Background: an optimization exercise with open tools, aiming at small area and a short achievable clock period. Do not read the settings as production practice.
At most, simulation tests tie the RTL to the original design; equivalence was not proved.
The series may have gaps, and a smaller design here may also do less where the tests do not look.
Only the layout flow was run in runs 1 to 3, 10 and 11; the RTL was not checked for function there.

==> flow/design.v <==
`timescale 1 ns / 1 ns
module Integrator
          (clk,
           reset,
           In,
           Out);
  input   clk;
  input   reset;
  input   signed [21:0] In;
  output  signed [21:0] Out;
  reg  [20:0] x1;    
  reg  [20:0] v;     
  reg         vc;    
  reg  [21:0] y1;    
  reg  [21:0] y2;    
  wire [20:0] x = In[20:0];
  wire ts0, tc0;
  Integrator_fa u_fa0 (.a(1'b1), .b(~v[1]), .c(~v[5]), .s(ts0), .co(tc0));
  wire ts1, tc1;
  Integrator_fa u_fa1 (.a(~v[2]), .b(~v[6]), .c(tc0), .s(ts1), .co(tc1));
  wire ts2, tc2;
  Integrator_fa u_fa2 (.a(~v[0]), .b(~v[3]), .c(~v[7]), .s(ts2), .co(tc2));
  wire ts3, tc3;
  Integrator_fa u_fa3 (.a(1'b1), .b(~v[1]), .c(~v[4]), .s(ts3), .co(tc3));
  wire ts4, tc4;
  Integrator_fa u_fa4 (.a(~v[8]), .b(tc2), .c(ts3), .s(ts4), .co(tc4));
  wire ts5, tc5;
  Integrator_fa u_fa5 (.a(v[0]), .b(~v[2]), .c(~v[5]), .s(ts5), .co(tc5));
  wire ts6, tc6;
  Integrator_fa u_fa6 (.a(~v[9]), .b(tc3), .c(ts5), .s(ts6), .co(tc6));
  wire ts7, tc7;
  Integrator_fa u_fa7 (.a(v[1]), .b(~v[10]), .c(~v[3]), .s(ts7), .co(tc7));
  wire ts8, tc8;
  Integrator_fa u_fa8 (.a(~v[6]), .b(tc5), .c(ts7), .s(ts8), .co(tc8));
  wire ts9, tc9;
  Integrator_fa u_fa9 (.a(v[2]), .b(vc), .c(x1[0]), .s(ts9), .co(tc9));
  wire ts10, tc10;
  Integrator_fa u_fa10 (.a(~v[11]), .b(~v[4]), .c(~v[7]), .s(ts10), .co(tc10));
  wire ts11, tc11;
  Integrator_fa u_fa11 (.a(tc7), .b(ts10), .c(ts9), .s(ts11), .co(tc11));
  wire ts12, tc12;
  Integrator_fa u_fa12 (.a(v[3]), .b(vc), .c(x1[1]), .s(ts12), .co(tc12));
  wire ts13, tc13;
  Integrator_fa u_fa13 (.a(~v[12]), .b(~v[5]), .c(~v[8]), .s(ts13), .co(tc13));
  wire ts14, tc14;
  Integrator_fa u_fa14 (.a(tc10), .b(tc9), .c(ts12), .s(ts14), .co(tc14));
  wire ts15, tc15;
  Integrator_fa u_fa15 (.a(ts13), .b(tc11), .c(ts14), .s(ts15), .co(tc15));
  wire ts16, tc16;
  Integrator_fa u_fa16 (.a(v[4]), .b(vc), .c(x1[2]), .s(ts16), .co(tc16));
  wire ts17, tc17;
  Integrator_fa u_fa17 (.a(~v[13]), .b(~v[6]), .c(~v[9]), .s(ts17), .co(tc17));
  wire ts18, tc18;
  Integrator_fa u_fa18 (.a(tc12), .b(tc13), .c(ts16), .s(ts18), .co(tc18));
  wire ts19, tc19;
  Integrator_fa u_fa19 (.a(ts17), .b(tc14), .c(ts18), .s(ts19), .co(tc19));
  wire ts20, tc20;
  Integrator_fa u_fa20 (.a(v[5]), .b(vc), .c(x1[3]), .s(ts20), .co(tc20));
  wire ts21, tc21;
  Integrator_fa u_fa21 (.a(~v[10]), .b(~v[14]), .c(~v[7]), .s(ts21), .co(tc21));
  wire ts22, tc22;
  Integrator_fa u_fa22 (.a(tc16), .b(tc17), .c(ts20), .s(ts22), .co(tc22));
  wire ts23, tc23;
  Integrator_fa u_fa23 (.a(ts21), .b(tc18), .c(ts22), .s(ts23), .co(tc23));
  wire ts24, tc24;
  Integrator_fa u_fa24 (.a(v[6]), .b(x1[4]), .c(~v[11]), .s(ts24), .co(tc24));
  wire ts25, tc25;
  Integrator_fa u_fa25 (.a(~v[15]), .b(~v[8]), .c(tc20), .s(ts25), .co(tc25));
  wire ts26, tc26;
  Integrator_fa u_fa26 (.a(tc21), .b(ts24), .c(tc22), .s(ts26), .co(tc26));
  wire ts27, tc27;
  Integrator_fa u_fa27 (.a(ts25), .b(tc23), .c(ts26), .s(ts27), .co(tc27));
  wire ts28, tc28;
  Integrator_fa u_fa28 (.a(v[7]), .b(vc), .c(x1[5]), .s(ts28), .co(tc28));
  wire ts29, tc29;
  Integrator_fa u_fa29 (.a(~v[12]), .b(~v[16]), .c(~v[9]), .s(ts29), .co(tc29));
  wire ts30, tc30;
  Integrator_fa u_fa30 (.a(tc24), .b(ts28), .c(ts29), .s(ts30), .co(tc30));
  wire ts31, tc31;
  Integrator_fa u_fa31 (.a(tc25), .b(ts30), .c(tc26), .s(ts31), .co(tc31));
  wire ts32, tc32;
  Integrator_fa u_fa32 (.a(v[8]), .b(vc), .c(x1[6]), .s(ts32), .co(tc32));
  wire ts33, tc33;
  Integrator_fa u_fa33 (.a(~v[10]), .b(~v[13]), .c(~v[17]), .s(ts33), .co(tc33));
  wire ts34, tc34;
  Integrator_fa u_fa34 (.a(tc28), .b(tc29), .c(ts32), .s(ts34), .co(tc34));
  wire ts35, tc35;
  Integrator_fa u_fa35 (.a(ts33), .b(tc30), .c(ts34), .s(ts35), .co(tc35));
  wire ts36, tc36;
  Integrator_fa u_fa36 (.a(v[9]), .b(x1[7]), .c(~v[11]), .s(ts36), .co(tc36));
  wire ts37, tc37;
  Integrator_fa u_fa37 (.a(~v[14]), .b(~v[18]), .c(tc32), .s(ts37), .co(tc37));
  wire ts38, tc38;
  Integrator_fa u_fa38 (.a(tc33), .b(ts36), .c(tc34), .s(ts38), .co(tc38));
  wire ts39, tc39;
  Integrator_fa u_fa39 (.a(ts37), .b(tc35), .c(ts38), .s(ts39), .co(tc39));
  wire ts40, tc40;
  Integrator_fa u_fa40 (.a(v[10]), .b(vc), .c(x1[8]), .s(ts40), .co(tc40));
  wire ts41, tc41;
  Integrator_fa u_fa41 (.a(~v[12]), .b(~v[15]), .c(~v[19]), .s(ts41), .co(tc41));
  wire ts42, tc42;
  Integrator_fa u_fa42 (.a(tc36), .b(ts40), .c(ts41), .s(ts42), .co(tc42));
  wire ts43, tc43;
  Integrator_fa u_fa43 (.a(tc37), .b(ts42), .c(tc38), .s(ts43), .co(tc43));
  wire ts44, tc44;
  Integrator_fa u_fa44 (.a(v[11]), .b(x1[9]), .c(~v[13]), .s(ts44), .co(tc44));
  wire ts45, tc45;
  Integrator_fa u_fa45 (.a(~v[16]), .b(~v[20]), .c(tc40), .s(ts45), .co(tc45));
  wire ts46, tc46;
  Integrator_fa u_fa46 (.a(tc41), .b(ts44), .c(tc42), .s(ts46), .co(tc46));
  wire ts47, tc47;
  Integrator_fa u_fa47 (.a(ts45), .b(ts46), .c(tc43), .s(ts47), .co(tc47));
  wire ts48, tc48;
  Integrator_fa u_fa48 (.a(1'b1), .b(~v[1]), .c(~x[1]), .s(ts48), .co(tc48));
  wire ts49, tc49;
  Integrator_ha u_ha49 (.a(~v[2]), .b(~x[2]), .s(ts49), .co(tc49));
  wire ts50, tc50;
  Integrator_ha u_ha50 (.a(~v[3]), .b(~x[3]), .s(ts50), .co(tc50));
  wire ts51, tc51;
  Integrator_fa u_fa51 (.a(~v[0]), .b(~v[4]), .c(~x[0]), .s(ts51), .co(tc51));
  wire ts52, tc52;
  Integrator_ha u_ha52 (.a(~x[4]), .b(tc50), .s(ts52), .co(tc52));
  wire ts53, tc53;
  Integrator_fa u_fa53 (.a(ts0), .b(~x[1]), .c(~x[5]), .s(ts53), .co(tc53));
  wire ts54, tc54;
  Integrator_ha u_ha54 (.a(tc52), .b(tc51), .s(ts54), .co(tc54));
  wire ts55, tc55;
  Integrator_fa u_fa55 (.a(ts1), .b(~x[2]), .c(~x[6]), .s(ts55), .co(tc55));
  wire ts56, tc56;
  Integrator_ha u_ha56 (.a(tc53), .b(ts55), .s(ts56), .co(tc56));
  wire ts57, tc57;
  Integrator_fa u_fa57 (.a(ts2), .b(tc1), .c(~x[0]), .s(ts57), .co(tc57));
  wire ts58, tc58;
  Integrator_fa u_fa58 (.a(~x[3]), .b(~x[7]), .c(tc55), .s(ts58), .co(tc58));
  wire ts59, tc59;
  Integrator_ha u_ha59 (.a(ts57), .b(tc56), .s(ts59), .co(tc59));
  wire ts60, tc60;
  Integrator_ha u_ha60 (.a(ts4), .b(~x[1]), .s(ts60), .co(tc60));
  wire ts61, tc61;
  Integrator_fa u_fa61 (.a(~x[4]), .b(~x[8]), .c(ts60), .s(ts61), .co(tc61));
  wire ts62, tc62;
  Integrator_fa u_fa62 (.a(tc57), .b(ts61), .c(tc58), .s(ts62), .co(tc62));
  wire ts63, tc63;
  Integrator_fa u_fa63 (.a(tc4), .b(ts6), .c(x[0]), .s(ts63), .co(tc63));
  wire ts64, tc64;
  Integrator_fa u_fa64 (.a(~x[2]), .b(~x[5]), .c(~x[9]), .s(ts64), .co(tc64));
  wire ts65, tc65;
  Integrator_fa u_fa65 (.a(tc60), .b(ts63), .c(ts64), .s(ts65), .co(tc65));
  wire ts66, tc66;
  Integrator_ha u_ha66 (.a(tc61), .b(ts65), .s(ts66), .co(tc66));
  wire ts67, tc67;
  Integrator_fa u_fa67 (.a(tc6), .b(ts8), .c(x[1]), .s(ts67), .co(tc67));
  wire ts68, tc68;
  Integrator_fa u_fa68 (.a(~x[10]), .b(~x[3]), .c(~x[6]), .s(ts68), .co(tc68));
  wire ts69, tc69;
  Integrator_fa u_fa69 (.a(tc63), .b(tc64), .c(ts67), .s(ts69), .co(tc69));
  wire ts70, tc70;
  Integrator_fa u_fa70 (.a(ts68), .b(tc65), .c(ts69), .s(ts70), .co(tc70));
  wire ts71, tc71;
  Integrator_fa u_fa71 (.a(tc8), .b(ts11), .c(x[2]), .s(ts71), .co(tc71));
  wire ts72, tc72;
  Integrator_fa u_fa72 (.a(~x[11]), .b(~x[4]), .c(~x[7]), .s(ts72), .co(tc72));
  wire ts73, tc73;
  Integrator_fa u_fa73 (.a(tc67), .b(tc68), .c(ts71), .s(ts73), .co(tc73));
  wire ts74, tc74;
  Integrator_fa u_fa74 (.a(ts72), .b(tc69), .c(ts73), .s(ts74), .co(tc74));
  wire ts75, tc75;
  Integrator_fa u_fa75 (.a(ts15), .b(x[3]), .c(~x[5]), .s(ts75), .co(tc75));
  wire ts76, tc76;
  Integrator_fa u_fa76 (.a(~x[12]), .b(~x[8]), .c(tc71), .s(ts76), .co(tc76));
  wire ts77, tc77;
  Integrator_ha u_ha77 (.a(tc72), .b(ts75), .s(ts77), .co(tc77));
  wire ts78, tc78;
  Integrator_fa u_fa78 (.a(ts77), .b(tc73), .c(ts76), .s(ts78), .co(tc78));
  wire ts79, tc79;
  Integrator_fa u_fa79 (.a(tc15), .b(ts19), .c(x[4]), .s(ts79), .co(tc79));
  wire ts80, tc80;
  Integrator_fa u_fa80 (.a(~x[13]), .b(~x[6]), .c(~x[9]), .s(ts80), .co(tc80));
  wire ts81, tc81;
  Integrator_fa u_fa81 (.a(tc75), .b(ts79), .c(ts80), .s(ts81), .co(tc81));
  wire ts82, tc82;
  Integrator_fa u_fa82 (.a(tc77), .b(tc76), .c(ts81), .s(ts82), .co(tc82));
  wire ts83, tc83;
  Integrator_fa u_fa83 (.a(tc19), .b(ts23), .c(x[5]), .s(ts83), .co(tc83));
  wire ts84, tc84;
  Integrator_fa u_fa84 (.a(~x[10]), .b(~x[14]), .c(~x[7]), .s(ts84), .co(tc84));
  wire ts85, tc85;
  Integrator_fa u_fa85 (.a(tc79), .b(tc80), .c(ts83), .s(ts85), .co(tc85));
  wire ts86, tc86;
  Integrator_fa u_fa86 (.a(ts84), .b(tc81), .c(ts85), .s(ts86), .co(tc86));
  wire ts87, tc87;
  Integrator_ha u_ha87 (.a(ts27), .b(x[6]), .s(ts87), .co(tc87));
  wire ts88, tc88;
  Integrator_fa u_fa88 (.a(~x[11]), .b(~x[15]), .c(~x[8]), .s(ts88), .co(tc88));
  wire ts89, tc89;
  Integrator_fa u_fa89 (.a(ts87), .b(tc83), .c(tc84), .s(ts89), .co(tc89));
  wire ts90, tc90;
  Integrator_fa u_fa90 (.a(ts88), .b(tc85), .c(ts89), .s(ts90), .co(tc90));
  wire ts91, tc91;
  Integrator_fa u_fa91 (.a(tc27), .b(ts31), .c(x[7]), .s(ts91), .co(tc91));
  wire ts92, tc92;
  Integrator_fa u_fa92 (.a(~x[12]), .b(~x[16]), .c(~x[9]), .s(ts92), .co(tc92));
  wire ts93, tc93;
  Integrator_fa u_fa93 (.a(tc87), .b(tc88), .c(ts91), .s(ts93), .co(tc93));
  wire ts94, tc94;
  Integrator_fa u_fa94 (.a(ts92), .b(tc89), .c(ts93), .s(ts94), .co(tc94));
  wire ts95, tc95;
  Integrator_fa u_fa95 (.a(ts35), .b(x[8]), .c(~x[10]), .s(ts95), .co(tc95));
  wire ts96, tc96;
  Integrator_fa u_fa96 (.a(tc31), .b(~x[13]), .c(~x[17]), .s(ts96), .co(tc96));
  wire ts97, tc97;
  Integrator_fa u_fa97 (.a(tc91), .b(tc92), .c(ts95), .s(ts97), .co(tc97));
  wire ts98, tc98;
  Integrator_fa u_fa98 (.a(ts96), .b(tc93), .c(ts97), .s(ts98), .co(tc98));
  wire ts99, tc99;
  Integrator_fa u_fa99 (.a(ts39), .b(x[9]), .c(~x[11]), .s(ts99), .co(tc99));
  wire ts100, tc100;
  Integrator_fa u_fa100 (.a(~x[14]), .b(~x[18]), .c(tc95), .s(ts100), .co(tc100));
  wire ts101, tc101;
  Integrator_ha u_ha101 (.a(tc96), .b(ts99), .s(ts101), .co(tc101));
  wire ts102, tc102;
  Integrator_fa u_fa102 (.a(ts101), .b(tc97), .c(ts100), .s(ts102), .co(tc102));
  wire ts103, tc103;
  Integrator_fa u_fa103 (.a(tc39), .b(ts43), .c(x[10]), .s(ts103), .co(tc103));
  wire ts104, tc104;
  Integrator_fa u_fa104 (.a(~x[12]), .b(~x[15]), .c(~x[19]), .s(ts104), .co(tc104));
  wire ts105, tc105;
  Integrator_fa u_fa105 (.a(tc99), .b(ts103), .c(ts104), .s(ts105), .co(tc105));
  wire ts106, tc106;
  Integrator_fa u_fa106 (.a(tc101), .b(tc100), .c(ts105), .s(ts106), .co(tc106));
  wire ts107, tc107;
  Integrator_fa u_fa107 (.a(x[11]), .b(~x[13]), .c(~x[16]), .s(ts107), .co(tc107));
  wire ts108, tc108;
  Integrator_fa u_fa108 (.a(~x[20]), .b(ts47), .c(tc103), .s(ts108), .co(tc108));
  wire ts109, tc109;
  Integrator_ha u_ha109 (.a(tc104), .b(ts107), .s(ts109), .co(tc109));
  wire ts110, tc110;
  Integrator_fa u_fa110 (.a(ts109), .b(tc105), .c(ts108), .s(ts110), .co(tc110));
  wire [20:0] ts = {tc106, tc102, tc98, tc94, tc90, tc86, tc82, tc78, tc74, tc70, tc66, tc62, tc59, ts58, tc54, ts53, ts51, tc49, ts49, 1'b0, ~v[0]};
  wire [20:0] tc = {ts110, ts106, ts102, ts98, ts94, ts90, ts86, ts82, ts78, ts74, ts70, ts66, ts62, ts59, ts56, ts54, ts52, ts50, tc48, ts48, ~x[0]};
  wire ra0_1, rb1_2;
  Integrator_fa u_ra0_1 (.a(y2[0]), .b(ts[0]), .c(tc[0]), .s(ra0_1), .co(rb1_2));
  wire ra1_3, rb2_4;
  Integrator_fa u_ra1_3 (.a(y2[1]), .b(ts[1]), .c(tc[1]), .s(ra1_3), .co(rb2_4));
  wire ra2_5, rb3_6;
  Integrator_fa u_ra2_5 (.a(y2[2]), .b(ts[2]), .c(tc[2]), .s(ra2_5), .co(rb3_6));
  wire ra3_7, rb4_8;
  Integrator_fa u_ra3_7 (.a(y2[3]), .b(ts[3]), .c(tc[3]), .s(ra3_7), .co(rb4_8));
  wire ra4_9, rb5_10;
  Integrator_fa u_ra4_9 (.a(y2[4]), .b(ts[4]), .c(tc[4]), .s(ra4_9), .co(rb5_10));
  wire ra5_11, rb6_12;
  Integrator_fa u_ra5_11 (.a(y2[5]), .b(ts[5]), .c(tc[5]), .s(ra5_11), .co(rb6_12));
  wire ra6_13, rb7_14;
  Integrator_fa u_ra6_13 (.a(y2[6]), .b(ts[6]), .c(tc[6]), .s(ra6_13), .co(rb7_14));
  wire ra7_15, rb8_16;
  Integrator_fa u_ra7_15 (.a(y2[7]), .b(ts[7]), .c(tc[7]), .s(ra7_15), .co(rb8_16));
  wire ra8_17, rb9_18;
  Integrator_fa u_ra8_17 (.a(y2[8]), .b(ts[8]), .c(tc[8]), .s(ra8_17), .co(rb9_18));
  wire ra9_19, rb10_20;
  Integrator_fa u_ra9_19 (.a(y2[9]), .b(ts[9]), .c(tc[9]), .s(ra9_19), .co(rb10_20));
  wire ra10_21, rb11_22;
  Integrator_fa u_ra10_21 (.a(y2[10]), .b(ts[10]), .c(tc[10]), .s(ra10_21), .co(rb11_22));
  wire ra11_23, rb12_24;
  Integrator_fa u_ra11_23 (.a(y2[11]), .b(ts[11]), .c(tc[11]), .s(ra11_23), .co(rb12_24));
  wire ra12_25, rb13_26;
  Integrator_fa u_ra12_25 (.a(y2[12]), .b(ts[12]), .c(tc[12]), .s(ra12_25), .co(rb13_26));
  wire ra13_27, rb14_28;
  Integrator_fa u_ra13_27 (.a(y2[13]), .b(ts[13]), .c(tc[13]), .s(ra13_27), .co(rb14_28));
  wire ra14_29, rb15_30;
  Integrator_fa u_ra14_29 (.a(y2[14]), .b(ts[14]), .c(tc[14]), .s(ra14_29), .co(rb15_30));
  wire ra15_31, rb16_32;
  Integrator_fa u_ra15_31 (.a(y2[15]), .b(ts[15]), .c(tc[15]), .s(ra15_31), .co(rb16_32));
  wire ra16_33, rb17_34;
  Integrator_fa u_ra16_33 (.a(y2[16]), .b(ts[16]), .c(tc[16]), .s(ra16_33), .co(rb17_34));
  wire ra17_35, rb18_36;
  Integrator_fa u_ra17_35 (.a(y2[17]), .b(ts[17]), .c(tc[17]), .s(ra17_35), .co(rb18_36));
  wire ra18_37, rb19_38;
  Integrator_fa u_ra18_37 (.a(y2[18]), .b(ts[18]), .c(tc[18]), .s(ra18_37), .co(rb19_38));
  wire ra19_39, rb20_40;
  Integrator_fa u_ra19_39 (.a(y2[19]), .b(ts[19]), .c(tc[19]), .s(ra19_39), .co(rb20_40));
  wire ra20_41, rb21_42;
  Integrator_fa u_ra20_41 (.a(y2[20]), .b(ts[20]), .c(tc[20]), .s(ra20_41), .co(rb21_42));
  wire mp1_43;
  Integrator_xor u_mp1_43 (.a(ra1_3), .b(rb1_2), .y(mp1_43));
  wire mg1_44;
  Integrator_nand u_mg1_44 (.a(ra1_3), .b(rb1_2), .y(mg1_44));
  wire mt1_45;
  Integrator_nor u_mt1_45 (.a(ra1_3), .b(rb1_2), .y(mt1_45));
  wire mp2_46;
  Integrator_xor u_mp2_46 (.a(ra2_5), .b(rb2_4), .y(mp2_46));
  wire mg2_47;
  Integrator_nand u_mg2_47 (.a(ra2_5), .b(rb2_4), .y(mg2_47));
  wire mt2_48;
  Integrator_nor u_mt2_48 (.a(ra2_5), .b(rb2_4), .y(mt2_48));
  wire mp3_49;
  Integrator_xor u_mp3_49 (.a(ra3_7), .b(rb3_6), .y(mp3_49));
  wire mg3_50;
  Integrator_nand u_mg3_50 (.a(ra3_7), .b(rb3_6), .y(mg3_50));
  wire mt3_51;
  Integrator_nor u_mt3_51 (.a(ra3_7), .b(rb3_6), .y(mt3_51));
  wire mp4_52;
  Integrator_xor u_mp4_52 (.a(ra4_9), .b(rb4_8), .y(mp4_52));
  wire mg4_53;
  Integrator_nand u_mg4_53 (.a(ra4_9), .b(rb4_8), .y(mg4_53));
  wire mt4_54;
  Integrator_nor u_mt4_54 (.a(ra4_9), .b(rb4_8), .y(mt4_54));
  wire mp5_55;
  Integrator_xor u_mp5_55 (.a(ra5_11), .b(rb5_10), .y(mp5_55));
  wire mg5_56;
  Integrator_nand u_mg5_56 (.a(ra5_11), .b(rb5_10), .y(mg5_56));
  wire mt5_57;
  Integrator_nor u_mt5_57 (.a(ra5_11), .b(rb5_10), .y(mt5_57));
  wire mp6_58;
  Integrator_xor u_mp6_58 (.a(ra6_13), .b(rb6_12), .y(mp6_58));
  wire mg6_59;
  Integrator_nand u_mg6_59 (.a(ra6_13), .b(rb6_12), .y(mg6_59));
  wire mt6_60;
  Integrator_nor u_mt6_60 (.a(ra6_13), .b(rb6_12), .y(mt6_60));
  wire mp7_61;
  Integrator_xor u_mp7_61 (.a(ra7_15), .b(rb7_14), .y(mp7_61));
  wire mg7_62;
  Integrator_nand u_mg7_62 (.a(ra7_15), .b(rb7_14), .y(mg7_62));
  wire mt7_63;
  Integrator_nor u_mt7_63 (.a(ra7_15), .b(rb7_14), .y(mt7_63));
  wire mp8_64;
  Integrator_xor u_mp8_64 (.a(ra8_17), .b(rb8_16), .y(mp8_64));
  wire mg8_65;
  Integrator_nand u_mg8_65 (.a(ra8_17), .b(rb8_16), .y(mg8_65));
  wire mt8_66;
  Integrator_nor u_mt8_66 (.a(ra8_17), .b(rb8_16), .y(mt8_66));
  wire mp9_67;
  Integrator_xor u_mp9_67 (.a(ra9_19), .b(rb9_18), .y(mp9_67));
  wire mg9_68;
  Integrator_nand u_mg9_68 (.a(ra9_19), .b(rb9_18), .y(mg9_68));
  wire mt9_69;
  Integrator_nor u_mt9_69 (.a(ra9_19), .b(rb9_18), .y(mt9_69));
  wire mp10_70;
  Integrator_xor u_mp10_70 (.a(ra10_21), .b(rb10_20), .y(mp10_70));
  wire mg10_71;
  Integrator_nand u_mg10_71 (.a(ra10_21), .b(rb10_20), .y(mg10_71));
  wire mt10_72;
  Integrator_nor u_mt10_72 (.a(ra10_21), .b(rb10_20), .y(mt10_72));
  wire mp11_73;
  Integrator_xor u_mp11_73 (.a(ra11_23), .b(rb11_22), .y(mp11_73));
  wire mg11_74;
  Integrator_nand u_mg11_74 (.a(ra11_23), .b(rb11_22), .y(mg11_74));
  wire mt11_75;
  Integrator_nor u_mt11_75 (.a(ra11_23), .b(rb11_22), .y(mt11_75));
  wire mp12_76;
  Integrator_xor u_mp12_76 (.a(ra12_25), .b(rb12_24), .y(mp12_76));
  wire mg12_77;
  Integrator_nand u_mg12_77 (.a(ra12_25), .b(rb12_24), .y(mg12_77));
  wire mt12_78;
  Integrator_nor u_mt12_78 (.a(ra12_25), .b(rb12_24), .y(mt12_78));
  wire mp13_79;
  Integrator_xor u_mp13_79 (.a(ra13_27), .b(rb13_26), .y(mp13_79));
  wire mg13_80;
  Integrator_nand u_mg13_80 (.a(ra13_27), .b(rb13_26), .y(mg13_80));
  wire mt13_81;
  Integrator_nor u_mt13_81 (.a(ra13_27), .b(rb13_26), .y(mt13_81));
  wire mp14_82;
  Integrator_xor u_mp14_82 (.a(ra14_29), .b(rb14_28), .y(mp14_82));
  wire mg14_83;
  Integrator_nand u_mg14_83 (.a(ra14_29), .b(rb14_28), .y(mg14_83));
  wire mt14_84;
  Integrator_nor u_mt14_84 (.a(ra14_29), .b(rb14_28), .y(mt14_84));
  wire mp15_85;
  Integrator_xor u_mp15_85 (.a(ra15_31), .b(rb15_30), .y(mp15_85));
  wire mg15_86;
  Integrator_nand u_mg15_86 (.a(ra15_31), .b(rb15_30), .y(mg15_86));
  wire mt15_87;
  Integrator_nor u_mt15_87 (.a(ra15_31), .b(rb15_30), .y(mt15_87));
  wire mp16_88;
  Integrator_xor u_mp16_88 (.a(ra16_33), .b(rb16_32), .y(mp16_88));
  wire mg16_89;
  Integrator_nand u_mg16_89 (.a(ra16_33), .b(rb16_32), .y(mg16_89));
  wire mt16_90;
  Integrator_nor u_mt16_90 (.a(ra16_33), .b(rb16_32), .y(mt16_90));
  wire mp17_91;
  Integrator_xor u_mp17_91 (.a(ra17_35), .b(rb17_34), .y(mp17_91));
  wire mg17_92;
  Integrator_nand u_mg17_92 (.a(ra17_35), .b(rb17_34), .y(mg17_92));
  wire mt17_93;
  Integrator_nor u_mt17_93 (.a(ra17_35), .b(rb17_34), .y(mt17_93));
  wire mp18_94;
  Integrator_xor u_mp18_94 (.a(ra18_37), .b(rb18_36), .y(mp18_94));
  wire mg18_95;
  Integrator_nand u_mg18_95 (.a(ra18_37), .b(rb18_36), .y(mg18_95));
  wire mt18_96;
  Integrator_nor u_mt18_96 (.a(ra18_37), .b(rb18_36), .y(mt18_96));
  wire mp19_97;
  Integrator_xor u_mp19_97 (.a(ra19_39), .b(rb19_38), .y(mp19_97));
  wire mg19_98;
  Integrator_nand u_mg19_98 (.a(ra19_39), .b(rb19_38), .y(mg19_98));
  wire mt19_99;
  Integrator_nor u_mt19_99 (.a(ra19_39), .b(rb19_38), .y(mt19_99));
  wire mp20_100;
  Integrator_xor u_mp20_100 (.a(ra20_41), .b(rb20_40), .y(mp20_100));
  wire mg20_101;
  Integrator_nand u_mg20_101 (.a(ra20_41), .b(rb20_40), .y(mg20_101));
  wire mt20_102;
  Integrator_nor u_mt20_102 (.a(ra20_41), .b(rb20_40), .y(mt20_102));
  wire mp21_103;
  Integrator_xor u_mp21_103 (.a(y2[21]), .b(rb21_42), .y(mp21_103));
  wire mg21_104;
  Integrator_nand u_mg21_104 (.a(y2[21]), .b(rb21_42), .y(mg21_104));
  wire mt21_105;
  Integrator_nor u_mt21_105 (.a(y2[21]), .b(rb21_42), .y(mt21_105));
  wire n_106;
  Integrator_inv u_n_106 (.a(mt1_45), .y(n_106));
  wire n_107;
  Integrator_inv u_n_107 (.a(mg1_44), .y(n_107));
  wire g_108;
  Integrator_aoi u_g_108 (.a(n_106), .b(1'b0), .c(n_107), .y(g_108));
  wire t_109;
  Integrator_nand u_t_109 (.a(n_106), .b(ra0_1), .y(t_109));
  wire g_110;
  Integrator_oai u_g_110 (.a(mt3_51), .b(mg2_47), .c(mg3_50), .y(g_110));
  wire t_111;
  Integrator_nor u_t_111 (.a(mt3_51), .b(mt2_48), .y(t_111));
  wire g_112;
  Integrator_oai u_g_112 (.a(mt5_57), .b(mg4_53), .c(mg5_56), .y(g_112));
  wire t_113;
  Integrator_nor u_t_113 (.a(mt5_57), .b(mt4_54), .y(t_113));
  wire g_114;
  Integrator_oai u_g_114 (.a(mt7_63), .b(mg6_59), .c(mg7_62), .y(g_114));
  wire t_115;
  Integrator_nor u_t_115 (.a(mt7_63), .b(mt6_60), .y(t_115));
  wire g_116;
  Integrator_oai u_g_116 (.a(mt9_69), .b(mg8_65), .c(mg9_68), .y(g_116));
  wire t_117;
  Integrator_nor u_t_117 (.a(mt9_69), .b(mt8_66), .y(t_117));
  wire g_118;
  Integrator_oai u_g_118 (.a(mt11_75), .b(mg10_71), .c(mg11_74), .y(g_118));
  wire t_119;
  Integrator_nor u_t_119 (.a(mt11_75), .b(mt10_72), .y(t_119));
  wire g_120;
  Integrator_oai u_g_120 (.a(mt13_81), .b(mg12_77), .c(mg13_80), .y(g_120));
  wire t_121;
  Integrator_nor u_t_121 (.a(mt13_81), .b(mt12_78), .y(t_121));
  wire g_122;
  Integrator_oai u_g_122 (.a(mt15_87), .b(mg14_83), .c(mg15_86), .y(g_122));
  wire t_123;
  Integrator_nor u_t_123 (.a(mt15_87), .b(mt14_84), .y(t_123));
  wire g_124;
  Integrator_oai u_g_124 (.a(mt17_93), .b(mg16_89), .c(mg17_92), .y(g_124));
  wire t_125;
  Integrator_nor u_t_125 (.a(mt17_93), .b(mt16_90), .y(t_125));
  wire g_126;
  Integrator_oai u_g_126 (.a(mt19_99), .b(mg18_95), .c(mg19_98), .y(g_126));
  wire t_127;
  Integrator_nor u_t_127 (.a(mt19_99), .b(mt18_96), .y(t_127));
  wire g_128;
  Integrator_oai u_g_128 (.a(mt21_105), .b(mg20_101), .c(mg21_104), .y(g_128));
  wire t_129;
  Integrator_nor u_t_129 (.a(mt21_105), .b(mt20_102), .y(t_129));
  wire g_130;
  Integrator_oai u_g_130 (.a(mt2_48), .b(g_108), .c(mg2_47), .y(g_130));
  wire n_131;
  Integrator_inv u_n_131 (.a(g_108), .y(n_131));
  wire g_132;
  Integrator_aoi u_g_132 (.a(t_111), .b(n_131), .c(g_110), .y(g_132));
  wire n_133;
  Integrator_inv u_n_133 (.a(t_109), .y(n_133));
  wire t_134;
  Integrator_nand u_t_134 (.a(t_111), .b(n_133), .y(t_134));
  wire n_135;
  Integrator_inv u_n_135 (.a(mt6_60), .y(n_135));
  wire n_136;
  Integrator_inv u_n_136 (.a(mg6_59), .y(n_136));
  wire g_137;
  Integrator_aoi u_g_137 (.a(n_135), .b(g_112), .c(n_136), .y(g_137));
  wire t_138;
  Integrator_nand u_t_138 (.a(n_135), .b(t_113), .y(t_138));
  wire g_139;
  Integrator_aoi u_g_139 (.a(t_115), .b(g_112), .c(g_114), .y(g_139));
  wire t_140;
  Integrator_nand u_t_140 (.a(t_115), .b(t_113), .y(t_140));
  wire n_141;
  Integrator_inv u_n_141 (.a(mt10_72), .y(n_141));
  wire n_142;
  Integrator_inv u_n_142 (.a(mg10_71), .y(n_142));
  wire g_143;
  Integrator_aoi u_g_143 (.a(n_141), .b(g_116), .c(n_142), .y(g_143));
  wire t_144;
  Integrator_nand u_t_144 (.a(n_141), .b(t_117), .y(t_144));
  wire g_145;
  Integrator_aoi u_g_145 (.a(t_119), .b(g_116), .c(g_118), .y(g_145));
  wire t_146;
  Integrator_nand u_t_146 (.a(t_119), .b(t_117), .y(t_146));
  wire n_147;
  Integrator_inv u_n_147 (.a(mt14_84), .y(n_147));
  wire n_148;
  Integrator_inv u_n_148 (.a(mg14_83), .y(n_148));
  wire g_149;
  Integrator_aoi u_g_149 (.a(n_147), .b(g_120), .c(n_148), .y(g_149));
  wire t_150;
  Integrator_nand u_t_150 (.a(n_147), .b(t_121), .y(t_150));
  wire g_151;
  Integrator_aoi u_g_151 (.a(t_123), .b(g_120), .c(g_122), .y(g_151));
  wire t_152;
  Integrator_nand u_t_152 (.a(t_123), .b(t_121), .y(t_152));
  wire n_153;
  Integrator_inv u_n_153 (.a(mt18_96), .y(n_153));
  wire n_154;
  Integrator_inv u_n_154 (.a(mg18_95), .y(n_154));
  wire g_155;
  Integrator_aoi u_g_155 (.a(n_153), .b(g_124), .c(n_154), .y(g_155));
  wire t_156;
  Integrator_nand u_t_156 (.a(n_153), .b(t_125), .y(t_156));
  wire g_157;
  Integrator_aoi u_g_157 (.a(t_127), .b(g_124), .c(g_126), .y(g_157));
  wire t_158;
  Integrator_nand u_t_158 (.a(t_127), .b(t_125), .y(t_158));
  wire g_159;
  Integrator_aoi u_g_159 (.a(t_111), .b(n_131), .c(g_110), .y(g_159));
  wire g_160;
  Integrator_aoi u_g_160 (.a(t_119), .b(g_116), .c(g_118), .y(g_160));
  wire g_161;
  Integrator_oai u_g_161 (.a(mt4_54), .b(g_132), .c(mg4_53), .y(g_161));
  wire n_162;
  Integrator_inv u_n_162 (.a(g_132), .y(n_162));
  wire g_163;
  Integrator_aoi u_g_163 (.a(t_113), .b(n_162), .c(g_112), .y(g_163));
  wire g_164;
  Integrator_oai u_g_164 (.a(t_138), .b(g_159), .c(g_137), .y(g_164));
  wire g_165;
  Integrator_oai u_g_165 (.a(t_140), .b(g_159), .c(g_139), .y(g_165));
  wire t_166;
  Integrator_nor u_t_166 (.a(t_140), .b(t_134), .y(t_166));
  wire g_167;
  Integrator_oai u_g_167 (.a(mt12_78), .b(g_145), .c(mg12_77), .y(g_167));
  wire t_168;
  Integrator_nor u_t_168 (.a(mt12_78), .b(t_146), .y(t_168));
  wire n_169;
  Integrator_inv u_n_169 (.a(g_145), .y(n_169));
  wire g_170;
  Integrator_aoi u_g_170 (.a(t_121), .b(n_169), .c(g_120), .y(g_170));
  wire n_171;
  Integrator_inv u_n_171 (.a(t_146), .y(n_171));
  wire t_172;
  Integrator_nand u_t_172 (.a(t_121), .b(n_171), .y(t_172));
  wire g_173;
  Integrator_oai u_g_173 (.a(t_150), .b(g_160), .c(g_149), .y(g_173));
  wire t_174;
  Integrator_nor u_t_174 (.a(t_150), .b(t_146), .y(t_174));
  wire g_175;
  Integrator_oai u_g_175 (.a(t_152), .b(g_160), .c(g_151), .y(g_175));
  wire t_176;
  Integrator_nor u_t_176 (.a(t_152), .b(t_146), .y(t_176));
  wire g_177;
  Integrator_oai u_g_177 (.a(mt20_102), .b(g_157), .c(mg20_101), .y(g_177));
  wire t_178;
  Integrator_nor u_t_178 (.a(mt20_102), .b(t_158), .y(t_178));
  wire n_179;
  Integrator_inv u_n_179 (.a(g_157), .y(n_179));
  wire g_180;
  Integrator_aoi u_g_180 (.a(t_129), .b(n_179), .c(g_128), .y(g_180));
  wire n_181;
  Integrator_inv u_n_181 (.a(t_158), .y(n_181));
  wire t_182;
  Integrator_nand u_t_182 (.a(t_129), .b(n_181), .y(t_182));
  wire g_183;
  Integrator_oai u_g_183 (.a(t_140), .b(g_159), .c(g_139), .y(g_183));
  wire g_184;
  Integrator_oai u_g_184 (.a(t_140), .b(g_159), .c(g_139), .y(g_184));
  wire n_185;
  Integrator_inv u_n_185 (.a(g_165), .y(n_185));
  wire g_186;
  Integrator_oai u_g_186 (.a(mt8_66), .b(n_185), .c(mg8_65), .y(g_186));
  wire g_187;
  Integrator_aoi u_g_187 (.a(t_117), .b(g_165), .c(g_116), .y(g_187));
  wire g_188;
  Integrator_oai u_g_188 (.a(t_144), .b(n_185), .c(g_143), .y(g_188));
  wire g_189;
  Integrator_aoi u_g_189 (.a(n_171), .b(g_183), .c(n_169), .y(g_189));
  wire g_190;
  Integrator_aoi u_g_190 (.a(t_168), .b(g_183), .c(g_167), .y(g_190));
  wire n_191;
  Integrator_inv u_n_191 (.a(g_183), .y(n_191));
  wire g_192;
  Integrator_oai u_g_192 (.a(t_172), .b(n_191), .c(g_170), .y(g_192));
  wire g_193;
  Integrator_aoi u_g_193 (.a(t_174), .b(g_184), .c(g_173), .y(g_193));
  wire g_194;
  Integrator_aoi u_g_194 (.a(t_176), .b(g_184), .c(g_175), .y(g_194));
  wire t_195;
  Integrator_nand u_t_195 (.a(t_176), .b(t_166), .y(t_195));
  wire g_196;
  Integrator_aoi u_g_196 (.a(t_176), .b(g_184), .c(g_175), .y(g_196));
  wire g_197;
  Integrator_oai u_g_197 (.a(mt16_90), .b(g_194), .c(mg16_89), .y(g_197));
  wire n_198;
  Integrator_inv u_n_198 (.a(g_194), .y(n_198));
  wire g_199;
  Integrator_aoi u_g_199 (.a(t_125), .b(n_198), .c(g_124), .y(g_199));
  wire g_200;
  Integrator_oai u_g_200 (.a(t_156), .b(g_194), .c(g_155), .y(g_200));
  wire g_201;
  Integrator_oai u_g_201 (.a(t_158), .b(g_196), .c(g_157), .y(g_201));
  wire n_202;
  Integrator_inv u_n_202 (.a(g_196), .y(n_202));
  wire g_203;
  Integrator_aoi u_g_203 (.a(t_178), .b(n_202), .c(g_177), .y(g_203));
  wire g_204;
  Integrator_oai u_g_204 (.a(t_182), .b(g_196), .c(g_180), .y(g_204));
  wire sum1_205;
  Integrator_xor u_sum1_205 (.a(mp1_43), .b(1'b0), .y(sum1_205));
  wire sum2_206;
  Integrator_xor u_sum2_206 (.a(mp2_46), .b(n_131), .y(sum2_206));
  wire sum3_207;
  Integrator_xor u_sum3_207 (.a(mp3_49), .b(g_130), .y(sum3_207));
  wire sum4_208;
  Integrator_xor u_sum4_208 (.a(mp4_52), .b(n_162), .y(sum4_208));
  wire sum5_209;
  Integrator_xor u_sum5_209 (.a(mp5_55), .b(g_161), .y(sum5_209));
  wire sum6_210;
  Integrator_xnor u_sum6_210 (.a(mp6_58), .b(g_163), .y(sum6_210));
  wire sum7_211;
  Integrator_xor u_sum7_211 (.a(mp7_61), .b(g_164), .y(sum7_211));
  wire sum8_212;
  Integrator_xor u_sum8_212 (.a(mp8_64), .b(g_165), .y(sum8_212));
  wire sum9_213;
  Integrator_xor u_sum9_213 (.a(mp9_67), .b(g_186), .y(sum9_213));
  wire sum10_214;
  Integrator_xnor u_sum10_214 (.a(mp10_70), .b(g_187), .y(sum10_214));
  wire sum11_215;
  Integrator_xor u_sum11_215 (.a(mp11_73), .b(g_188), .y(sum11_215));
  wire sum12_216;
  Integrator_xnor u_sum12_216 (.a(mp12_76), .b(g_189), .y(sum12_216));
  wire sum13_217;
  Integrator_xnor u_sum13_217 (.a(mp13_79), .b(g_190), .y(sum13_217));
  wire sum14_218;
  Integrator_xor u_sum14_218 (.a(mp14_82), .b(g_192), .y(sum14_218));
  wire sum15_219;
  Integrator_xnor u_sum15_219 (.a(mp15_85), .b(g_193), .y(sum15_219));
  wire sum16_220;
  Integrator_xor u_sum16_220 (.a(mp16_88), .b(n_198), .y(sum16_220));
  wire sum17_221;
  Integrator_xor u_sum17_221 (.a(mp17_91), .b(g_197), .y(sum17_221));
  wire sum18_222;
  Integrator_xnor u_sum18_222 (.a(mp18_94), .b(g_199), .y(sum18_222));
  wire sum19_223;
  Integrator_xor u_sum19_223 (.a(mp19_97), .b(g_200), .y(sum19_223));
  wire sum20_224;
  Integrator_xor u_sum20_224 (.a(mp20_100), .b(g_201), .y(sum20_224));
  wire kt0_225;
  Integrator_nor u_kt0_225 (.a(ts[0]), .b(tc[0]), .y(kt0_225));
  wire kt1_226;
  Integrator_nor u_kt1_226 (.a(ts[1]), .b(tc[1]), .y(kt1_226));
  wire kt2_227;
  Integrator_nor u_kt2_227 (.a(ts[2]), .b(tc[2]), .y(kt2_227));
  wire kt3_228;
  Integrator_nor u_kt3_228 (.a(ts[3]), .b(tc[3]), .y(kt3_228));
  wire kt4_229;
  Integrator_nor u_kt4_229 (.a(ts[4]), .b(tc[4]), .y(kt4_229));
  wire kt5_230;
  Integrator_nor u_kt5_230 (.a(ts[5]), .b(tc[5]), .y(kt5_230));
  wire kt6_231;
  Integrator_nor u_kt6_231 (.a(ts[6]), .b(tc[6]), .y(kt6_231));
  wire kt7_232;
  Integrator_nor u_kt7_232 (.a(ts[7]), .b(tc[7]), .y(kt7_232));
  wire kt8_233;
  Integrator_nor u_kt8_233 (.a(ts[8]), .b(tc[8]), .y(kt8_233));
  wire kt9_234;
  Integrator_nor u_kt9_234 (.a(ts[9]), .b(tc[9]), .y(kt9_234));
  wire kt10_235;
  Integrator_nor u_kt10_235 (.a(ts[10]), .b(tc[10]), .y(kt10_235));
  wire kt11_236;
  Integrator_nor u_kt11_236 (.a(ts[11]), .b(tc[11]), .y(kt11_236));
  wire kt12_237;
  Integrator_nor u_kt12_237 (.a(ts[12]), .b(tc[12]), .y(kt12_237));
  wire kt13_238;
  Integrator_nor u_kt13_238 (.a(ts[13]), .b(tc[13]), .y(kt13_238));
  wire kt14_239;
  Integrator_nor u_kt14_239 (.a(ts[14]), .b(tc[14]), .y(kt14_239));
  wire kt15_240;
  Integrator_nor u_kt15_240 (.a(ts[15]), .b(tc[15]), .y(kt15_240));
  wire kt16_241;
  Integrator_nor u_kt16_241 (.a(ts[16]), .b(tc[16]), .y(kt16_241));
  wire kt17_242;
  Integrator_nor u_kt17_242 (.a(ts[17]), .b(tc[17]), .y(kt17_242));
  wire kt18_243;
  Integrator_nor u_kt18_243 (.a(ts[18]), .b(tc[18]), .y(kt18_243));
  wire kt19_244;
  Integrator_nor u_kt19_244 (.a(ts[19]), .b(tc[19]), .y(kt19_244));
  wire kg0_245;
  Integrator_nand u_kg0_245 (.a(ts[0]), .b(tc[0]), .y(kg0_245));
  wire kg1_246;
  Integrator_nand u_kg1_246 (.a(ts[1]), .b(tc[1]), .y(kg1_246));
  wire kg2_247;
  Integrator_nand u_kg2_247 (.a(ts[2]), .b(tc[2]), .y(kg2_247));
  wire kg3_248;
  Integrator_nand u_kg3_248 (.a(ts[3]), .b(tc[3]), .y(kg3_248));
  wire kg4_249;
  Integrator_nand u_kg4_249 (.a(ts[4]), .b(tc[4]), .y(kg4_249));
  wire kg5_250;
  Integrator_nand u_kg5_250 (.a(ts[5]), .b(tc[5]), .y(kg5_250));
  wire kg6_251;
  Integrator_nand u_kg6_251 (.a(ts[6]), .b(tc[6]), .y(kg6_251));
  wire kg7_252;
  Integrator_nand u_kg7_252 (.a(ts[7]), .b(tc[7]), .y(kg7_252));
  wire kg8_253;
  Integrator_nand u_kg8_253 (.a(ts[8]), .b(tc[8]), .y(kg8_253));
  wire kg9_254;
  Integrator_nand u_kg9_254 (.a(ts[9]), .b(tc[9]), .y(kg9_254));
  wire kg10_255;
  Integrator_nand u_kg10_255 (.a(ts[10]), .b(tc[10]), .y(kg10_255));
  wire kg11_256;
  Integrator_nand u_kg11_256 (.a(ts[11]), .b(tc[11]), .y(kg11_256));
  wire kg12_257;
  Integrator_nand u_kg12_257 (.a(ts[12]), .b(tc[12]), .y(kg12_257));
  wire kg13_258;
  Integrator_nand u_kg13_258 (.a(ts[13]), .b(tc[13]), .y(kg13_258));
  wire kg14_259;
  Integrator_nand u_kg14_259 (.a(ts[14]), .b(tc[14]), .y(kg14_259));
  wire kg15_260;
  Integrator_nand u_kg15_260 (.a(ts[15]), .b(tc[15]), .y(kg15_260));
  wire kg16_261;
  Integrator_nand u_kg16_261 (.a(ts[16]), .b(tc[16]), .y(kg16_261));
  wire kg17_262;
  Integrator_nand u_kg17_262 (.a(ts[17]), .b(tc[17]), .y(kg17_262));
  wire kg18_263;
  Integrator_nand u_kg18_263 (.a(ts[18]), .b(tc[18]), .y(kg18_263));
  wire kg19_264;
  Integrator_nand u_kg19_264 (.a(ts[19]), .b(tc[19]), .y(kg19_264));
  wire g_265;
  Integrator_oai u_g_265 (.a(kt1_226), .b(kg0_245), .c(kg1_246), .y(g_265));
  wire t_266;
  Integrator_nor u_t_266 (.a(kt1_226), .b(kt0_225), .y(t_266));
  wire g_267;
  Integrator_oai u_g_267 (.a(kt3_228), .b(kg2_247), .c(kg3_248), .y(g_267));
  wire t_268;
  Integrator_nor u_t_268 (.a(kt3_228), .b(kt2_227), .y(t_268));
  wire g_269;
  Integrator_oai u_g_269 (.a(kt5_230), .b(kg4_249), .c(kg5_250), .y(g_269));
  wire t_270;
  Integrator_nor u_t_270 (.a(kt5_230), .b(kt4_229), .y(t_270));
  wire g_271;
  Integrator_oai u_g_271 (.a(kt7_232), .b(kg6_251), .c(kg7_252), .y(g_271));
  wire t_272;
  Integrator_nor u_t_272 (.a(kt7_232), .b(kt6_231), .y(t_272));
  wire g_273;
  Integrator_oai u_g_273 (.a(kt9_234), .b(kg8_253), .c(kg9_254), .y(g_273));
  wire t_274;
  Integrator_nor u_t_274 (.a(kt9_234), .b(kt8_233), .y(t_274));
  wire g_275;
  Integrator_oai u_g_275 (.a(kt11_236), .b(kg10_255), .c(kg11_256), .y(g_275));
  wire t_276;
  Integrator_nor u_t_276 (.a(kt11_236), .b(kt10_235), .y(t_276));
  wire g_277;
  Integrator_oai u_g_277 (.a(kt13_238), .b(kg12_257), .c(kg13_258), .y(g_277));
  wire t_278;
  Integrator_nor u_t_278 (.a(kt13_238), .b(kt12_237), .y(t_278));
  wire g_279;
  Integrator_oai u_g_279 (.a(kt15_240), .b(kg14_259), .c(kg15_260), .y(g_279));
  wire t_280;
  Integrator_nor u_t_280 (.a(kt15_240), .b(kt14_239), .y(t_280));
  wire g_281;
  Integrator_oai u_g_281 (.a(kt17_242), .b(kg16_261), .c(kg17_262), .y(g_281));
  wire t_282;
  Integrator_nor u_t_282 (.a(kt17_242), .b(kt16_241), .y(t_282));
  wire g_283;
  Integrator_oai u_g_283 (.a(kt19_244), .b(kg18_263), .c(kg19_264), .y(g_283));
  wire t_284;
  Integrator_nor u_t_284 (.a(kt19_244), .b(kt18_243), .y(t_284));
  wire g_285;
  Integrator_aoi u_g_285 (.a(t_268), .b(g_265), .c(g_267), .y(g_285));
  wire t_286;
  Integrator_nand u_t_286 (.a(t_268), .b(t_266), .y(t_286));
  wire g_287;
  Integrator_aoi u_g_287 (.a(t_272), .b(g_269), .c(g_271), .y(g_287));
  wire t_288;
  Integrator_nand u_t_288 (.a(t_272), .b(t_270), .y(t_288));
  wire g_289;
  Integrator_aoi u_g_289 (.a(t_276), .b(g_273), .c(g_275), .y(g_289));
  wire t_290;
  Integrator_nand u_t_290 (.a(t_276), .b(t_274), .y(t_290));
  wire g_291;
  Integrator_aoi u_g_291 (.a(t_280), .b(g_277), .c(g_279), .y(g_291));
  wire t_292;
  Integrator_nand u_t_292 (.a(t_280), .b(t_278), .y(t_292));
  wire g_293;
  Integrator_aoi u_g_293 (.a(t_284), .b(g_281), .c(g_283), .y(g_293));
  wire t_294;
  Integrator_nand u_t_294 (.a(t_284), .b(t_282), .y(t_294));
  wire g_295;
  Integrator_oai u_g_295 (.a(t_288), .b(g_285), .c(g_287), .y(g_295));
  wire t_296;
  Integrator_nor u_t_296 (.a(t_288), .b(t_286), .y(t_296));
  wire g_297;
  Integrator_oai u_g_297 (.a(t_292), .b(g_289), .c(g_291), .y(g_297));
  wire t_298;
  Integrator_nor u_t_298 (.a(t_292), .b(t_290), .y(t_298));
  wire g_299;
  Integrator_aoi u_g_299 (.a(t_298), .b(g_295), .c(g_297), .y(g_299));
  wire t_300;
  Integrator_nand u_t_300 (.a(t_298), .b(t_296), .y(t_300));
  wire n_301;
  Integrator_inv u_n_301 (.a(t_290), .y(n_301));
  wire n_302;
  Integrator_inv u_n_302 (.a(g_289), .y(n_302));
  wire g_303;
  Integrator_aoi u_g_303 (.a(n_301), .b(g_295), .c(n_302), .y(g_303));
  wire t_304;
  Integrator_nand u_t_304 (.a(n_301), .b(t_296), .y(t_304));
  wire g_305;
  Integrator_oai u_g_305 (.a(t_294), .b(g_299), .c(g_293), .y(g_305));
  wire n_306;
  Integrator_inv u_n_306 (.a(g_285), .y(n_306));
  wire g_307;
  Integrator_aoi u_g_307 (.a(t_270), .b(n_306), .c(g_269), .y(g_307));
  wire n_308;
  Integrator_inv u_n_308 (.a(t_286), .y(n_308));
  wire t_309;
  Integrator_nand u_t_309 (.a(t_270), .b(n_308), .y(t_309));
  wire g_310;
  Integrator_aoi u_g_310 (.a(t_274), .b(g_295), .c(g_273), .y(g_310));
  wire t_311;
  Integrator_nand u_t_311 (.a(t_274), .b(t_296), .y(t_311));
  wire n_312;
  Integrator_inv u_n_312 (.a(g_303), .y(n_312));
  wire g_313;
  Integrator_aoi u_g_313 (.a(t_278), .b(n_312), .c(g_277), .y(g_313));
  wire n_314;
  Integrator_inv u_n_314 (.a(t_304), .y(n_314));
  wire t_315;
  Integrator_nand u_t_315 (.a(t_278), .b(n_314), .y(t_315));
  wire n_316;
  Integrator_inv u_n_316 (.a(g_299), .y(n_316));
  wire g_317;
  Integrator_aoi u_g_317 (.a(t_282), .b(n_316), .c(g_281), .y(g_317));
  wire n_318;
  Integrator_inv u_n_318 (.a(t_300), .y(n_318));
  wire t_319;
  Integrator_nand u_t_319 (.a(t_282), .b(n_318), .y(t_319));
  wire n_320;
  Integrator_inv u_n_320 (.a(g_265), .y(n_320));
  wire g_321;
  Integrator_oai u_g_321 (.a(kt2_227), .b(n_320), .c(kg2_247), .y(g_321));
  wire g_322;
  Integrator_oai u_g_322 (.a(kt4_229), .b(g_285), .c(kg4_249), .y(g_322));
  wire g_323;
  Integrator_oai u_g_323 (.a(kt6_231), .b(g_307), .c(kg6_251), .y(g_323));
  wire n_324;
  Integrator_inv u_n_324 (.a(g_295), .y(n_324));
  wire g_325;
  Integrator_oai u_g_325 (.a(kt8_233), .b(n_324), .c(kg8_253), .y(g_325));
  wire g_326;
  Integrator_oai u_g_326 (.a(kt10_235), .b(g_310), .c(kg10_255), .y(g_326));
  wire g_327;
  Integrator_oai u_g_327 (.a(kt12_237), .b(g_303), .c(kg12_257), .y(g_327));
  wire g_328;
  Integrator_oai u_g_328 (.a(kt14_239), .b(g_313), .c(kg14_259), .y(g_328));
  wire g_329;
  Integrator_oai u_g_329 (.a(kt16_241), .b(g_299), .c(kg16_261), .y(g_329));
  wire g_330;
  Integrator_oai u_g_330 (.a(kt18_243), .b(g_317), .c(kg18_263), .y(g_330));
  wire flip = (ts[20] ^ tc[20]) | (g_305 ^ ts[20]);
  wire pf_331;
  Integrator_xor u_pf_331 (.a(mp21_103), .b(flip), .y(pf_331));
  wire top_332;
  Integrator_xnor u_top_332 (.a(pf_331), .b(g_203), .y(top_332));
  wire [21:0] y = {top_332, sum20_224, sum19_223, sum18_222, sum17_221, sum16_220, sum15_219, sum14_218, sum13_217, sum12_216, sum11_215, sum10_214, sum9_213, sum8_212, sum7_211, sum6_210, sum5_209, sum4_208, sum3_207, sum2_206, sum1_205, ra0_1};
  wire [20:0] v_next;
  assign v_next[0] = x1[0];
  wire vk1;
  assign v_next[1] = x1[1] ^ x[0];
  assign vk1 = x1[1] | ~x[0];
  wire vk2;
  Integrator_fa u_vl2 (.a(x1[2]), .b(~x[1]), .c(vk1), .s(v_next[2]), .co(vk2));
  wire vk3;
  Integrator_fa u_vl3 (.a(x1[3]), .b(~x[2]), .c(vk2), .s(v_next[3]), .co(vk3));
  wire vk4;
  Integrator_fa u_vl4 (.a(x1[4]), .b(~x[3]), .c(vk3), .s(v_next[4]), .co(vk4));
  wire vk5;
  Integrator_fa u_vl5 (.a(x1[5]), .b(~x[4]), .c(vk4), .s(v_next[5]), .co(vk5));
  wire vk6;
  Integrator_fa u_vl6 (.a(x1[6]), .b(~x[5]), .c(vk5), .s(v_next[6]), .co(vk6));
  wire vk7;
  Integrator_fa u_vl7 (.a(x1[7]), .b(~x[6]), .c(vk6), .s(v_next[7]), .co(vk7));
  wire vk8;
  Integrator_fa u_vl8 (.a(x1[8]), .b(~x[7]), .c(vk7), .s(v_next[8]), .co(vk8));
  wire vk9;
  Integrator_fa u_vl9 (.a(x1[9]), .b(~x[8]), .c(vk8), .s(v_next[9]), .co(vk9));
  wire vk10;
  Integrator_fa u_vl10 (.a(x1[10]), .b(~x[9]), .c(vk9), .s(v_next[10]), .co(vk10));
  wire vc_next = vk10;
  wire vh11;
  Integrator_ha u_vh11 (.a(x1[11]), .b(~x[10]), .s(v_next[11]), .co(vh11));
  wire vh12;
  Integrator_fa u_vh12 (.a(x1[12]), .b(~x[11]), .c(vh11), .s(v_next[12]), .co(vh12));
  wire vh13;
  Integrator_fa u_vh13 (.a(x1[13]), .b(~x[12]), .c(vh12), .s(v_next[13]), .co(vh13));
  wire vh14;
  Integrator_fa u_vh14 (.a(x1[14]), .b(~x[13]), .c(vh13), .s(v_next[14]), .co(vh14));
  wire vh15;
  Integrator_fa u_vh15 (.a(x1[15]), .b(~x[14]), .c(vh14), .s(v_next[15]), .co(vh15));
  wire vh16;
  Integrator_fa u_vh16 (.a(x1[16]), .b(~x[15]), .c(vh15), .s(v_next[16]), .co(vh16));
  wire vh17;
  Integrator_fa u_vh17 (.a(x1[17]), .b(~x[16]), .c(vh16), .s(v_next[17]), .co(vh17));
  wire vh18;
  Integrator_fa u_vh18 (.a(x1[18]), .b(~x[17]), .c(vh17), .s(v_next[18]), .co(vh18));
  wire vh19;
  Integrator_fa u_vh19 (.a(x1[19]), .b(~x[18]), .c(vh18), .s(v_next[19]), .co(vh19));
  assign v_next[20] = x1[20] ^ ~x[19] ^ vh19;
  always @(posedge clk or posedge reset) begin
    if (reset) begin
      x1 <= 21'd0;
      v  <= 21'd0;
      vc <= 1'b0;
      y1 <= 22'd0;
      y2 <= 22'd0;
    end else begin
      x1 <= x;
      v  <= v_next;
      vc <= vc_next;
      y1 <= y;
      y2 <= y1;
    end
  end
  assign Out = y;
endmodule   
module Integrator_fa (a, b, c, s, co);
  input a, b, c;
  output s, co;
  assign s = a ^ b ^ c;
  assign co = (a & b) | (a & c) | (b & c);
endmodule
module Integrator_ha (a, b, s, co);
  input a, b;
  output s, co;
  assign s = a ^ b;
  assign co = a & b;
endmodule
module Integrator_xor (a, b, y);
  input a, b;
  output y;
  assign y = a ^ b;
endmodule
module Integrator_maj (a, b, c, y);
  input a, b, c;
  output y;
  assign y = (b & c) | (a & (b | c));
endmodule
module Integrator_mux (s, a, b, y);
  input s, a, b;
  output y;
  assign y = s ? b : a;
endmodule
module Integrator_aoi (a, b, c, y);
  input a, b, c;
  output y;
  assign y = ~((a & b) | c);
endmodule
module Integrator_inv (a, y);
  input a;
  output y;
  assign y = ~a;
endmodule
module Integrator_nand (a, b, y);
  input a, b;
  output y;
  assign y = ~(a & b);
endmodule
module Integrator_nor (a, b, y);
  input a, b;
  output y;
  assign y = ~(a | b);
endmodule
module Integrator_oai (a, b, c, y);
  input a, b, c;
  output y;
  assign y = ~((a | b) & c);
endmodule
module Integrator_xnor (a, b, y);
  input a, b;
  output y;
  assign y = ~(a ^ b);
endmodule
==> flow/flow/run.sh <==
#!/bin/bash
# Layout flow: the standard synthesis and ORFS layout (standard.sh) with two
# changes to how the layout is made:
#  - the input and output ports get plain buffer cells (buffer_ports
#    -buffer_cell) instead of the delay cells buffer_ports picks by itself;
#  - clock tree synthesis adds no dummy loads (-dont_use_dummy_load); the
#    other CTS arguments are the ones ORFS builds from config.mk.
# Each step's full output goes to a log file here (ORFS keeps its own per-step
# logs under orfs/logs).
set -euo pipefail
export BUFFER_PORTS_ARGS="-buffer_cell sky130_fd_sc_hd__buf_2"
export CTS_ARGS="-sink_clustering_enable -repair_clock_nets -sink_clustering_size 30 -sink_clustering_max_diameter 100 -buf_list {sky130_fd_sc_hd__clkbuf_4 sky130_fd_sc_hd__clkbuf_8} -dont_use_dummy_load"
bash standard.sh synth > run_synth.log 2>&1
bash standard.sh > run_layout.log 2>&1
==> flow/standard.sh <==
#!/bin/bash
# synth_recipe.tcl (not shown) runs the flow's synth.tcl, then flattens the netlist and writes it again
# the make line also repeats each setting of config.mk as NAME=value (left out here)
make -C /OpenROAD-flow-scripts/flow DESIGN_CONFIG=/design/flow/config.mk WORK_HOME=/design/flow/orfs CLKGATE_MAP_FILE= SYNTH_SCRIPT=/design/flow/synth_recipe.tcl "${@:-finish}"
==> flow/config.mk <==
export PLATFORM = sky130hd
export DESIGN_NAME = Integrator
export DESIGN_NICKNAME = Integrator
export VERILOG_FILES = /design/flow/design.v
export SDC_FILE = /design/flow/constraint.sdc
export NUM_CORES = 4
export LEC_CHECK = 0
export CAP_MARGIN = 20
export CORE_MARGIN = 2
export CORE_UTILIZATION = 40
export CTS_BUF_LIST = sky130_fd_sc_hd__clkbuf_4 sky130_fd_sc_hd__clkbuf_8
export CTS_CLUSTER_DIAMETER = 100
export CTS_CLUSTER_SIZE = 30
export SETUP_SLACK_MARGIN = 4
export SLEW_MARGIN = 20
export SYNTH_HIERARCHICAL = 1
export SYNTH_MINIMUM_KEEP_SIZE = 0
==> flow/constraint.sdc <==
create_clock -name core_clock -period 14.0 [get_ports {clk}]
set_input_delay 2.8000 -clock core_clock [delete_from_list [all_inputs] [get_ports {clk}]]
set_output_delay 2.8000 -clock core_clock [all_outputs]
set_load 0.01 [all_outputs]
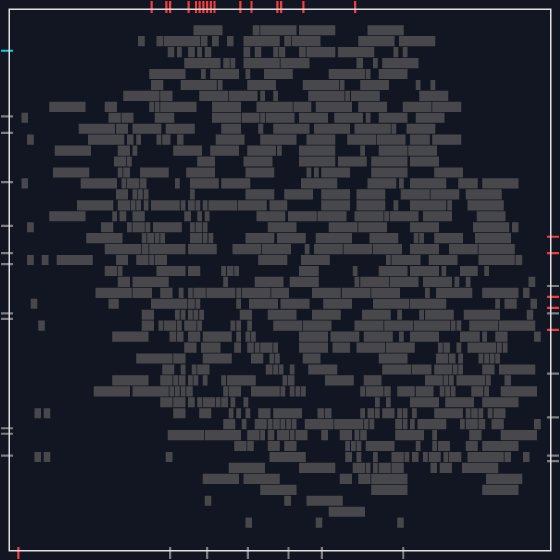
*Pin map, run 1*
Pins as bars across the die edge, other pins in grey.
red -> `In`  # pins 22, direction input, edge 16 top, 5 right, 1 bottom
cyan -> `clk`  # pins 1, direction input, edge left
vertical extent of the die: 134.2 um
Port Buffers: 44
overall die width: 134.2 um

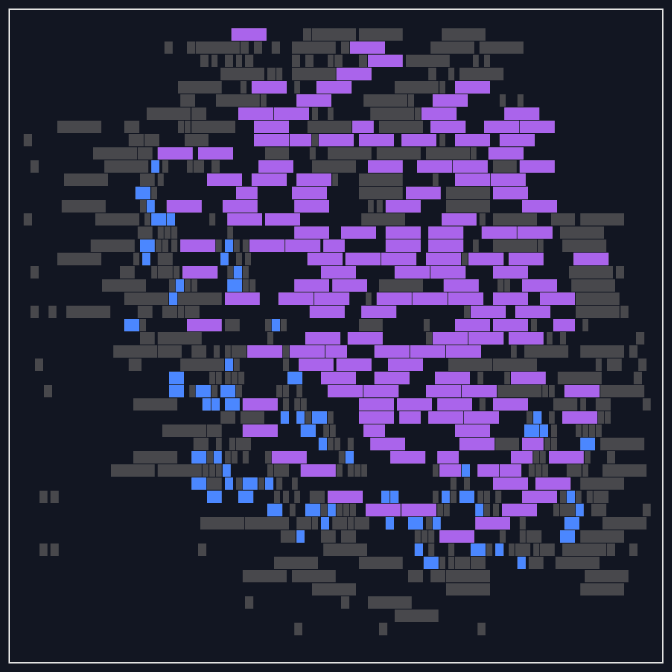
*Selected gate families, run 1*
blue -> aoi and oai cells  # cells 66, most used o21ai_1
purple -> fa/ha/maj cells  # cells 151, most used fa_1

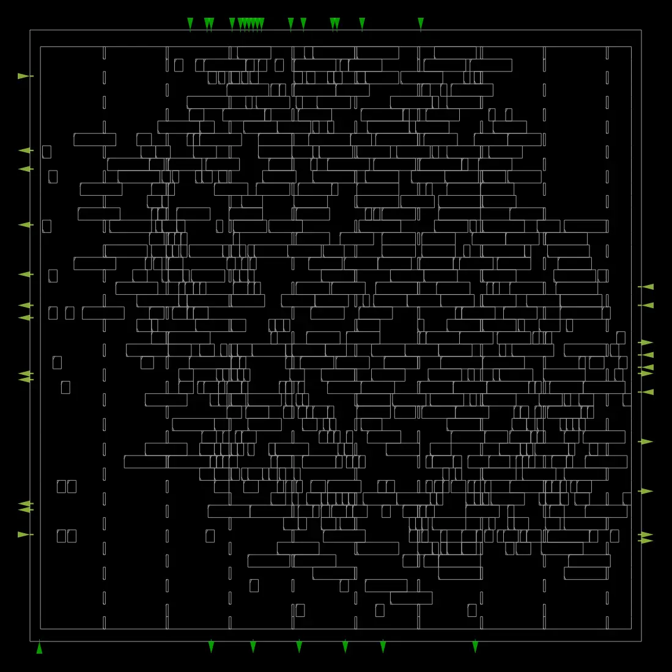
*Cell outlines without signal wires, run 1*
final core area utilization: 0.4384
core region area: 0.01658 mm^2

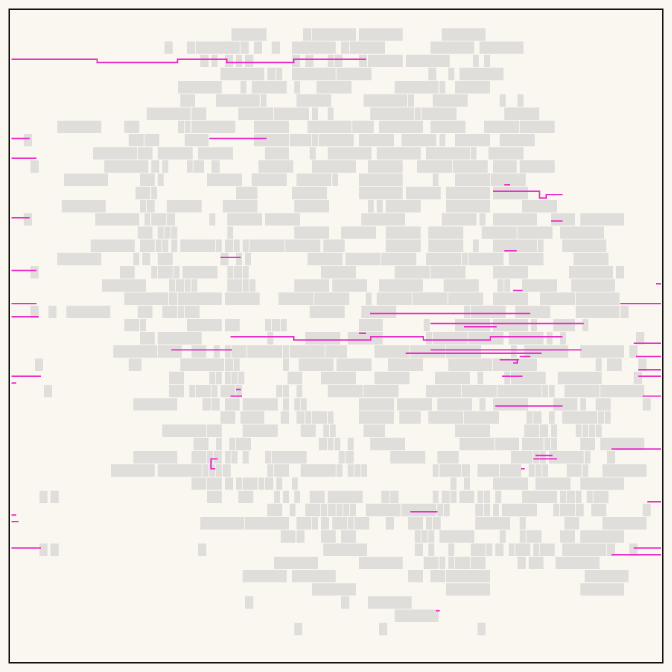
*Signal wires on met3, run 1*
share of all routed wire = 3.7%
nets with wire on the layer = 39
longest straight run = 32.7 um
wire length on this layer = 471 um
main direction = horizontal

==> impl_results.rst, run 1 <==
.. list-table::
   :header-rows: 1

   * - Metric
     - Value
   * - Sequential-to-total area share from yosys stat
     - 0.3209
   * - Yosys reg bits
     - 87
   * - Outcome
     - complete, no violations
   * - Class of the most critical setup path
     - in -> out
   * - Slowest library cell on the worst path
     - sky130_fd_sc_hd__fa_1
   * - Type of the tightest min-delay check
     - reg -> reg
   * - Clock insertion delay at the later pin of the skew report
     - 0.37 ns
   * - Final weighted congestion in routability-driven placement
     - 0.8674
   * - Global-route total usage across every layer
     - 0.1645
   * - DRC Markers
     - 0
   * - FF-to-FF Start
     - vc
   * - Die area
     - 0.01802 mm^2
   * - Family with the most delay on the worst path
     - adder cells
   * - Startpoint of the lowest-slack hold path
     - y1[8]
   * - DR vias/cell
     - 4.653
   * - Fraction of the cycle the final worst path needs
     - 0.6739
   * - Final net count
     - 770
   * - Fraction of layout instances using a drive strength above 1
     - 0.1400
   * - Crit-path most repeated cell
     - sky130_fd_sc_hd__fa_1
   * - Slew at the pin closest to its max-slew limit
     - 0.7401 ns
   * - Setup TNS
     - 0 ns
   * - Most instantiated library cell after synthesis
     - sky130_fd_sc_hd__fa_1
   * - Critical-path cell list
     - buf_2, inv_1, fa_1, fa_1, fa_1, fa_1, nor2_1, nor2_1, nand2_1, nor2_1, a21oi_2, inv_1, a21oi_2, xnor2_1, buf_2
   * - First-pass GRT wire length
     - 22580 um
==> run 1: path summary, 6_finish.rpt <==
path	slack, ns	cells past startpoint	to
max in group asynchronous	10.42	3	x1[5]
hold / removal	0.34	0	y2[8]
min in group asynchronous	2.44	2	y1[13]
setup reg to reg	8.31	14	y1[21]
setup / recovery	4.56	15	Out[18]
hold reg to reg	0.34	0	y2[8]
==> run 1: modules after synthesis, one instance, submodules excluded <==
module	area (um^2)	flops+latches	cells inside	times used
Integrator	2567	87	163	1
Integrator_aoi	8.758	0	1	28
Integrator_fa	20.02	0	1	137
Integrator_ha	12.51	0	1	13
Integrator_inv	3.754	0	1	18
Integrator_nand	3.754	0	1	53
Integrator_nor	3.754	0	1	62
Integrator_oai	5.005	0	1	38
Integrator_xnor	8.758	0	1	7
Integrator_xor	8.758	0	1	36
==> run 1: flip-flops by register name, summed over array words and instances, names as in the netlist <==
name,cells
vc,1
y2,22
v,21
y1,22
x1,21
==> run 1: logic make-up (layout without fill, tap and decap cells) <==
| logic type | count (synthesis) | after routing | share of synthesized area |
|---|---|---|---|
| DFF | 87 | 87 | 0.3209 |
| other | 2 | 8 | 0.001107 |
| buffers and inverters | 86 | 118 | 0.05976 |
| adders and majority gates | 151 | 151 | 0.4301 |
| and+or+nand+nor | 118 | 118 | 0.06584 |
| xor gates and xnor gates | 45 | 45 | 0.05810 |
| AOI/OAI and AO/OA | 66 | 66 | 0.06418 |
==> run 1: per-stage QoR <==
| stage | cell area (um^2) | cells |
|---|---|---|
| floorplan | 6807 | 561 |
| detailed placement | 7146 | 804 |
| global placement | 7146 | 804 |
| global route | 7269 | 813 |
| CTS | 7269 | 813 |
| finish | 7269 | 813 |
==> run 1: area by class of cell <==
cell class                 instances  area (um^2)
fill                            1570         9314
multi-input combinational        388         4224
sequential                        87         2177
tap                              220        275.3
inverter                          64        241.5
timing repair buffer              45        227.7
clock buffer                       9        123.9
==> run 1: cells in the final DEF, fill, tap and decap left out <==
cell	count
sky130_fd_sc_hd__a21oi_2	28
sky130_fd_sc_hd__and3_1	1
sky130_fd_sc_hd__buf_2	44
sky130_fd_sc_hd__buf_4	1
sky130_fd_sc_hd__clkbuf_8	9
sky130_fd_sc_hd__clkinv_2	1
sky130_fd_sc_hd__conb_1	8
sky130_fd_sc_hd__dfrtp_1	87
sky130_fd_sc_hd__fa_1	137
sky130_fd_sc_hd__ha_1	14
sky130_fd_sc_hd__inv_1	63
sky130_fd_sc_hd__nand2_1	53
sky130_fd_sc_hd__nor2_1	63
sky130_fd_sc_hd__nor3_1	1
sky130_fd_sc_hd__o21ai_1	38
sky130_fd_sc_hd__xnor2_1	9
sky130_fd_sc_hd__xor2_1	36
==> run 1: layer usage <==
| metal | vias up | global-route usage | share of wire |
|---|---|---|---|
| li1 | 1736 | - | - |
| met1 | 1966 | 0.2286 | 0.46 |
| met2 | 64 | 0.2582 | 0.48 |
| met3 | 17 | 0.04006 | 0.037 |
| met4 | 0 | 0.05029 | 0.018 |
| met5 | - | 0 | 0 |
## Run 2: files that changed since run 1, shown whole
==> flow/design.v <==
`timescale 1 ns / 1 ns
module Integrator
          (clk,
           reset,
           In,
           Out);
  input   clk;
  input   reset;
  input   signed [21:0] In;
  output  signed [21:0] Out;
  reg  [20:0] x1;    
  reg  [20:0] v;     
  reg         vc;    
  reg  [21:0] y1;    
  reg  [21:0] y2;    
  wire [20:0] x = In[20:0];
  wire ts0, tc0;
  Integrator_fa u_fa0 (.a(1'b1), .b(~v[1]), .c(~v[5]), .s(ts0), .co(tc0));
  wire ts1, tc1;
  Integrator_fa u_fa1 (.a(~v[2]), .b(~v[6]), .c(tc0), .s(ts1), .co(tc1));
  wire ts2, tc2;
  Integrator_fa u_fa2 (.a(~v[0]), .b(~v[3]), .c(~v[7]), .s(ts2), .co(tc2));
  wire ts3, tc3;
  Integrator_fa u_fa3 (.a(1'b1), .b(~v[1]), .c(~v[4]), .s(ts3), .co(tc3));
  wire ts4, tc4;
  Integrator_fa u_fa4 (.a(~v[8]), .b(tc2), .c(ts3), .s(ts4), .co(tc4));
  wire ts5, tc5;
  Integrator_fa u_fa5 (.a(v[0]), .b(~v[2]), .c(~v[5]), .s(ts5), .co(tc5));
  wire ts6, tc6;
  Integrator_fa u_fa6 (.a(~v[9]), .b(tc3), .c(ts5), .s(ts6), .co(tc6));
  wire ts7, tc7;
  Integrator_fa u_fa7 (.a(v[1]), .b(~v[10]), .c(~v[3]), .s(ts7), .co(tc7));
  wire ts8, tc8;
  Integrator_fa u_fa8 (.a(~v[6]), .b(tc5), .c(ts7), .s(ts8), .co(tc8));
  wire ts9, tc9;
  Integrator_fa u_fa9 (.a(v[2]), .b(vc), .c(x1[0]), .s(ts9), .co(tc9));
  wire ts10, tc10;
  Integrator_fa u_fa10 (.a(~v[11]), .b(~v[4]), .c(~v[7]), .s(ts10), .co(tc10));
  wire ts11, tc11;
  Integrator_fa u_fa11 (.a(tc7), .b(ts10), .c(ts9), .s(ts11), .co(tc11));
  wire ts12, tc12;
  Integrator_fa u_fa12 (.a(v[3]), .b(vc), .c(x1[1]), .s(ts12), .co(tc12));
  wire ts13, tc13;
  Integrator_fa u_fa13 (.a(~v[12]), .b(~v[5]), .c(~v[8]), .s(ts13), .co(tc13));
  wire ts14, tc14;
  Integrator_fa u_fa14 (.a(tc10), .b(tc9), .c(ts12), .s(ts14), .co(tc14));
  wire ts15, tc15;
  Integrator_fa u_fa15 (.a(ts13), .b(tc11), .c(ts14), .s(ts15), .co(tc15));
  wire ts16, tc16;
  Integrator_fa u_fa16 (.a(v[4]), .b(vc), .c(x1[2]), .s(ts16), .co(tc16));
  wire ts17, tc17;
  Integrator_fa u_fa17 (.a(~v[13]), .b(~v[6]), .c(~v[9]), .s(ts17), .co(tc17));
  wire ts18, tc18;
  Integrator_fa u_fa18 (.a(tc12), .b(tc13), .c(ts16), .s(ts18), .co(tc18));
  wire ts19, tc19;
  Integrator_fa u_fa19 (.a(ts17), .b(tc14), .c(ts18), .s(ts19), .co(tc19));
  wire ts20, tc20;
  Integrator_fa u_fa20 (.a(v[5]), .b(vc), .c(x1[3]), .s(ts20), .co(tc20));
  wire ts21, tc21;
  Integrator_fa u_fa21 (.a(~v[10]), .b(~v[14]), .c(~v[7]), .s(ts21), .co(tc21));
  wire ts22, tc22;
  Integrator_fa u_fa22 (.a(tc16), .b(tc17), .c(ts20), .s(ts22), .co(tc22));
  wire ts23, tc23;
  Integrator_fa u_fa23 (.a(ts21), .b(tc18), .c(ts22), .s(ts23), .co(tc23));
  wire ts24, tc24;
  Integrator_fa u_fa24 (.a(v[6]), .b(x1[4]), .c(~v[11]), .s(ts24), .co(tc24));
  wire ts25, tc25;
  Integrator_fa u_fa25 (.a(~v[15]), .b(~v[8]), .c(tc20), .s(ts25), .co(tc25));
  wire ts26, tc26;
  Integrator_fa u_fa26 (.a(tc21), .b(ts24), .c(tc22), .s(ts26), .co(tc26));
  wire ts27, tc27;
  Integrator_fa u_fa27 (.a(ts25), .b(tc23), .c(ts26), .s(ts27), .co(tc27));
  wire ts28, tc28;
  Integrator_fa u_fa28 (.a(v[7]), .b(vc), .c(x1[5]), .s(ts28), .co(tc28));
  wire ts29, tc29;
  Integrator_fa u_fa29 (.a(~v[12]), .b(~v[16]), .c(~v[9]), .s(ts29), .co(tc29));
  wire ts30, tc30;
  Integrator_fa u_fa30 (.a(tc24), .b(ts28), .c(ts29), .s(ts30), .co(tc30));
  wire ts31, tc31;
  Integrator_fa u_fa31 (.a(tc25), .b(ts30), .c(tc26), .s(ts31), .co(tc31));
  wire ts32, tc32;
  Integrator_fa u_fa32 (.a(v[8]), .b(vc), .c(x1[6]), .s(ts32), .co(tc32));
  wire ts33, tc33;
  Integrator_fa u_fa33 (.a(~v[10]), .b(~v[13]), .c(~v[17]), .s(ts33), .co(tc33));
  wire ts34, tc34;
  Integrator_fa u_fa34 (.a(tc28), .b(tc29), .c(ts32), .s(ts34), .co(tc34));
  wire ts35, tc35;
  Integrator_fa u_fa35 (.a(ts33), .b(tc30), .c(ts34), .s(ts35), .co(tc35));
  wire ts36, tc36;
  Integrator_fa u_fa36 (.a(v[9]), .b(x1[7]), .c(~v[11]), .s(ts36), .co(tc36));
  wire ts37, tc37;
  Integrator_fa u_fa37 (.a(~v[14]), .b(~v[18]), .c(tc32), .s(ts37), .co(tc37));
  wire ts38, tc38;
  Integrator_fa u_fa38 (.a(tc33), .b(ts36), .c(tc34), .s(ts38), .co(tc38));
  wire ts39, tc39;
  Integrator_fa u_fa39 (.a(ts37), .b(tc35), .c(ts38), .s(ts39), .co(tc39));
  wire ts40, tc40;
  Integrator_fa u_fa40 (.a(v[10]), .b(vc), .c(x1[8]), .s(ts40), .co(tc40));
  wire ts41, tc41;
  Integrator_fa u_fa41 (.a(~v[12]), .b(~v[15]), .c(~v[19]), .s(ts41), .co(tc41));
  wire ts42, tc42;
  Integrator_fa u_fa42 (.a(tc36), .b(ts40), .c(ts41), .s(ts42), .co(tc42));
  wire ts43, tc43;
  Integrator_fa u_fa43 (.a(tc37), .b(ts42), .c(tc38), .s(ts43), .co(tc43));
  wire ts44, tc44;
  Integrator_fa u_fa44 (.a(v[11]), .b(x1[9]), .c(~v[13]), .s(ts44), .co(tc44));
  wire ts45, tc45;
  Integrator_fa u_fa45 (.a(~v[16]), .b(~v[20]), .c(tc40), .s(ts45), .co(tc45));
  wire ts46, tc46;
  Integrator_fa u_fa46 (.a(tc41), .b(ts44), .c(tc42), .s(ts46), .co(tc46));
  wire ts47, tc47;
  Integrator_fa u_fa47 (.a(ts45), .b(ts46), .c(tc43), .s(ts47), .co(tc47));
  wire ts48, tc48;
  Integrator_fa u_fa48 (.a(1'b1), .b(~v[1]), .c(~x[1]), .s(ts48), .co(tc48));
  wire ts49, tc49;
  Integrator_ha u_ha49 (.a(~v[2]), .b(~x[2]), .s(ts49), .co(tc49));
  wire ts50, tc50;
  Integrator_ha u_ha50 (.a(~v[3]), .b(~x[3]), .s(ts50), .co(tc50));
  wire ts51, tc51;
  Integrator_fa u_fa51 (.a(~v[0]), .b(~v[4]), .c(~x[0]), .s(ts51), .co(tc51));
  wire ts52, tc52;
  Integrator_ha u_ha52 (.a(~x[4]), .b(tc50), .s(ts52), .co(tc52));
  wire ts53, tc53;
  Integrator_fa u_fa53 (.a(ts0), .b(~x[1]), .c(~x[5]), .s(ts53), .co(tc53));
  wire ts54, tc54;
  Integrator_ha u_ha54 (.a(tc52), .b(tc51), .s(ts54), .co(tc54));
  wire ts55, tc55;
  Integrator_fa u_fa55 (.a(ts1), .b(~x[2]), .c(~x[6]), .s(ts55), .co(tc55));
  wire ts56, tc56;
  Integrator_ha u_ha56 (.a(tc53), .b(ts55), .s(ts56), .co(tc56));
  wire ts57, tc57;
  Integrator_fa u_fa57 (.a(ts2), .b(tc1), .c(~x[0]), .s(ts57), .co(tc57));
  wire ts58, tc58;
  Integrator_fa u_fa58 (.a(~x[3]), .b(~x[7]), .c(tc55), .s(ts58), .co(tc58));
  wire ts59, tc59;
  Integrator_ha u_ha59 (.a(ts57), .b(tc56), .s(ts59), .co(tc59));
  wire ts60, tc60;
  Integrator_ha u_ha60 (.a(ts4), .b(~x[1]), .s(ts60), .co(tc60));
  wire ts61, tc61;
  Integrator_fa u_fa61 (.a(~x[4]), .b(~x[8]), .c(ts60), .s(ts61), .co(tc61));
  wire ts62, tc62;
  Integrator_fa u_fa62 (.a(tc57), .b(ts61), .c(tc58), .s(ts62), .co(tc62));
  wire ts63, tc63;
  Integrator_fa u_fa63 (.a(tc4), .b(ts6), .c(x[0]), .s(ts63), .co(tc63));
  wire ts64, tc64;
  Integrator_fa u_fa64 (.a(~x[2]), .b(~x[5]), .c(~x[9]), .s(ts64), .co(tc64));
  wire ts65, tc65;
  Integrator_fa u_fa65 (.a(tc60), .b(ts63), .c(ts64), .s(ts65), .co(tc65));
  wire ts66, tc66;
  Integrator_ha u_ha66 (.a(tc61), .b(ts65), .s(ts66), .co(tc66));
  wire ts67, tc67;
  Integrator_fa u_fa67 (.a(tc6), .b(ts8), .c(x[1]), .s(ts67), .co(tc67));
  wire ts68, tc68;
  Integrator_fa u_fa68 (.a(~x[10]), .b(~x[3]), .c(~x[6]), .s(ts68), .co(tc68));
  wire ts69, tc69;
  Integrator_fa u_fa69 (.a(tc63), .b(tc64), .c(ts67), .s(ts69), .co(tc69));
  wire ts70, tc70;
  Integrator_fa u_fa70 (.a(ts68), .b(tc65), .c(ts69), .s(ts70), .co(tc70));
  wire ts71, tc71;
  Integrator_fa u_fa71 (.a(tc8), .b(ts11), .c(x[2]), .s(ts71), .co(tc71));
  wire ts72, tc72;
  Integrator_fa u_fa72 (.a(~x[11]), .b(~x[4]), .c(~x[7]), .s(ts72), .co(tc72));
  wire ts73, tc73;
  Integrator_fa u_fa73 (.a(tc67), .b(tc68), .c(ts71), .s(ts73), .co(tc73));
  wire ts74, tc74;
  Integrator_fa u_fa74 (.a(ts72), .b(tc69), .c(ts73), .s(ts74), .co(tc74));
  wire ts75, tc75;
  Integrator_fa u_fa75 (.a(ts15), .b(x[3]), .c(~x[5]), .s(ts75), .co(tc75));
  wire ts76, tc76;
  Integrator_fa u_fa76 (.a(~x[12]), .b(~x[8]), .c(tc71), .s(ts76), .co(tc76));
  wire ts77, tc77;
  Integrator_ha u_ha77 (.a(tc72), .b(ts75), .s(ts77), .co(tc77));
  wire ts78, tc78;
  Integrator_fa u_fa78 (.a(ts77), .b(tc73), .c(ts76), .s(ts78), .co(tc78));
  wire ts79, tc79;
  Integrator_fa u_fa79 (.a(tc15), .b(ts19), .c(x[4]), .s(ts79), .co(tc79));
  wire ts80, tc80;
  Integrator_fa u_fa80 (.a(~x[13]), .b(~x[6]), .c(~x[9]), .s(ts80), .co(tc80));
  wire ts81, tc81;
  Integrator_fa u_fa81 (.a(tc75), .b(ts79), .c(ts80), .s(ts81), .co(tc81));
  wire ts82, tc82;
  Integrator_fa u_fa82 (.a(tc77), .b(tc76), .c(ts81), .s(ts82), .co(tc82));
  wire ts83, tc83;
  Integrator_fa u_fa83 (.a(tc19), .b(ts23), .c(x[5]), .s(ts83), .co(tc83));
  wire ts84, tc84;
  Integrator_fa u_fa84 (.a(~x[10]), .b(~x[14]), .c(~x[7]), .s(ts84), .co(tc84));
  wire ts85, tc85;
  Integrator_fa u_fa85 (.a(tc79), .b(tc80), .c(ts83), .s(ts85), .co(tc85));
  wire ts86, tc86;
  Integrator_fa u_fa86 (.a(ts84), .b(tc81), .c(ts85), .s(ts86), .co(tc86));
  wire ts87, tc87;
  Integrator_ha u_ha87 (.a(ts27), .b(x[6]), .s(ts87), .co(tc87));
  wire ts88, tc88;
  Integrator_fa u_fa88 (.a(~x[11]), .b(~x[15]), .c(~x[8]), .s(ts88), .co(tc88));
  wire ts89, tc89;
  Integrator_fa u_fa89 (.a(ts87), .b(tc83), .c(tc84), .s(ts89), .co(tc89));
  wire ts90, tc90;
  Integrator_fa u_fa90 (.a(ts88), .b(tc85), .c(ts89), .s(ts90), .co(tc90));
  wire ts91, tc91;
  Integrator_fa u_fa91 (.a(tc27), .b(ts31), .c(x[7]), .s(ts91), .co(tc91));
  wire ts92, tc92;
  Integrator_fa u_fa92 (.a(~x[12]), .b(~x[16]), .c(~x[9]), .s(ts92), .co(tc92));
  wire ts93, tc93;
  Integrator_fa u_fa93 (.a(tc87), .b(tc88), .c(ts91), .s(ts93), .co(tc93));
  wire ts94, tc94;
  Integrator_fa u_fa94 (.a(ts92), .b(tc89), .c(ts93), .s(ts94), .co(tc94));
  wire ts95, tc95;
  Integrator_fa u_fa95 (.a(ts35), .b(x[8]), .c(~x[10]), .s(ts95), .co(tc95));
  wire ts96, tc96;
  Integrator_fa u_fa96 (.a(tc31), .b(~x[13]), .c(~x[17]), .s(ts96), .co(tc96));
  wire ts97, tc97;
  Integrator_fa u_fa97 (.a(tc91), .b(tc92), .c(ts95), .s(ts97), .co(tc97));
  wire ts98, tc98;
  Integrator_fa u_fa98 (.a(ts96), .b(tc93), .c(ts97), .s(ts98), .co(tc98));
  wire ts99, tc99;
  Integrator_fa u_fa99 (.a(ts39), .b(x[9]), .c(~x[11]), .s(ts99), .co(tc99));
  wire ts100, tc100;
  Integrator_fa u_fa100 (.a(~x[14]), .b(~x[18]), .c(tc95), .s(ts100), .co(tc100));
  wire ts101, tc101;
  Integrator_ha u_ha101 (.a(tc96), .b(ts99), .s(ts101), .co(tc101));
  wire ts102, tc102;
  Integrator_fa u_fa102 (.a(ts101), .b(tc97), .c(ts100), .s(ts102), .co(tc102));
  wire ts103, tc103;
  Integrator_fa u_fa103 (.a(tc39), .b(ts43), .c(x[10]), .s(ts103), .co(tc103));
  wire ts104, tc104;
  Integrator_fa u_fa104 (.a(~x[12]), .b(~x[15]), .c(~x[19]), .s(ts104), .co(tc104));
  wire ts105, tc105;
  Integrator_fa u_fa105 (.a(tc99), .b(ts103), .c(ts104), .s(ts105), .co(tc105));
  wire ts106, tc106;
  Integrator_fa u_fa106 (.a(tc101), .b(tc100), .c(ts105), .s(ts106), .co(tc106));
  wire ts107, tc107;
  Integrator_fa u_fa107 (.a(x[11]), .b(~x[13]), .c(~x[16]), .s(ts107), .co(tc107));
  wire ts108, tc108;
  Integrator_fa u_fa108 (.a(~x[20]), .b(ts47), .c(tc103), .s(ts108), .co(tc108));
  wire ts109, tc109;
  Integrator_ha u_ha109 (.a(tc104), .b(ts107), .s(ts109), .co(tc109));
  wire ts110, tc110;
  Integrator_fa u_fa110 (.a(ts109), .b(tc105), .c(ts108), .s(ts110), .co(tc110));
  wire [20:0] ts = {tc106, tc102, tc98, tc94, tc90, tc86, tc82, tc78, tc74, tc70, tc66, tc62, tc59, ts58, tc54, ts53, ts51, tc49, ts49, 1'b0, ~v[0]};
  wire [20:0] tc = {ts110, ts106, ts102, ts98, ts94, ts90, ts86, ts82, ts78, ts74, ts70, ts66, ts62, ts59, ts56, ts54, ts52, ts50, tc48, ts48, ~x[0]};
  wire ra0_1, rb1_2;
  Integrator_fa u_ra0_1 (.a(y2[0]), .b(ts[0]), .c(tc[0]), .s(ra0_1), .co(rb1_2));
  wire ra1_3, rb2_4;
  Integrator_fa u_ra1_3 (.a(y2[1]), .b(ts[1]), .c(tc[1]), .s(ra1_3), .co(rb2_4));
  wire ra2_5, rb3_6;
  Integrator_fa u_ra2_5 (.a(y2[2]), .b(ts[2]), .c(tc[2]), .s(ra2_5), .co(rb3_6));
  wire ra3_7, rb4_8;
  Integrator_fa u_ra3_7 (.a(y2[3]), .b(ts[3]), .c(tc[3]), .s(ra3_7), .co(rb4_8));
  wire ra4_9, rb5_10;
  Integrator_fa u_ra4_9 (.a(y2[4]), .b(ts[4]), .c(tc[4]), .s(ra4_9), .co(rb5_10));
  wire ra5_11, rb6_12;
  Integrator_fa u_ra5_11 (.a(y2[5]), .b(ts[5]), .c(tc[5]), .s(ra5_11), .co(rb6_12));
  wire ra6_13, rb7_14;
  Integrator_fa u_ra6_13 (.a(y2[6]), .b(ts[6]), .c(tc[6]), .s(ra6_13), .co(rb7_14));
  wire ra7_15, rb8_16;
  Integrator_fa u_ra7_15 (.a(y2[7]), .b(ts[7]), .c(tc[7]), .s(ra7_15), .co(rb8_16));
  wire ra8_17, rb9_18;
  Integrator_fa u_ra8_17 (.a(y2[8]), .b(ts[8]), .c(tc[8]), .s(ra8_17), .co(rb9_18));
  wire ra9_19, rb10_20;
  Integrator_fa u_ra9_19 (.a(y2[9]), .b(ts[9]), .c(tc[9]), .s(ra9_19), .co(rb10_20));
  wire ra10_21, rb11_22;
  Integrator_fa u_ra10_21 (.a(y2[10]), .b(ts[10]), .c(tc[10]), .s(ra10_21), .co(rb11_22));
  wire ra11_23, rb12_24;
  Integrator_fa u_ra11_23 (.a(y2[11]), .b(ts[11]), .c(tc[11]), .s(ra11_23), .co(rb12_24));
  wire ra12_25, rb13_26;
  Integrator_fa u_ra12_25 (.a(y2[12]), .b(ts[12]), .c(tc[12]), .s(ra12_25), .co(rb13_26));
  wire ra13_27, rb14_28;
  Integrator_fa u_ra13_27 (.a(y2[13]), .b(ts[13]), .c(tc[13]), .s(ra13_27), .co(rb14_28));
  wire ra14_29, rb15_30;
  Integrator_fa u_ra14_29 (.a(y2[14]), .b(ts[14]), .c(tc[14]), .s(ra14_29), .co(rb15_30));
  wire ra15_31, rb16_32;
  Integrator_fa u_ra15_31 (.a(y2[15]), .b(ts[15]), .c(tc[15]), .s(ra15_31), .co(rb16_32));
  wire ra16_33, rb17_34;
  Integrator_fa u_ra16_33 (.a(y2[16]), .b(ts[16]), .c(tc[16]), .s(ra16_33), .co(rb17_34));
  wire ra17_35, rb18_36;
  Integrator_fa u_ra17_35 (.a(y2[17]), .b(ts[17]), .c(tc[17]), .s(ra17_35), .co(rb18_36));
  wire ra18_37, rb19_38;
  Integrator_fa u_ra18_37 (.a(y2[18]), .b(ts[18]), .c(tc[18]), .s(ra18_37), .co(rb19_38));
  wire ra19_39, rb20_40;
  Integrator_fa u_ra19_39 (.a(y2[19]), .b(ts[19]), .c(tc[19]), .s(ra19_39), .co(rb20_40));
  wire ra20_41, rb21_42;
  Integrator_fa u_ra20_41 (.a(y2[20]), .b(ts[20]), .c(tc[20]), .s(ra20_41), .co(rb21_42));
  wire mp1_43;
  Integrator_xor u_mp1_43 (.a(ra1_3), .b(rb1_2), .y(mp1_43));
  wire mg1_44;
  Integrator_nand u_mg1_44 (.a(ra1_3), .b(rb1_2), .y(mg1_44));
  wire mt1_45;
  Integrator_nor u_mt1_45 (.a(ra1_3), .b(rb1_2), .y(mt1_45));
  wire mp2_46;
  Integrator_xor u_mp2_46 (.a(ra2_5), .b(rb2_4), .y(mp2_46));
  wire mg2_47;
  Integrator_nand u_mg2_47 (.a(ra2_5), .b(rb2_4), .y(mg2_47));
  wire mt2_48;
  Integrator_nor u_mt2_48 (.a(ra2_5), .b(rb2_4), .y(mt2_48));
  wire mp3_49;
  Integrator_xor u_mp3_49 (.a(ra3_7), .b(rb3_6), .y(mp3_49));
  wire mg3_50;
  Integrator_nand u_mg3_50 (.a(ra3_7), .b(rb3_6), .y(mg3_50));
  wire mt3_51;
  Integrator_nor u_mt3_51 (.a(ra3_7), .b(rb3_6), .y(mt3_51));
  wire mp4_52;
  Integrator_xor u_mp4_52 (.a(ra4_9), .b(rb4_8), .y(mp4_52));
  wire mg4_53;
  Integrator_nand u_mg4_53 (.a(ra4_9), .b(rb4_8), .y(mg4_53));
  wire mt4_54;
  Integrator_nor u_mt4_54 (.a(ra4_9), .b(rb4_8), .y(mt4_54));
  wire mp5_55;
  Integrator_xor u_mp5_55 (.a(ra5_11), .b(rb5_10), .y(mp5_55));
  wire mg5_56;
  Integrator_nand u_mg5_56 (.a(ra5_11), .b(rb5_10), .y(mg5_56));
  wire mt5_57;
  Integrator_nor u_mt5_57 (.a(ra5_11), .b(rb5_10), .y(mt5_57));
  wire mp6_58;
  Integrator_xor u_mp6_58 (.a(ra6_13), .b(rb6_12), .y(mp6_58));
  wire mg6_59;
  Integrator_nand u_mg6_59 (.a(ra6_13), .b(rb6_12), .y(mg6_59));
  wire mt6_60;
  Integrator_nor u_mt6_60 (.a(ra6_13), .b(rb6_12), .y(mt6_60));
  wire mp7_61;
  Integrator_xor u_mp7_61 (.a(ra7_15), .b(rb7_14), .y(mp7_61));
  wire mg7_62;
  Integrator_nand u_mg7_62 (.a(ra7_15), .b(rb7_14), .y(mg7_62));
  wire mt7_63;
  Integrator_nor u_mt7_63 (.a(ra7_15), .b(rb7_14), .y(mt7_63));
  wire mp8_64;
  Integrator_xor u_mp8_64 (.a(ra8_17), .b(rb8_16), .y(mp8_64));
  wire mg8_65;
  Integrator_nand u_mg8_65 (.a(ra8_17), .b(rb8_16), .y(mg8_65));
  wire mt8_66;
  Integrator_nor u_mt8_66 (.a(ra8_17), .b(rb8_16), .y(mt8_66));
  wire mp9_67;
  Integrator_xor u_mp9_67 (.a(ra9_19), .b(rb9_18), .y(mp9_67));
  wire mg9_68;
  Integrator_nand u_mg9_68 (.a(ra9_19), .b(rb9_18), .y(mg9_68));
  wire mt9_69;
  Integrator_nor u_mt9_69 (.a(ra9_19), .b(rb9_18), .y(mt9_69));
  wire mp10_70;
  Integrator_xor u_mp10_70 (.a(ra10_21), .b(rb10_20), .y(mp10_70));
  wire mg10_71;
  Integrator_nand u_mg10_71 (.a(ra10_21), .b(rb10_20), .y(mg10_71));
  wire mt10_72;
  Integrator_nor u_mt10_72 (.a(ra10_21), .b(rb10_20), .y(mt10_72));
  wire mp11_73;
  Integrator_xor u_mp11_73 (.a(ra11_23), .b(rb11_22), .y(mp11_73));
  wire mg11_74;
  Integrator_nand u_mg11_74 (.a(ra11_23), .b(rb11_22), .y(mg11_74));
  wire mt11_75;
  Integrator_nor u_mt11_75 (.a(ra11_23), .b(rb11_22), .y(mt11_75));
  wire mp12_76;
  Integrator_xor u_mp12_76 (.a(ra12_25), .b(rb12_24), .y(mp12_76));
  wire mg12_77;
  Integrator_nand u_mg12_77 (.a(ra12_25), .b(rb12_24), .y(mg12_77));
  wire mt12_78;
  Integrator_nor u_mt12_78 (.a(ra12_25), .b(rb12_24), .y(mt12_78));
  wire mp13_79;
  Integrator_xor u_mp13_79 (.a(ra13_27), .b(rb13_26), .y(mp13_79));
  wire mg13_80;
  Integrator_nand u_mg13_80 (.a(ra13_27), .b(rb13_26), .y(mg13_80));
  wire mt13_81;
  Integrator_nor u_mt13_81 (.a(ra13_27), .b(rb13_26), .y(mt13_81));
  wire mp14_82;
  Integrator_xor u_mp14_82 (.a(ra14_29), .b(rb14_28), .y(mp14_82));
  wire mg14_83;
  Integrator_nand u_mg14_83 (.a(ra14_29), .b(rb14_28), .y(mg14_83));
  wire mt14_84;
  Integrator_nor u_mt14_84 (.a(ra14_29), .b(rb14_28), .y(mt14_84));
  wire mp15_85;
  Integrator_xor u_mp15_85 (.a(ra15_31), .b(rb15_30), .y(mp15_85));
  wire mg15_86;
  Integrator_nand u_mg15_86 (.a(ra15_31), .b(rb15_30), .y(mg15_86));
  wire mt15_87;
  Integrator_nor u_mt15_87 (.a(ra15_31), .b(rb15_30), .y(mt15_87));
  wire mp16_88;
  Integrator_xor u_mp16_88 (.a(ra16_33), .b(rb16_32), .y(mp16_88));
  wire mg16_89;
  Integrator_nand u_mg16_89 (.a(ra16_33), .b(rb16_32), .y(mg16_89));
  wire mt16_90;
  Integrator_nor u_mt16_90 (.a(ra16_33), .b(rb16_32), .y(mt16_90));
  wire mp17_91;
  Integrator_xor u_mp17_91 (.a(ra17_35), .b(rb17_34), .y(mp17_91));
  wire mg17_92;
  Integrator_nand u_mg17_92 (.a(ra17_35), .b(rb17_34), .y(mg17_92));
  wire mt17_93;
  Integrator_nor u_mt17_93 (.a(ra17_35), .b(rb17_34), .y(mt17_93));
  wire mp18_94;
  Integrator_xor u_mp18_94 (.a(ra18_37), .b(rb18_36), .y(mp18_94));
  wire mg18_95;
  Integrator_nand u_mg18_95 (.a(ra18_37), .b(rb18_36), .y(mg18_95));
  wire mt18_96;
  Integrator_nor u_mt18_96 (.a(ra18_37), .b(rb18_36), .y(mt18_96));
  wire mp19_97;
  Integrator_xor u_mp19_97 (.a(ra19_39), .b(rb19_38), .y(mp19_97));
  wire mg19_98;
  Integrator_nand u_mg19_98 (.a(ra19_39), .b(rb19_38), .y(mg19_98));
  wire mt19_99;
  Integrator_nor u_mt19_99 (.a(ra19_39), .b(rb19_38), .y(mt19_99));
  wire mp20_100;
  Integrator_xor u_mp20_100 (.a(ra20_41), .b(rb20_40), .y(mp20_100));
  wire mg20_101;
  Integrator_nand u_mg20_101 (.a(ra20_41), .b(rb20_40), .y(mg20_101));
  wire mt20_102;
  Integrator_nor u_mt20_102 (.a(ra20_41), .b(rb20_40), .y(mt20_102));
  wire mp21_103;
  Integrator_xor u_mp21_103 (.a(y2[21]), .b(rb21_42), .y(mp21_103));
  wire mg21_104;
  Integrator_nand u_mg21_104 (.a(y2[21]), .b(rb21_42), .y(mg21_104));
  wire mt21_105;
  Integrator_nor u_mt21_105 (.a(y2[21]), .b(rb21_42), .y(mt21_105));
  wire g_106;
  Integrator_oai u_g_106 (.a(mt1_45), .b(1'b1), .c(mg1_44), .y(g_106));
  wire g_107;
  Integrator_oai u_g_107 (.a(mt3_51), .b(mg2_47), .c(mg3_50), .y(g_107));
  wire t_108;
  Integrator_nor u_t_108 (.a(mt3_51), .b(mt2_48), .y(t_108));
  wire g_109;
  Integrator_oai u_g_109 (.a(mt5_57), .b(mg4_53), .c(mg5_56), .y(g_109));
  wire t_110;
  Integrator_nor u_t_110 (.a(mt5_57), .b(mt4_54), .y(t_110));
  wire g_111;
  Integrator_oai u_g_111 (.a(mt7_63), .b(mg6_59), .c(mg7_62), .y(g_111));
  wire t_112;
  Integrator_nor u_t_112 (.a(mt7_63), .b(mt6_60), .y(t_112));
  wire g_113;
  Integrator_oai u_g_113 (.a(mt9_69), .b(mg8_65), .c(mg9_68), .y(g_113));
  wire t_114;
  Integrator_nor u_t_114 (.a(mt9_69), .b(mt8_66), .y(t_114));
  wire g_115;
  Integrator_oai u_g_115 (.a(mt11_75), .b(mg10_71), .c(mg11_74), .y(g_115));
  wire t_116;
  Integrator_nor u_t_116 (.a(mt11_75), .b(mt10_72), .y(t_116));
  wire g_117;
  Integrator_oai u_g_117 (.a(mt13_81), .b(mg12_77), .c(mg13_80), .y(g_117));
  wire t_118;
  Integrator_nor u_t_118 (.a(mt13_81), .b(mt12_78), .y(t_118));
  wire g_119;
  Integrator_oai u_g_119 (.a(mt15_87), .b(mg14_83), .c(mg15_86), .y(g_119));
  wire t_120;
  Integrator_nor u_t_120 (.a(mt15_87), .b(mt14_84), .y(t_120));
  wire g_121;
  Integrator_oai u_g_121 (.a(mt17_93), .b(mg16_89), .c(mg17_92), .y(g_121));
  wire t_122;
  Integrator_nor u_t_122 (.a(mt17_93), .b(mt16_90), .y(t_122));
  wire g_123;
  Integrator_oai u_g_123 (.a(mt19_99), .b(mg18_95), .c(mg19_98), .y(g_123));
  wire t_124;
  Integrator_nor u_t_124 (.a(mt19_99), .b(mt18_96), .y(t_124));
  wire g_125;
  Integrator_oai u_g_125 (.a(mt21_105), .b(mg20_101), .c(mg21_104), .y(g_125));
  wire t_126;
  Integrator_nor u_t_126 (.a(mt21_105), .b(mt20_102), .y(t_126));
  wire n_127;
  Integrator_inv u_n_127 (.a(g_106), .y(n_127));
  wire g_128;
  Integrator_oai u_g_128 (.a(mt2_48), .b(n_127), .c(mg2_47), .y(g_128));
  wire g_129;
  Integrator_aoi u_g_129 (.a(t_108), .b(g_106), .c(g_107), .y(g_129));
  wire n_130;
  Integrator_inv u_n_130 (.a(mt6_60), .y(n_130));
  wire n_131;
  Integrator_inv u_n_131 (.a(mg6_59), .y(n_131));
  wire g_132;
  Integrator_aoi u_g_132 (.a(n_130), .b(g_109), .c(n_131), .y(g_132));
  wire t_133;
  Integrator_nand u_t_133 (.a(n_130), .b(t_110), .y(t_133));
  wire g_134;
  Integrator_aoi u_g_134 (.a(t_112), .b(g_109), .c(g_111), .y(g_134));
  wire t_135;
  Integrator_nand u_t_135 (.a(t_112), .b(t_110), .y(t_135));
  wire n_136;
  Integrator_inv u_n_136 (.a(mt10_72), .y(n_136));
  wire n_137;
  Integrator_inv u_n_137 (.a(mg10_71), .y(n_137));
  wire g_138;
  Integrator_aoi u_g_138 (.a(n_136), .b(g_113), .c(n_137), .y(g_138));
  wire t_139;
  Integrator_nand u_t_139 (.a(n_136), .b(t_114), .y(t_139));
  wire g_140;
  Integrator_aoi u_g_140 (.a(t_116), .b(g_113), .c(g_115), .y(g_140));
  wire t_141;
  Integrator_nand u_t_141 (.a(t_116), .b(t_114), .y(t_141));
  wire n_142;
  Integrator_inv u_n_142 (.a(mt14_84), .y(n_142));
  wire n_143;
  Integrator_inv u_n_143 (.a(mg14_83), .y(n_143));
  wire g_144;
  Integrator_aoi u_g_144 (.a(n_142), .b(g_117), .c(n_143), .y(g_144));
  wire t_145;
  Integrator_nand u_t_145 (.a(n_142), .b(t_118), .y(t_145));
  wire g_146;
  Integrator_aoi u_g_146 (.a(t_120), .b(g_117), .c(g_119), .y(g_146));
  wire t_147;
  Integrator_nand u_t_147 (.a(t_120), .b(t_118), .y(t_147));
  wire n_148;
  Integrator_inv u_n_148 (.a(mt18_96), .y(n_148));
  wire n_149;
  Integrator_inv u_n_149 (.a(mg18_95), .y(n_149));
  wire g_150;
  Integrator_aoi u_g_150 (.a(n_148), .b(g_121), .c(n_149), .y(g_150));
  wire t_151;
  Integrator_nand u_t_151 (.a(n_148), .b(t_122), .y(t_151));
  wire g_152;
  Integrator_aoi u_g_152 (.a(t_124), .b(g_121), .c(g_123), .y(g_152));
  wire t_153;
  Integrator_nand u_t_153 (.a(t_124), .b(t_122), .y(t_153));
  wire g_154;
  Integrator_oai u_g_154 (.a(mt4_54), .b(g_129), .c(mg4_53), .y(g_154));
  wire n_155;
  Integrator_inv u_n_155 (.a(g_129), .y(n_155));
  wire g_156;
  Integrator_aoi u_g_156 (.a(t_110), .b(n_155), .c(g_109), .y(g_156));
  wire g_157;
  Integrator_oai u_g_157 (.a(t_133), .b(g_129), .c(g_132), .y(g_157));
  wire g_158;
  Integrator_oai u_g_158 (.a(t_135), .b(g_129), .c(g_134), .y(g_158));
  wire g_159;
  Integrator_oai u_g_159 (.a(mt12_78), .b(g_140), .c(mg12_77), .y(g_159));
  wire t_160;
  Integrator_nor u_t_160 (.a(mt12_78), .b(t_141), .y(t_160));
  wire n_161;
  Integrator_inv u_n_161 (.a(g_140), .y(n_161));
  wire g_162;
  Integrator_aoi u_g_162 (.a(t_118), .b(n_161), .c(g_117), .y(g_162));
  wire n_163;
  Integrator_inv u_n_163 (.a(t_141), .y(n_163));
  wire t_164;
  Integrator_nand u_t_164 (.a(t_118), .b(n_163), .y(t_164));
  wire g_165;
  Integrator_oai u_g_165 (.a(t_145), .b(g_140), .c(g_144), .y(g_165));
  wire t_166;
  Integrator_nor u_t_166 (.a(t_145), .b(t_141), .y(t_166));
  wire g_167;
  Integrator_oai u_g_167 (.a(t_147), .b(g_140), .c(g_146), .y(g_167));
  wire t_168;
  Integrator_nor u_t_168 (.a(t_147), .b(t_141), .y(t_168));
  wire g_169;
  Integrator_oai u_g_169 (.a(mt20_102), .b(g_152), .c(mg20_101), .y(g_169));
  wire t_170;
  Integrator_nor u_t_170 (.a(mt20_102), .b(t_153), .y(t_170));
  wire n_171;
  Integrator_inv u_n_171 (.a(g_152), .y(n_171));
  wire g_172;
  Integrator_aoi u_g_172 (.a(t_126), .b(n_171), .c(g_125), .y(g_172));
  wire n_173;
  Integrator_inv u_n_173 (.a(t_153), .y(n_173));
  wire t_174;
  Integrator_nand u_t_174 (.a(t_126), .b(n_173), .y(t_174));
  wire g_175;
  Integrator_oai u_g_175 (.a(t_135), .b(g_129), .c(g_134), .y(g_175));
  wire n_176;
  Integrator_inv u_n_176 (.a(g_158), .y(n_176));
  wire g_177;
  Integrator_oai u_g_177 (.a(mt8_66), .b(n_176), .c(mg8_65), .y(g_177));
  wire g_178;
  Integrator_aoi u_g_178 (.a(t_114), .b(g_158), .c(g_113), .y(g_178));
  wire g_179;
  Integrator_oai u_g_179 (.a(t_139), .b(n_176), .c(g_138), .y(g_179));
  wire g_180;
  Integrator_aoi u_g_180 (.a(n_163), .b(g_158), .c(n_161), .y(g_180));
  wire g_181;
  Integrator_aoi u_g_181 (.a(t_160), .b(g_175), .c(g_159), .y(g_181));
  wire n_182;
  Integrator_inv u_n_182 (.a(g_175), .y(n_182));
  wire g_183;
  Integrator_oai u_g_183 (.a(t_164), .b(n_182), .c(g_162), .y(g_183));
  wire g_184;
  Integrator_aoi u_g_184 (.a(t_166), .b(g_175), .c(g_165), .y(g_184));
  wire g_185;
  Integrator_aoi u_g_185 (.a(t_168), .b(g_175), .c(g_167), .y(g_185));
  wire g_186;
  Integrator_aoi u_g_186 (.a(t_168), .b(g_175), .c(g_167), .y(g_186));
  wire g_187;
  Integrator_oai u_g_187 (.a(mt16_90), .b(g_185), .c(mg16_89), .y(g_187));
  wire n_188;
  Integrator_inv u_n_188 (.a(g_185), .y(n_188));
  wire g_189;
  Integrator_aoi u_g_189 (.a(t_122), .b(n_188), .c(g_121), .y(g_189));
  wire g_190;
  Integrator_oai u_g_190 (.a(t_151), .b(g_185), .c(g_150), .y(g_190));
  wire g_191;
  Integrator_oai u_g_191 (.a(t_153), .b(g_186), .c(g_152), .y(g_191));
  wire n_192;
  Integrator_inv u_n_192 (.a(g_186), .y(n_192));
  wire g_193;
  Integrator_aoi u_g_193 (.a(t_170), .b(n_192), .c(g_169), .y(g_193));
  wire g_194;
  Integrator_oai u_g_194 (.a(t_174), .b(g_186), .c(g_172), .y(g_194));
  wire sum1_195;
  Integrator_xor u_sum1_195 (.a(mp1_43), .b(1'b0), .y(sum1_195));
  wire sum2_196;
  Integrator_xor u_sum2_196 (.a(mp2_46), .b(g_106), .y(sum2_196));
  wire sum3_197;
  Integrator_xor u_sum3_197 (.a(mp3_49), .b(g_128), .y(sum3_197));
  wire sum4_198;
  Integrator_xor u_sum4_198 (.a(mp4_52), .b(n_155), .y(sum4_198));
  wire sum5_199;
  Integrator_xor u_sum5_199 (.a(mp5_55), .b(g_154), .y(sum5_199));
  wire sum6_200;
  Integrator_xnor u_sum6_200 (.a(mp6_58), .b(g_156), .y(sum6_200));
  wire sum7_201;
  Integrator_xor u_sum7_201 (.a(mp7_61), .b(g_157), .y(sum7_201));
  wire sum8_202;
  Integrator_xor u_sum8_202 (.a(mp8_64), .b(g_158), .y(sum8_202));
  wire sum9_203;
  Integrator_xor u_sum9_203 (.a(mp9_67), .b(g_177), .y(sum9_203));
  wire sum10_204;
  Integrator_xnor u_sum10_204 (.a(mp10_70), .b(g_178), .y(sum10_204));
  wire sum11_205;
  Integrator_xor u_sum11_205 (.a(mp11_73), .b(g_179), .y(sum11_205));
  wire sum12_206;
  Integrator_xnor u_sum12_206 (.a(mp12_76), .b(g_180), .y(sum12_206));
  wire sum13_207;
  Integrator_xnor u_sum13_207 (.a(mp13_79), .b(g_181), .y(sum13_207));
  wire sum14_208;
  Integrator_xor u_sum14_208 (.a(mp14_82), .b(g_183), .y(sum14_208));
  wire sum15_209;
  Integrator_xnor u_sum15_209 (.a(mp15_85), .b(g_184), .y(sum15_209));
  wire sum16_210;
  Integrator_xor u_sum16_210 (.a(mp16_88), .b(n_188), .y(sum16_210));
  wire sum17_211;
  Integrator_xor u_sum17_211 (.a(mp17_91), .b(g_187), .y(sum17_211));
  wire sum18_212;
  Integrator_xnor u_sum18_212 (.a(mp18_94), .b(g_189), .y(sum18_212));
  wire sum19_213;
  Integrator_xor u_sum19_213 (.a(mp19_97), .b(g_190), .y(sum19_213));
  wire sum20_214;
  Integrator_xor u_sum20_214 (.a(mp20_100), .b(g_191), .y(sum20_214));
  wire kt0_215;
  Integrator_nor u_kt0_215 (.a(ts[0]), .b(tc[0]), .y(kt0_215));
  wire kt1_216;
  Integrator_nor u_kt1_216 (.a(ts[1]), .b(tc[1]), .y(kt1_216));
  wire kt2_217;
  Integrator_nor u_kt2_217 (.a(ts[2]), .b(tc[2]), .y(kt2_217));
  wire kt3_218;
  Integrator_nor u_kt3_218 (.a(ts[3]), .b(tc[3]), .y(kt3_218));
  wire kt4_219;
  Integrator_nor u_kt4_219 (.a(ts[4]), .b(tc[4]), .y(kt4_219));
  wire kt5_220;
  Integrator_nor u_kt5_220 (.a(ts[5]), .b(tc[5]), .y(kt5_220));
  wire kt6_221;
  Integrator_nor u_kt6_221 (.a(ts[6]), .b(tc[6]), .y(kt6_221));
  wire kt7_222;
  Integrator_nor u_kt7_222 (.a(ts[7]), .b(tc[7]), .y(kt7_222));
  wire kt8_223;
  Integrator_nor u_kt8_223 (.a(ts[8]), .b(tc[8]), .y(kt8_223));
  wire kt9_224;
  Integrator_nor u_kt9_224 (.a(ts[9]), .b(tc[9]), .y(kt9_224));
  wire kt10_225;
  Integrator_nor u_kt10_225 (.a(ts[10]), .b(tc[10]), .y(kt10_225));
  wire kt11_226;
  Integrator_nor u_kt11_226 (.a(ts[11]), .b(tc[11]), .y(kt11_226));
  wire kt12_227;
  Integrator_nor u_kt12_227 (.a(ts[12]), .b(tc[12]), .y(kt12_227));
  wire kt13_228;
  Integrator_nor u_kt13_228 (.a(ts[13]), .b(tc[13]), .y(kt13_228));
  wire kt14_229;
  Integrator_nor u_kt14_229 (.a(ts[14]), .b(tc[14]), .y(kt14_229));
  wire kt15_230;
  Integrator_nor u_kt15_230 (.a(ts[15]), .b(tc[15]), .y(kt15_230));
  wire kt16_231;
  Integrator_nor u_kt16_231 (.a(ts[16]), .b(tc[16]), .y(kt16_231));
  wire kt17_232;
  Integrator_nor u_kt17_232 (.a(ts[17]), .b(tc[17]), .y(kt17_232));
  wire kt18_233;
  Integrator_nor u_kt18_233 (.a(ts[18]), .b(tc[18]), .y(kt18_233));
  wire kt19_234;
  Integrator_nor u_kt19_234 (.a(ts[19]), .b(tc[19]), .y(kt19_234));
  wire kg0_235;
  Integrator_nand u_kg0_235 (.a(ts[0]), .b(tc[0]), .y(kg0_235));
  wire kg1_236;
  Integrator_nand u_kg1_236 (.a(ts[1]), .b(tc[1]), .y(kg1_236));
  wire kg2_237;
  Integrator_nand u_kg2_237 (.a(ts[2]), .b(tc[2]), .y(kg2_237));
  wire kg3_238;
  Integrator_nand u_kg3_238 (.a(ts[3]), .b(tc[3]), .y(kg3_238));
  wire kg4_239;
  Integrator_nand u_kg4_239 (.a(ts[4]), .b(tc[4]), .y(kg4_239));
  wire kg5_240;
  Integrator_nand u_kg5_240 (.a(ts[5]), .b(tc[5]), .y(kg5_240));
  wire kg6_241;
  Integrator_nand u_kg6_241 (.a(ts[6]), .b(tc[6]), .y(kg6_241));
  wire kg7_242;
  Integrator_nand u_kg7_242 (.a(ts[7]), .b(tc[7]), .y(kg7_242));
  wire kg8_243;
  Integrator_nand u_kg8_243 (.a(ts[8]), .b(tc[8]), .y(kg8_243));
  wire kg9_244;
  Integrator_nand u_kg9_244 (.a(ts[9]), .b(tc[9]), .y(kg9_244));
  wire kg10_245;
  Integrator_nand u_kg10_245 (.a(ts[10]), .b(tc[10]), .y(kg10_245));
  wire kg11_246;
  Integrator_nand u_kg11_246 (.a(ts[11]), .b(tc[11]), .y(kg11_246));
  wire kg12_247;
  Integrator_nand u_kg12_247 (.a(ts[12]), .b(tc[12]), .y(kg12_247));
  wire kg13_248;
  Integrator_nand u_kg13_248 (.a(ts[13]), .b(tc[13]), .y(kg13_248));
  wire kg14_249;
  Integrator_nand u_kg14_249 (.a(ts[14]), .b(tc[14]), .y(kg14_249));
  wire kg15_250;
  Integrator_nand u_kg15_250 (.a(ts[15]), .b(tc[15]), .y(kg15_250));
  wire kg16_251;
  Integrator_nand u_kg16_251 (.a(ts[16]), .b(tc[16]), .y(kg16_251));
  wire kg17_252;
  Integrator_nand u_kg17_252 (.a(ts[17]), .b(tc[17]), .y(kg17_252));
  wire kg18_253;
  Integrator_nand u_kg18_253 (.a(ts[18]), .b(tc[18]), .y(kg18_253));
  wire kg19_254;
  Integrator_nand u_kg19_254 (.a(ts[19]), .b(tc[19]), .y(kg19_254));
  wire g_255;
  Integrator_oai u_g_255 (.a(kt1_216), .b(kg0_235), .c(kg1_236), .y(g_255));
  wire g_256;
  Integrator_oai u_g_256 (.a(kt3_218), .b(kg2_237), .c(kg3_238), .y(g_256));
  wire t_257;
  Integrator_nor u_t_257 (.a(kt3_218), .b(kt2_217), .y(t_257));
  wire g_258;
  Integrator_oai u_g_258 (.a(kt5_220), .b(kg4_239), .c(kg5_240), .y(g_258));
  wire t_259;
  Integrator_nor u_t_259 (.a(kt5_220), .b(kt4_219), .y(t_259));
  wire g_260;
  Integrator_oai u_g_260 (.a(kt7_222), .b(kg6_241), .c(kg7_242), .y(g_260));
  wire t_261;
  Integrator_nor u_t_261 (.a(kt7_222), .b(kt6_221), .y(t_261));
  wire g_262;
  Integrator_oai u_g_262 (.a(kt9_224), .b(kg8_243), .c(kg9_244), .y(g_262));
  wire t_263;
  Integrator_nor u_t_263 (.a(kt9_224), .b(kt8_223), .y(t_263));
  wire g_264;
  Integrator_oai u_g_264 (.a(kt11_226), .b(kg10_245), .c(kg11_246), .y(g_264));
  wire t_265;
  Integrator_nor u_t_265 (.a(kt11_226), .b(kt10_225), .y(t_265));
  wire g_266;
  Integrator_oai u_g_266 (.a(kt13_228), .b(kg12_247), .c(kg13_248), .y(g_266));
  wire t_267;
  Integrator_nor u_t_267 (.a(kt13_228), .b(kt12_227), .y(t_267));
  wire g_268;
  Integrator_oai u_g_268 (.a(kt15_230), .b(kg14_249), .c(kg15_250), .y(g_268));
  wire t_269;
  Integrator_nor u_t_269 (.a(kt15_230), .b(kt14_229), .y(t_269));
  wire g_270;
  Integrator_oai u_g_270 (.a(kt17_232), .b(kg16_251), .c(kg17_252), .y(g_270));
  wire t_271;
  Integrator_nor u_t_271 (.a(kt17_232), .b(kt16_231), .y(t_271));
  wire g_272;
  Integrator_oai u_g_272 (.a(kt19_234), .b(kg18_253), .c(kg19_254), .y(g_272));
  wire t_273;
  Integrator_nor u_t_273 (.a(kt19_234), .b(kt18_233), .y(t_273));
  wire g_274;
  Integrator_aoi u_g_274 (.a(t_257), .b(g_255), .c(g_256), .y(g_274));
  wire g_275;
  Integrator_aoi u_g_275 (.a(t_261), .b(g_258), .c(g_260), .y(g_275));
  wire t_276;
  Integrator_nand u_t_276 (.a(t_261), .b(t_259), .y(t_276));
  wire g_277;
  Integrator_aoi u_g_277 (.a(t_265), .b(g_262), .c(g_264), .y(g_277));
  wire t_278;
  Integrator_nand u_t_278 (.a(t_265), .b(t_263), .y(t_278));
  wire g_279;
  Integrator_aoi u_g_279 (.a(t_269), .b(g_266), .c(g_268), .y(g_279));
  wire t_280;
  Integrator_nand u_t_280 (.a(t_269), .b(t_267), .y(t_280));
  wire g_281;
  Integrator_aoi u_g_281 (.a(t_273), .b(g_270), .c(g_272), .y(g_281));
  wire t_282;
  Integrator_nand u_t_282 (.a(t_273), .b(t_271), .y(t_282));
  wire g_283;
  Integrator_oai u_g_283 (.a(t_276), .b(g_274), .c(g_275), .y(g_283));
  wire g_284;
  Integrator_oai u_g_284 (.a(t_280), .b(g_277), .c(g_279), .y(g_284));
  wire t_285;
  Integrator_nor u_t_285 (.a(t_280), .b(t_278), .y(t_285));
  wire g_286;
  Integrator_aoi u_g_286 (.a(t_285), .b(g_283), .c(g_284), .y(g_286));
  wire n_287;
  Integrator_inv u_n_287 (.a(g_283), .y(n_287));
  wire g_288;
  Integrator_oai u_g_288 (.a(t_278), .b(n_287), .c(g_277), .y(g_288));
  wire g_289;
  Integrator_oai u_g_289 (.a(t_282), .b(g_286), .c(g_281), .y(g_289));
  wire n_290;
  Integrator_inv u_n_290 (.a(g_274), .y(n_290));
  wire g_291;
  Integrator_aoi u_g_291 (.a(t_259), .b(n_290), .c(g_258), .y(g_291));
  wire g_292;
  Integrator_aoi u_g_292 (.a(t_263), .b(g_283), .c(g_262), .y(g_292));
  wire g_293;
  Integrator_aoi u_g_293 (.a(t_267), .b(g_288), .c(g_266), .y(g_293));
  wire n_294;
  Integrator_inv u_n_294 (.a(g_286), .y(n_294));
  wire g_295;
  Integrator_aoi u_g_295 (.a(t_271), .b(n_294), .c(g_270), .y(g_295));
  wire n_296;
  Integrator_inv u_n_296 (.a(g_255), .y(n_296));
  wire g_297;
  Integrator_oai u_g_297 (.a(kt2_217), .b(n_296), .c(kg2_237), .y(g_297));
  wire g_298;
  Integrator_oai u_g_298 (.a(kt4_219), .b(g_274), .c(kg4_239), .y(g_298));
  wire g_299;
  Integrator_oai u_g_299 (.a(kt6_221), .b(g_291), .c(kg6_241), .y(g_299));
  wire g_300;
  Integrator_oai u_g_300 (.a(kt8_223), .b(n_287), .c(kg8_243), .y(g_300));
  wire g_301;
  Integrator_oai u_g_301 (.a(kt10_225), .b(g_292), .c(kg10_245), .y(g_301));
  wire n_302;
  Integrator_inv u_n_302 (.a(g_288), .y(n_302));
  wire g_303;
  Integrator_oai u_g_303 (.a(kt12_227), .b(n_302), .c(kg12_247), .y(g_303));
  wire g_304;
  Integrator_oai u_g_304 (.a(kt14_229), .b(g_293), .c(kg14_249), .y(g_304));
  wire g_305;
  Integrator_oai u_g_305 (.a(kt16_231), .b(g_286), .c(kg16_251), .y(g_305));
  wire g_306;
  Integrator_oai u_g_306 (.a(kt18_233), .b(g_295), .c(kg18_253), .y(g_306));
  wire flip = (ts[20] ^ tc[20]) | (g_289 ^ ts[20]);
  wire pf_307;
  Integrator_xor u_pf_307 (.a(mp21_103), .b(flip), .y(pf_307));
  wire top_308;
  Integrator_xnor u_top_308 (.a(pf_307), .b(g_193), .y(top_308));
  wire [21:0] y = {top_308, sum20_214, sum19_213, sum18_212, sum17_211, sum16_210, sum15_209, sum14_208, sum13_207, sum12_206, sum11_205, sum10_204, sum9_203, sum8_202, sum7_201, sum6_200, sum5_199, sum4_198, sum3_197, sum2_196, sum1_195, ra0_1};
  wire [20:0] v_next;
  assign v_next[0] = x1[0];
  wire vk1;
  assign v_next[1] = x1[1] ^ x[0];
  assign vk1 = x1[1] | ~x[0];
  wire vk2;
  Integrator_fa u_vl2 (.a(x1[2]), .b(~x[1]), .c(vk1), .s(v_next[2]), .co(vk2));
  wire vk3;
  Integrator_fa u_vl3 (.a(x1[3]), .b(~x[2]), .c(vk2), .s(v_next[3]), .co(vk3));
  wire vk4;
  Integrator_fa u_vl4 (.a(x1[4]), .b(~x[3]), .c(vk3), .s(v_next[4]), .co(vk4));
  wire vk5;
  Integrator_fa u_vl5 (.a(x1[5]), .b(~x[4]), .c(vk4), .s(v_next[5]), .co(vk5));
  wire vk6;
  Integrator_fa u_vl6 (.a(x1[6]), .b(~x[5]), .c(vk5), .s(v_next[6]), .co(vk6));
  wire vk7;
  Integrator_fa u_vl7 (.a(x1[7]), .b(~x[6]), .c(vk6), .s(v_next[7]), .co(vk7));
  wire vk8;
  Integrator_fa u_vl8 (.a(x1[8]), .b(~x[7]), .c(vk7), .s(v_next[8]), .co(vk8));
  wire vk9;
  Integrator_fa u_vl9 (.a(x1[9]), .b(~x[8]), .c(vk8), .s(v_next[9]), .co(vk9));
  wire vk10;
  Integrator_fa u_vl10 (.a(x1[10]), .b(~x[9]), .c(vk9), .s(v_next[10]), .co(vk10));
  wire vc_next = vk10;
  wire vh11;
  Integrator_ha u_vh11 (.a(x1[11]), .b(~x[10]), .s(v_next[11]), .co(vh11));
  wire vh12;
  Integrator_fa u_vh12 (.a(x1[12]), .b(~x[11]), .c(vh11), .s(v_next[12]), .co(vh12));
  wire vh13;
  Integrator_fa u_vh13 (.a(x1[13]), .b(~x[12]), .c(vh12), .s(v_next[13]), .co(vh13));
  wire vh14;
  Integrator_fa u_vh14 (.a(x1[14]), .b(~x[13]), .c(vh13), .s(v_next[14]), .co(vh14));
  wire vh15;
  Integrator_fa u_vh15 (.a(x1[15]), .b(~x[14]), .c(vh14), .s(v_next[15]), .co(vh15));
  wire vh16;
  Integrator_fa u_vh16 (.a(x1[16]), .b(~x[15]), .c(vh15), .s(v_next[16]), .co(vh16));
  wire vh17;
  Integrator_fa u_vh17 (.a(x1[17]), .b(~x[16]), .c(vh16), .s(v_next[17]), .co(vh17));
  wire vh18;
  Integrator_fa u_vh18 (.a(x1[18]), .b(~x[17]), .c(vh17), .s(v_next[18]), .co(vh18));
  wire vh19;
  Integrator_fa u_vh19 (.a(x1[19]), .b(~x[18]), .c(vh18), .s(v_next[19]), .co(vh19));
  assign v_next[20] = x1[20] ^ ~x[19] ^ vh19;
  always @(posedge clk or posedge reset) begin
    if (reset) begin
      x1 <= 21'd0;
      v  <= 21'd0;
      vc <= 1'b0;
      y1 <= 22'd0;
      y2 <= 22'd0;
    end else begin
      x1 <= x;
      v  <= v_next;
      vc <= vc_next;
      y1 <= y;
      y2 <= y1;
    end
  end
  assign Out = y;
endmodule   
module Integrator_fa (a, b, c, s, co);
  input a, b, c;
  output s, co;
  assign s = a ^ b ^ c;
  assign co = (a & b) | (a & c) | (b & c);
endmodule
module Integrator_ha (a, b, s, co);
  input a, b;
  output s, co;
  assign s = a ^ b;
  assign co = a & b;
endmodule
module Integrator_xor (a, b, y);
  input a, b;
  output y;
  assign y = a ^ b;
endmodule
module Integrator_maj (a, b, c, y);
  input a, b, c;
  output y;
  assign y = (b & c) | (a & (b | c));
endmodule
module Integrator_mux (s, a, b, y);
  input s, a, b;
  output y;
  assign y = s ? b : a;
endmodule
module Integrator_aoi (a, b, c, y);
  input a, b, c;
  output y;
  assign y = ~((a & b) | c);
endmodule
module Integrator_inv (a, y);
  input a;
  output y;
  assign y = ~a;
endmodule
module Integrator_nand (a, b, y);
  input a, b;
  output y;
  assign y = ~(a & b);
endmodule
module Integrator_nor (a, b, y);
  input a, b;
  output y;
  assign y = ~(a | b);
endmodule
module Integrator_oai (a, b, c, y);
  input a, b, c;
  output y;
  assign y = ~((a | b) & c);
endmodule
module Integrator_xnor (a, b, y);
  input a, b;
  output y;
  assign y = ~(a ^ b);
endmodule
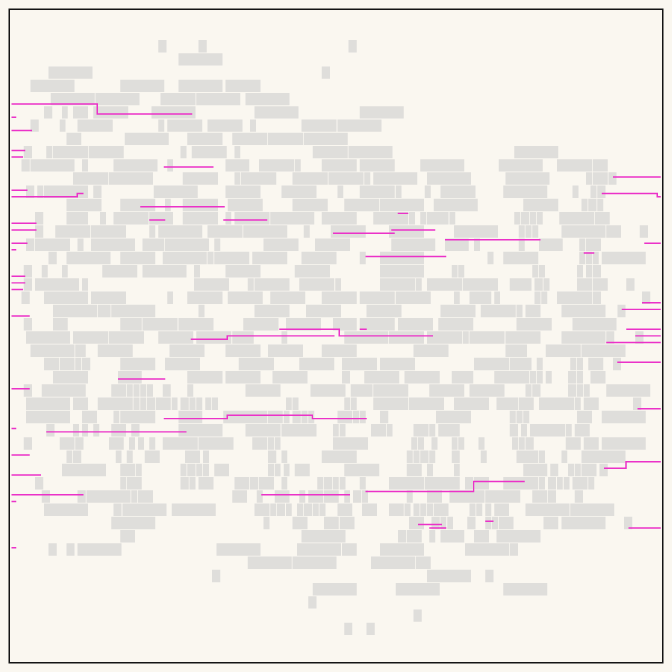
*Signal wires on met3, run 2*
M3 GR Usage: 0.03477
sum of routed wire length over all layers: 12670 um
DR vias: 3777

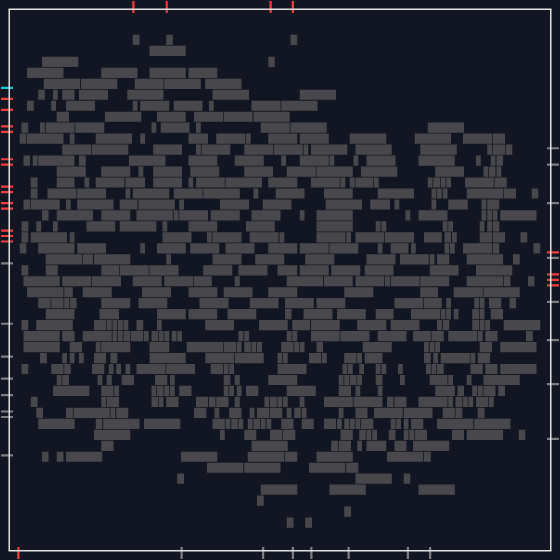
*Pin map, run 2*
Pins as bars across the die edge, other pins in grey.
red -> `In`  # pins 22, direction input, edge 13 left, 4 right, 4 top, 1 bottom
cyan -> `clk`  # pins 1, direction input, edge left
all pins by edge = 22 left, 12 right, 8 bottom, 4 top

==> run 2 against run 1 <==
Setup slack gained 0.013 ns. Global-route usage down 0.30 points. Final cell count is 0.62% lower. Die area is 0.48% lower.
==> impl_results.rst, run 2 <==
.. list-table::
   :header-rows: 1

   * - Metric
     - Value
   * - Outcome
     - complete, no violations
   * - Type of the tightest min-delay check
     - reg -> reg
   * - Sequential-to-total area share from yosys stat
     - 0.3225
   * - Port Buffers
     - 44
   * - Fraction of layout instances using a drive strength above 1
     - 0.1361
   * - Vias in the first global route
     - 4319
   * - Buffers plus inverters on the worst setup path
     - 3
   * - Reg2Reg Depth
     - 15
   * - Regs by FF count
     - y1 (22), y2 (22)
   * - Die area
     - 0.01793 mm^2
   * - Class of the most critical setup path
     - in -> out
   * - Overall die width
     - 133.9 um
   * - Core region area
     - 0.01652 mm^2
   * - Number of resized instances in the post-cts repair step
     - 0
   * - Global-route total usage across every layer
     - 0.1615
   * - DR vias/cell
     - 4.675
   * - Endpoint of the most critical setup path
     - Out[17]
   * - Critical-path cell list
     - buf_2, inv_1, fa_1, fa_1, fa_1, fa_1, nor2_1, nor2_1, nand2_1, nor2_1, a21oi_2, o21ai_1, xor2_1, buf_2
   * - Final net count
     - 765
   * - Commonest non-fill, non-tap cells in the layout
     - sky130_fd_sc_hd__fa_1, sky130_fd_sc_hd__dfrtp_1, sky130_fd_sc_hd__nor2_1, sky130_fd_sc_hd__inv_1, sky130_fd_sc_hd__nand2_1
   * - Yosys reg bits
     - 87
   * - Total number of cells along the worst setup path
     - 14
   * - Leading cell type in the layout, fill and taps excluded
     - sky130_fd_sc_hd__fa_1
   * - Final weighted congestion in routability-driven placement
     - 0.8632
   * - Slew at the pin closest to its max-slew limit
     - 0.7290 ns
   * - Fraction of the cycle the final worst path needs
     - 0.6730
   * - Synthesized instance count
     - 550
   * - Most instantiated library cell after synthesis
     - sky130_fd_sc_hd__fa_1
   * - Vertical extent of the die
     - 133.9 um
   * - First-pass GRT wire length
     - 21860 um
   * - Largest fanout on the critical path
     - 4
   * - Arithmetic-cell share of the synthesized area counting full adders, half adders and majority gates
     - 0.4323
   * - Num Clock Sinks
     - 87
   * - Clock insertion delay at the later pin of the skew report
     - 0.39 ns
   * - DRC Markers
     - 0
   * - FF-to-FF Start
     - vc
   * - Xor and xnor area share after synthesis
     - 0.05839
   * - Syn-to-layout area delta
     - 7.192%
   * - Family with the most delay on the worst path
     - adder cells
   * - Slowest library cell on the worst path
     - sky130_fd_sc_hd__fa_1
   * - Worst R2R End
     - y1[17]
   * - Max-Slew Margin vs Limit
     - 0.5107
   * - Crit-path most repeated cell
     - sky130_fd_sc_hd__fa_1
   * - Register-to-register path setup slack
     - 8.37 ns
   * - Portion of netlist area occupied by mux cells
     - 0
   * - RSZ-0062 raised after global routing
     - no
   * - N_diodes
     - 0
run 2: cell types whose count changed after synthesis:
cell / delta
sky130_fd_sc_hd__inv_1: -2
sky130_fd_sc_hd__a21oi_2: -3
run 2: metal layers:
layer / share of wire / up-vias / track usage
li1: - / 1715 / -
met4: 0.012 / 0 / 0.04078
met5: 0 / - / 0
met1: 0.43 / 1982 / 0.2175
met3: 0.041 / 10 / 0.03477
met2: 0.51 / 70 / 0.2689
run 2: cell families (layout without fill, tap and decap cells):
family	Yosys count	count (layout)
buffers and inverters	84	116
AND/OR/NAND/NOR	118	118
adder cells (fa/ha/maj)	151	151
AO/OA/AOI/OAI	63	63
XOR/XNOR	45	45
other	2	8
flip-flops	87	87
run 2: Yosys stat by module (local to each module, per instance):
module	area, um^2	flip-flops and latches	times used
Integrator	2567	87	1
Integrator_fa	20.02	0	137
Integrator_ha	12.51	0	13
Integrator_aoi	8.758	0	25
Integrator_xnor	8.758	0	7
Integrator_xor	8.758	0	36
Integrator_oai	5.005	0	38
Integrator_inv	3.754	0	16
Integrator_nand	3.754	0	53
Integrator_nor	3.754	0	62
run 2: layout make-up:
class,count,area [um^2]
fill,1544,9289
multi-input combinational,385,4198
sequential,87,2177
tap,220,275.3
inverter,62,234.0
timing repair buffer,45,227.7
clock buffer,9,123.9
run 2: metrics by stage:
stage | area, um^2 | setup slack, ns | instances | hold slack, ns | utilization
after floorplan | 6773 | 5.175 | 556 | 0.3312 | -
after global placement | 7112 | 4.659 | 799 | 0.3323 | 0.4304
after detailed placement | 7112 | 4.582 | 799 | 0.3363 | 0.4304
after CTS | 7236 | 4.569 | 808 | 0.3510 | 0.4379
after global routing | 7236 | 4.317 | 808 | 0.3551 | 0.4379
final | 7236 | 4.578 | 808 | 0.3477 | 0.4379
run 2: worst min path at each step:
stage	from	end	slack, ns	depth (start not counted)
floorplan	y1[0]	y2[0]	0.33	0
global placement	y1[18]	y2[18]	0.33	0
detailed placement	y1[21]	y2[21]	0.34	0
CTS	y1[10]	y2[10]	0.35	0
global route	y1[10]	y2[10]	0.36	0
finish	y1[9]	y2[9]	0.35	0
==> run 3, diff against run 2 <==
--- a/flow/flow/run.sh
+++ b/flow/flow/run.sh
@@ -10,3 +10,3 @@
 set -euo pipefail
-export BUFFER_PORTS_ARGS="-buffer_cell sky130_fd_sc_hd__buf_2"
+export BUFFER_PORTS_ARGS="-buffer_cell sky130_fd_sc_hd__buf_1"
 export CTS_ARGS="-sink_clustering_enable -repair_clock_nets -sink_clustering_size 30 -sink_clustering_max_diameter 100 -buf_list {sky130_fd_sc_hd__clkbuf_4 sky130_fd_sc_hd__clkbuf_8} -dont_use_dummy_load"
==> run 3 against run 2 <==
Utilization decreased by 0.33 points. Register-to-register slack about the same. Critical path depth is the same.
==> impl_results.rst, run 3 <==
.. list-table::
   :header-rows: 1

   * - Metric
     - Value
   * - N_diodes
     - 0
   * - Commonest non-fill, non-tap cells in the layout
     - sky130_fd_sc_hd__fa_1, sky130_fd_sc_hd__dfrtp_1, sky130_fd_sc_hd__nor2_1, sky130_fd_sc_hd__inv_1, sky130_fd_sc_hd__nand2_1
   * - Largest fanout on the critical path
     - 4
   * - Type of the tightest min-delay check
     - reg -> reg
   * - DR vias/cell
     - 4.661
   * - Outcome
     - complete, no violations
   * - Setup TNS
     - 0 ns
   * - Fraction of layout instances using a drive strength above 1
     - 0.06122
   * - Slew at the pin closest to its max-slew limit
     - 0.6660 ns
   * - Port Buffers
     - 44
   * - Max-Slew Margin vs Limit
     - 0.5560
   * - Synthesized instance count
     - 550
   * - Cell types with the largest area share after synthesis
     - sky130_fd_sc_hd__fa_1, sky130_fd_sc_hd__dfrtp_1, sky130_fd_sc_hd__xor2_1, sky130_fd_sc_hd__nor2_1, sky130_fd_sc_hd__inv_1
   * - Top cell types by occurrence after synthesis
     - sky130_fd_sc_hd__fa_1, sky130_fd_sc_hd__dfrtp_1, sky130_fd_sc_hd__nor2_1
   * - Core region area
     - 0.01652 mm^2
   * - First-pass GRT wire length
     - 22330 um
   * - Total congestion overflow after global routing
     - 0
   * - Register-to-register path setup slack
     - 8.38 ns
   * - Yosys reg bits
     - 87
   * - Fin Hold WS
     - 0.3309 ns
   * - Syn-to-layout area delta
     - 6.376%
   * - Class of the most critical setup path
     - in -> out
   * - Number of resized instances in the post-cts repair step
     - 0
   * - Regs by FF count
     - y1 (22), y2 (22)
   * - Vias in the first global route
     - 4436
   * - Num Clock Sinks
     - 87
   * - Final net count
     - 765
   * - Sequential-to-total area share from yosys stat
     - 0.3225
   * - FF-to-FF Start
     - vc
   * - Most instantiated library cell after synthesis
     - sky130_fd_sc_hd__fa_1
   * - Startpoint of the lowest-slack hold path
     - y1[17]
   * - Leading cell type in the layout, fill and taps excluded
     - sky130_fd_sc_hd__fa_1
   * - Global-route total usage across every layer
     - 0.1630
   * - Sum of routed wire length over all layers
     - 12710 um
   * - DR vias
     - 3766
   * - Data required time at the worst endpoint
     - 11.20 ns
   * - Clock insertion delay at the later pin of the skew report
     - 0.39 ns
   * - Die area
     - 0.01793 mm^2
   * - Fraction of the cycle the final worst path needs
     - 0.6804
   * - DRC Markers
     - 0
-- run 3: critical path, stage by stage --
cell and delay [ns]:
sky130_fd_sc_hd__buf_1 0.22, sky130_fd_sc_hd__inv_1 0.22, sky130_fd_sc_hd__fa_1 0.49, sky130_fd_sc_hd__fa_1 0.54
sky130_fd_sc_hd__fa_1 0.48, sky130_fd_sc_hd__fa_1 0.58, sky130_fd_sc_hd__nor2_1 0.07, sky130_fd_sc_hd__nor2_1 0.17
sky130_fd_sc_hd__nand2_1 0.15, sky130_fd_sc_hd__nor2_1 0.24, sky130_fd_sc_hd__a21oi_2 0.11, sky130_fd_sc_hd__o21ai_1 0.19
sky130_fd_sc_hd__xor2_1 0.27, sky130_fd_sc_hd__buf_1 0.19
-- run 3: worst paths after layout --
kind,to,cells after the start
max,Out[17],14
min,y2[17],0
max reg2reg,y1[17],15
min reg2reg,y2[17],0
max in group asynchronous,y1[1],3
min in group asynchronous,y1[18],2
-- run 3: cell families after synthesis --
logic type                 count (synthesis)  synth area share
adders and majority gates                151            0.4323
and+or+nand+nor                          118           0.06617
DFF                                       87            0.3225
buffers and inverters                     84           0.05894
AOI/OAI and AO/OA                         63           0.06061
xor gates and xnor gates                  45           0.05839
other                                      2          0.001113
-- run 3: metal layers --
layer | GRT usage | wire, um
met2 | 0.2635 | 6408
met3 | 0.03628 | 463
met4 | 0.05378 | 250
met5 | 0 | 0
met1 | 0.2201 | 5584
-- run 3: Yosys stat by module (local to each module, per instance) --
module,times used,flip-flops and latches,cells,cell area (um^2)
Integrator_ha,13,0,1,12.51
Integrator_nor,62,0,1,3.754
Integrator_inv,16,0,1,3.754
Integrator_nand,53,0,1,3.754
Integrator,1,87,163,2567
Integrator_aoi,25,0,1,8.758
Integrator_fa,137,0,1,20.02
Integrator_xnor,7,0,1,8.758
Integrator_xor,36,0,1,8.758
Integrator_oai,38,0,1,5.005
-- run 3: final cells by class --
class,count,area (um^2)
fill,1556,9344
multi-input combinational,385,4198
sequential,87,2177
tap,220,275.3
inverter,62,234.0
timing repair buffer,45,172.7
clock buffer,9,123.9
-- run 3: through the flow --
| step | util | setup WS [ns] | area, um^2 | std cells |
|---|---|---|---|---|
| 6_report | 0.4345 | 4.474 | 7181 | 808 |
| 5_1_grt | 0.4345 | 4.187 | 7181 | 808 |
| 4_1_cts | 0.4345 | 4.490 | 7181 | 808 |
| 3_5_place_dp | 0.4270 | 4.499 | 7057 | 799 |
| 3_3_place_gp | 0.4270 | 4.559 | 7057 | 799 |
| 2_1_floorplan | - | 5.175 | 6773 | 556 |
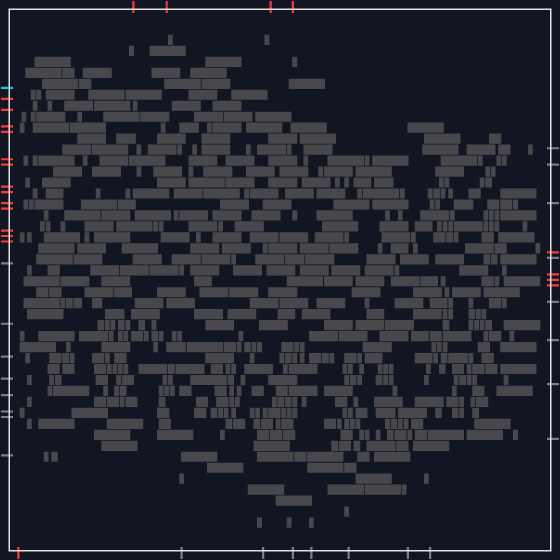
*Pin map, run 3*
Pins as bars across the die edge, other pins in grey.
red -> `In`  # pins 22, direction input, edge 13 left, 4 right, 4 top, 1 bottom
cyan -> `clk`  # pins 1, direction input, edge left
all pins by edge = 22 left, 12 right, 8 bottom, 4 top
overall die width: 133.9 um
vertical extent of the die: 133.9 um

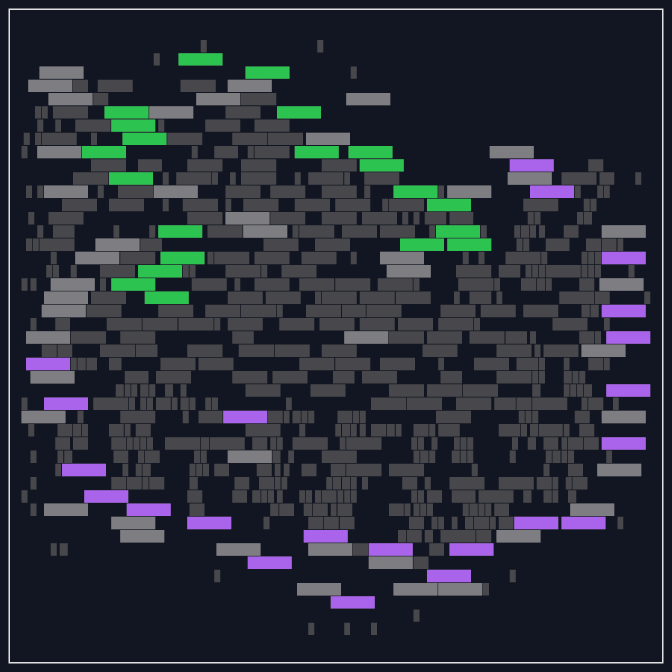
*Where the registers sit, run 3*
purple -> `y2`  # sequential cells 22
green -> `v`  # sequential cells 21
not coloured = 44
sequential cell area: 0.002177 mm^2
final core area utilization: 0.4345
sequential portion of the cell area: 0.3032

### Cell outlines without signal wires, run 3

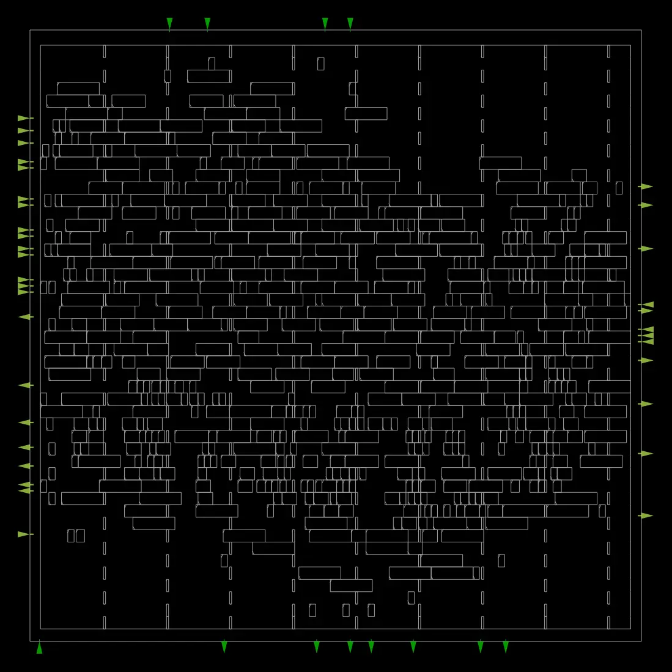

## Run 4: files that changed since run 3, shown whole
==> flow/design.v <==
`timescale 1 ns / 1 ns
module Integrator
          (clk,
           reset,
           In,
           Out);
  input   clk;
  input   reset;
  input   signed [21:0] In;
  output  signed [21:0] Out;
  reg  [20:0] x1;    
  reg  [20:0] v;     
  reg         vc;    
  reg  [21:0] y1;    
  reg  [21:0] y2;    
  wire [20:0] x = In[20:0];
  wire ts0, tc0;
  Integrator_fa u_fa0 (.a(1'b1), .b(~v[1]), .c(~v[5]), .s(ts0), .co(tc0));
  wire ts1, tc1;
  Integrator_fa u_fa1 (.a(~v[2]), .b(~v[6]), .c(tc0), .s(ts1), .co(tc1));
  wire ts2, tc2;
  Integrator_fa u_fa2 (.a(~v[0]), .b(~v[3]), .c(~v[7]), .s(ts2), .co(tc2));
  wire ts3, tc3;
  Integrator_fa u_fa3 (.a(1'b1), .b(~v[1]), .c(~v[4]), .s(ts3), .co(tc3));
  wire ts4, tc4;
  Integrator_fa u_fa4 (.a(~v[8]), .b(tc2), .c(ts3), .s(ts4), .co(tc4));
  wire ts5, tc5;
  Integrator_fa u_fa5 (.a(v[0]), .b(~v[2]), .c(~v[5]), .s(ts5), .co(tc5));
  wire ts6, tc6;
  Integrator_fa u_fa6 (.a(~v[9]), .b(tc3), .c(ts5), .s(ts6), .co(tc6));
  wire ts7, tc7;
  Integrator_fa u_fa7 (.a(v[1]), .b(~v[10]), .c(~v[3]), .s(ts7), .co(tc7));
  wire ts8, tc8;
  Integrator_fa u_fa8 (.a(~v[6]), .b(tc5), .c(ts7), .s(ts8), .co(tc8));
  wire ts9, tc9;
  Integrator_fa u_fa9 (.a(v[2]), .b(vc), .c(x1[0]), .s(ts9), .co(tc9));
  wire ts10, tc10;
  Integrator_fa u_fa10 (.a(~v[11]), .b(~v[4]), .c(~v[7]), .s(ts10), .co(tc10));
  wire ts11, tc11;
  Integrator_fa u_fa11 (.a(tc7), .b(ts10), .c(ts9), .s(ts11), .co(tc11));
  wire ts12, tc12;
  Integrator_fa u_fa12 (.a(v[3]), .b(vc), .c(x1[1]), .s(ts12), .co(tc12));
  wire ts13, tc13;
  Integrator_fa u_fa13 (.a(~v[12]), .b(~v[5]), .c(~v[8]), .s(ts13), .co(tc13));
  wire ts14, tc14;
  Integrator_fa u_fa14 (.a(tc10), .b(tc9), .c(ts12), .s(ts14), .co(tc14));
  wire ts15, tc15;
  Integrator_fa u_fa15 (.a(ts13), .b(tc11), .c(ts14), .s(ts15), .co(tc15));
  wire ts16, tc16;
  Integrator_fa u_fa16 (.a(v[4]), .b(vc), .c(x1[2]), .s(ts16), .co(tc16));
  wire ts17, tc17;
  Integrator_fa u_fa17 (.a(~v[13]), .b(~v[6]), .c(~v[9]), .s(ts17), .co(tc17));
  wire ts18, tc18;
  Integrator_fa u_fa18 (.a(tc12), .b(tc13), .c(ts16), .s(ts18), .co(tc18));
  wire ts19, tc19;
  Integrator_fa u_fa19 (.a(ts17), .b(tc14), .c(ts18), .s(ts19), .co(tc19));
  wire ts20, tc20;
  Integrator_fa u_fa20 (.a(v[5]), .b(vc), .c(x1[3]), .s(ts20), .co(tc20));
  wire ts21, tc21;
  Integrator_fa u_fa21 (.a(~v[10]), .b(~v[14]), .c(~v[7]), .s(ts21), .co(tc21));
  wire ts22, tc22;
  Integrator_fa u_fa22 (.a(tc16), .b(tc17), .c(ts20), .s(ts22), .co(tc22));
  wire ts23, tc23;
  Integrator_fa u_fa23 (.a(ts21), .b(tc18), .c(ts22), .s(ts23), .co(tc23));
  wire ts24, tc24;
  Integrator_fa u_fa24 (.a(v[6]), .b(x1[4]), .c(~v[11]), .s(ts24), .co(tc24));
  wire ts25, tc25;
  Integrator_fa u_fa25 (.a(~v[15]), .b(~v[8]), .c(tc20), .s(ts25), .co(tc25));
  wire ts26, tc26;
  Integrator_fa u_fa26 (.a(tc21), .b(ts24), .c(tc22), .s(ts26), .co(tc26));
  wire ts27, tc27;
  Integrator_fa u_fa27 (.a(ts25), .b(tc23), .c(ts26), .s(ts27), .co(tc27));
  wire ts28, tc28;
  Integrator_fa u_fa28 (.a(v[7]), .b(vc), .c(x1[5]), .s(ts28), .co(tc28));
  wire ts29, tc29;
  Integrator_fa u_fa29 (.a(~v[12]), .b(~v[16]), .c(~v[9]), .s(ts29), .co(tc29));
  wire ts30, tc30;
  Integrator_fa u_fa30 (.a(tc24), .b(ts28), .c(ts29), .s(ts30), .co(tc30));
  wire ts31, tc31;
  Integrator_fa u_fa31 (.a(tc25), .b(ts30), .c(tc26), .s(ts31), .co(tc31));
  wire ts32, tc32;
  Integrator_fa u_fa32 (.a(v[8]), .b(vc), .c(x1[6]), .s(ts32), .co(tc32));
  wire ts33, tc33;
  Integrator_fa u_fa33 (.a(~v[10]), .b(~v[13]), .c(~v[17]), .s(ts33), .co(tc33));
  wire ts34, tc34;
  Integrator_fa u_fa34 (.a(tc28), .b(tc29), .c(ts32), .s(ts34), .co(tc34));
  wire ts35, tc35;
  Integrator_fa u_fa35 (.a(ts33), .b(tc30), .c(ts34), .s(ts35), .co(tc35));
  wire ts36, tc36;
  Integrator_fa u_fa36 (.a(v[9]), .b(x1[7]), .c(~v[11]), .s(ts36), .co(tc36));
  wire ts37, tc37;
  Integrator_fa u_fa37 (.a(~v[14]), .b(~v[18]), .c(tc32), .s(ts37), .co(tc37));
  wire ts38, tc38;
  Integrator_fa u_fa38 (.a(tc33), .b(ts36), .c(tc34), .s(ts38), .co(tc38));
  wire ts39, tc39;
  Integrator_fa u_fa39 (.a(ts37), .b(tc35), .c(ts38), .s(ts39), .co(tc39));
  wire ts40, tc40;
  Integrator_fa u_fa40 (.a(v[10]), .b(vc), .c(x1[8]), .s(ts40), .co(tc40));
  wire ts41, tc41;
  Integrator_fa u_fa41 (.a(~v[12]), .b(~v[15]), .c(~v[19]), .s(ts41), .co(tc41));
  wire ts42, tc42;
  Integrator_fa u_fa42 (.a(tc36), .b(ts40), .c(ts41), .s(ts42), .co(tc42));
  wire ts43, tc43;
  Integrator_fa u_fa43 (.a(tc37), .b(ts42), .c(tc38), .s(ts43), .co(tc43));
  wire ts44, tc44;
  Integrator_fa u_fa44 (.a(v[11]), .b(x1[9]), .c(~v[13]), .s(ts44), .co(tc44));
  wire ts45, tc45;
  Integrator_fa u_fa45 (.a(~v[16]), .b(~v[20]), .c(tc40), .s(ts45), .co(tc45));
  wire ts46, tc46;
  Integrator_fa u_fa46 (.a(tc41), .b(ts44), .c(tc42), .s(ts46), .co(tc46));
  wire ts47, tc47;
  Integrator_fa u_fa47 (.a(ts45), .b(ts46), .c(tc43), .s(ts47), .co(tc47));
  wire ts48, tc48;
  Integrator_fa u_fa48 (.a(1'b1), .b(~v[1]), .c(~x[1]), .s(ts48), .co(tc48));
  wire ts49, tc49;
  Integrator_ha u_ha49 (.a(~v[2]), .b(~x[2]), .s(ts49), .co(tc49));
  wire ts50, tc50;
  Integrator_ha u_ha50 (.a(~v[3]), .b(~x[3]), .s(ts50), .co(tc50));
  wire ts51, tc51;
  Integrator_fa u_fa51 (.a(~v[0]), .b(~v[4]), .c(~x[0]), .s(ts51), .co(tc51));
  wire ts52, tc52;
  Integrator_ha u_ha52 (.a(~x[4]), .b(tc50), .s(ts52), .co(tc52));
  wire ts53, tc53;
  Integrator_fa u_fa53 (.a(ts0), .b(~x[1]), .c(~x[5]), .s(ts53), .co(tc53));
  wire ts54, tc54;
  Integrator_ha u_ha54 (.a(tc52), .b(tc51), .s(ts54), .co(tc54));
  wire ts55, tc55;
  Integrator_fa u_fa55 (.a(ts1), .b(~x[2]), .c(~x[6]), .s(ts55), .co(tc55));
  wire ts56, tc56;
  Integrator_ha u_ha56 (.a(tc53), .b(ts55), .s(ts56), .co(tc56));
  wire ts57, tc57;
  Integrator_fa u_fa57 (.a(ts2), .b(tc1), .c(~x[0]), .s(ts57), .co(tc57));
  wire ts58, tc58;
  Integrator_fa u_fa58 (.a(~x[3]), .b(~x[7]), .c(tc55), .s(ts58), .co(tc58));
  wire ts59, tc59;
  Integrator_ha u_ha59 (.a(ts57), .b(tc56), .s(ts59), .co(tc59));
  wire ts60, tc60;
  Integrator_ha u_ha60 (.a(ts4), .b(~x[1]), .s(ts60), .co(tc60));
  wire ts61, tc61;
  Integrator_fa u_fa61 (.a(~x[4]), .b(~x[8]), .c(ts60), .s(ts61), .co(tc61));
  wire ts62, tc62;
  Integrator_fa u_fa62 (.a(tc57), .b(ts61), .c(tc58), .s(ts62), .co(tc62));
  wire ts63, tc63;
  Integrator_fa u_fa63 (.a(tc4), .b(ts6), .c(x[0]), .s(ts63), .co(tc63));
  wire ts64, tc64;
  Integrator_fa u_fa64 (.a(~x[2]), .b(~x[5]), .c(~x[9]), .s(ts64), .co(tc64));
  wire ts65, tc65;
  Integrator_fa u_fa65 (.a(tc60), .b(ts63), .c(ts64), .s(ts65), .co(tc65));
  wire ts66, tc66;
  Integrator_ha u_ha66 (.a(tc61), .b(ts65), .s(ts66), .co(tc66));
  wire ts67, tc67;
  Integrator_fa u_fa67 (.a(tc6), .b(ts8), .c(x[1]), .s(ts67), .co(tc67));
  wire ts68, tc68;
  Integrator_fa u_fa68 (.a(~x[10]), .b(~x[3]), .c(~x[6]), .s(ts68), .co(tc68));
  wire ts69, tc69;
  Integrator_fa u_fa69 (.a(tc63), .b(tc64), .c(ts67), .s(ts69), .co(tc69));
  wire ts70, tc70;
  Integrator_fa u_fa70 (.a(ts68), .b(tc65), .c(ts69), .s(ts70), .co(tc70));
  wire ts71, tc71;
  Integrator_fa u_fa71 (.a(tc8), .b(ts11), .c(x[2]), .s(ts71), .co(tc71));
  wire ts72, tc72;
  Integrator_fa u_fa72 (.a(~x[11]), .b(~x[4]), .c(~x[7]), .s(ts72), .co(tc72));
  wire ts73, tc73;
  Integrator_fa u_fa73 (.a(tc67), .b(tc68), .c(ts71), .s(ts73), .co(tc73));
  wire ts74, tc74;
  Integrator_fa u_fa74 (.a(ts72), .b(tc69), .c(ts73), .s(ts74), .co(tc74));
  wire ts75, tc75;
  Integrator_fa u_fa75 (.a(ts15), .b(x[3]), .c(~x[5]), .s(ts75), .co(tc75));
  wire ts76, tc76;
  Integrator_fa u_fa76 (.a(~x[12]), .b(~x[8]), .c(tc71), .s(ts76), .co(tc76));
  wire ts77, tc77;
  Integrator_ha u_ha77 (.a(tc72), .b(ts75), .s(ts77), .co(tc77));
  wire ts78, tc78;
  Integrator_fa u_fa78 (.a(ts77), .b(tc73), .c(ts76), .s(ts78), .co(tc78));
  wire ts79, tc79;
  Integrator_fa u_fa79 (.a(tc15), .b(ts19), .c(x[4]), .s(ts79), .co(tc79));
  wire ts80, tc80;
  Integrator_fa u_fa80 (.a(~x[13]), .b(~x[6]), .c(~x[9]), .s(ts80), .co(tc80));
  wire ts81, tc81;
  Integrator_fa u_fa81 (.a(tc75), .b(ts79), .c(ts80), .s(ts81), .co(tc81));
  wire ts82, tc82;
  Integrator_fa u_fa82 (.a(tc77), .b(tc76), .c(ts81), .s(ts82), .co(tc82));
  wire ts83, tc83;
  Integrator_fa u_fa83 (.a(tc19), .b(ts23), .c(x[5]), .s(ts83), .co(tc83));
  wire ts84, tc84;
  Integrator_fa u_fa84 (.a(~x[10]), .b(~x[14]), .c(~x[7]), .s(ts84), .co(tc84));
  wire ts85, tc85;
  Integrator_fa u_fa85 (.a(tc79), .b(tc80), .c(ts83), .s(ts85), .co(tc85));
  wire ts86, tc86;
  Integrator_fa u_fa86 (.a(ts84), .b(tc81), .c(ts85), .s(ts86), .co(tc86));
  wire ts87, tc87;
  Integrator_ha u_ha87 (.a(ts27), .b(x[6]), .s(ts87), .co(tc87));
  wire ts88, tc88;
  Integrator_fa u_fa88 (.a(~x[11]), .b(~x[15]), .c(~x[8]), .s(ts88), .co(tc88));
  wire ts89, tc89;
  Integrator_fa u_fa89 (.a(ts87), .b(tc83), .c(tc84), .s(ts89), .co(tc89));
  wire ts90, tc90;
  Integrator_fa u_fa90 (.a(ts88), .b(tc85), .c(ts89), .s(ts90), .co(tc90));
  wire ts91, tc91;
  Integrator_fa u_fa91 (.a(tc27), .b(ts31), .c(x[7]), .s(ts91), .co(tc91));
  wire ts92, tc92;
  Integrator_fa u_fa92 (.a(~x[12]), .b(~x[16]), .c(~x[9]), .s(ts92), .co(tc92));
  wire ts93, tc93;
  Integrator_fa u_fa93 (.a(tc87), .b(tc88), .c(ts91), .s(ts93), .co(tc93));
  wire ts94, tc94;
  Integrator_fa u_fa94 (.a(ts92), .b(tc89), .c(ts93), .s(ts94), .co(tc94));
  wire ts95, tc95;
  Integrator_fa u_fa95 (.a(ts35), .b(x[8]), .c(~x[10]), .s(ts95), .co(tc95));
  wire ts96, tc96;
  Integrator_fa u_fa96 (.a(tc31), .b(~x[13]), .c(~x[17]), .s(ts96), .co(tc96));
  wire ts97, tc97;
  Integrator_fa u_fa97 (.a(tc91), .b(tc92), .c(ts95), .s(ts97), .co(tc97));
  wire ts98, tc98;
  Integrator_fa u_fa98 (.a(ts96), .b(tc93), .c(ts97), .s(ts98), .co(tc98));
  wire ts99, tc99;
  Integrator_fa u_fa99 (.a(ts39), .b(x[9]), .c(~x[11]), .s(ts99), .co(tc99));
  wire ts100, tc100;
  Integrator_fa u_fa100 (.a(~x[14]), .b(~x[18]), .c(tc95), .s(ts100), .co(tc100));
  wire ts101, tc101;
  Integrator_ha u_ha101 (.a(tc96), .b(ts99), .s(ts101), .co(tc101));
  wire ts102, tc102;
  Integrator_fa u_fa102 (.a(ts101), .b(tc97), .c(ts100), .s(ts102), .co(tc102));
  wire ts103, tc103;
  Integrator_fa u_fa103 (.a(tc39), .b(ts43), .c(x[10]), .s(ts103), .co(tc103));
  wire ts104, tc104;
  Integrator_fa u_fa104 (.a(~x[12]), .b(~x[15]), .c(~x[19]), .s(ts104), .co(tc104));
  wire ts105, tc105;
  Integrator_fa u_fa105 (.a(tc99), .b(ts103), .c(ts104), .s(ts105), .co(tc105));
  wire ts106, tc106;
  Integrator_fa u_fa106 (.a(tc101), .b(tc100), .c(ts105), .s(ts106), .co(tc106));
  wire ts107, tc107;
  Integrator_fa u_fa107 (.a(x[11]), .b(~x[13]), .c(~x[16]), .s(ts107), .co(tc107));
  wire ts108, tc108;
  Integrator_fa u_fa108 (.a(~x[20]), .b(ts47), .c(tc103), .s(ts108), .co(tc108));
  wire ts109, tc109;
  Integrator_ha u_ha109 (.a(tc104), .b(ts107), .s(ts109), .co(tc109));
  wire ts110, tc110;
  Integrator_fa u_fa110 (.a(ts109), .b(tc105), .c(ts108), .s(ts110), .co(tc110));
  wire [20:0] ts = {tc106, tc102, tc98, tc94, tc90, tc86, tc82, tc78, tc74, tc70, tc66, tc62, tc59, ts58, tc54, ts53, ts51, tc49, ts49, 1'b0, ~v[0]};
  wire [20:0] tc = {ts110, ts106, ts102, ts98, ts94, ts90, ts86, ts82, ts78, ts74, ts70, ts66, ts62, ts59, ts56, ts54, ts52, ts50, tc48, ts48, ~x[0]};
  wire ra0_1, rb1_2;
  Integrator_fa u_ra0_1 (.a(y2[0]), .b(ts[0]), .c(tc[0]), .s(ra0_1), .co(rb1_2));
  wire ra1_3, rb2_4;
  Integrator_fa u_ra1_3 (.a(y2[1]), .b(ts[1]), .c(tc[1]), .s(ra1_3), .co(rb2_4));
  wire ra2_5, rb3_6;
  Integrator_fa u_ra2_5 (.a(y2[2]), .b(ts[2]), .c(tc[2]), .s(ra2_5), .co(rb3_6));
  wire ra3_7, rb4_8;
  Integrator_fa u_ra3_7 (.a(y2[3]), .b(ts[3]), .c(tc[3]), .s(ra3_7), .co(rb4_8));
  wire ra4_9, rb5_10;
  Integrator_fa u_ra4_9 (.a(y2[4]), .b(ts[4]), .c(tc[4]), .s(ra4_9), .co(rb5_10));
  wire ra5_11, rb6_12;
  Integrator_fa u_ra5_11 (.a(y2[5]), .b(ts[5]), .c(tc[5]), .s(ra5_11), .co(rb6_12));
  wire ra6_13, rb7_14;
  Integrator_fa u_ra6_13 (.a(y2[6]), .b(ts[6]), .c(tc[6]), .s(ra6_13), .co(rb7_14));
  wire ra7_15, rb8_16;
  Integrator_fa u_ra7_15 (.a(y2[7]), .b(ts[7]), .c(tc[7]), .s(ra7_15), .co(rb8_16));
  wire ra8_17, rb9_18;
  Integrator_fa u_ra8_17 (.a(y2[8]), .b(ts[8]), .c(tc[8]), .s(ra8_17), .co(rb9_18));
  wire ra9_19, rb10_20;
  Integrator_fa u_ra9_19 (.a(y2[9]), .b(ts[9]), .c(tc[9]), .s(ra9_19), .co(rb10_20));
  wire ra10_21, rb11_22;
  Integrator_fa u_ra10_21 (.a(y2[10]), .b(ts[10]), .c(tc[10]), .s(ra10_21), .co(rb11_22));
  wire ra11_23, rb12_24;
  Integrator_fa u_ra11_23 (.a(y2[11]), .b(ts[11]), .c(tc[11]), .s(ra11_23), .co(rb12_24));
  wire ra12_25, rb13_26;
  Integrator_fa u_ra12_25 (.a(y2[12]), .b(ts[12]), .c(tc[12]), .s(ra12_25), .co(rb13_26));
  wire ra13_27, rb14_28;
  Integrator_fa u_ra13_27 (.a(y2[13]), .b(ts[13]), .c(tc[13]), .s(ra13_27), .co(rb14_28));
  wire ra14_29, rb15_30;
  Integrator_fa u_ra14_29 (.a(y2[14]), .b(ts[14]), .c(tc[14]), .s(ra14_29), .co(rb15_30));
  wire ra15_31, rb16_32;
  Integrator_fa u_ra15_31 (.a(y2[15]), .b(ts[15]), .c(tc[15]), .s(ra15_31), .co(rb16_32));
  wire ra16_33, rb17_34;
  Integrator_fa u_ra16_33 (.a(y2[16]), .b(ts[16]), .c(tc[16]), .s(ra16_33), .co(rb17_34));
  wire ra17_35, rb18_36;
  Integrator_fa u_ra17_35 (.a(y2[17]), .b(ts[17]), .c(tc[17]), .s(ra17_35), .co(rb18_36));
  wire ra18_37, rb19_38;
  Integrator_fa u_ra18_37 (.a(y2[18]), .b(ts[18]), .c(tc[18]), .s(ra18_37), .co(rb19_38));
  wire ra19_39, rb20_40;
  Integrator_fa u_ra19_39 (.a(y2[19]), .b(ts[19]), .c(tc[19]), .s(ra19_39), .co(rb20_40));
  wire ra20_41, rb21_42;
  Integrator_fa u_ra20_41 (.a(y2[20]), .b(ts[20]), .c(tc[20]), .s(ra20_41), .co(rb21_42));
  wire mp1_43;
  Integrator_xor u_mp1_43 (.a(ra1_3), .b(rb1_2), .y(mp1_43));
  wire mg1_44;
  Integrator_nand u_mg1_44 (.a(ra1_3), .b(rb1_2), .y(mg1_44));
  wire mt1_45;
  Integrator_nor u_mt1_45 (.a(ra1_3), .b(rb1_2), .y(mt1_45));
  wire mp2_46;
  Integrator_xor u_mp2_46 (.a(ra2_5), .b(rb2_4), .y(mp2_46));
  wire mg2_47;
  Integrator_nand u_mg2_47 (.a(ra2_5), .b(rb2_4), .y(mg2_47));
  wire mt2_48;
  Integrator_nor u_mt2_48 (.a(ra2_5), .b(rb2_4), .y(mt2_48));
  wire mp3_49;
  Integrator_xor u_mp3_49 (.a(ra3_7), .b(rb3_6), .y(mp3_49));
  wire mg3_50;
  Integrator_nand u_mg3_50 (.a(ra3_7), .b(rb3_6), .y(mg3_50));
  wire mt3_51;
  Integrator_nor u_mt3_51 (.a(ra3_7), .b(rb3_6), .y(mt3_51));
  wire mp4_52;
  Integrator_xor u_mp4_52 (.a(ra4_9), .b(rb4_8), .y(mp4_52));
  wire mg4_53;
  Integrator_nand u_mg4_53 (.a(ra4_9), .b(rb4_8), .y(mg4_53));
  wire mt4_54;
  Integrator_nor u_mt4_54 (.a(ra4_9), .b(rb4_8), .y(mt4_54));
  wire mp5_55;
  Integrator_xor u_mp5_55 (.a(ra5_11), .b(rb5_10), .y(mp5_55));
  wire mg5_56;
  Integrator_nand u_mg5_56 (.a(ra5_11), .b(rb5_10), .y(mg5_56));
  wire mt5_57;
  Integrator_nor u_mt5_57 (.a(ra5_11), .b(rb5_10), .y(mt5_57));
  wire mp6_58;
  Integrator_xor u_mp6_58 (.a(ra6_13), .b(rb6_12), .y(mp6_58));
  wire mg6_59;
  Integrator_nand u_mg6_59 (.a(ra6_13), .b(rb6_12), .y(mg6_59));
  wire mt6_60;
  Integrator_nor u_mt6_60 (.a(ra6_13), .b(rb6_12), .y(mt6_60));
  wire mp7_61;
  Integrator_xor u_mp7_61 (.a(ra7_15), .b(rb7_14), .y(mp7_61));
  wire mg7_62;
  Integrator_nand u_mg7_62 (.a(ra7_15), .b(rb7_14), .y(mg7_62));
  wire mt7_63;
  Integrator_nor u_mt7_63 (.a(ra7_15), .b(rb7_14), .y(mt7_63));
  wire mp8_64;
  Integrator_xor u_mp8_64 (.a(ra8_17), .b(rb8_16), .y(mp8_64));
  wire mg8_65;
  Integrator_nand u_mg8_65 (.a(ra8_17), .b(rb8_16), .y(mg8_65));
  wire mt8_66;
  Integrator_nor u_mt8_66 (.a(ra8_17), .b(rb8_16), .y(mt8_66));
  wire mp9_67;
  Integrator_xor u_mp9_67 (.a(ra9_19), .b(rb9_18), .y(mp9_67));
  wire mg9_68;
  Integrator_nand u_mg9_68 (.a(ra9_19), .b(rb9_18), .y(mg9_68));
  wire mt9_69;
  Integrator_nor u_mt9_69 (.a(ra9_19), .b(rb9_18), .y(mt9_69));
  wire mp10_70;
  Integrator_xor u_mp10_70 (.a(ra10_21), .b(rb10_20), .y(mp10_70));
  wire mg10_71;
  Integrator_nand u_mg10_71 (.a(ra10_21), .b(rb10_20), .y(mg10_71));
  wire mt10_72;
  Integrator_nor u_mt10_72 (.a(ra10_21), .b(rb10_20), .y(mt10_72));
  wire mp11_73;
  Integrator_xor u_mp11_73 (.a(ra11_23), .b(rb11_22), .y(mp11_73));
  wire mg11_74;
  Integrator_nand u_mg11_74 (.a(ra11_23), .b(rb11_22), .y(mg11_74));
  wire mt11_75;
  Integrator_nor u_mt11_75 (.a(ra11_23), .b(rb11_22), .y(mt11_75));
  wire mp12_76;
  Integrator_xor u_mp12_76 (.a(ra12_25), .b(rb12_24), .y(mp12_76));
  wire mg12_77;
  Integrator_nand u_mg12_77 (.a(ra12_25), .b(rb12_24), .y(mg12_77));
  wire mt12_78;
  Integrator_nor u_mt12_78 (.a(ra12_25), .b(rb12_24), .y(mt12_78));
  wire mp13_79;
  Integrator_xor u_mp13_79 (.a(ra13_27), .b(rb13_26), .y(mp13_79));
  wire mg13_80;
  Integrator_nand u_mg13_80 (.a(ra13_27), .b(rb13_26), .y(mg13_80));
  wire mt13_81;
  Integrator_nor u_mt13_81 (.a(ra13_27), .b(rb13_26), .y(mt13_81));
  wire mp14_82;
  Integrator_xor u_mp14_82 (.a(ra14_29), .b(rb14_28), .y(mp14_82));
  wire mg14_83;
  Integrator_nand u_mg14_83 (.a(ra14_29), .b(rb14_28), .y(mg14_83));
  wire mt14_84;
  Integrator_nor u_mt14_84 (.a(ra14_29), .b(rb14_28), .y(mt14_84));
  wire mp15_85;
  Integrator_xor u_mp15_85 (.a(ra15_31), .b(rb15_30), .y(mp15_85));
  wire mg15_86;
  Integrator_nand u_mg15_86 (.a(ra15_31), .b(rb15_30), .y(mg15_86));
  wire mt15_87;
  Integrator_nor u_mt15_87 (.a(ra15_31), .b(rb15_30), .y(mt15_87));
  wire mp16_88;
  Integrator_xor u_mp16_88 (.a(ra16_33), .b(rb16_32), .y(mp16_88));
  wire mg16_89;
  Integrator_nand u_mg16_89 (.a(ra16_33), .b(rb16_32), .y(mg16_89));
  wire mt16_90;
  Integrator_nor u_mt16_90 (.a(ra16_33), .b(rb16_32), .y(mt16_90));
  wire mp17_91;
  Integrator_xor u_mp17_91 (.a(ra17_35), .b(rb17_34), .y(mp17_91));
  wire mg17_92;
  Integrator_nand u_mg17_92 (.a(ra17_35), .b(rb17_34), .y(mg17_92));
  wire mt17_93;
  Integrator_nor u_mt17_93 (.a(ra17_35), .b(rb17_34), .y(mt17_93));
  wire mp18_94;
  Integrator_xor u_mp18_94 (.a(ra18_37), .b(rb18_36), .y(mp18_94));
  wire mg18_95;
  Integrator_nand u_mg18_95 (.a(ra18_37), .b(rb18_36), .y(mg18_95));
  wire mt18_96;
  Integrator_nor u_mt18_96 (.a(ra18_37), .b(rb18_36), .y(mt18_96));
  wire mp19_97;
  Integrator_xor u_mp19_97 (.a(ra19_39), .b(rb19_38), .y(mp19_97));
  wire mg19_98;
  Integrator_nand u_mg19_98 (.a(ra19_39), .b(rb19_38), .y(mg19_98));
  wire mt19_99;
  Integrator_nor u_mt19_99 (.a(ra19_39), .b(rb19_38), .y(mt19_99));
  wire mp20_100;
  Integrator_xor u_mp20_100 (.a(ra20_41), .b(rb20_40), .y(mp20_100));
  wire mg20_101;
  Integrator_nand u_mg20_101 (.a(ra20_41), .b(rb20_40), .y(mg20_101));
  wire mt20_102;
  Integrator_nor u_mt20_102 (.a(ra20_41), .b(rb20_40), .y(mt20_102));
  wire mp21_103;
  Integrator_xor u_mp21_103 (.a(y2[21]), .b(rb21_42), .y(mp21_103));
  wire mg21_104;
  Integrator_nand u_mg21_104 (.a(y2[21]), .b(rb21_42), .y(mg21_104));
  wire mt21_105;
  Integrator_nor u_mt21_105 (.a(y2[21]), .b(rb21_42), .y(mt21_105));
  wire g_106;
  Integrator_oai u_g_106 (.a(mt1_45), .b(1'b1), .c(mg1_44), .y(g_106));
  wire g_107;
  Integrator_oai u_g_107 (.a(mt3_51), .b(mg2_47), .c(mg3_50), .y(g_107));
  wire t_108;
  Integrator_nor u_t_108 (.a(mt3_51), .b(mt2_48), .y(t_108));
  wire g_109;
  Integrator_oai u_g_109 (.a(mt5_57), .b(mg4_53), .c(mg5_56), .y(g_109));
  wire t_110;
  Integrator_nor u_t_110 (.a(mt5_57), .b(mt4_54), .y(t_110));
  wire g_111;
  Integrator_oai u_g_111 (.a(mt7_63), .b(mg6_59), .c(mg7_62), .y(g_111));
  wire t_112;
  Integrator_nor u_t_112 (.a(mt7_63), .b(mt6_60), .y(t_112));
  wire g_113;
  Integrator_oai u_g_113 (.a(mt9_69), .b(mg8_65), .c(mg9_68), .y(g_113));
  wire t_114;
  Integrator_nor u_t_114 (.a(mt9_69), .b(mt8_66), .y(t_114));
  wire g_115;
  Integrator_oai u_g_115 (.a(mt11_75), .b(mg10_71), .c(mg11_74), .y(g_115));
  wire t_116;
  Integrator_nor u_t_116 (.a(mt11_75), .b(mt10_72), .y(t_116));
  wire g_117;
  Integrator_oai u_g_117 (.a(mt13_81), .b(mg12_77), .c(mg13_80), .y(g_117));
  wire t_118;
  Integrator_nor u_t_118 (.a(mt13_81), .b(mt12_78), .y(t_118));
  wire g_119;
  Integrator_oai u_g_119 (.a(mt15_87), .b(mg14_83), .c(mg15_86), .y(g_119));
  wire t_120;
  Integrator_nor u_t_120 (.a(mt15_87), .b(mt14_84), .y(t_120));
  wire g_121;
  Integrator_oai u_g_121 (.a(mt17_93), .b(mg16_89), .c(mg17_92), .y(g_121));
  wire t_122;
  Integrator_nor u_t_122 (.a(mt17_93), .b(mt16_90), .y(t_122));
  wire g_123;
  Integrator_oai u_g_123 (.a(mt19_99), .b(mg18_95), .c(mg19_98), .y(g_123));
  wire t_124;
  Integrator_nor u_t_124 (.a(mt19_99), .b(mt18_96), .y(t_124));
  wire g_125;
  Integrator_oai u_g_125 (.a(mt21_105), .b(mg20_101), .c(mg21_104), .y(g_125));
  wire t_126;
  Integrator_nor u_t_126 (.a(mt21_105), .b(mt20_102), .y(t_126));
  wire n_127;
  Integrator_inv u_n_127 (.a(g_106), .y(n_127));
  wire g_128;
  Integrator_oai u_g_128 (.a(mt2_48), .b(n_127), .c(mg2_47), .y(g_128));
  wire g_129;
  Integrator_aoi u_g_129 (.a(t_108), .b(g_106), .c(g_107), .y(g_129));
  wire n_130;
  Integrator_inv u_n_130 (.a(g_109), .y(n_130));
  wire g_131;
  Integrator_oai u_g_131 (.a(mt6_60), .b(n_130), .c(mg6_59), .y(g_131));
  wire n_132;
  Integrator_inv u_n_132 (.a(t_110), .y(n_132));
  wire t_133;
  Integrator_nor u_t_133 (.a(mt6_60), .b(n_132), .y(t_133));
  wire g_134;
  Integrator_aoi u_g_134 (.a(t_112), .b(g_109), .c(g_111), .y(g_134));
  wire t_135;
  Integrator_nand u_t_135 (.a(t_112), .b(t_110), .y(t_135));
  wire n_136;
  Integrator_inv u_n_136 (.a(g_113), .y(n_136));
  wire g_137;
  Integrator_oai u_g_137 (.a(mt10_72), .b(n_136), .c(mg10_71), .y(g_137));
  wire n_138;
  Integrator_inv u_n_138 (.a(t_114), .y(n_138));
  wire t_139;
  Integrator_nor u_t_139 (.a(mt10_72), .b(n_138), .y(t_139));
  wire g_140;
  Integrator_aoi u_g_140 (.a(t_116), .b(g_113), .c(g_115), .y(g_140));
  wire t_141;
  Integrator_nand u_t_141 (.a(t_116), .b(t_114), .y(t_141));
  wire n_142;
  Integrator_inv u_n_142 (.a(g_117), .y(n_142));
  wire g_143;
  Integrator_oai u_g_143 (.a(mt14_84), .b(n_142), .c(mg14_83), .y(g_143));
  wire n_144;
  Integrator_inv u_n_144 (.a(t_118), .y(n_144));
  wire t_145;
  Integrator_nor u_t_145 (.a(mt14_84), .b(n_144), .y(t_145));
  wire g_146;
  Integrator_aoi u_g_146 (.a(t_120), .b(g_117), .c(g_119), .y(g_146));
  wire t_147;
  Integrator_nand u_t_147 (.a(t_120), .b(t_118), .y(t_147));
  wire n_148;
  Integrator_inv u_n_148 (.a(g_121), .y(n_148));
  wire g_149;
  Integrator_oai u_g_149 (.a(mt18_96), .b(n_148), .c(mg18_95), .y(g_149));
  wire n_150;
  Integrator_inv u_n_150 (.a(t_122), .y(n_150));
  wire t_151;
  Integrator_nor u_t_151 (.a(mt18_96), .b(n_150), .y(t_151));
  wire g_152;
  Integrator_aoi u_g_152 (.a(t_124), .b(g_121), .c(g_123), .y(g_152));
  wire t_153;
  Integrator_nand u_t_153 (.a(t_124), .b(t_122), .y(t_153));
  wire g_154;
  Integrator_oai u_g_154 (.a(mt4_54), .b(g_129), .c(mg4_53), .y(g_154));
  wire g_155;
  Integrator_oai u_g_155 (.a(n_132), .b(g_129), .c(n_130), .y(g_155));
  wire n_156;
  Integrator_inv u_n_156 (.a(g_129), .y(n_156));
  wire g_157;
  Integrator_aoi u_g_157 (.a(t_133), .b(n_156), .c(g_131), .y(g_157));
  wire g_158;
  Integrator_oai u_g_158 (.a(t_135), .b(g_129), .c(g_134), .y(g_158));
  wire g_159;
  Integrator_oai u_g_159 (.a(mt12_78), .b(g_140), .c(mg12_77), .y(g_159));
  wire t_160;
  Integrator_nor u_t_160 (.a(mt12_78), .b(t_141), .y(t_160));
  wire g_161;
  Integrator_oai u_g_161 (.a(n_144), .b(g_140), .c(n_142), .y(g_161));
  wire t_162;
  Integrator_nor u_t_162 (.a(n_144), .b(t_141), .y(t_162));
  wire n_163;
  Integrator_inv u_n_163 (.a(t_145), .y(n_163));
  wire n_164;
  Integrator_inv u_n_164 (.a(g_143), .y(n_164));
  wire g_165;
  Integrator_oai u_g_165 (.a(n_163), .b(g_140), .c(n_164), .y(g_165));
  wire t_166;
  Integrator_nor u_t_166 (.a(n_163), .b(t_141), .y(t_166));
  wire g_167;
  Integrator_oai u_g_167 (.a(t_147), .b(g_140), .c(g_146), .y(g_167));
  wire t_168;
  Integrator_nor u_t_168 (.a(t_147), .b(t_141), .y(t_168));
  wire g_169;
  Integrator_oai u_g_169 (.a(mt20_102), .b(g_152), .c(mg20_101), .y(g_169));
  wire t_170;
  Integrator_nor u_t_170 (.a(mt20_102), .b(t_153), .y(t_170));
  wire n_171;
  Integrator_inv u_n_171 (.a(t_126), .y(n_171));
  wire n_172;
  Integrator_inv u_n_172 (.a(g_125), .y(n_172));
  wire g_173;
  Integrator_oai u_g_173 (.a(n_171), .b(g_152), .c(n_172), .y(g_173));
  wire t_174;
  Integrator_nor u_t_174 (.a(n_171), .b(t_153), .y(t_174));
  wire g_175;
  Integrator_oai u_g_175 (.a(t_135), .b(g_129), .c(g_134), .y(g_175));
  wire n_176;
  Integrator_inv u_n_176 (.a(g_158), .y(n_176));
  wire g_177;
  Integrator_oai u_g_177 (.a(mt8_66), .b(n_176), .c(mg8_65), .y(g_177));
  wire g_178;
  Integrator_oai u_g_178 (.a(n_138), .b(n_176), .c(n_136), .y(g_178));
  wire g_179;
  Integrator_aoi u_g_179 (.a(t_139), .b(g_158), .c(g_137), .y(g_179));
  wire g_180;
  Integrator_oai u_g_180 (.a(t_141), .b(n_176), .c(g_140), .y(g_180));
  wire g_181;
  Integrator_aoi u_g_181 (.a(t_160), .b(g_175), .c(g_159), .y(g_181));
  wire g_182;
  Integrator_aoi u_g_182 (.a(t_162), .b(g_175), .c(g_161), .y(g_182));
  wire g_183;
  Integrator_aoi u_g_183 (.a(t_166), .b(g_175), .c(g_165), .y(g_183));
  wire g_184;
  Integrator_aoi u_g_184 (.a(t_168), .b(g_175), .c(g_167), .y(g_184));
  wire g_185;
  Integrator_aoi u_g_185 (.a(t_168), .b(g_175), .c(g_167), .y(g_185));
  wire g_186;
  Integrator_oai u_g_186 (.a(mt16_90), .b(g_184), .c(mg16_89), .y(g_186));
  wire g_187;
  Integrator_oai u_g_187 (.a(n_150), .b(g_184), .c(n_148), .y(g_187));
  wire n_188;
  Integrator_inv u_n_188 (.a(g_184), .y(n_188));
  wire g_189;
  Integrator_aoi u_g_189 (.a(t_151), .b(n_188), .c(g_149), .y(g_189));
  wire g_190;
  Integrator_oai u_g_190 (.a(t_153), .b(g_185), .c(g_152), .y(g_190));
  wire n_191;
  Integrator_inv u_n_191 (.a(g_185), .y(n_191));
  wire g_192;
  Integrator_aoi u_g_192 (.a(t_170), .b(n_191), .c(g_169), .y(g_192));
  wire g_193;
  Integrator_aoi u_g_193 (.a(t_174), .b(n_191), .c(g_173), .y(g_193));
  wire sum1_194;
  Integrator_xor u_sum1_194 (.a(mp1_43), .b(1'b0), .y(sum1_194));
  wire sum2_195;
  Integrator_xor u_sum2_195 (.a(mp2_46), .b(g_106), .y(sum2_195));
  wire sum3_196;
  Integrator_xor u_sum3_196 (.a(mp3_49), .b(g_128), .y(sum3_196));
  wire sum4_197;
  Integrator_xor u_sum4_197 (.a(mp4_52), .b(n_156), .y(sum4_197));
  wire sum5_198;
  Integrator_xor u_sum5_198 (.a(mp5_55), .b(g_154), .y(sum5_198));
  wire sum6_199;
  Integrator_xor u_sum6_199 (.a(mp6_58), .b(g_155), .y(sum6_199));
  wire sum7_200;
  Integrator_xnor u_sum7_200 (.a(mp7_61), .b(g_157), .y(sum7_200));
  wire sum8_201;
  Integrator_xor u_sum8_201 (.a(mp8_64), .b(g_158), .y(sum8_201));
  wire sum9_202;
  Integrator_xor u_sum9_202 (.a(mp9_67), .b(g_177), .y(sum9_202));
  wire sum10_203;
  Integrator_xor u_sum10_203 (.a(mp10_70), .b(g_178), .y(sum10_203));
  wire sum11_204;
  Integrator_xnor u_sum11_204 (.a(mp11_73), .b(g_179), .y(sum11_204));
  wire sum12_205;
  Integrator_xor u_sum12_205 (.a(mp12_76), .b(g_180), .y(sum12_205));
  wire sum13_206;
  Integrator_xnor u_sum13_206 (.a(mp13_79), .b(g_181), .y(sum13_206));
  wire sum14_207;
  Integrator_xnor u_sum14_207 (.a(mp14_82), .b(g_182), .y(sum14_207));
  wire sum15_208;
  Integrator_xnor u_sum15_208 (.a(mp15_85), .b(g_183), .y(sum15_208));
  wire sum16_209;
  Integrator_xor u_sum16_209 (.a(mp16_88), .b(n_188), .y(sum16_209));
  wire sum17_210;
  Integrator_xor u_sum17_210 (.a(mp17_91), .b(g_186), .y(sum17_210));
  wire sum18_211;
  Integrator_xor u_sum18_211 (.a(mp18_94), .b(g_187), .y(sum18_211));
  wire sum19_212;
  Integrator_xnor u_sum19_212 (.a(mp19_97), .b(g_189), .y(sum19_212));
  wire sum20_213;
  Integrator_xor u_sum20_213 (.a(mp20_100), .b(g_190), .y(sum20_213));
  wire kt0_214;
  Integrator_nor u_kt0_214 (.a(ts[0]), .b(tc[0]), .y(kt0_214));
  wire kt1_215;
  Integrator_nor u_kt1_215 (.a(ts[1]), .b(tc[1]), .y(kt1_215));
  wire kt2_216;
  Integrator_nor u_kt2_216 (.a(ts[2]), .b(tc[2]), .y(kt2_216));
  wire kt3_217;
  Integrator_nor u_kt3_217 (.a(ts[3]), .b(tc[3]), .y(kt3_217));
  wire kt4_218;
  Integrator_nor u_kt4_218 (.a(ts[4]), .b(tc[4]), .y(kt4_218));
  wire kt5_219;
  Integrator_nor u_kt5_219 (.a(ts[5]), .b(tc[5]), .y(kt5_219));
  wire kt6_220;
  Integrator_nor u_kt6_220 (.a(ts[6]), .b(tc[6]), .y(kt6_220));
  wire kt7_221;
  Integrator_nor u_kt7_221 (.a(ts[7]), .b(tc[7]), .y(kt7_221));
  wire kt8_222;
  Integrator_nor u_kt8_222 (.a(ts[8]), .b(tc[8]), .y(kt8_222));
  wire kt9_223;
  Integrator_nor u_kt9_223 (.a(ts[9]), .b(tc[9]), .y(kt9_223));
  wire kt10_224;
  Integrator_nor u_kt10_224 (.a(ts[10]), .b(tc[10]), .y(kt10_224));
  wire kt11_225;
  Integrator_nor u_kt11_225 (.a(ts[11]), .b(tc[11]), .y(kt11_225));
  wire kt12_226;
  Integrator_nor u_kt12_226 (.a(ts[12]), .b(tc[12]), .y(kt12_226));
  wire kt13_227;
  Integrator_nor u_kt13_227 (.a(ts[13]), .b(tc[13]), .y(kt13_227));
  wire kt14_228;
  Integrator_nor u_kt14_228 (.a(ts[14]), .b(tc[14]), .y(kt14_228));
  wire kt15_229;
  Integrator_nor u_kt15_229 (.a(ts[15]), .b(tc[15]), .y(kt15_229));
  wire kt16_230;
  Integrator_nor u_kt16_230 (.a(ts[16]), .b(tc[16]), .y(kt16_230));
  wire kt17_231;
  Integrator_nor u_kt17_231 (.a(ts[17]), .b(tc[17]), .y(kt17_231));
  wire kt18_232;
  Integrator_nor u_kt18_232 (.a(ts[18]), .b(tc[18]), .y(kt18_232));
  wire kt19_233;
  Integrator_nor u_kt19_233 (.a(ts[19]), .b(tc[19]), .y(kt19_233));
  wire kg0_234;
  Integrator_nand u_kg0_234 (.a(ts[0]), .b(tc[0]), .y(kg0_234));
  wire kg1_235;
  Integrator_nand u_kg1_235 (.a(ts[1]), .b(tc[1]), .y(kg1_235));
  wire kg2_236;
  Integrator_nand u_kg2_236 (.a(ts[2]), .b(tc[2]), .y(kg2_236));
  wire kg3_237;
  Integrator_nand u_kg3_237 (.a(ts[3]), .b(tc[3]), .y(kg3_237));
  wire kg4_238;
  Integrator_nand u_kg4_238 (.a(ts[4]), .b(tc[4]), .y(kg4_238));
  wire kg5_239;
  Integrator_nand u_kg5_239 (.a(ts[5]), .b(tc[5]), .y(kg5_239));
  wire kg6_240;
  Integrator_nand u_kg6_240 (.a(ts[6]), .b(tc[6]), .y(kg6_240));
  wire kg7_241;
  Integrator_nand u_kg7_241 (.a(ts[7]), .b(tc[7]), .y(kg7_241));
  wire kg8_242;
  Integrator_nand u_kg8_242 (.a(ts[8]), .b(tc[8]), .y(kg8_242));
  wire kg9_243;
  Integrator_nand u_kg9_243 (.a(ts[9]), .b(tc[9]), .y(kg9_243));
  wire kg10_244;
  Integrator_nand u_kg10_244 (.a(ts[10]), .b(tc[10]), .y(kg10_244));
  wire kg11_245;
  Integrator_nand u_kg11_245 (.a(ts[11]), .b(tc[11]), .y(kg11_245));
  wire kg12_246;
  Integrator_nand u_kg12_246 (.a(ts[12]), .b(tc[12]), .y(kg12_246));
  wire kg13_247;
  Integrator_nand u_kg13_247 (.a(ts[13]), .b(tc[13]), .y(kg13_247));
  wire kg14_248;
  Integrator_nand u_kg14_248 (.a(ts[14]), .b(tc[14]), .y(kg14_248));
  wire kg15_249;
  Integrator_nand u_kg15_249 (.a(ts[15]), .b(tc[15]), .y(kg15_249));
  wire kg16_250;
  Integrator_nand u_kg16_250 (.a(ts[16]), .b(tc[16]), .y(kg16_250));
  wire kg17_251;
  Integrator_nand u_kg17_251 (.a(ts[17]), .b(tc[17]), .y(kg17_251));
  wire kg18_252;
  Integrator_nand u_kg18_252 (.a(ts[18]), .b(tc[18]), .y(kg18_252));
  wire kg19_253;
  Integrator_nand u_kg19_253 (.a(ts[19]), .b(tc[19]), .y(kg19_253));
  wire g_254;
  Integrator_oai u_g_254 (.a(kt1_215), .b(kg0_234), .c(kg1_235), .y(g_254));
  wire g_255;
  Integrator_oai u_g_255 (.a(kt3_217), .b(kg2_236), .c(kg3_237), .y(g_255));
  wire t_256;
  Integrator_nor u_t_256 (.a(kt3_217), .b(kt2_216), .y(t_256));
  wire g_257;
  Integrator_oai u_g_257 (.a(kt5_219), .b(kg4_238), .c(kg5_239), .y(g_257));
  wire t_258;
  Integrator_nor u_t_258 (.a(kt5_219), .b(kt4_218), .y(t_258));
  wire g_259;
  Integrator_oai u_g_259 (.a(kt7_221), .b(kg6_240), .c(kg7_241), .y(g_259));
  wire t_260;
  Integrator_nor u_t_260 (.a(kt7_221), .b(kt6_220), .y(t_260));
  wire g_261;
  Integrator_oai u_g_261 (.a(kt9_223), .b(kg8_242), .c(kg9_243), .y(g_261));
  wire t_262;
  Integrator_nor u_t_262 (.a(kt9_223), .b(kt8_222), .y(t_262));
  wire g_263;
  Integrator_oai u_g_263 (.a(kt11_225), .b(kg10_244), .c(kg11_245), .y(g_263));
  wire t_264;
  Integrator_nor u_t_264 (.a(kt11_225), .b(kt10_224), .y(t_264));
  wire g_265;
  Integrator_oai u_g_265 (.a(kt13_227), .b(kg12_246), .c(kg13_247), .y(g_265));
  wire t_266;
  Integrator_nor u_t_266 (.a(kt13_227), .b(kt12_226), .y(t_266));
  wire g_267;
  Integrator_oai u_g_267 (.a(kt15_229), .b(kg14_248), .c(kg15_249), .y(g_267));
  wire t_268;
  Integrator_nor u_t_268 (.a(kt15_229), .b(kt14_228), .y(t_268));
  wire g_269;
  Integrator_oai u_g_269 (.a(kt17_231), .b(kg16_250), .c(kg17_251), .y(g_269));
  wire t_270;
  Integrator_nor u_t_270 (.a(kt17_231), .b(kt16_230), .y(t_270));
  wire g_271;
  Integrator_oai u_g_271 (.a(kt19_233), .b(kg18_252), .c(kg19_253), .y(g_271));
  wire t_272;
  Integrator_nor u_t_272 (.a(kt19_233), .b(kt18_232), .y(t_272));
  wire g_273;
  Integrator_aoi u_g_273 (.a(t_256), .b(g_254), .c(g_255), .y(g_273));
  wire g_274;
  Integrator_aoi u_g_274 (.a(t_260), .b(g_257), .c(g_259), .y(g_274));
  wire t_275;
  Integrator_nand u_t_275 (.a(t_260), .b(t_258), .y(t_275));
  wire g_276;
  Integrator_aoi u_g_276 (.a(t_264), .b(g_261), .c(g_263), .y(g_276));
  wire t_277;
  Integrator_nand u_t_277 (.a(t_264), .b(t_262), .y(t_277));
  wire g_278;
  Integrator_aoi u_g_278 (.a(t_268), .b(g_265), .c(g_267), .y(g_278));
  wire t_279;
  Integrator_nand u_t_279 (.a(t_268), .b(t_266), .y(t_279));
  wire g_280;
  Integrator_aoi u_g_280 (.a(t_272), .b(g_269), .c(g_271), .y(g_280));
  wire t_281;
  Integrator_nand u_t_281 (.a(t_272), .b(t_270), .y(t_281));
  wire g_282;
  Integrator_oai u_g_282 (.a(t_275), .b(g_273), .c(g_274), .y(g_282));
  wire g_283;
  Integrator_oai u_g_283 (.a(t_279), .b(g_276), .c(g_278), .y(g_283));
  wire t_284;
  Integrator_nor u_t_284 (.a(t_279), .b(t_277), .y(t_284));
  wire g_285;
  Integrator_aoi u_g_285 (.a(t_284), .b(g_282), .c(g_283), .y(g_285));
  wire n_286;
  Integrator_inv u_n_286 (.a(g_282), .y(n_286));
  wire g_287;
  Integrator_oai u_g_287 (.a(t_277), .b(n_286), .c(g_276), .y(g_287));
  wire g_288;
  Integrator_oai u_g_288 (.a(t_281), .b(g_285), .c(g_280), .y(g_288));
  wire n_289;
  Integrator_inv u_n_289 (.a(g_273), .y(n_289));
  wire g_290;
  Integrator_aoi u_g_290 (.a(t_258), .b(n_289), .c(g_257), .y(g_290));
  wire g_291;
  Integrator_aoi u_g_291 (.a(t_262), .b(g_282), .c(g_261), .y(g_291));
  wire g_292;
  Integrator_aoi u_g_292 (.a(t_266), .b(g_287), .c(g_265), .y(g_292));
  wire n_293;
  Integrator_inv u_n_293 (.a(g_285), .y(n_293));
  wire g_294;
  Integrator_aoi u_g_294 (.a(t_270), .b(n_293), .c(g_269), .y(g_294));
  wire n_295;
  Integrator_inv u_n_295 (.a(g_254), .y(n_295));
  wire g_296;
  Integrator_oai u_g_296 (.a(kt2_216), .b(n_295), .c(kg2_236), .y(g_296));
  wire g_297;
  Integrator_oai u_g_297 (.a(kt4_218), .b(g_273), .c(kg4_238), .y(g_297));
  wire g_298;
  Integrator_oai u_g_298 (.a(kt6_220), .b(g_290), .c(kg6_240), .y(g_298));
  wire g_299;
  Integrator_oai u_g_299 (.a(kt8_222), .b(n_286), .c(kg8_242), .y(g_299));
  wire g_300;
  Integrator_oai u_g_300 (.a(kt10_224), .b(g_291), .c(kg10_244), .y(g_300));
  wire n_301;
  Integrator_inv u_n_301 (.a(g_287), .y(n_301));
  wire g_302;
  Integrator_oai u_g_302 (.a(kt12_226), .b(n_301), .c(kg12_246), .y(g_302));
  wire g_303;
  Integrator_oai u_g_303 (.a(kt14_228), .b(g_292), .c(kg14_248), .y(g_303));
  wire g_304;
  Integrator_oai u_g_304 (.a(kt16_230), .b(g_285), .c(kg16_250), .y(g_304));
  wire g_305;
  Integrator_oai u_g_305 (.a(kt18_232), .b(g_294), .c(kg18_252), .y(g_305));
  wire flip = (ts[20] ^ tc[20]) | (g_288 ^ ts[20]);
  wire pf_306;
  Integrator_xor u_pf_306 (.a(mp21_103), .b(flip), .y(pf_306));
  wire top_307;
  Integrator_xnor u_top_307 (.a(pf_306), .b(g_192), .y(top_307));
  wire [21:0] y = {top_307, sum20_213, sum19_212, sum18_211, sum17_210, sum16_209, sum15_208, sum14_207, sum13_206, sum12_205, sum11_204, sum10_203, sum9_202, sum8_201, sum7_200, sum6_199, sum5_198, sum4_197, sum3_196, sum2_195, sum1_194, ra0_1};
  wire [20:0] v_next;
  assign v_next[0] = x1[0];
  wire vk1;
  assign v_next[1] = x1[1] ^ x[0];
  assign vk1 = x1[1] | ~x[0];
  wire vk2;
  Integrator_fa u_vl2 (.a(x1[2]), .b(~x[1]), .c(vk1), .s(v_next[2]), .co(vk2));
  wire vk3;
  Integrator_fa u_vl3 (.a(x1[3]), .b(~x[2]), .c(vk2), .s(v_next[3]), .co(vk3));
  wire vk4;
  Integrator_fa u_vl4 (.a(x1[4]), .b(~x[3]), .c(vk3), .s(v_next[4]), .co(vk4));
  wire vk5;
  Integrator_fa u_vl5 (.a(x1[5]), .b(~x[4]), .c(vk4), .s(v_next[5]), .co(vk5));
  wire vk6;
  Integrator_fa u_vl6 (.a(x1[6]), .b(~x[5]), .c(vk5), .s(v_next[6]), .co(vk6));
  wire vk7;
  Integrator_fa u_vl7 (.a(x1[7]), .b(~x[6]), .c(vk6), .s(v_next[7]), .co(vk7));
  wire vk8;
  Integrator_fa u_vl8 (.a(x1[8]), .b(~x[7]), .c(vk7), .s(v_next[8]), .co(vk8));
  wire vk9;
  Integrator_fa u_vl9 (.a(x1[9]), .b(~x[8]), .c(vk8), .s(v_next[9]), .co(vk9));
  wire vk10;
  Integrator_fa u_vl10 (.a(x1[10]), .b(~x[9]), .c(vk9), .s(v_next[10]), .co(vk10));
  wire vc_next = vk10;
  wire vh11;
  Integrator_ha u_vh11 (.a(x1[11]), .b(~x[10]), .s(v_next[11]), .co(vh11));
  wire vh12;
  Integrator_fa u_vh12 (.a(x1[12]), .b(~x[11]), .c(vh11), .s(v_next[12]), .co(vh12));
  wire vh13;
  Integrator_fa u_vh13 (.a(x1[13]), .b(~x[12]), .c(vh12), .s(v_next[13]), .co(vh13));
  wire vh14;
  Integrator_fa u_vh14 (.a(x1[14]), .b(~x[13]), .c(vh13), .s(v_next[14]), .co(vh14));
  wire vh15;
  Integrator_fa u_vh15 (.a(x1[15]), .b(~x[14]), .c(vh14), .s(v_next[15]), .co(vh15));
  wire vh16;
  Integrator_fa u_vh16 (.a(x1[16]), .b(~x[15]), .c(vh15), .s(v_next[16]), .co(vh16));
  wire vh17;
  Integrator_fa u_vh17 (.a(x1[17]), .b(~x[16]), .c(vh16), .s(v_next[17]), .co(vh17));
  wire vh18;
  Integrator_fa u_vh18 (.a(x1[18]), .b(~x[17]), .c(vh17), .s(v_next[18]), .co(vh18));
  wire vh19;
  Integrator_fa u_vh19 (.a(x1[19]), .b(~x[18]), .c(vh18), .s(v_next[19]), .co(vh19));
  assign v_next[20] = x1[20] ^ ~x[19] ^ vh19;
  always @(posedge clk or posedge reset) begin
    if (reset) begin
      x1 <= 21'd0;
      v  <= 21'd0;
      vc <= 1'b0;
      y1 <= 22'd0;
      y2 <= 22'd0;
    end else begin
      x1 <= x;
      v  <= v_next;
      vc <= vc_next;
      y1 <= y;
      y2 <= y1;
    end
  end
  assign Out = y;
endmodule   
module Integrator_fa (a, b, c, s, co);
  input a, b, c;
  output s, co;
  assign s = a ^ b ^ c;
  assign co = (a & b) | (a & c) | (b & c);
endmodule
module Integrator_ha (a, b, s, co);
  input a, b;
  output s, co;
  assign s = a ^ b;
  assign co = a & b;
endmodule
module Integrator_han (a, b, s, co);
  input a, b;
  output s, co;
  assign s = ~(a ^ b);
  assign co = a | b;
endmodule
module Integrator_xor (a, b, y);
  input a, b;
  output y;
  assign y = a ^ b;
endmodule
module Integrator_maj (a, b, c, y);
  input a, b, c;
  output y;
  assign y = (b & c) | (a & (b | c));
endmodule
module Integrator_mux (s, a, b, y);
  input s, a, b;
  output y;
  assign y = s ? b : a;
endmodule
module Integrator_aoi (a, b, c, y);
  input a, b, c;
  output y;
  assign y = ~((a & b) | c);
endmodule
module Integrator_inv (a, y);
  input a;
  output y;
  assign y = ~a;
endmodule
module Integrator_nand (a, b, y);
  input a, b;
  output y;
  assign y = ~(a & b);
endmodule
module Integrator_nor (a, b, y);
  input a, b;
  output y;
  assign y = ~(a | b);
endmodule
module Integrator_oai (a, b, c, y);
  input a, b, c;
  output y;
  assign y = ~((a | b) & c);
endmodule
module Integrator_xnor (a, b, y);
  input a, b;
  output y;
  assign y = ~(a ^ b);
endmodule
==> flow/flow/run.sh <==
#!/bin/bash
# Layout flow: the standard synthesis and ORFS layout (standard.sh) with two
# changes to how the layout is made:
#  - the input and output ports get plain buffer cells (buffer_ports
#    -buffer_cell) instead of the delay cells buffer_ports picks by itself;
#  - clock tree synthesis adds no dummy loads (-dont_use_dummy_load); the
#    other CTS arguments are the ones ORFS builds from config.mk.
# Each step's full output goes to a log file here (ORFS keeps its own per-step
# logs under orfs/logs).
set -euo pipefail
export BUFFER_PORTS_ARGS="-buffer_cell sky130_fd_sc_hd__buf_2"
export CTS_ARGS="-sink_clustering_enable -repair_clock_nets -sink_clustering_size 30 -sink_clustering_max_diameter 100 -buf_list {sky130_fd_sc_hd__clkbuf_4 sky130_fd_sc_hd__clkbuf_8} -dont_use_dummy_load"
bash standard.sh synth > run_synth.log 2>&1
bash standard.sh > run_layout.log 2>&1
==> flow/config.mk <==
export PLATFORM = sky130hd
export DESIGN_NAME = Integrator
export DESIGN_NICKNAME = Integrator
export VERILOG_FILES = /design/flow/design.v
export SDC_FILE = /design/flow/constraint.sdc
export NUM_CORES = 4
export LEC_CHECK = 0
export CAP_MARGIN = 20
export CORE_MARGIN = 2
export CORE_UTILIZATION = 40
export CTS_BUF_LIST = sky130_fd_sc_hd__clkbuf_4 sky130_fd_sc_hd__clkbuf_8
export CTS_CLUSTER_DIAMETER = 100
export CTS_CLUSTER_SIZE = 30
export PLACE_DENSITY = 0.85
export SETUP_SLACK_MARGIN = 4
export SLEW_MARGIN = 20
export SYNTH_HIERARCHICAL = 1
export SYNTH_MINIMUM_KEEP_SIZE = 0
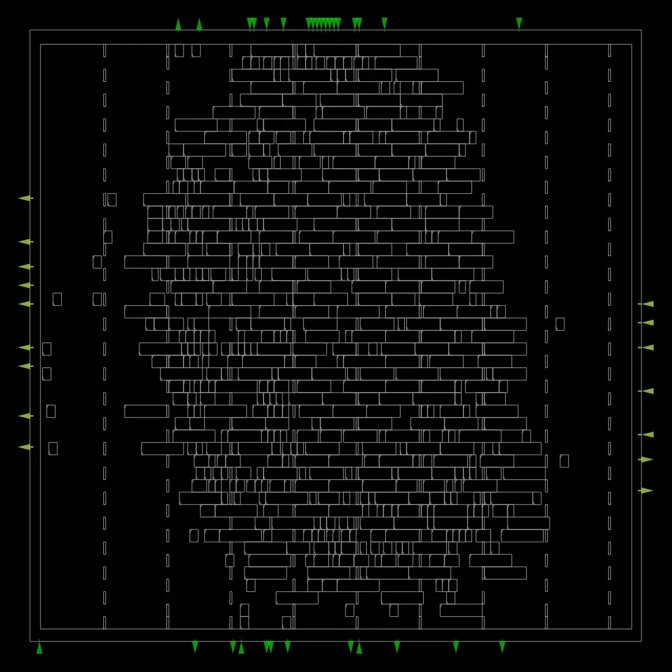
*Cell outlines without signal wires, run 4*
sequential portion of the cell area: 0.3018
final core area utilization: 0.4365
total of fill cells in the finished design: 1425
row count: 47
core region area: 0.01652 mm^2

==> run 4 against run 3 <==
Highest routed layer is now met5. Clock-buffer cell count stayed put. Sequential share of layout area is 0.14 points lower. Utilization is 0.20 points higher. Die area is 0.32% lower. Largest cell class unchanged. Register-to-register slack hardly changed. Synthesized cell count is 0.18% lower. Clock skew is 0.019 ns lower. Flip-flop and latch count stayed put.
==> impl_results.rst, run 4 <==
.. list-table::
   :header-rows: 1

   * - Metric
     - Value
   * - Total congestion overflow after global routing
     - 0
   * - Buffers plus inverters on the worst setup path
     - 4
   * - N_diodes
     - 0
   * - Commonest non-fill, non-tap cells in the layout
     - sky130_fd_sc_hd__fa_1, sky130_fd_sc_hd__dfrtp_1, sky130_fd_sc_hd__nor2_1, sky130_fd_sc_hd__inv_1, sky130_fd_sc_hd__nand2_1
   * - Most instantiated library cell after synthesis
     - sky130_fd_sc_hd__fa_1
   * - Setup TNS
     - 0 ns
   * - Crit-path most repeated cell
     - sky130_fd_sc_hd__fa_1
   * - Number of cells on the worst hold path
     - 0
   * - DR vias/cell
     - 4.742
   * - Post-route cell area
     - 0.007213 mm^2
   * - Sum of routed wire length over all layers
     - 12780 um
   * - Destination of the worst hold path
     - y2[21]
   * - Register-to-register path setup slack
     - 8.37 ns
   * - FF-to-FF Start
     - vc
   * - Worst R2R End
     - y1[17]
   * - Syn-to-layout area delta
     - 7.216%
   * - Portion of netlist area occupied by mux cells
     - 0
   * - Max-Slew Margin vs Limit
     - 0.5354
   * - DP Area
     - 0.007089 mm^2
   * - Biggest cell delay along the critical path
     - 0.61 ns
   * - Reg2Reg Depth
     - 15
   * - Vertical extent of the die
     - 133.7 um
   * - Top cell types by occurrence after synthesis
     - sky130_fd_sc_hd__fa_1, sky130_fd_sc_hd__dfrtp_1, sky130_fd_sc_hd__nor2_1
   * - RSZ-0062 raised after global routing
     - no
   * - Fraction of layout instances using a drive strength above 1
     - 0.1278
   * - Startpoint of the lowest-slack hold path
     - y1[21]
   * - Overall die width
     - 133.7 um
   * - Type of the tightest min-delay check
     - reg -> reg
   * - Slowest library cell on the worst path
     - sky130_fd_sc_hd__fa_1
   * - Synthesized instance count
     - 549
   * - Fraction of the cycle the final worst path needs
     - 0.6697
   * - Post-synthesis simple-gate area fraction
     - 0.06639
   * - Final weighted congestion in routability-driven placement
     - 0.8817
   * - Port Buffers
     - 44
   * - Die area
     - 0.01787 mm^2
   * - Main combinational cell family by area after synthesis
     - adder cells
   * - Data required time at the worst endpoint
     - 11.20 ns
   * - Largest fanout on the critical path
     - 5
   * - Global-route total usage across every layer
     - 0.1641
   * - Outcome
     - complete, no violations
   * - Num Clock Sinks
     - 87
   * - DRC Markers
     - 0
   * - Arithmetic-cell share of the synthesized area counting full adders, half adders and majority gates
     - 0.4337
   * - Xor and xnor area share after synthesis
     - 0.05858
   * - Fin Hold WS
     - 0.3494 ns
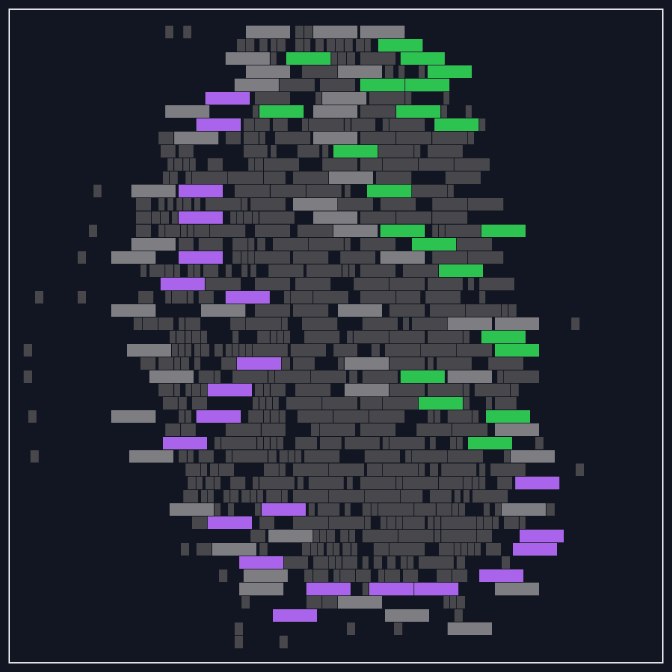
*Where the registers sit, run 4*
purple -> `y2`  # sequential cells 22
green -> `v`  # sequential cells 21
not coloured = 44

## run 4: cell types whose count changed after synthesis, sizes merged
cell / previous run / this run
a21oi: 25 / 20
nor2: 63 / 68
o21ai: 38 / 43
inv: 62 / 61
nand2: 53 / 48
## run 4: final cells by class
cell class / count / area [um^2]
well taps: 220 / 275.3
repair buffers: 45 / 227.7
clock buffers: 9 / 123.9
fillers: 1425 / 9311
inverters: 61 / 230.2
multi-input cells: 385 / 4179
flip-flops and latches: 87 / 2177
## run 4: modules after synthesis (local to each module, per instance)
module           cell area (um^2)  copies in the design  cells inside
Integrator_xor              8.758                    36             1
Integrator_aoi              8.758                    20             1
Integrator_inv              3.754                    15             1
Integrator                   2567                     1           163
Integrator_fa               20.02                   137             1
Integrator_nor              3.754                    67             1
Integrator_xnor             8.758                     7             1
Integrator_oai              5.005                    43             1
Integrator_nand             3.754                    48             1
Integrator_ha               12.51                    13             1
## run 4: how the worst max path moves through the flow
stage               start  endpoint  cells after the start
detailed placement  In[5]   Out[19]                     15
floorplan           In[5]   Out[19]                     14
global route        In[5]   Out[19]                     15
finish              In[5]   Out[19]                     15
global placement    In[5]   Out[19]                     15
CTS                 In[5]   Out[19]                     15
## run 4: cell families after synthesis
logic type | count (synthesis)
AO/OA/AOI/OAI | 63
XOR/XNOR | 45
adder cells (fa/ha/maj) | 151
buffers and inverters | 83
flip-flops | 87
other | 2
AND/OR/NAND/NOR | 118
## run 4: per-stage QoR
step | utilization | setup slack [ns] | cells
3_3_place_gp | 0.4290 | 4.714 | 798
5_1_grt | 0.4365 | 4.319 | 807
3_5_place_dp | 0.4290 | 4.629 | 798
2_1_floorplan | - | 5.184 | 555
4_1_cts | 0.4365 | 4.620 | 807
6_report | 0.4365 | 4.624 | 807
## run 4: layer usage
layer / share of wire / global-route usage / wire, um / up-vias
met3: 0.040 / 0.02854 / 509 / 33
met4: 0.035 / 0.07329 / 443 / 2
met5: 0.00086 / 0 / 11 / -
li1: - / - / - / 1719
met1: 0.40 / 0.2099 / 5121 / 1985
met2: 0.52 / 0.2755 / 6694 / 88
### Signal wires on met3, run 4

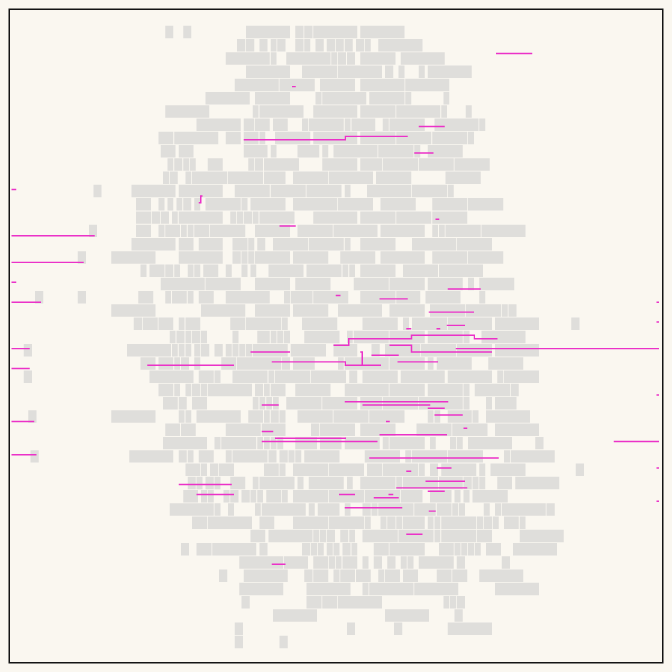

## Run 5: large edit since run 4, in outline
flow/design.v: 937 -> 937 lines; modules unchanged: 12
  Integrator: edited, 873 -> 867 lines
  Integrator_fa1: new, 6 lines
==> module Integrator_fa1 as of run 5 <==
module Integrator_fa1 (a, b, s, co);
  input a, b;
  output s, co;
  assign s = ~(a ^ b);
  assign co = a | b;
endmodule
--- a/flow/flow/run.sh
+++ b/flow/flow/run.sh
@@ -10,5 +10,5 @@
 set -euo pipefail
 export BUFFER_PORTS_ARGS="-buffer_cell sky130_fd_sc_hd__buf_2"
-export CTS_ARGS="-sink_clustering_enable -repair_clock_nets -sink_clustering_size 30 -sink_clustering_max_diameter 100 -buf_list {sky130_fd_sc_hd__clkbuf_4 sky130_fd_sc_hd__clkbuf_8} -dont_use_dummy_load"
+export CTS_ARGS="-sink_clustering_enable -repair_clock_nets -sink_clustering_size 12 -sink_clustering_max_diameter 60 -root_buf sky130_fd_sc_hd__clkbuf_8 -buf_list {sky130_fd_sc_hd__clkbuf_4} -dont_use_dummy_load"
 bash standard.sh synth > run_synth.log 2>&1
 bash standard.sh > run_layout.log 2>&1
--- a/flow/config.mk
+++ b/flow/config.mk
@@ -10,6 +10,6 @@
 export CORE_UTILIZATION = 40
 export CTS_BUF_LIST = sky130_fd_sc_hd__clkbuf_4 sky130_fd_sc_hd__clkbuf_8
-export CTS_CLUSTER_DIAMETER = 100
-export CTS_CLUSTER_SIZE = 30
+export CTS_CLUSTER_DIAMETER = 60
+export CTS_CLUSTER_SIZE = 12
 export PLACE_DENSITY = 0.85
 export SETUP_SLACK_MARGIN = 4
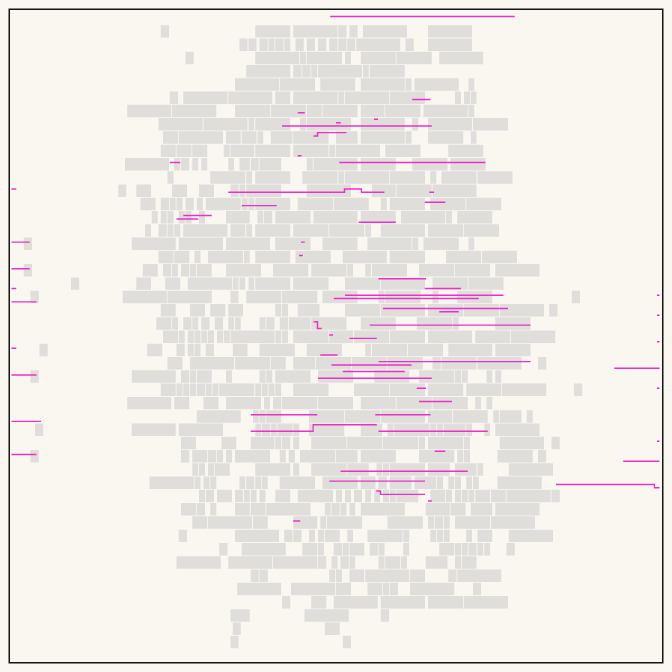
*Signal wires on met3, run 5*
wire length on this layer = 616 um
main direction = horizontal
share of all routed wire = 4.9%
nets with wire on the layer = 47

==> run 5 against run 4 <==
Setup slack improved by 0.0063 ns. Routed wire length shrank 2.2%. Register-to-register slack worse by 0.04 ns. Non-clock buffer count did not move. Flip-flop and latch count is the same. Final cell count up 0.12%. Utilization shrank 0.18 points. Die area is 0.16% lower. Synthesized area is 0.17% lower. Global-route usage fell by 0.52 points. Sequential share of layout area rose by 0.13 points. First-iteration DRC count decreased by 7.6%. Largest cell class unchanged. Highest routed layer is now met4.
==> impl_results.rst, run 5 <==
.. list-table::
   :header-rows: 1

   * - Metric
     - Value
   * - Core region area
     - 0.01652 mm^2
   * - Fin Hold WS
     - 0.3505 ns
   * - Clock insertion delay at the later pin of the skew report
     - 0.37 ns
   * - Regs by FF count
     - y1 (22), y2 (22)
   * - DR vias/cell
     - 4.694
   * - N_diodes
     - 0
   * - Row count
     - 47
   * - Post-synthesis simple-gate area fraction
     - 0.06539
   * - Post-synthesis compound-gate area fraction
     - 0.05663
   * - Setup TNS
     - 0 ns
   * - Data required time at the worst endpoint
     - 11.20 ns
   * - Final non-filler cell total
     - 808
   * - Total congestion overflow after global routing
     - 0
   * - Fraction of the cycle the final worst path needs
     - 0.6693
   * - RSZ-0062 raised after global routing
     - no
   * - Port Buffers
     - 44
   * - Max-Slew Margin vs Limit
     - 0.4730
   * - DP Cell Count
     - 799
   * - Final Hold Viols
     - 0
   * - Cell types with the largest area share after synthesis
     - sky130_fd_sc_hd__fa_1, sky130_fd_sc_hd__dfrtp_1, sky130_fd_sc_hd__xor2_1, sky130_fd_sc_hd__inv_1, sky130_fd_sc_hd__nor2_1
   * - Startpoint of the lowest-slack hold path
     - y1[11]
   * - Top cell types by occurrence after synthesis
     - sky130_fd_sc_hd__fa_1, sky130_fd_sc_hd__dfrtp_1, sky130_fd_sc_hd__inv_1
   * - Global-route total usage across every layer
     - 0.1588
   * - Synthesized instance count
     - 556
   * - Final weighted congestion in routability-driven placement
     - 0.8652
   * - Register-to-register path setup slack
     - 8.33 ns
   * - Outcome
     - complete, no violations
   * - Yosys reg bits
     - 87
   * - Post-CTS Repair Setup Buffers
     - 0
   * - FF-to-FF Start
     - vc
   * - Xor and xnor area share after synthesis
     - 0.05738
   * - Total of fill cells in the finished design
     - 1433
   * - Die area
     - 0.01784 mm^2
   * - Dominant synthesized flop cell
     - sky130_fd_sc_hd__dfrtp_1
   * - Fraction of layout instances using a drive strength above 1
     - 0.1276
   * - Most instantiated library cell after synthesis
     - sky130_fd_sc_hd__fa_1
   * - Number of resized instances in the post-cts repair step
     - 0
   * - Final net count
     - 765
   * - DR vias
     - 3793
   * - Main combinational cell family by area after synthesis
     - adder cells
   * - DP Area
     - 0.007056 mm^2
   * - Type of the tightest min-delay check
     - reg -> reg
   * - Sequential-to-total area share from yosys stat
     - 0.3241
   * - Commonest non-fill, non-tap cells in the layout
     - sky130_fd_sc_hd__fa_1, sky130_fd_sc_hd__dfrtp_1, sky130_fd_sc_hd__inv_1, sky130_fd_sc_hd__nor2_1, sky130_fd_sc_hd__nand2_1
   * - Vias in the first global route
     - 4402
   * - Post-route cell area
     - 0.007183 mm^2
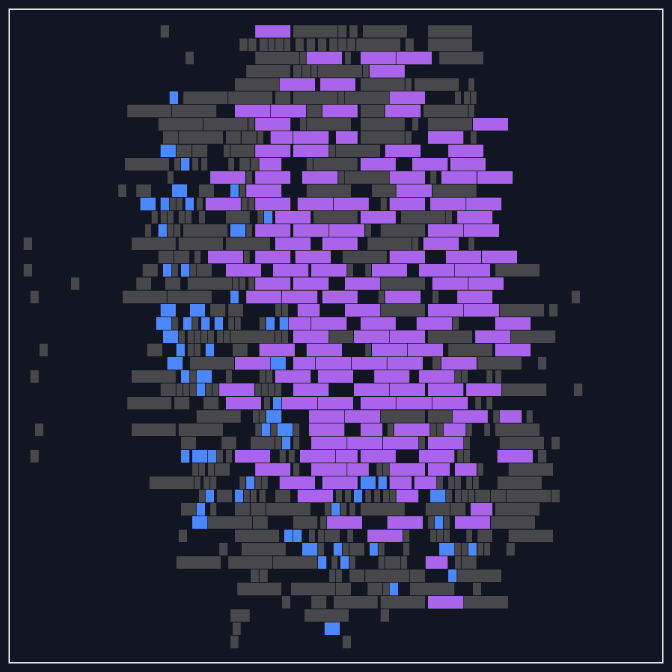
*Selected gate families, run 5*
leading cell type in the layout, fill and taps excluded: sky130_fd_sc_hd__fa_1
multi-input combinational area share: 0.5698

## run 5: per-layer routing
metal | routed length, um | global-route usage | up-vias
met5 | 0 | 0 | -
met4 | 274 | 0.06028 | 0
met3 | 616 | 0.02702 | 23
met2 | 6471 | 0.2712 | 94
met1 | 5137 | 0.2042 | 1949
li1 | - | - | 1727
## run 5: worst max-delay path: stages
cell and delay, ns:
sky130_fd_sc_hd__buf_2 0.13, sky130_fd_sc_hd__inv_1 0.21, sky130_fd_sc_hd__fa_1 0.48, sky130_fd_sc_hd__fa_1 0.41, sky130_fd_sc_hd__fa_1 0.62, sky130_fd_sc_hd__fa_1 0.50
sky130_fd_sc_hd__nor2_1 0.19, sky130_fd_sc_hd__nor2_1 0.10, sky130_fd_sc_hd__a21oi_2 0.25, sky130_fd_sc_hd__o21ai_1 0.15, sky130_fd_sc_hd__a21oi_2 0.18, sky130_fd_sc_hd__inv_1 0.10
sky130_fd_sc_hd__a21oi_2 0.13, sky130_fd_sc_hd__xnor2_1 0.15, sky130_fd_sc_hd__buf_2 0.18
## run 5: path summary, 6_finish.rpt
check / end / depth (start not counted)
max in group asynchronous: v[0] / 3
min: y2[11] / 0
max reg2reg: y1[18] / 15
min reg2reg: y2[11] / 0
max: Out[19] / 15
min in group asynchronous: y1[5] / 3
## run 5: layout make-up
type | instances | area [um^2] | area share
Multi-Input combinational cell | 372 | 4093 | 0.5698
Sequential cell | 87 | 2177 | 0.3031
Inverter | 75 | 282.8 | 0.03937
Tap cell | 220 | 275.3 | 0.03832
Timing Repair Buffer | 45 | 231.5 | 0.03222
Clock buffer | 9 | 123.9 | 0.01724
## run 5: kinds of logic (layout without fill, tap and decap cells)
group / after synthesis / in the layout
AO/OA/AOI/OAI: 61 / 61
XOR/XNOR: 44 / 44
adder cells (fa/ha/maj): 151 / 151
buffers and inverters: 97 / 129
flip-flops: 87 / 87
AND/OR/NAND/NOR: 116 / 116
## run 5: stage by stage
step / util / worst slack [ns]
2_1_floorplan: - / 5.184
3_3_place_gp: 0.4270 / 4.703
3_5_place_dp: 0.4270 / 4.606
4_1_cts: 0.4345 / 4.583
5_1_grt: 0.4347 / 4.314
6_report: 0.4347 / 4.630
## run 5: per-module statistics from Yosys, one instance, submodules excluded
module,flops+latches,area [um^2],cells,copies in the design
Integrator_oai,0,5.005,1,41
Integrator_inv,0,3.754,1,17
Integrator_nor,0,3.754,1,65
Integrator_aoi,0,8.758,1,20
Integrator,87,2560,161,1
Integrator_nand,0,3.754,1,48
Integrator_fa1,0,27.53,5,3
Integrator_fa,0,20.02,1,133
Integrator_ha,0,12.51,1,14
Integrator_xor,0,8.758,1,35
Integrator_xnor,0,8.758,1,7
==> run 6, diff against run 5 <==
--- a/flow/flow/run.sh
+++ b/flow/flow/run.sh
@@ -11,3 +11,3 @@
 export BUFFER_PORTS_ARGS="-buffer_cell sky130_fd_sc_hd__buf_2"
-export CTS_ARGS="-sink_clustering_enable -repair_clock_nets -sink_clustering_size 12 -sink_clustering_max_diameter 60 -root_buf sky130_fd_sc_hd__clkbuf_8 -buf_list {sky130_fd_sc_hd__clkbuf_4} -dont_use_dummy_load"
+export CTS_ARGS="-sink_clustering_enable -repair_clock_nets -sink_clustering_size 30 -sink_clustering_max_diameter 100 -buf_list {sky130_fd_sc_hd__clkbuf_4 sky130_fd_sc_hd__clkbuf_8} -dont_use_dummy_load"
 bash standard.sh synth > run_synth.log 2>&1
--- a/flow/config.mk
+++ b/flow/config.mk
@@ -11,4 +11,4 @@
 export CTS_BUF_LIST = sky130_fd_sc_hd__clkbuf_4 sky130_fd_sc_hd__clkbuf_8
-export CTS_CLUSTER_DIAMETER = 60
-export CTS_CLUSTER_SIZE = 12
+export CTS_CLUSTER_DIAMETER = 100
+export CTS_CLUSTER_SIZE = 30
 export PLACE_DENSITY = 0.85
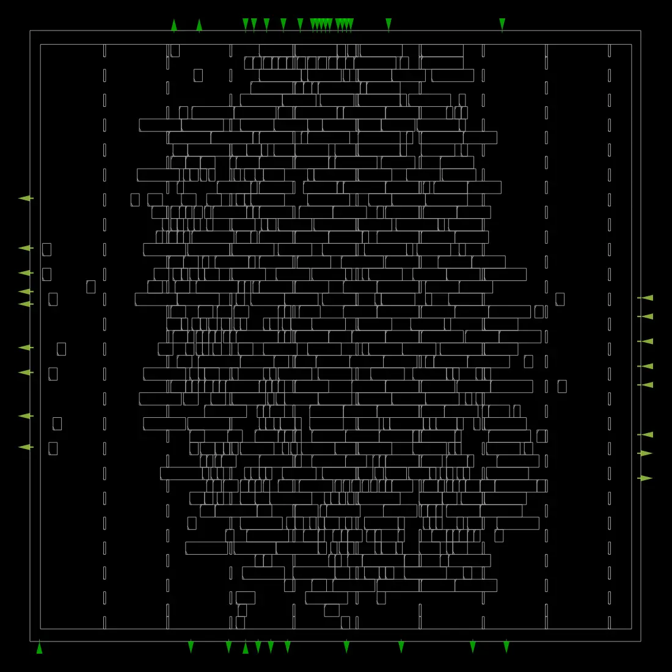
*Cell outlines without signal wires, run 6*
total of fill cells in the finished design: 1433
final non-filler cell total: 808

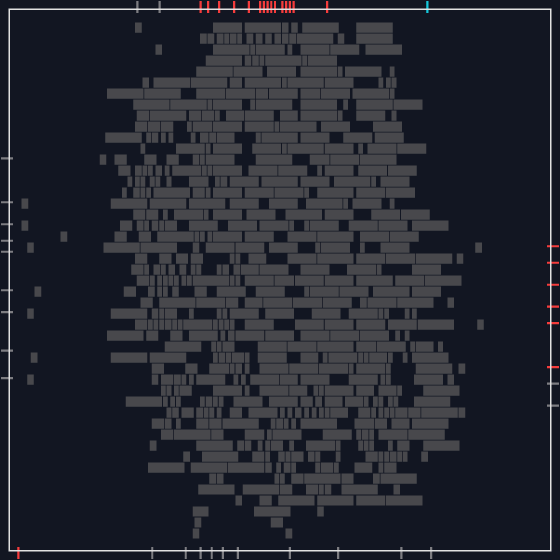
*Pin map, run 6*
Pins as bars across the die edge, other pins in grey.
red -> `In`  # pins 22, direction input, edge 15 top, 6 right, 1 bottom
cyan -> `clk`  # pins 1, direction input, edge top
all pins by edge = 18 top, 11 bottom, 9 left, 8 right
vertical extent of the die: 133.6 um
overall die width: 133.6 um

==> run 6 against run 5 <==
Global-route usage is the same. Synthesized area is the same. Still clean. Largest cell class unchanged. Critical endpoint unchanged. Final cell count is the same. Clock skew is the same. Via count is the same.
==> impl_results.rst, run 6 <==
.. list-table::
   :header-rows: 1

   * - Metric
     - Value
   * - Synthesized instance count
     - 556
   * - Setup TNS
     - 0 ns
   * - Syn-to-layout area delta
     - 6.949%
   * - Type of the tightest min-delay check
     - reg -> reg
   * - Num Clock Sinks
     - 87
   * - Kind of capture point of the worst setup path
     - output port
   * - DR vias
     - 3793
   * - Fraction of the cycle the final worst path needs
     - 0.6693
   * - Final weighted congestion in routability-driven placement
     - 0.8652
   * - Number of CTS-inserted buffers
     - 9
   * - GR Util met1
     - 0.2042
   * - DR vias/cell
     - 4.694
   * - First-pass GRT wire length
     - 21760 um
   * - DRC Markers
     - 0
   * - DP Cell Count
     - 799
   * - Dominant synthesized flop cell
     - sky130_fd_sc_hd__dfrtp_1
   * - Critical-path cell list
     - buf_2, inv_1, fa_1, fa_1, fa_1, fa_1, nor2_1, nor2_1, a21oi_2, o21ai_1, a21oi_2, inv_1, a21oi_2, xnor2_1, buf_2
   * - Vias in the first global route
     - 4402
   * - RSZ-0062 raised after global routing
     - no
   * - Commonest non-fill, non-tap cells in the layout
     - sky130_fd_sc_hd__fa_1, sky130_fd_sc_hd__dfrtp_1, sky130_fd_sc_hd__inv_1, sky130_fd_sc_hd__nor2_1, sky130_fd_sc_hd__nand2_1
   * - Outcome
     - complete, no violations
   * - Fraction of layout instances using a drive strength above 1
     - 0.1276
   * - Yosys reg bits
     - 87
   * - Largest fanout on the critical path
     - 5
   * - Port Buffers
     - 44
   * - Sequential-to-total area share from yosys stat
     - 0.3241
   * - N_diodes
     - 0
   * - Top cell types by occurrence after synthesis
     - sky130_fd_sc_hd__fa_1, sky130_fd_sc_hd__dfrtp_1, sky130_fd_sc_hd__inv_1
   * - Most instantiated library cell after synthesis
     - sky130_fd_sc_hd__fa_1
   * - Sum of routed wire length over all layers
     - 12500 um
   * - Core region area
     - 0.01652 mm^2
   * - Pin count of the biggest net entering global routing
     - 88
   * - Data required time at the worst endpoint
     - 11.20 ns
   * - Regs by FF count
     - y1 (22), y2 (22)
   * - Biggest cell delay along the critical path
     - 0.62 ns
   * - Clock insertion delay at the later pin of the skew report
     - 0.37 ns
   * - Crit-path most repeated cell
     - sky130_fd_sc_hd__fa_1
   * - DR pass1 iterations
     - 4
   * - Number of resized instances in the post-cts repair step
     - 0
   * - GR met2 Demand/Resource
     - 0.2712
   * - Final net count
     - 765
   * - Slowest library cell on the worst path
     - sky130_fd_sc_hd__fa_1
   * - Total congestion overflow after global routing
     - 0
   * - Global-route total usage across every layer
     - 0.1588
   * - M3 GR Usage
     - 0.02702
   * - Post-CTS Repair Setup Buffers
     - 0
   * - Busiest layer in global routing
     - met2
   * - Cell types with the largest area share after synthesis
     - sky130_fd_sc_hd__fa_1, sky130_fd_sc_hd__dfrtp_1, sky130_fd_sc_hd__xor2_1, sky130_fd_sc_hd__inv_1, sky130_fd_sc_hd__nor2_1
   * - Slew at the pin closest to its max-slew limit
     - 0.7904 ns
   * - Die area
     - 0.01784 mm^2
   * - Row count
     - 47
   * - Class of the most critical setup path
     - in -> out
   * - Leading cell type in the layout, fill and taps excluded
     - sky130_fd_sc_hd__fa_1
## run 6: cell counts after synthesis
Identical to the previous run, type by type.
## run 6: per-stage QoR
step	util	cell area [um^2]	hold slack (ns)	setup slack (ns)
finish	0.4347	7183	0.3505	4.630
global route	0.4347	7183	0.3615	4.314
CTS	0.4345	7179	0.3451	4.583
detailed placement	0.4270	7056	0.3355	4.606
global placement	0.4270	7056	0.3329	4.703
floorplan	-	6716	0.3312	5.184
## run 6: worst paths after layout
kind	start	endpoint	slack [ns]	cells after the start
max	In[9]	Out[19]	4.63	15
min in group asynchronous	reset	y1[5]	2.64	3
max in group asynchronous	reset	v[0]	10.80	3
min reg2reg	y1[11]	y2[11]	0.35	0
min	y1[11]	y2[11]	0.35	0
max reg2reg	vc	y1[18]	8.33	15
## run 6: cell families after synthesis
family,Yosys count,synth area share
simple gates,116,0.06539
fa+ha+maj,151,0.4300
flops,87,0.3241
buf+inv,97,0.06651
xor+xnor,44,0.05738
compound gates,61,0.05663
## run 6: layout make-up
| cell class | instances | area (um^2) |
|---|---|---|
| Clock buffer | 9 | 123.9 |
| Fill cell | 1433 | 9341 |
| Inverter | 75 | 282.8 |
| Multi-Input combinational cell | 372 | 4093 |
| Sequential cell | 87 | 2177 |
| Tap cell | 220 | 275.3 |
| Timing Repair Buffer | 45 | 231.5 |
## run 6: critical path: cells and delay by family
| family | cells | cell delay, ns |
|---|---|---|
| adders and majority gates | 4 | 2.01 |
| xor gates and xnor gates | 1 | 0.15 |
| buffers and inverters | 4 | 0.62 |
| AOI/OAI and AO/OA | 4 | 0.71 |
| and+or+nand+nor | 2 | 0.29 |
## run 6: per-layer routing
layer | routed length (um) | up-vias
li1 | - | 1727
met1 | 5137 | 1949
met2 | 6471 | 94
met3 | 616 | 23
met4 | 274 | 0
met5 | 0 | -
## run 6: Yosys stat by module (local to each module, per instance)
module | cells | flip-flops and latches
Integrator_inv | 1 | 0
Integrator_aoi | 1 | 0
Integrator_fa | 1 | 0
Integrator_ha | 1 | 0
Integrator_oai | 1 | 0
Integrator_xnor | 1 | 0
Integrator | 161 | 87
Integrator_xor | 1 | 0
Integrator_nand | 1 | 0
Integrator_nor | 1 | 0
Integrator_fa1 | 5 | 0
--- run 7: outline of the changes from run 6 ---
flow/design.v: 937 -> 929 lines; modules unchanged: 13
  Integrator: edited, 867 -> 859 lines
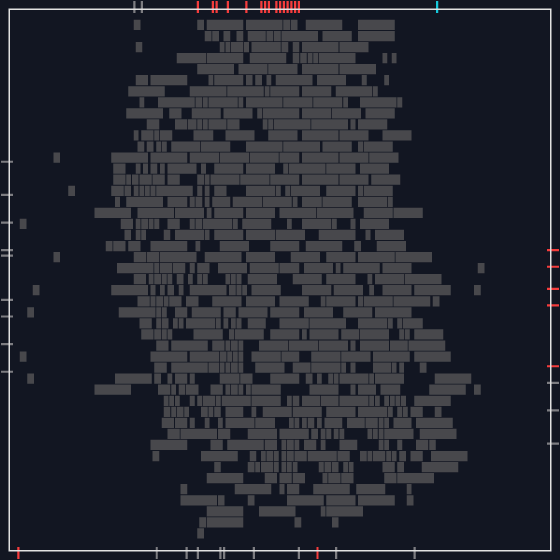
*Pin map, run 7*
Pins as bars across the die edge, other pins in grey.
red -> `In`  # pins 22, direction input, edge 15 top, 5 right, 2 bottom
cyan -> `clk`  # pins 1, direction input, edge top
vertical extent of the die: 132.9 um
overall die width: 132.9 um

==> run 7 against run 6 <==
Still clean on timing, DRC and antenna. Utilization is 0.14 points lower. Register-to-register slack got worse by 0.73 ns. First-iteration DRC count increased by 17%. Via count rose by 0.42%. Non-clock buffer count unchanged. Final cell count is 0.37% lower. Critical path depth did not move. Synthesized area is 1.1% lower. Sequential share of layout area is 0.31 points higher. Worst hold slack worse by 0.0020 ns. Die area shrank 1.0%. Highest routed layer unchanged.
==> impl_results.rst, run 7 <==
.. list-table::
   :header-rows: 1

   * - Metric
     - Value
   * - Outcome
     - complete, no violations
   * - Arithmetic-cell share of the synthesized area counting full adders, half adders and majority gates
     - 0.4237
   * - Fraction of the cycle the final worst path needs
     - 0.6722
   * - Worst setup path start
     - In[9]
   * - Number of resized instances in the post-cts repair step
     - 0
   * - GR met2 Demand/Resource
     - 0.2809
   * - Worst R2R End
     - v[15]
   * - Portion of netlist area occupied by mux cells
     - 0
   * - Number of CTS-inserted buffers
     - 9
   * - Total congestion overflow after global routing
     - 0
   * - Final net count
     - 757
   * - Slew at the pin closest to its max-slew limit
     - 0.8154 ns
   * - DR vias/cell
     - 4.732
   * - Sequential-to-total area share from yosys stat
     - 0.3277
   * - Cell types with the largest area share after synthesis
     - sky130_fd_sc_hd__fa_1, sky130_fd_sc_hd__dfrtp_1, sky130_fd_sc_hd__xor2_1, sky130_fd_sc_hd__inv_1, sky130_fd_sc_hd__nor2_1
   * - RSZ-0062 raised after global routing
     - no
   * - Vias in the first global route
     - 4443
   * - Slowest library cell on the worst path
     - sky130_fd_sc_hd__fa_1
   * - Sequential cell area
     - 0.002177 mm^2
   * - DRC Markers
     - 0
   * - Num Clock Sinks
     - 87
   * - Core region area
     - 0.01641 mm^2
   * - Post-synthesis compound-gate area fraction
     - 0.05725
   * - Yosys reg bits
     - 87
   * - Busiest layer in global routing
     - met2
   * - Reg2Reg Depth
     - 17
   * - Row count
     - 47
   * - First-pass GRT wire length
     - 21860 um
   * - Post-synthesis simple-gate area fraction
     - 0.06610
   * - Final Hold Viols
     - 0
   * - Pin count of the biggest net entering global routing
     - 66
   * - Final weighted congestion in routability-driven placement
     - 0.8497
   * - Regs by FF count
     - y1 (22), y2 (22)
   * - DR pass1 iterations
     - 4
   * - Total of fill cells in the finished design
     - 1428
   * - Crit-path most repeated cell
     - sky130_fd_sc_hd__fa_1
   * - Critical-path cell list
     - buf_2, inv_1, fa_1, fa_1, fa_1, fa_1, nor2_1, nor2_1, a21oi_2, o21ai_1, a21oi_2, inv_1, a21oi_2, xnor2_1, buf_2
   * - Max-Slew Margin vs Limit
     - 0.4564
   * - Area of the multi-input gates
     - 0.004020 mm^2
   * - Family with the most delay on the worst path
     - adder cells
   * - Largest fanout on the critical path
     - 5
   * - Die area
     - 0.01766 mm^2
   * - Syn-to-layout area delta
     - 7.006%
   * - GR Util met1
     - 0.2020
   * - Leading cell type in the layout, fill and taps excluded
     - sky130_fd_sc_hd__fa_1
   * - Clock insertion delay at the later pin of the skew report
     - 0.38 ns
   * - Fraction of layout instances using a drive strength above 1
     - 0.1284
   * - Setup TNS
     - 0 ns
   * - DR vias
     - 3809
   * - Xor and xnor area share after synthesis
     - 0.05800
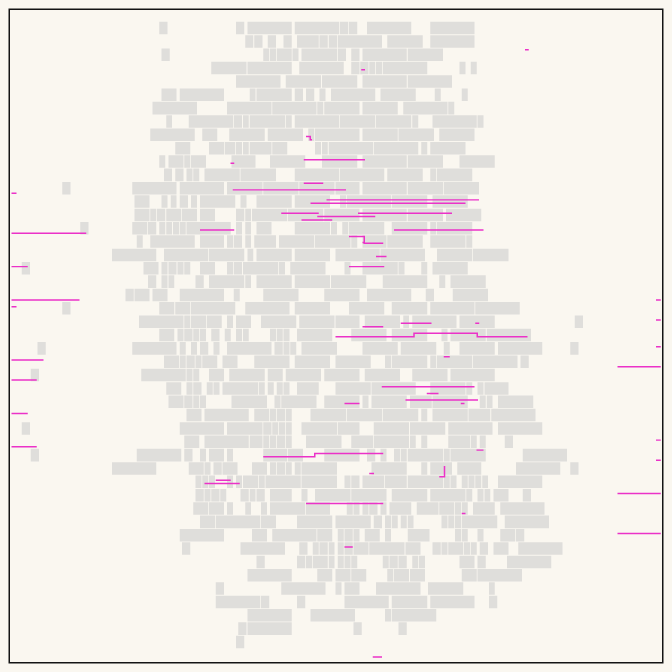
*Signal wires on met3, run 7*
M3 GR Usage: 0.03410
sum of routed wire length over all layers: 12530 um

-- run 7: changes by cell type after synthesis, sizes merged --
cell | previous run | this run
ha | 18 | 17
fa | 133 | 130
-- run 7: cell families (layout without fill, tap and decap cells) --
family / after synthesis / after routing
adder cells (fa/ha/maj): 147 / 147
buffers and inverters: 97 / 129
AO/OA/AOI/OAI: 61 / 61
AND/OR/NAND/NOR: 116 / 116
flip-flops: 87 / 87
other: 0 / 1
XOR/XNOR: 44 / 44
-- run 7: how the worst min path moves through the flow --
stage	depth (start not counted)	slack, ns	startpoint	to
4_1_cts	0	0.35	y1[5]	y2[5]
3_5_place_dp	0	0.34	y1[19]	y2[19]
2_1_floorplan	0	0.33	y1[0]	y2[0]
5_1_grt	0	0.36	y1[5]	y2[5]
6_report	0	0.35	y1[5]	y2[5]
3_3_place_gp	0	0.33	y1[20]	y2[20]
-- run 7: worst reg2reg max path, delay by kind of cell (launching register included) --
kind                     cells  cell delay [ns]
adder cells (fa/ha/maj)     15             5.76
buffers and inverters        2             0.12
flip-flops                   1             0.41
-- run 7: metrics by stage --
step / utilization / worst slack (ns) / cell area, um^2 / std cells / hold WS, ns
finish: 0.4333 / 4.590 / 7109 / 805 / 0.3485
global route: 0.4333 / 4.307 / 7109 / 805 / 0.3554
CTS: 0.4332 / 4.581 / 7107 / 804 / 0.3516
detailed placement: 0.4256 / 4.617 / 6983 / 795 / 0.3355
global placement: 0.4256 / 4.709 / 6983 / 795 / 0.3322
floorplan: - / 5.172 / 6644 / 552 / 0.3312
-- run 7: Yosys stat by module, one instance, submodules excluded --
module | cell area [um^2] | copies in the design | cells
Integrator_xor | 8.758 | 35 | 1
Integrator_fa | 20.02 | 130 | 1
Integrator_fa1 | 27.53 | 3 | 5
Integrator | 2560 | 1 | 161
Integrator_aoi | 8.758 | 20 | 1
Integrator_ha | 12.51 | 13 | 1
Integrator_oai | 5.005 | 41 | 1
Integrator_inv | 3.754 | 17 | 1
Integrator_xnor | 8.758 | 7 | 1
Integrator_nor | 3.754 | 65 | 1
Integrator_nand | 3.754 | 48 | 1
-- run 7: layer usage --
layer / vias up / part of all wire
li1: 1716 / -
met1: 1998 / 0.42
met2: 74 / 0.53
met3: 21 / 0.033
met4: 0 / 0.019
met5: - / 0
-- run 7: area by class of cell --
class	instances	share of cell area
timing repair buffer	45	0.03203
clock buffer	9	0.01742
antenna	1	0.0003520
sequential	87	0.3062
inverter	75	0.03977
multi-input combinational	368	0.5655
tap	220	0.03872
==> run 8, diff against run 7 <==
--- a/flow/design.v
+++ b/flow/design.v
@@ -17,3 +17,4 @@
   wire ts0, tc0;
-  Integrator_fa1 u_fa0 (.a(~v[1]), .b(~v[5]), .s(ts0), .co(tc0));
+  Integrator_xnor1 u_fa0s (.a(~v[1]), .b(~v[5]), .y(ts0));
+  Integrator_or1 u_fa0c (.a(~v[1]), .b(~v[5]), .y(tc0));
   wire ts1, tc1;
@@ -23,3 +24,4 @@
   wire ts3, tc3;
-  Integrator_fa1 u_fa3 (.a(~v[1]), .b(~v[4]), .s(ts3), .co(tc3));
+  Integrator_xnor1 u_fa3s (.a(~v[1]), .b(~v[4]), .y(ts3));
+  Integrator_or1 u_fa3c (.a(~v[1]), .b(~v[4]), .y(tc3));
   wire ts4, tc4;
@@ -105,3 +107,4 @@
   wire ts44, tc44;
-  Integrator_fa1 u_fa44 (.a(~v[1]), .b(~x[1]), .s(ts44), .co(tc44));
+  Integrator_xnor1 u_fa44s (.a(~v[1]), .b(~x[1]), .y(ts44));
+  Integrator_or1 u_fa44c (.a(~v[1]), .b(~x[1]), .y(tc44));
   wire ts45, tc45;
@@ -866,7 +869,11 @@
 endmodule
-module Integrator_fa1 (a, b, s, co);
+module Integrator_xnor1 (a, b, y);
   input a, b;
-  output s, co;
-  assign s = ~(a ^ b);
-  assign co = a | b;
+  output y;
+  assign y = ~(a ^ b);
+endmodule
+module Integrator_or1 (a, b, y);
+  input a, b;
+  output y;
+  assign y = a | b;
 endmodule
--- a/flow/config.mk
+++ b/flow/config.mk
@@ -14,3 +14,3 @@
 export PLACE_DENSITY = 0.85
-export SETUP_SLACK_MARGIN = 4
+export SETUP_SLACK_MARGIN = 4.7
 export SLEW_MARGIN = 20
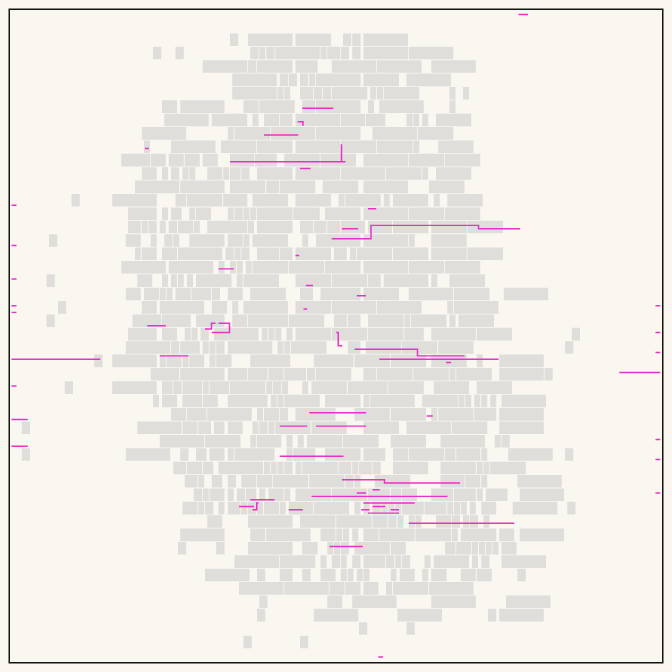
*Signal wires on met3, run 8*
sum of routed wire length over all layers: 13140 um
M3 GR Usage: 0.02222
DR vias: 3848

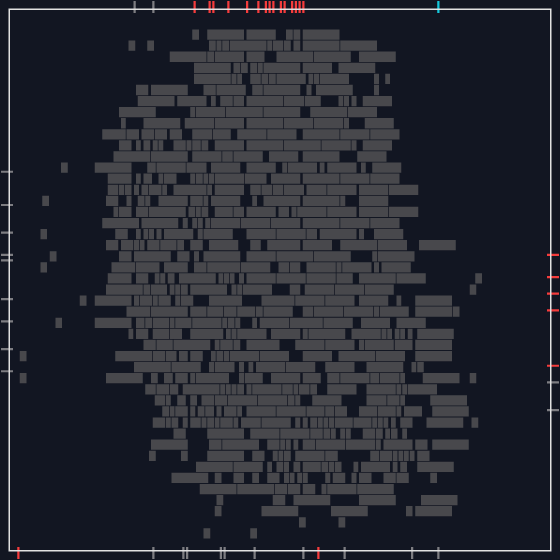
*Pin map, run 8*
Pins as bars across the die edge, other pins in grey.
cyan -> `clk`  # pins 1, direction input, edge top
red -> `In`  # pins 22, direction input, edge 15 top, 5 right, 2 bottom
vertical extent of the die: 132.5 um
overall die width: 132.5 um

==> run 8 against run 7 <==
Sequential share of layout area decreased by 1.3 points. Design area grew 4.3%. Clock skew is 0.0051 ns lower. Clock-buffer cell count unchanged. Synthesized cell count decreased by 1.6%. Critical path depth unchanged. Global-route usage shrank 0.59 points. Utilization grew 3.0 points. Die area fell by 0.55%. Critical path type unchanged. Largest cell class unchanged. Highest routed layer unchanged.
==> impl_results.rst, run 8 <==
.. list-table::
   :header-rows: 1

   * - Metric
     - Value
   * - Max-Slew Margin vs Limit
     - 0.5191
   * - Outcome
     - complete, no violations
   * - Fin Hold WS
     - 0.3496 ns
   * - Final Hold Viols
     - 0
   * - N_diodes
     - 0
   * - Cell types with the largest area share after synthesis
     - sky130_fd_sc_hd__fa_1, sky130_fd_sc_hd__dfrtp_1, sky130_fd_sc_hd__xor2_1, sky130_fd_sc_hd__nor2_1, sky130_fd_sc_hd__inv_1
   * - Clock insertion delay at the later pin of the skew report
     - 0.37 ns
   * - Row count
     - 46
   * - Fraction of the cycle the final worst path needs
     - 0.6625
   * - Fraction of layout instances using a drive strength above 1
     - 0.2247
   * - Min setup slack post-route
     - 4.725 ns
   * - Post-Place Setup Slack
     - 4.687 ns
   * - Area of the multi-input gates
     - 0.004205 mm^2
   * - Reg2Reg Depth
     - 17
   * - Core region area
     - 0.01600 mm^2
   * - Total number of cells along the worst setup path
     - 15
   * - Synthesized instance count
     - 543
   * - Crit-path most repeated cell
     - sky130_fd_sc_hd__fa_2
   * - Kind of capture point of the worst setup path
     - output port
   * - Regs by FF count
     - y1 (22), y2 (22)
   * - Largest fanout on the critical path
     - 4
   * - Port Buffers
     - 44
   * - DP Area
     - 0.006940 mm^2
   * - Final net count
     - 762
   * - Family with the most delay on the worst path
     - adder cells
   * - Vias in the first global route
     - 4263
   * - Type of the tightest min-delay check
     - reg -> reg
   * - Final weighted congestion in routability-driven placement
     - 0.8561
   * - Number of CTS-inserted buffers
     - 9
   * - First-pass GRT wire length
     - 21160 um
   * - Class of the most critical setup path
     - in -> out
   * - DRC Markers
     - 0
run 8: cell types whose count changed after synthesis, sizes merged:
cell	before	now
xnor2	9	12
or2	0	3
ha	17	14
inv	75	63
run 8: timing repair:
action	CTS	global route
setup buffers	1	16
endpoints found under the setup margin	5	8
resized for setup	1	59
cloned	0	0
pin swaps	1	14
run 8: worst register-to-register path, cell delays in order (launching register included):
cell and delay [ns]:
sky130_fd_sc_hd__dfrtp_1 0.41, sky130_fd_sc_hd__inv_1 0.07, sky130_fd_sc_hd__ha_1 0.13, sky130_fd_sc_hd__inv_1 0.05, sky130_fd_sc_hd__fa_1 0.37, sky130_fd_sc_hd__fa_1 0.39, sky130_fd_sc_hd__fa_1 0.39, sky130_fd_sc_hd__fa_1 0.40
sky130_fd_sc_hd__fa_1 0.40, sky130_fd_sc_hd__fa_1 0.41, sky130_fd_sc_hd__fa_1 0.39, sky130_fd_sc_hd__fa_1 0.40, sky130_fd_sc_hd__fa_1 0.40, sky130_fd_sc_hd__fa_1 0.40, sky130_fd_sc_hd__fa_1 0.41, sky130_fd_sc_hd__fa_1 0.41
sky130_fd_sc_hd__fa_1 0.39, sky130_fd_sc_hd__fa_1 0.44
run 8: path summary, 6_finish.rpt:
kind	start	end	slack [ns]
worst max-delay path	In[12]	Out[15]	4.73
worst min-delay path	y1[11]	y2[11]	0.35
worst max register to register	x1[1]	v[15]	7.68
worst min register to register	y1[11]	y2[11]	0.35
max in group asynchronous	reset	v[8]	10.44
min in group asynchronous	reset	y1[7]	2.47
run 8: cells by family (layout without fill, tap and decap cells):
logic type	Yosys count	after routing	synth area share
AO/OA/AOI/OAI	61	61	0.05758
XOR/XNOR	47	47	0.06231
flip-flops	87	87	0.3295
buffers and inverters	85	134	0.06080
adder cells (fa/ha/maj)	144	144	0.4205
AND/OR/NAND/NOR	119	119	0.06932
run 8: per-module statistics from Yosys, one instance, submodules excluded, excerpt:
module | times used | flops+latches | cells
Integrator_fa | 130 | 0 | 1
Integrator_aoi | 20 | 0 | 1
Integrator_inv | 17 | 0 | 1
Integrator_xor | 35 | 0 | 1
Integrator_ha | 13 | 0 | 1
Integrator_or1 | 3 | 0 | 1
Integrator_xnor | 7 | 0 | 1
Integrator_nor | 65 | 0 | 1
Integrator_oai | 41 | 0 | 1
Integrator_xnor1 | 3 | 0 | 1
Integrator | 1 | 87 | 161
run 8: area by class of cell:
| cell class | instances | area share |
|---|---|---|
| sequential | 87 | 0.2936 |
| clock buffer | 9 | 0.01671 |
| timing repair buffer | 62 | 0.05096 |
| inverter | 63 | 0.03510 |
| tap | 216 | 0.03645 |
| multi-input combinational | 371 | 0.5672 |
run 8: per-stage QoR:
step                utilization  std cells
CTS                      0.4421        792
global placement         0.4338        782
finish                   0.4634        808
global route             0.4634        808
detailed placement       0.4338        782
floorplan                     -        543
run 8: layer usage:
layer  track usage  wire length (um)  share of wire  vias up
met5             0                 0              0        -
met4       0.04540               337          0.026        0
met3       0.02222               363          0.028       24
met2        0.2683              6910           0.53       87
met1        0.2046              5528           0.42     1999
li1              -                 -              -     1738
==> run 9, diff against run 8 <==
--- a/flow/config.mk
+++ b/flow/config.mk
@@ -14,3 +14,3 @@
 export PLACE_DENSITY = 0.85
-export SETUP_SLACK_MARGIN = 4.7
+export SETUP_SLACK_MARGIN = 4
 export SLEW_MARGIN = 20
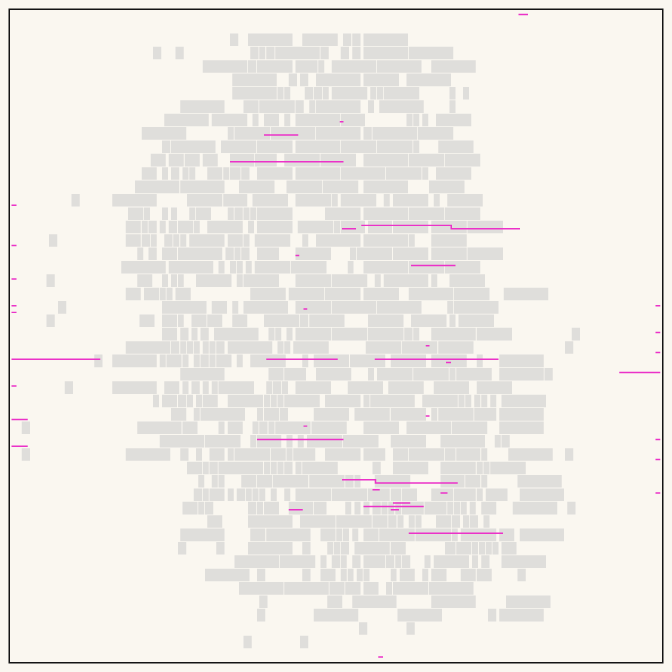
*Signal wires on met3, run 9*
nets with wire on the layer = 30
wire length on this layer = 238 um
sum of routed wire length over all layers: 12120 um
DR vias: 3661

==> run 9 against run 8 <==
First-iteration DRC count fell by 15%. Setup slack got worse by 0.059 ns. Global-route usage barely moved. Maximum frequency fell by 0.63%. Routed wire length fell by 7.8%.
==> impl_results.rst, run 9 <==
.. list-table::
   :header-rows: 1

   * - Metric
     - Value
   * - Regs by FF count
     - y1 (22), y2 (22)
   * - Final Hold Viols
     - 0
   * - Final weighted congestion in routability-driven placement
     - 0.8561
   * - Post-Place Setup Slack
     - 4.687 ns
   * - DP Cell Count
     - 782
   * - Type of the tightest min-delay check
     - reg -> reg
   * - DR vias/cell
     - 4.628
   * - Vias in the first global route
     - 4257
   * - Fraction of the cycle the final worst path needs
     - 0.6667
   * - Number of CTS-inserted buffers
     - 9
   * - GR met2 Demand/Resource
     - 0.2671
   * - Busiest layer in global routing
     - met2
   * - Fraction of layout instances using a drive strength above 1
     - 0.1304
   * - Port Buffers
     - 44
   * - Kind of capture point of the worst setup path
     - output port
   * - Row count
     - 46
   * - Outcome
     - complete, no violations
   * - FF-to-FF Start
     - x1[1]
   * - Syn-to-layout area delta
     - 6.932%
   * - Most instantiated library cell after synthesis
     - sky130_fd_sc_hd__fa_1
   * - Max-Slew Margin vs Limit
     - 0.5311
   * - Setup TNS
     - 0 ns
   * - Number of resized instances in the post-cts repair step
     - 0
   * - Clock insertion delay at the later pin of the skew report
     - 0.36 ns
   * - Cell types with the largest area share after synthesis
     - sky130_fd_sc_hd__fa_1, sky130_fd_sc_hd__dfrtp_1, sky130_fd_sc_hd__xor2_1, sky130_fd_sc_hd__nor2_1, sky130_fd_sc_hd__inv_1
   * - RSZ-0062 raised after global routing
     - no
   * - Class of the most critical setup path
     - in -> out
   * - Sequential-to-total area share from yosys stat
     - 0.3295
   * - Data required time at the worst endpoint
     - 11.20 ns
   * - Num Clock Sinks
     - 87
   * - Pin count of the biggest net entering global routing
     - 57
   * - Leading cell type in the layout, fill and taps excluded
     - sky130_fd_sc_hd__fa_1
   * - Synthesized instance count
     - 543
   * - Yosys reg bits
     - 87
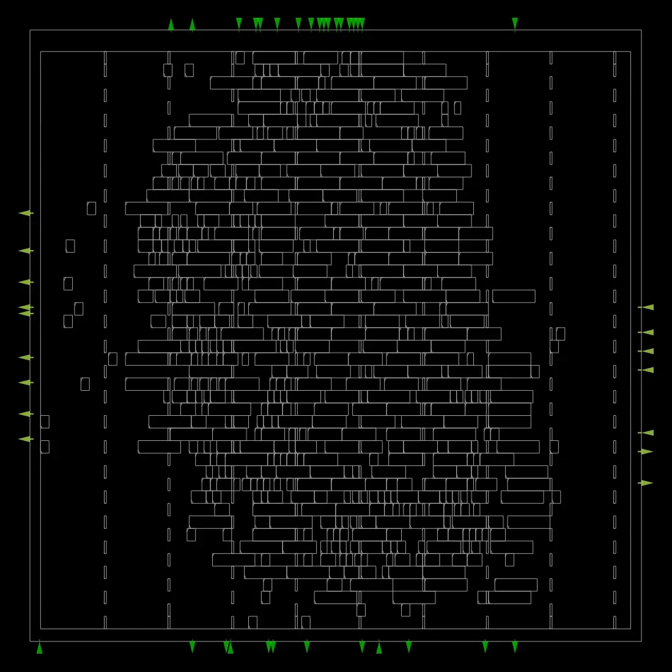
*Cell outlines without signal wires, run 9*
sequential portion of the cell area: 0.3082
number of tap instances: 216
core region area: 0.01600 mm^2
final core area utilization: 0.4415
final non-filler cell total: 791

-- run 9: modules after synthesis, one instance, submodules excluded, a selection --
module           area, um^2  cells
Integrator_aoi        8.758      1
Integrator_nor        3.754      1
Integrator_oai        5.005      1
Integrator_fa         20.02      1
Integrator_xnor       8.758      1
Integrator_or1        6.256      1
Integrator_nand       3.754      1
Integrator             2560    161
Integrator_ha         12.51      1
-- run 9: critical path, stage by stage --
cell,delay (ns)
sky130_fd_sc_hd__buf_2,0.13
sky130_fd_sc_hd__inv_1,0.22
sky130_fd_sc_hd__fa_1,0.48
sky130_fd_sc_hd__fa_1,0.40
sky130_fd_sc_hd__fa_1,0.59
sky130_fd_sc_hd__fa_1,0.49
sky130_fd_sc_hd__nor2_1,0.19
sky130_fd_sc_hd__nor2_1,0.10
sky130_fd_sc_hd__a21oi_2,0.24
sky130_fd_sc_hd__o21ai_1,0.15
sky130_fd_sc_hd__a21oi_2,0.17
sky130_fd_sc_hd__inv_1,0.10
sky130_fd_sc_hd__a21oi_2,0.13
sky130_fd_sc_hd__xnor2_1,0.15
sky130_fd_sc_hd__buf_2,0.17
-- run 9: area by class of cell --
| cell class | count | area, um^2 | area share |
|---|---|---|---|
| multi-input cells | 371 | 4028 | 0.5701 |
| flip-flops and latches | 87 | 2177 | 0.3082 |
| well taps | 216 | 270.3 | 0.03826 |
| inverters | 63 | 237.7 | 0.03365 |
| repair buffers | 45 | 227.7 | 0.03224 |
| clock buffers | 9 | 123.9 | 0.01753 |
-- run 9: final timing paths --
check	endpoint	slack, ns	cells after the start
hold / removal	y2[11]	0.35	0
setup / recovery	Out[19]	4.67	15
setup reg to reg	v[15]	7.70	17
hold reg to reg	y2[11]	0.35	0
min in group asynchronous	y1[7]	2.47	2
max in group asynchronous	y2[19]	10.46	3
-- run 9: metal layers --
metal | wire (um) | vias to the layer above | part of all wire
met1 | 5365 | 1902 | 0.44
met4 | 253 | 0 | 0.021
li1 | - | 1691 | -
met5 | 0 | - | 0
met2 | 6263 | 49 | 0.52
met3 | 238 | 19 | 0.020
-- run 9: cells by family after synthesis --
kind of cell | Yosys count | share of synthesized area
buffers and inverters | 85 | 0.06080
and+or+nand+nor | 119 | 0.06932
AOI/OAI and AO/OA | 61 | 0.05758
xor gates and xnor gates | 47 | 0.06231
adders and majority gates | 144 | 0.4205
DFF | 87 | 0.3295
--- run 10: outline of the changes from run 9 ---
flow/design.v: 936 -> 944 lines; modules unchanged: 14
  Integrator: edited, 862 -> 870 lines
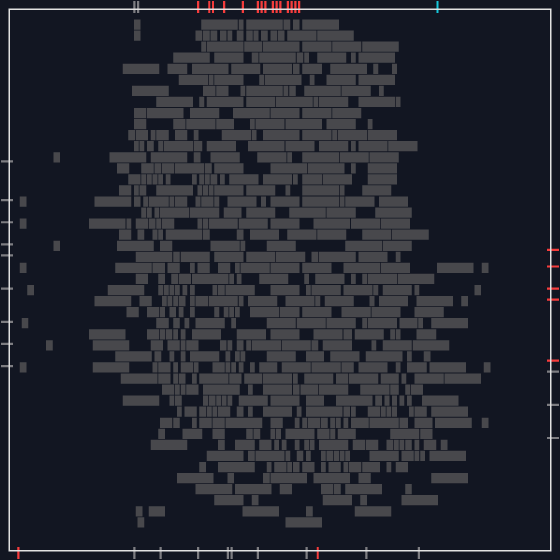
*Pin map, run 10*
Pins as bars across the die edge, other pins in grey.
red -> `In`  # pins 22, direction input, edge 15 top, 5 right, 2 bottom
cyan -> `clk`  # pins 1, direction input, edge top
all pins by edge = 18 top, 11 bottom, 9 left, 8 right
vertical extent of the die: 132.8 um
overall die width: 132.8 um

==> run 10 against run 9 <==
Clock-buffer cell count did not move. First-iteration DRC count fell by 10%. Critical endpoint is now Out[18]. Maximum frequency down 1.1%. Clock skew grew 0.0068 ns. Die area rose by 0.39%.
==> impl_results.rst, run 10 <==
.. list-table::
   :header-rows: 1

   * - Metric
     - Value
   * - Outcome
     - complete, no violations
   * - Syn-to-layout area delta
     - 7.036%
   * - Critical-path cell list
     - buf_2, inv_1, fa_1, fa_1, fa_1, fa_1, nor2_1, nor2_1, nand2_1, nor2_1, a21oi_2, o21ai_1, xor2_1, buf_2
   * - Fraction of layout instances using a drive strength above 1
     - 0.1330
   * - Vias in the first global route
     - 4408
   * - Dominant synthesized flop cell
     - sky130_fd_sc_hd__dfrtp_1
   * - Post-CTS Repair Setup Buffers
     - 0
   * - Kind of capture point of the worst setup path
     - output port
   * - Synthesized instance count
     - 547
   * - N_diodes
     - 0
   * - Cell types with the largest area share after synthesis
     - sky130_fd_sc_hd__fa_1, sky130_fd_sc_hd__dfrtp_1, sky130_fd_sc_hd__xor2_1, sky130_fd_sc_hd__nor2_1, sky130_fd_sc_hd__inv_1
   * - Max-Slew Margin vs Limit
     - 0.4681
   * - Fraction of the cycle the final worst path needs
     - 0.6743
   * - Row count
     - 47
   * - Port Buffers
     - 44
   * - Final weighted congestion in routability-driven placement
     - 0.8473
   * - DRC Markers
     - 0
   * - DR pass1 iterations
     - 4
   * - Num Clock Sinks
     - 87
   * - DR vias
     - 3789
   * - Final core area utilization
     - 0.4327
   * - Number of resized instances in the post-cts repair step
     - 0
   * - Final Hold Viols
     - 0
   * - Buffers plus inverters on the worst setup path
     - 3
   * - Sum of routed wire length over all layers
     - 12870 um
   * - Final non-filler cell total
     - 799
   * - Die area
     - 0.01763 mm^2
   * - Met3 WL post-DR
     - 504 um
   * - Global-route total usage across every layer
     - 0.1648
   * - Core region area
     - 0.01641 mm^2
   * - Type of the tightest min-delay check
     - reg -> reg
   * - Class of the most critical setup path
     - in -> out
   * - Met2 WL post-DR
     - 6630 um
   * - First-pass GRT wire length
     - 22040 um
   * - Slowest library cell on the worst path
     - sky130_fd_sc_hd__fa_1
   * - Family with the most delay on the worst path
     - adder cells
   * - Sequential-to-total area share from yosys stat
     - 0.3282
   * - Top cell types by occurrence after synthesis
     - sky130_fd_sc_hd__fa_1, sky130_fd_sc_hd__dfrtp_1, sky130_fd_sc_hd__nor2_1
   * - DR vias/cell
     - 4.742
   * - Crit-path most repeated cell
     - sky130_fd_sc_hd__fa_1
   * - Pin count of the biggest net entering global routing
     - 88
   * - Setup TNS
     - 0 ns
   * - Final net count
     - 749
   * - DP Cell Count
     - 790
   * - DP Area
     - 0.006972 mm^2
   * - Number of CTS-inserted buffers
     - 9
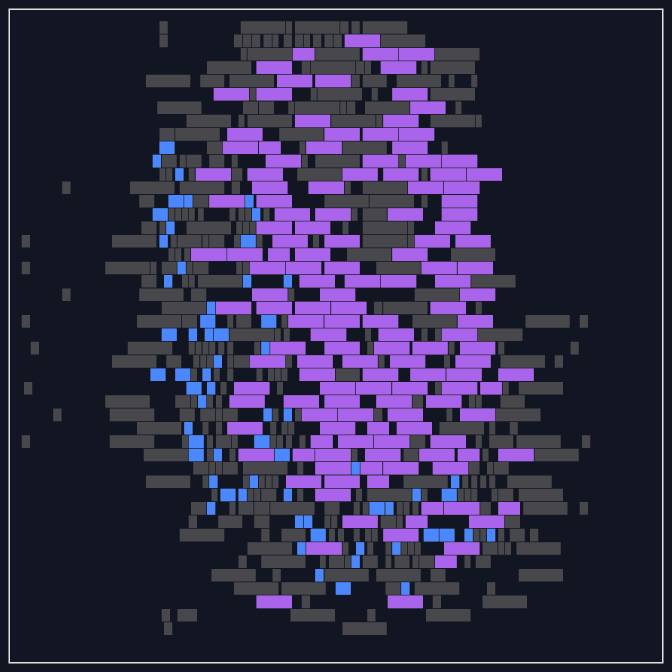
*Selected gate families, run 10*
blue -> aoi and oai cells  # cells 64, most used o21ai_1
purple -> fa/ha/maj cells  # cells 144, most used fa_1

-- run 10: final timing paths --
kind                       startpoint  endpoint  slack [ns]  cells past startpoint
max                             In[9]   Out[18]        4.56                     14
min                            y1[10]    y2[10]        0.35                      0
max reg2reg                     x1[1]     v[15]        7.54                     17
min reg2reg                    y1[10]    y2[10]        0.35                      0
max in group asynchronous       reset     v[20]       10.81                      3
min in group asynchronous       reset     y1[9]        2.63                      3
-- run 10: metrics by stage --
stage,hold WS (ns),worst slack (ns)
floorplan,0.3312,5.134
global placement,0.3327,4.653
detailed placement,0.3363,4.598
CTS,0.3495,4.578
global route,0.3561,4.379
finish,0.3488,4.559
-- run 10: layout make-up --
| cell class | count | area [um^2] |
|---|---|---|
| multi-input cells | 374 | 4050 |
| flip-flops and latches | 87 | 2177 |
| well taps | 220 | 275.3 |
| fillers | 1467 | 9308 |
| inverters | 64 | 241.5 |
| clock buffers | 9 | 123.9 |
| repair buffers | 45 | 231.5 |
-- run 10: kinds of logic (layout without fill, tap and decap cells) --
| family | Yosys count | count (layout) | share of synthesized area |
|---|---|---|---|
| xor gates and xnor gates | 47 | 47 | 0.06206 |
| AOI/OAI and AO/OA | 64 | 64 | 0.06074 |
| buffers and inverters | 86 | 118 | 0.06112 |
| and+or+nand+nor | 119 | 119 | 0.06904 |
| DFF | 87 | 87 | 0.3282 |
| adders and majority gates | 144 | 144 | 0.4188 |
-- run 10: worst reg2reg max path, cell delays in order, from the launching register on --
cell                      delay (ns)
sky130_fd_sc_hd__dfrtp_1        0.42
sky130_fd_sc_hd__inv_1          0.08
sky130_fd_sc_hd__ha_1           0.13
sky130_fd_sc_hd__inv_1          0.05
sky130_fd_sc_hd__fa_1           0.37
sky130_fd_sc_hd__fa_1           0.39
sky130_fd_sc_hd__fa_1           0.39
sky130_fd_sc_hd__fa_1           0.40
sky130_fd_sc_hd__fa_1           0.41
sky130_fd_sc_hd__fa_1           0.42
sky130_fd_sc_hd__fa_1           0.41
sky130_fd_sc_hd__fa_1           0.41
sky130_fd_sc_hd__fa_1           0.41
sky130_fd_sc_hd__fa_1           0.43
sky130_fd_sc_hd__fa_1           0.39
sky130_fd_sc_hd__fa_1           0.42
sky130_fd_sc_hd__fa_1           0.40
sky130_fd_sc_hd__fa_1           0.44
-- run 10: Yosys stat by module (local to each module, per instance), a selection --
module,copies in the design,flip-flops and latches,cells,cell area [um^2]
Integrator_xnor,8,0,1,8.758
Integrator_nand,48,0,1,3.754
Integrator_inv,18,0,1,3.754
Integrator_fa,130,0,1,20.02
Integrator_nor,65,0,1,3.754
Integrator,1,87,161,2560
-- run 10: per-layer routing --
metal  vias to the layer above  global-route usage
met1                      1968              0.2047
met4                         0             0.07228
met5                         -                   0
met3                        30             0.04138
li1                       1710                   -
met2                        81              0.2743
--- run 11: outline of the changes from run 10 ---
flow/design.v: 944 -> 890 lines; modules unchanged: 14
  Integrator: edited, 870 -> 816 lines
==> run 11 against run 10 <==
Still clean on timing, DRC and antenna. Global-route usage decreased by 0.71 points. Die area fell by 2.0%. Final cell count down 3.6%. Sequential share of layout area grew 0.63 points. Critical endpoint is now Out[21].
==> impl_results.rst, run 11 <==
.. list-table::
   :header-rows: 1

   * - Metric
     - Value
   * - Outcome
     - complete, no violations
   * - Commonest non-fill, non-tap cells in the layout
     - sky130_fd_sc_hd__fa_1, sky130_fd_sc_hd__dfrtp_1, sky130_fd_sc_hd__nor2_1, sky130_fd_sc_hd__inv_1, sky130_fd_sc_hd__nand2_1
   * - Fraction of layout instances using a drive strength above 1
     - 0.1286
   * - Sequential-to-total area share from yosys stat
     - 0.3353
   * - Post-CTS Repair Setup Buffers
     - 0
   * - Final net count
     - 722
   * - Sum of routed wire length over all layers
     - 12390 um
   * - Startpoint of the lowest-slack hold path
     - y1[4]
   * - Regs by FF count
     - y1 (22), y2 (22)
   * - Dominant synthesized flop cell
     - sky130_fd_sc_hd__dfrtp_1
   * - Most instantiated library cell after synthesis
     - sky130_fd_sc_hd__fa_1
   * - Type of the tightest min-delay check
     - reg -> reg
   * - DR vias
     - 3672
   * - Register-to-register path setup slack
     - 7.64 ns
   * - Critical-path cell list
     - buf_2, inv_1, fa_1, fa_1, fa_1, fa_1, nand2_1, o21ai_1, a21oi_2, o21ai_1, a21oi_2, o21ai_1, inv_1, o21ai_1, xor2_1, buf_2
   * - Clock insertion delay at the later pin of the skew report
     - 0.36 ns
   * - Total congestion overflow after global routing
     - 0
   * - Final Hold Viols
     - 0
   * - Pin count of the biggest net entering global routing
     - 66
   * - Synthesized instance count
     - 520
   * - Post-route cell area
     - 0.006957 mm^2
   * - Syn-to-layout area delta
     - 7.129%
   * - Num Clock Sinks
     - 87
   * - Slew at the pin closest to its max-slew limit
     - 0.8056 ns
   * - Post-Place Setup Slack
     - 4.554 ns
run 11: cell count changes after synthesis:
cell	delta
sky130_fd_sc_hd__xor2_1	+4
sky130_fd_sc_hd__o21ai_1	-6
sky130_fd_sc_hd__nor2_1	-7
sky130_fd_sc_hd__xnor2_1	-4
sky130_fd_sc_hd__inv_1	-8
sky130_fd_sc_hd__a21oi_2	-6
run 11: layout make-up:
class,count,area (um^2),area share
Multi-Input combinational cell,355,3941,0.5665
Sequential cell,87,2177,0.3130
Tap cell,216,270.3,0.03885
Timing Repair Buffer,45,227.7,0.03273
Inverter,56,211.5,0.03040
Clock buffer,9,123.9,0.01781
Antenna cell,2,5.005,0.0007194
run 11: how the worst max path moves through the flow:
stage           start  cells after the start       to  slack (ns)
4_1_cts         In[8]                     16  Out[21]        4.52
5_1_grt        In[11]                     16  Out[21]        4.25
3_5_place_dp    In[5]                     16  Out[21]        4.55
3_3_place_gp    In[5]                     16  Out[21]        4.63
2_1_floorplan   In[2]                     15  Out[21]        5.11
6_report        In[8]                     16  Out[21]        4.51
run 11: metrics by stage:
| stage | hold WS [ns] | utilization |
|---|---|---|
| floorplan | 0.3312 | - |
| global placement | 0.3316 | 0.4298 |
| detailed placement | 0.3347 | 0.4298 |
| CTS | 0.3493 | 0.4376 |
| global route | 0.3581 | 0.4378 |
| finish | 0.3480 | 0.4379 |
run 11: per-layer routing:
layer | share of wire | track usage | vias up
met5 | 0 | 0 | -
met4 | 0.038 | 0.06884 | 0
met3 | 0.033 | 0.02199 | 34
met2 | 0.50 | 0.2621 | 104
met1 | 0.43 | 0.2079 | 1914
li1 | - | - | 1620
run 11: per-module statistics from Yosys, one instance, submodules excluded, excerpt:
| module | cells | flip-flops and latches | times used | area [um^2] |
|---|---|---|---|---|
| Integrator_xnor1 | 1 | 0 | 3 | 8.758 |
| Integrator_inv | 1 | 0 | 10 | 3.754 |
| Integrator_oai | 1 | 0 | 36 | 5.005 |
| Integrator_fa | 1 | 0 | 130 | 20.02 |
| Integrator_xnor | 1 | 0 | 4 | 8.758 |
| Integrator_nand | 1 | 0 | 48 | 3.754 |
| Integrator | 161 | 87 | 1 | 2560 |
| Integrator_aoi | 1 | 0 | 16 | 8.758 |
run 11: worst max-delay path: cells and delay by family:
family                     cells  cell delay [ns]
and+or+nand+nor                1             0.09
AOI/OAI and AO/OA              6             0.91
xor gates and xnor gates       1             0.19
buffers and inverters          4             0.60
adders and majority gates      4             2.10
run 11: cells by family after synthesis:
| family | share of synthesized area |
|---|---|
| adders and majority gates | 0.4277 |
| and+or+nand+nor | 0.06647 |
| DFF | 0.3353 |
| buffers and inverters | 0.05780 |
| AOI/OAI and AO/OA | 0.04932 |
| xor gates and xnor gates | 0.06339 |
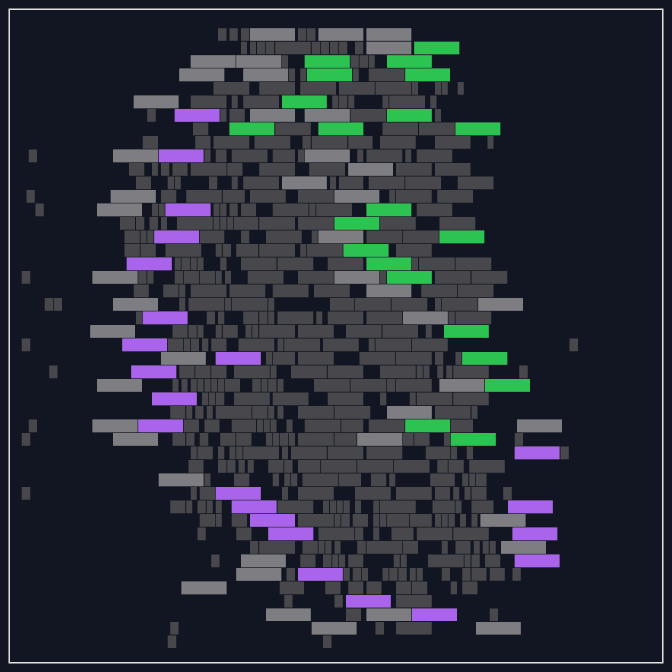
*Where the registers sit, run 11*
green -> `v`  # sequential cells 21
purple -> `y2`  # sequential cells 22
not coloured = 44
sequential portion of the cell area: 0.3130
final core area utilization: 0.4379

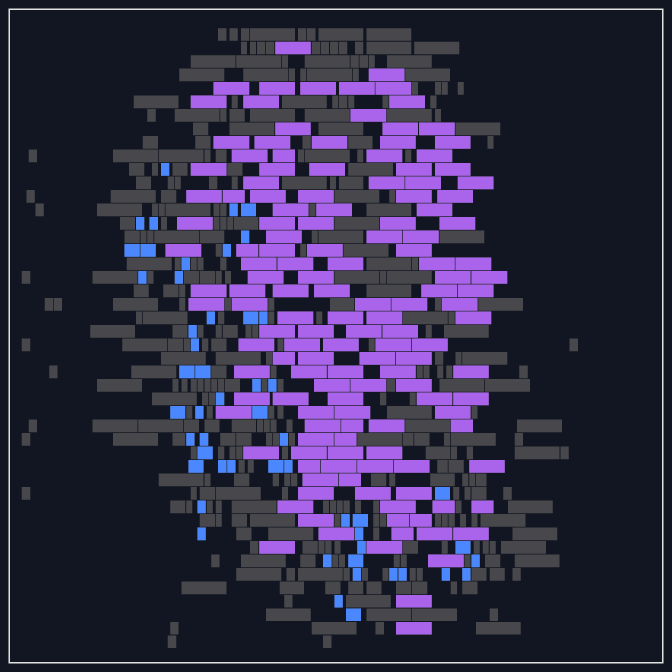
*Selected gate families, run 11*
blue -> aoi and oai cells  # cells 52, most used o21ai_1
purple -> fa/ha/maj cells  # cells 144, most used fa_1
final non-filler cell total: 770
multi-input combinational area share: 0.5665

what the ideal ports hide:
Ports are ideal in the flow. The routed layouts listed here were re-timed in OpenROAD. Step 1 (the two cells are an assumption about what drives the block):
set clk [get_ports {clk}]
set_driving_cell -lib_cell sky130_fd_sc_hd__clkbuf_16 $clk
set_driving_cell -lib_cell sky130_fd_sc_hd__buf_2 [delete_from_list [all_inputs] $clk]
Step 2 adds t to the input delays and takes it off the output delays; t is the mean of the earliest and latest rising clock arrival at the registers after step 1. Input paths then give back, and output paths get back, about the clock's delay inside the block. Three values: ideal, step 1, step 2; two values: the first two.
run	shift t [ns]	setup WS [ns]	hold slack, ns	worst setup path after step 2	worst slew at a driven data input, ns
run 1	0.399	4.565 / 4.542 / 4.542	0.344 / 0.344 / 0.344	input to output	0.04
run 2	0.411	4.578 / 4.557 / 4.557	0.348 / 0.348 / 0.348	input to output	0.03
run 3	0.406	4.474 / 4.446 / 4.446	0.331 / 0.331 / 0.331	input to output	0.04
run 4	0.399	4.624 / 4.593 / 4.593	0.349 / 0.349 / 0.349	input to output	0.06
run 5	0.394	4.630 / 4.597 / 4.597	0.350 / 0.350 / 0.350	input to output	0.06
run 6	0.394	4.630 / 4.597 / 4.597	0.350 / 0.350 / 0.350	input to output	0.06
run 7	0.395	4.590 / 4.569 / 4.569	0.348 / 0.348 / 0.348	input to output	0.05
run 8	0.384	4.725 / 4.644 / 4.644	0.350 / 0.350 / 0.350	input to output	0.08
run 9	0.378	4.667 / 4.635 / 4.635	0.349 / 0.349 / 0.349	input to output	0.07
run 10	0.406	4.559 / 4.522 / 4.522	0.349 / 0.349 / 0.349	input to output	0.07
run 11	0.383	4.511 / 4.489 / 4.489	0.348 / 0.348 / 0.348	input to output	0.06
After both steps setup and hold are still met in every run listed. For run 8, which loses most, drivers alone change the setup slack by -0.081 ns; drivers and shift together by -0.081 ns.
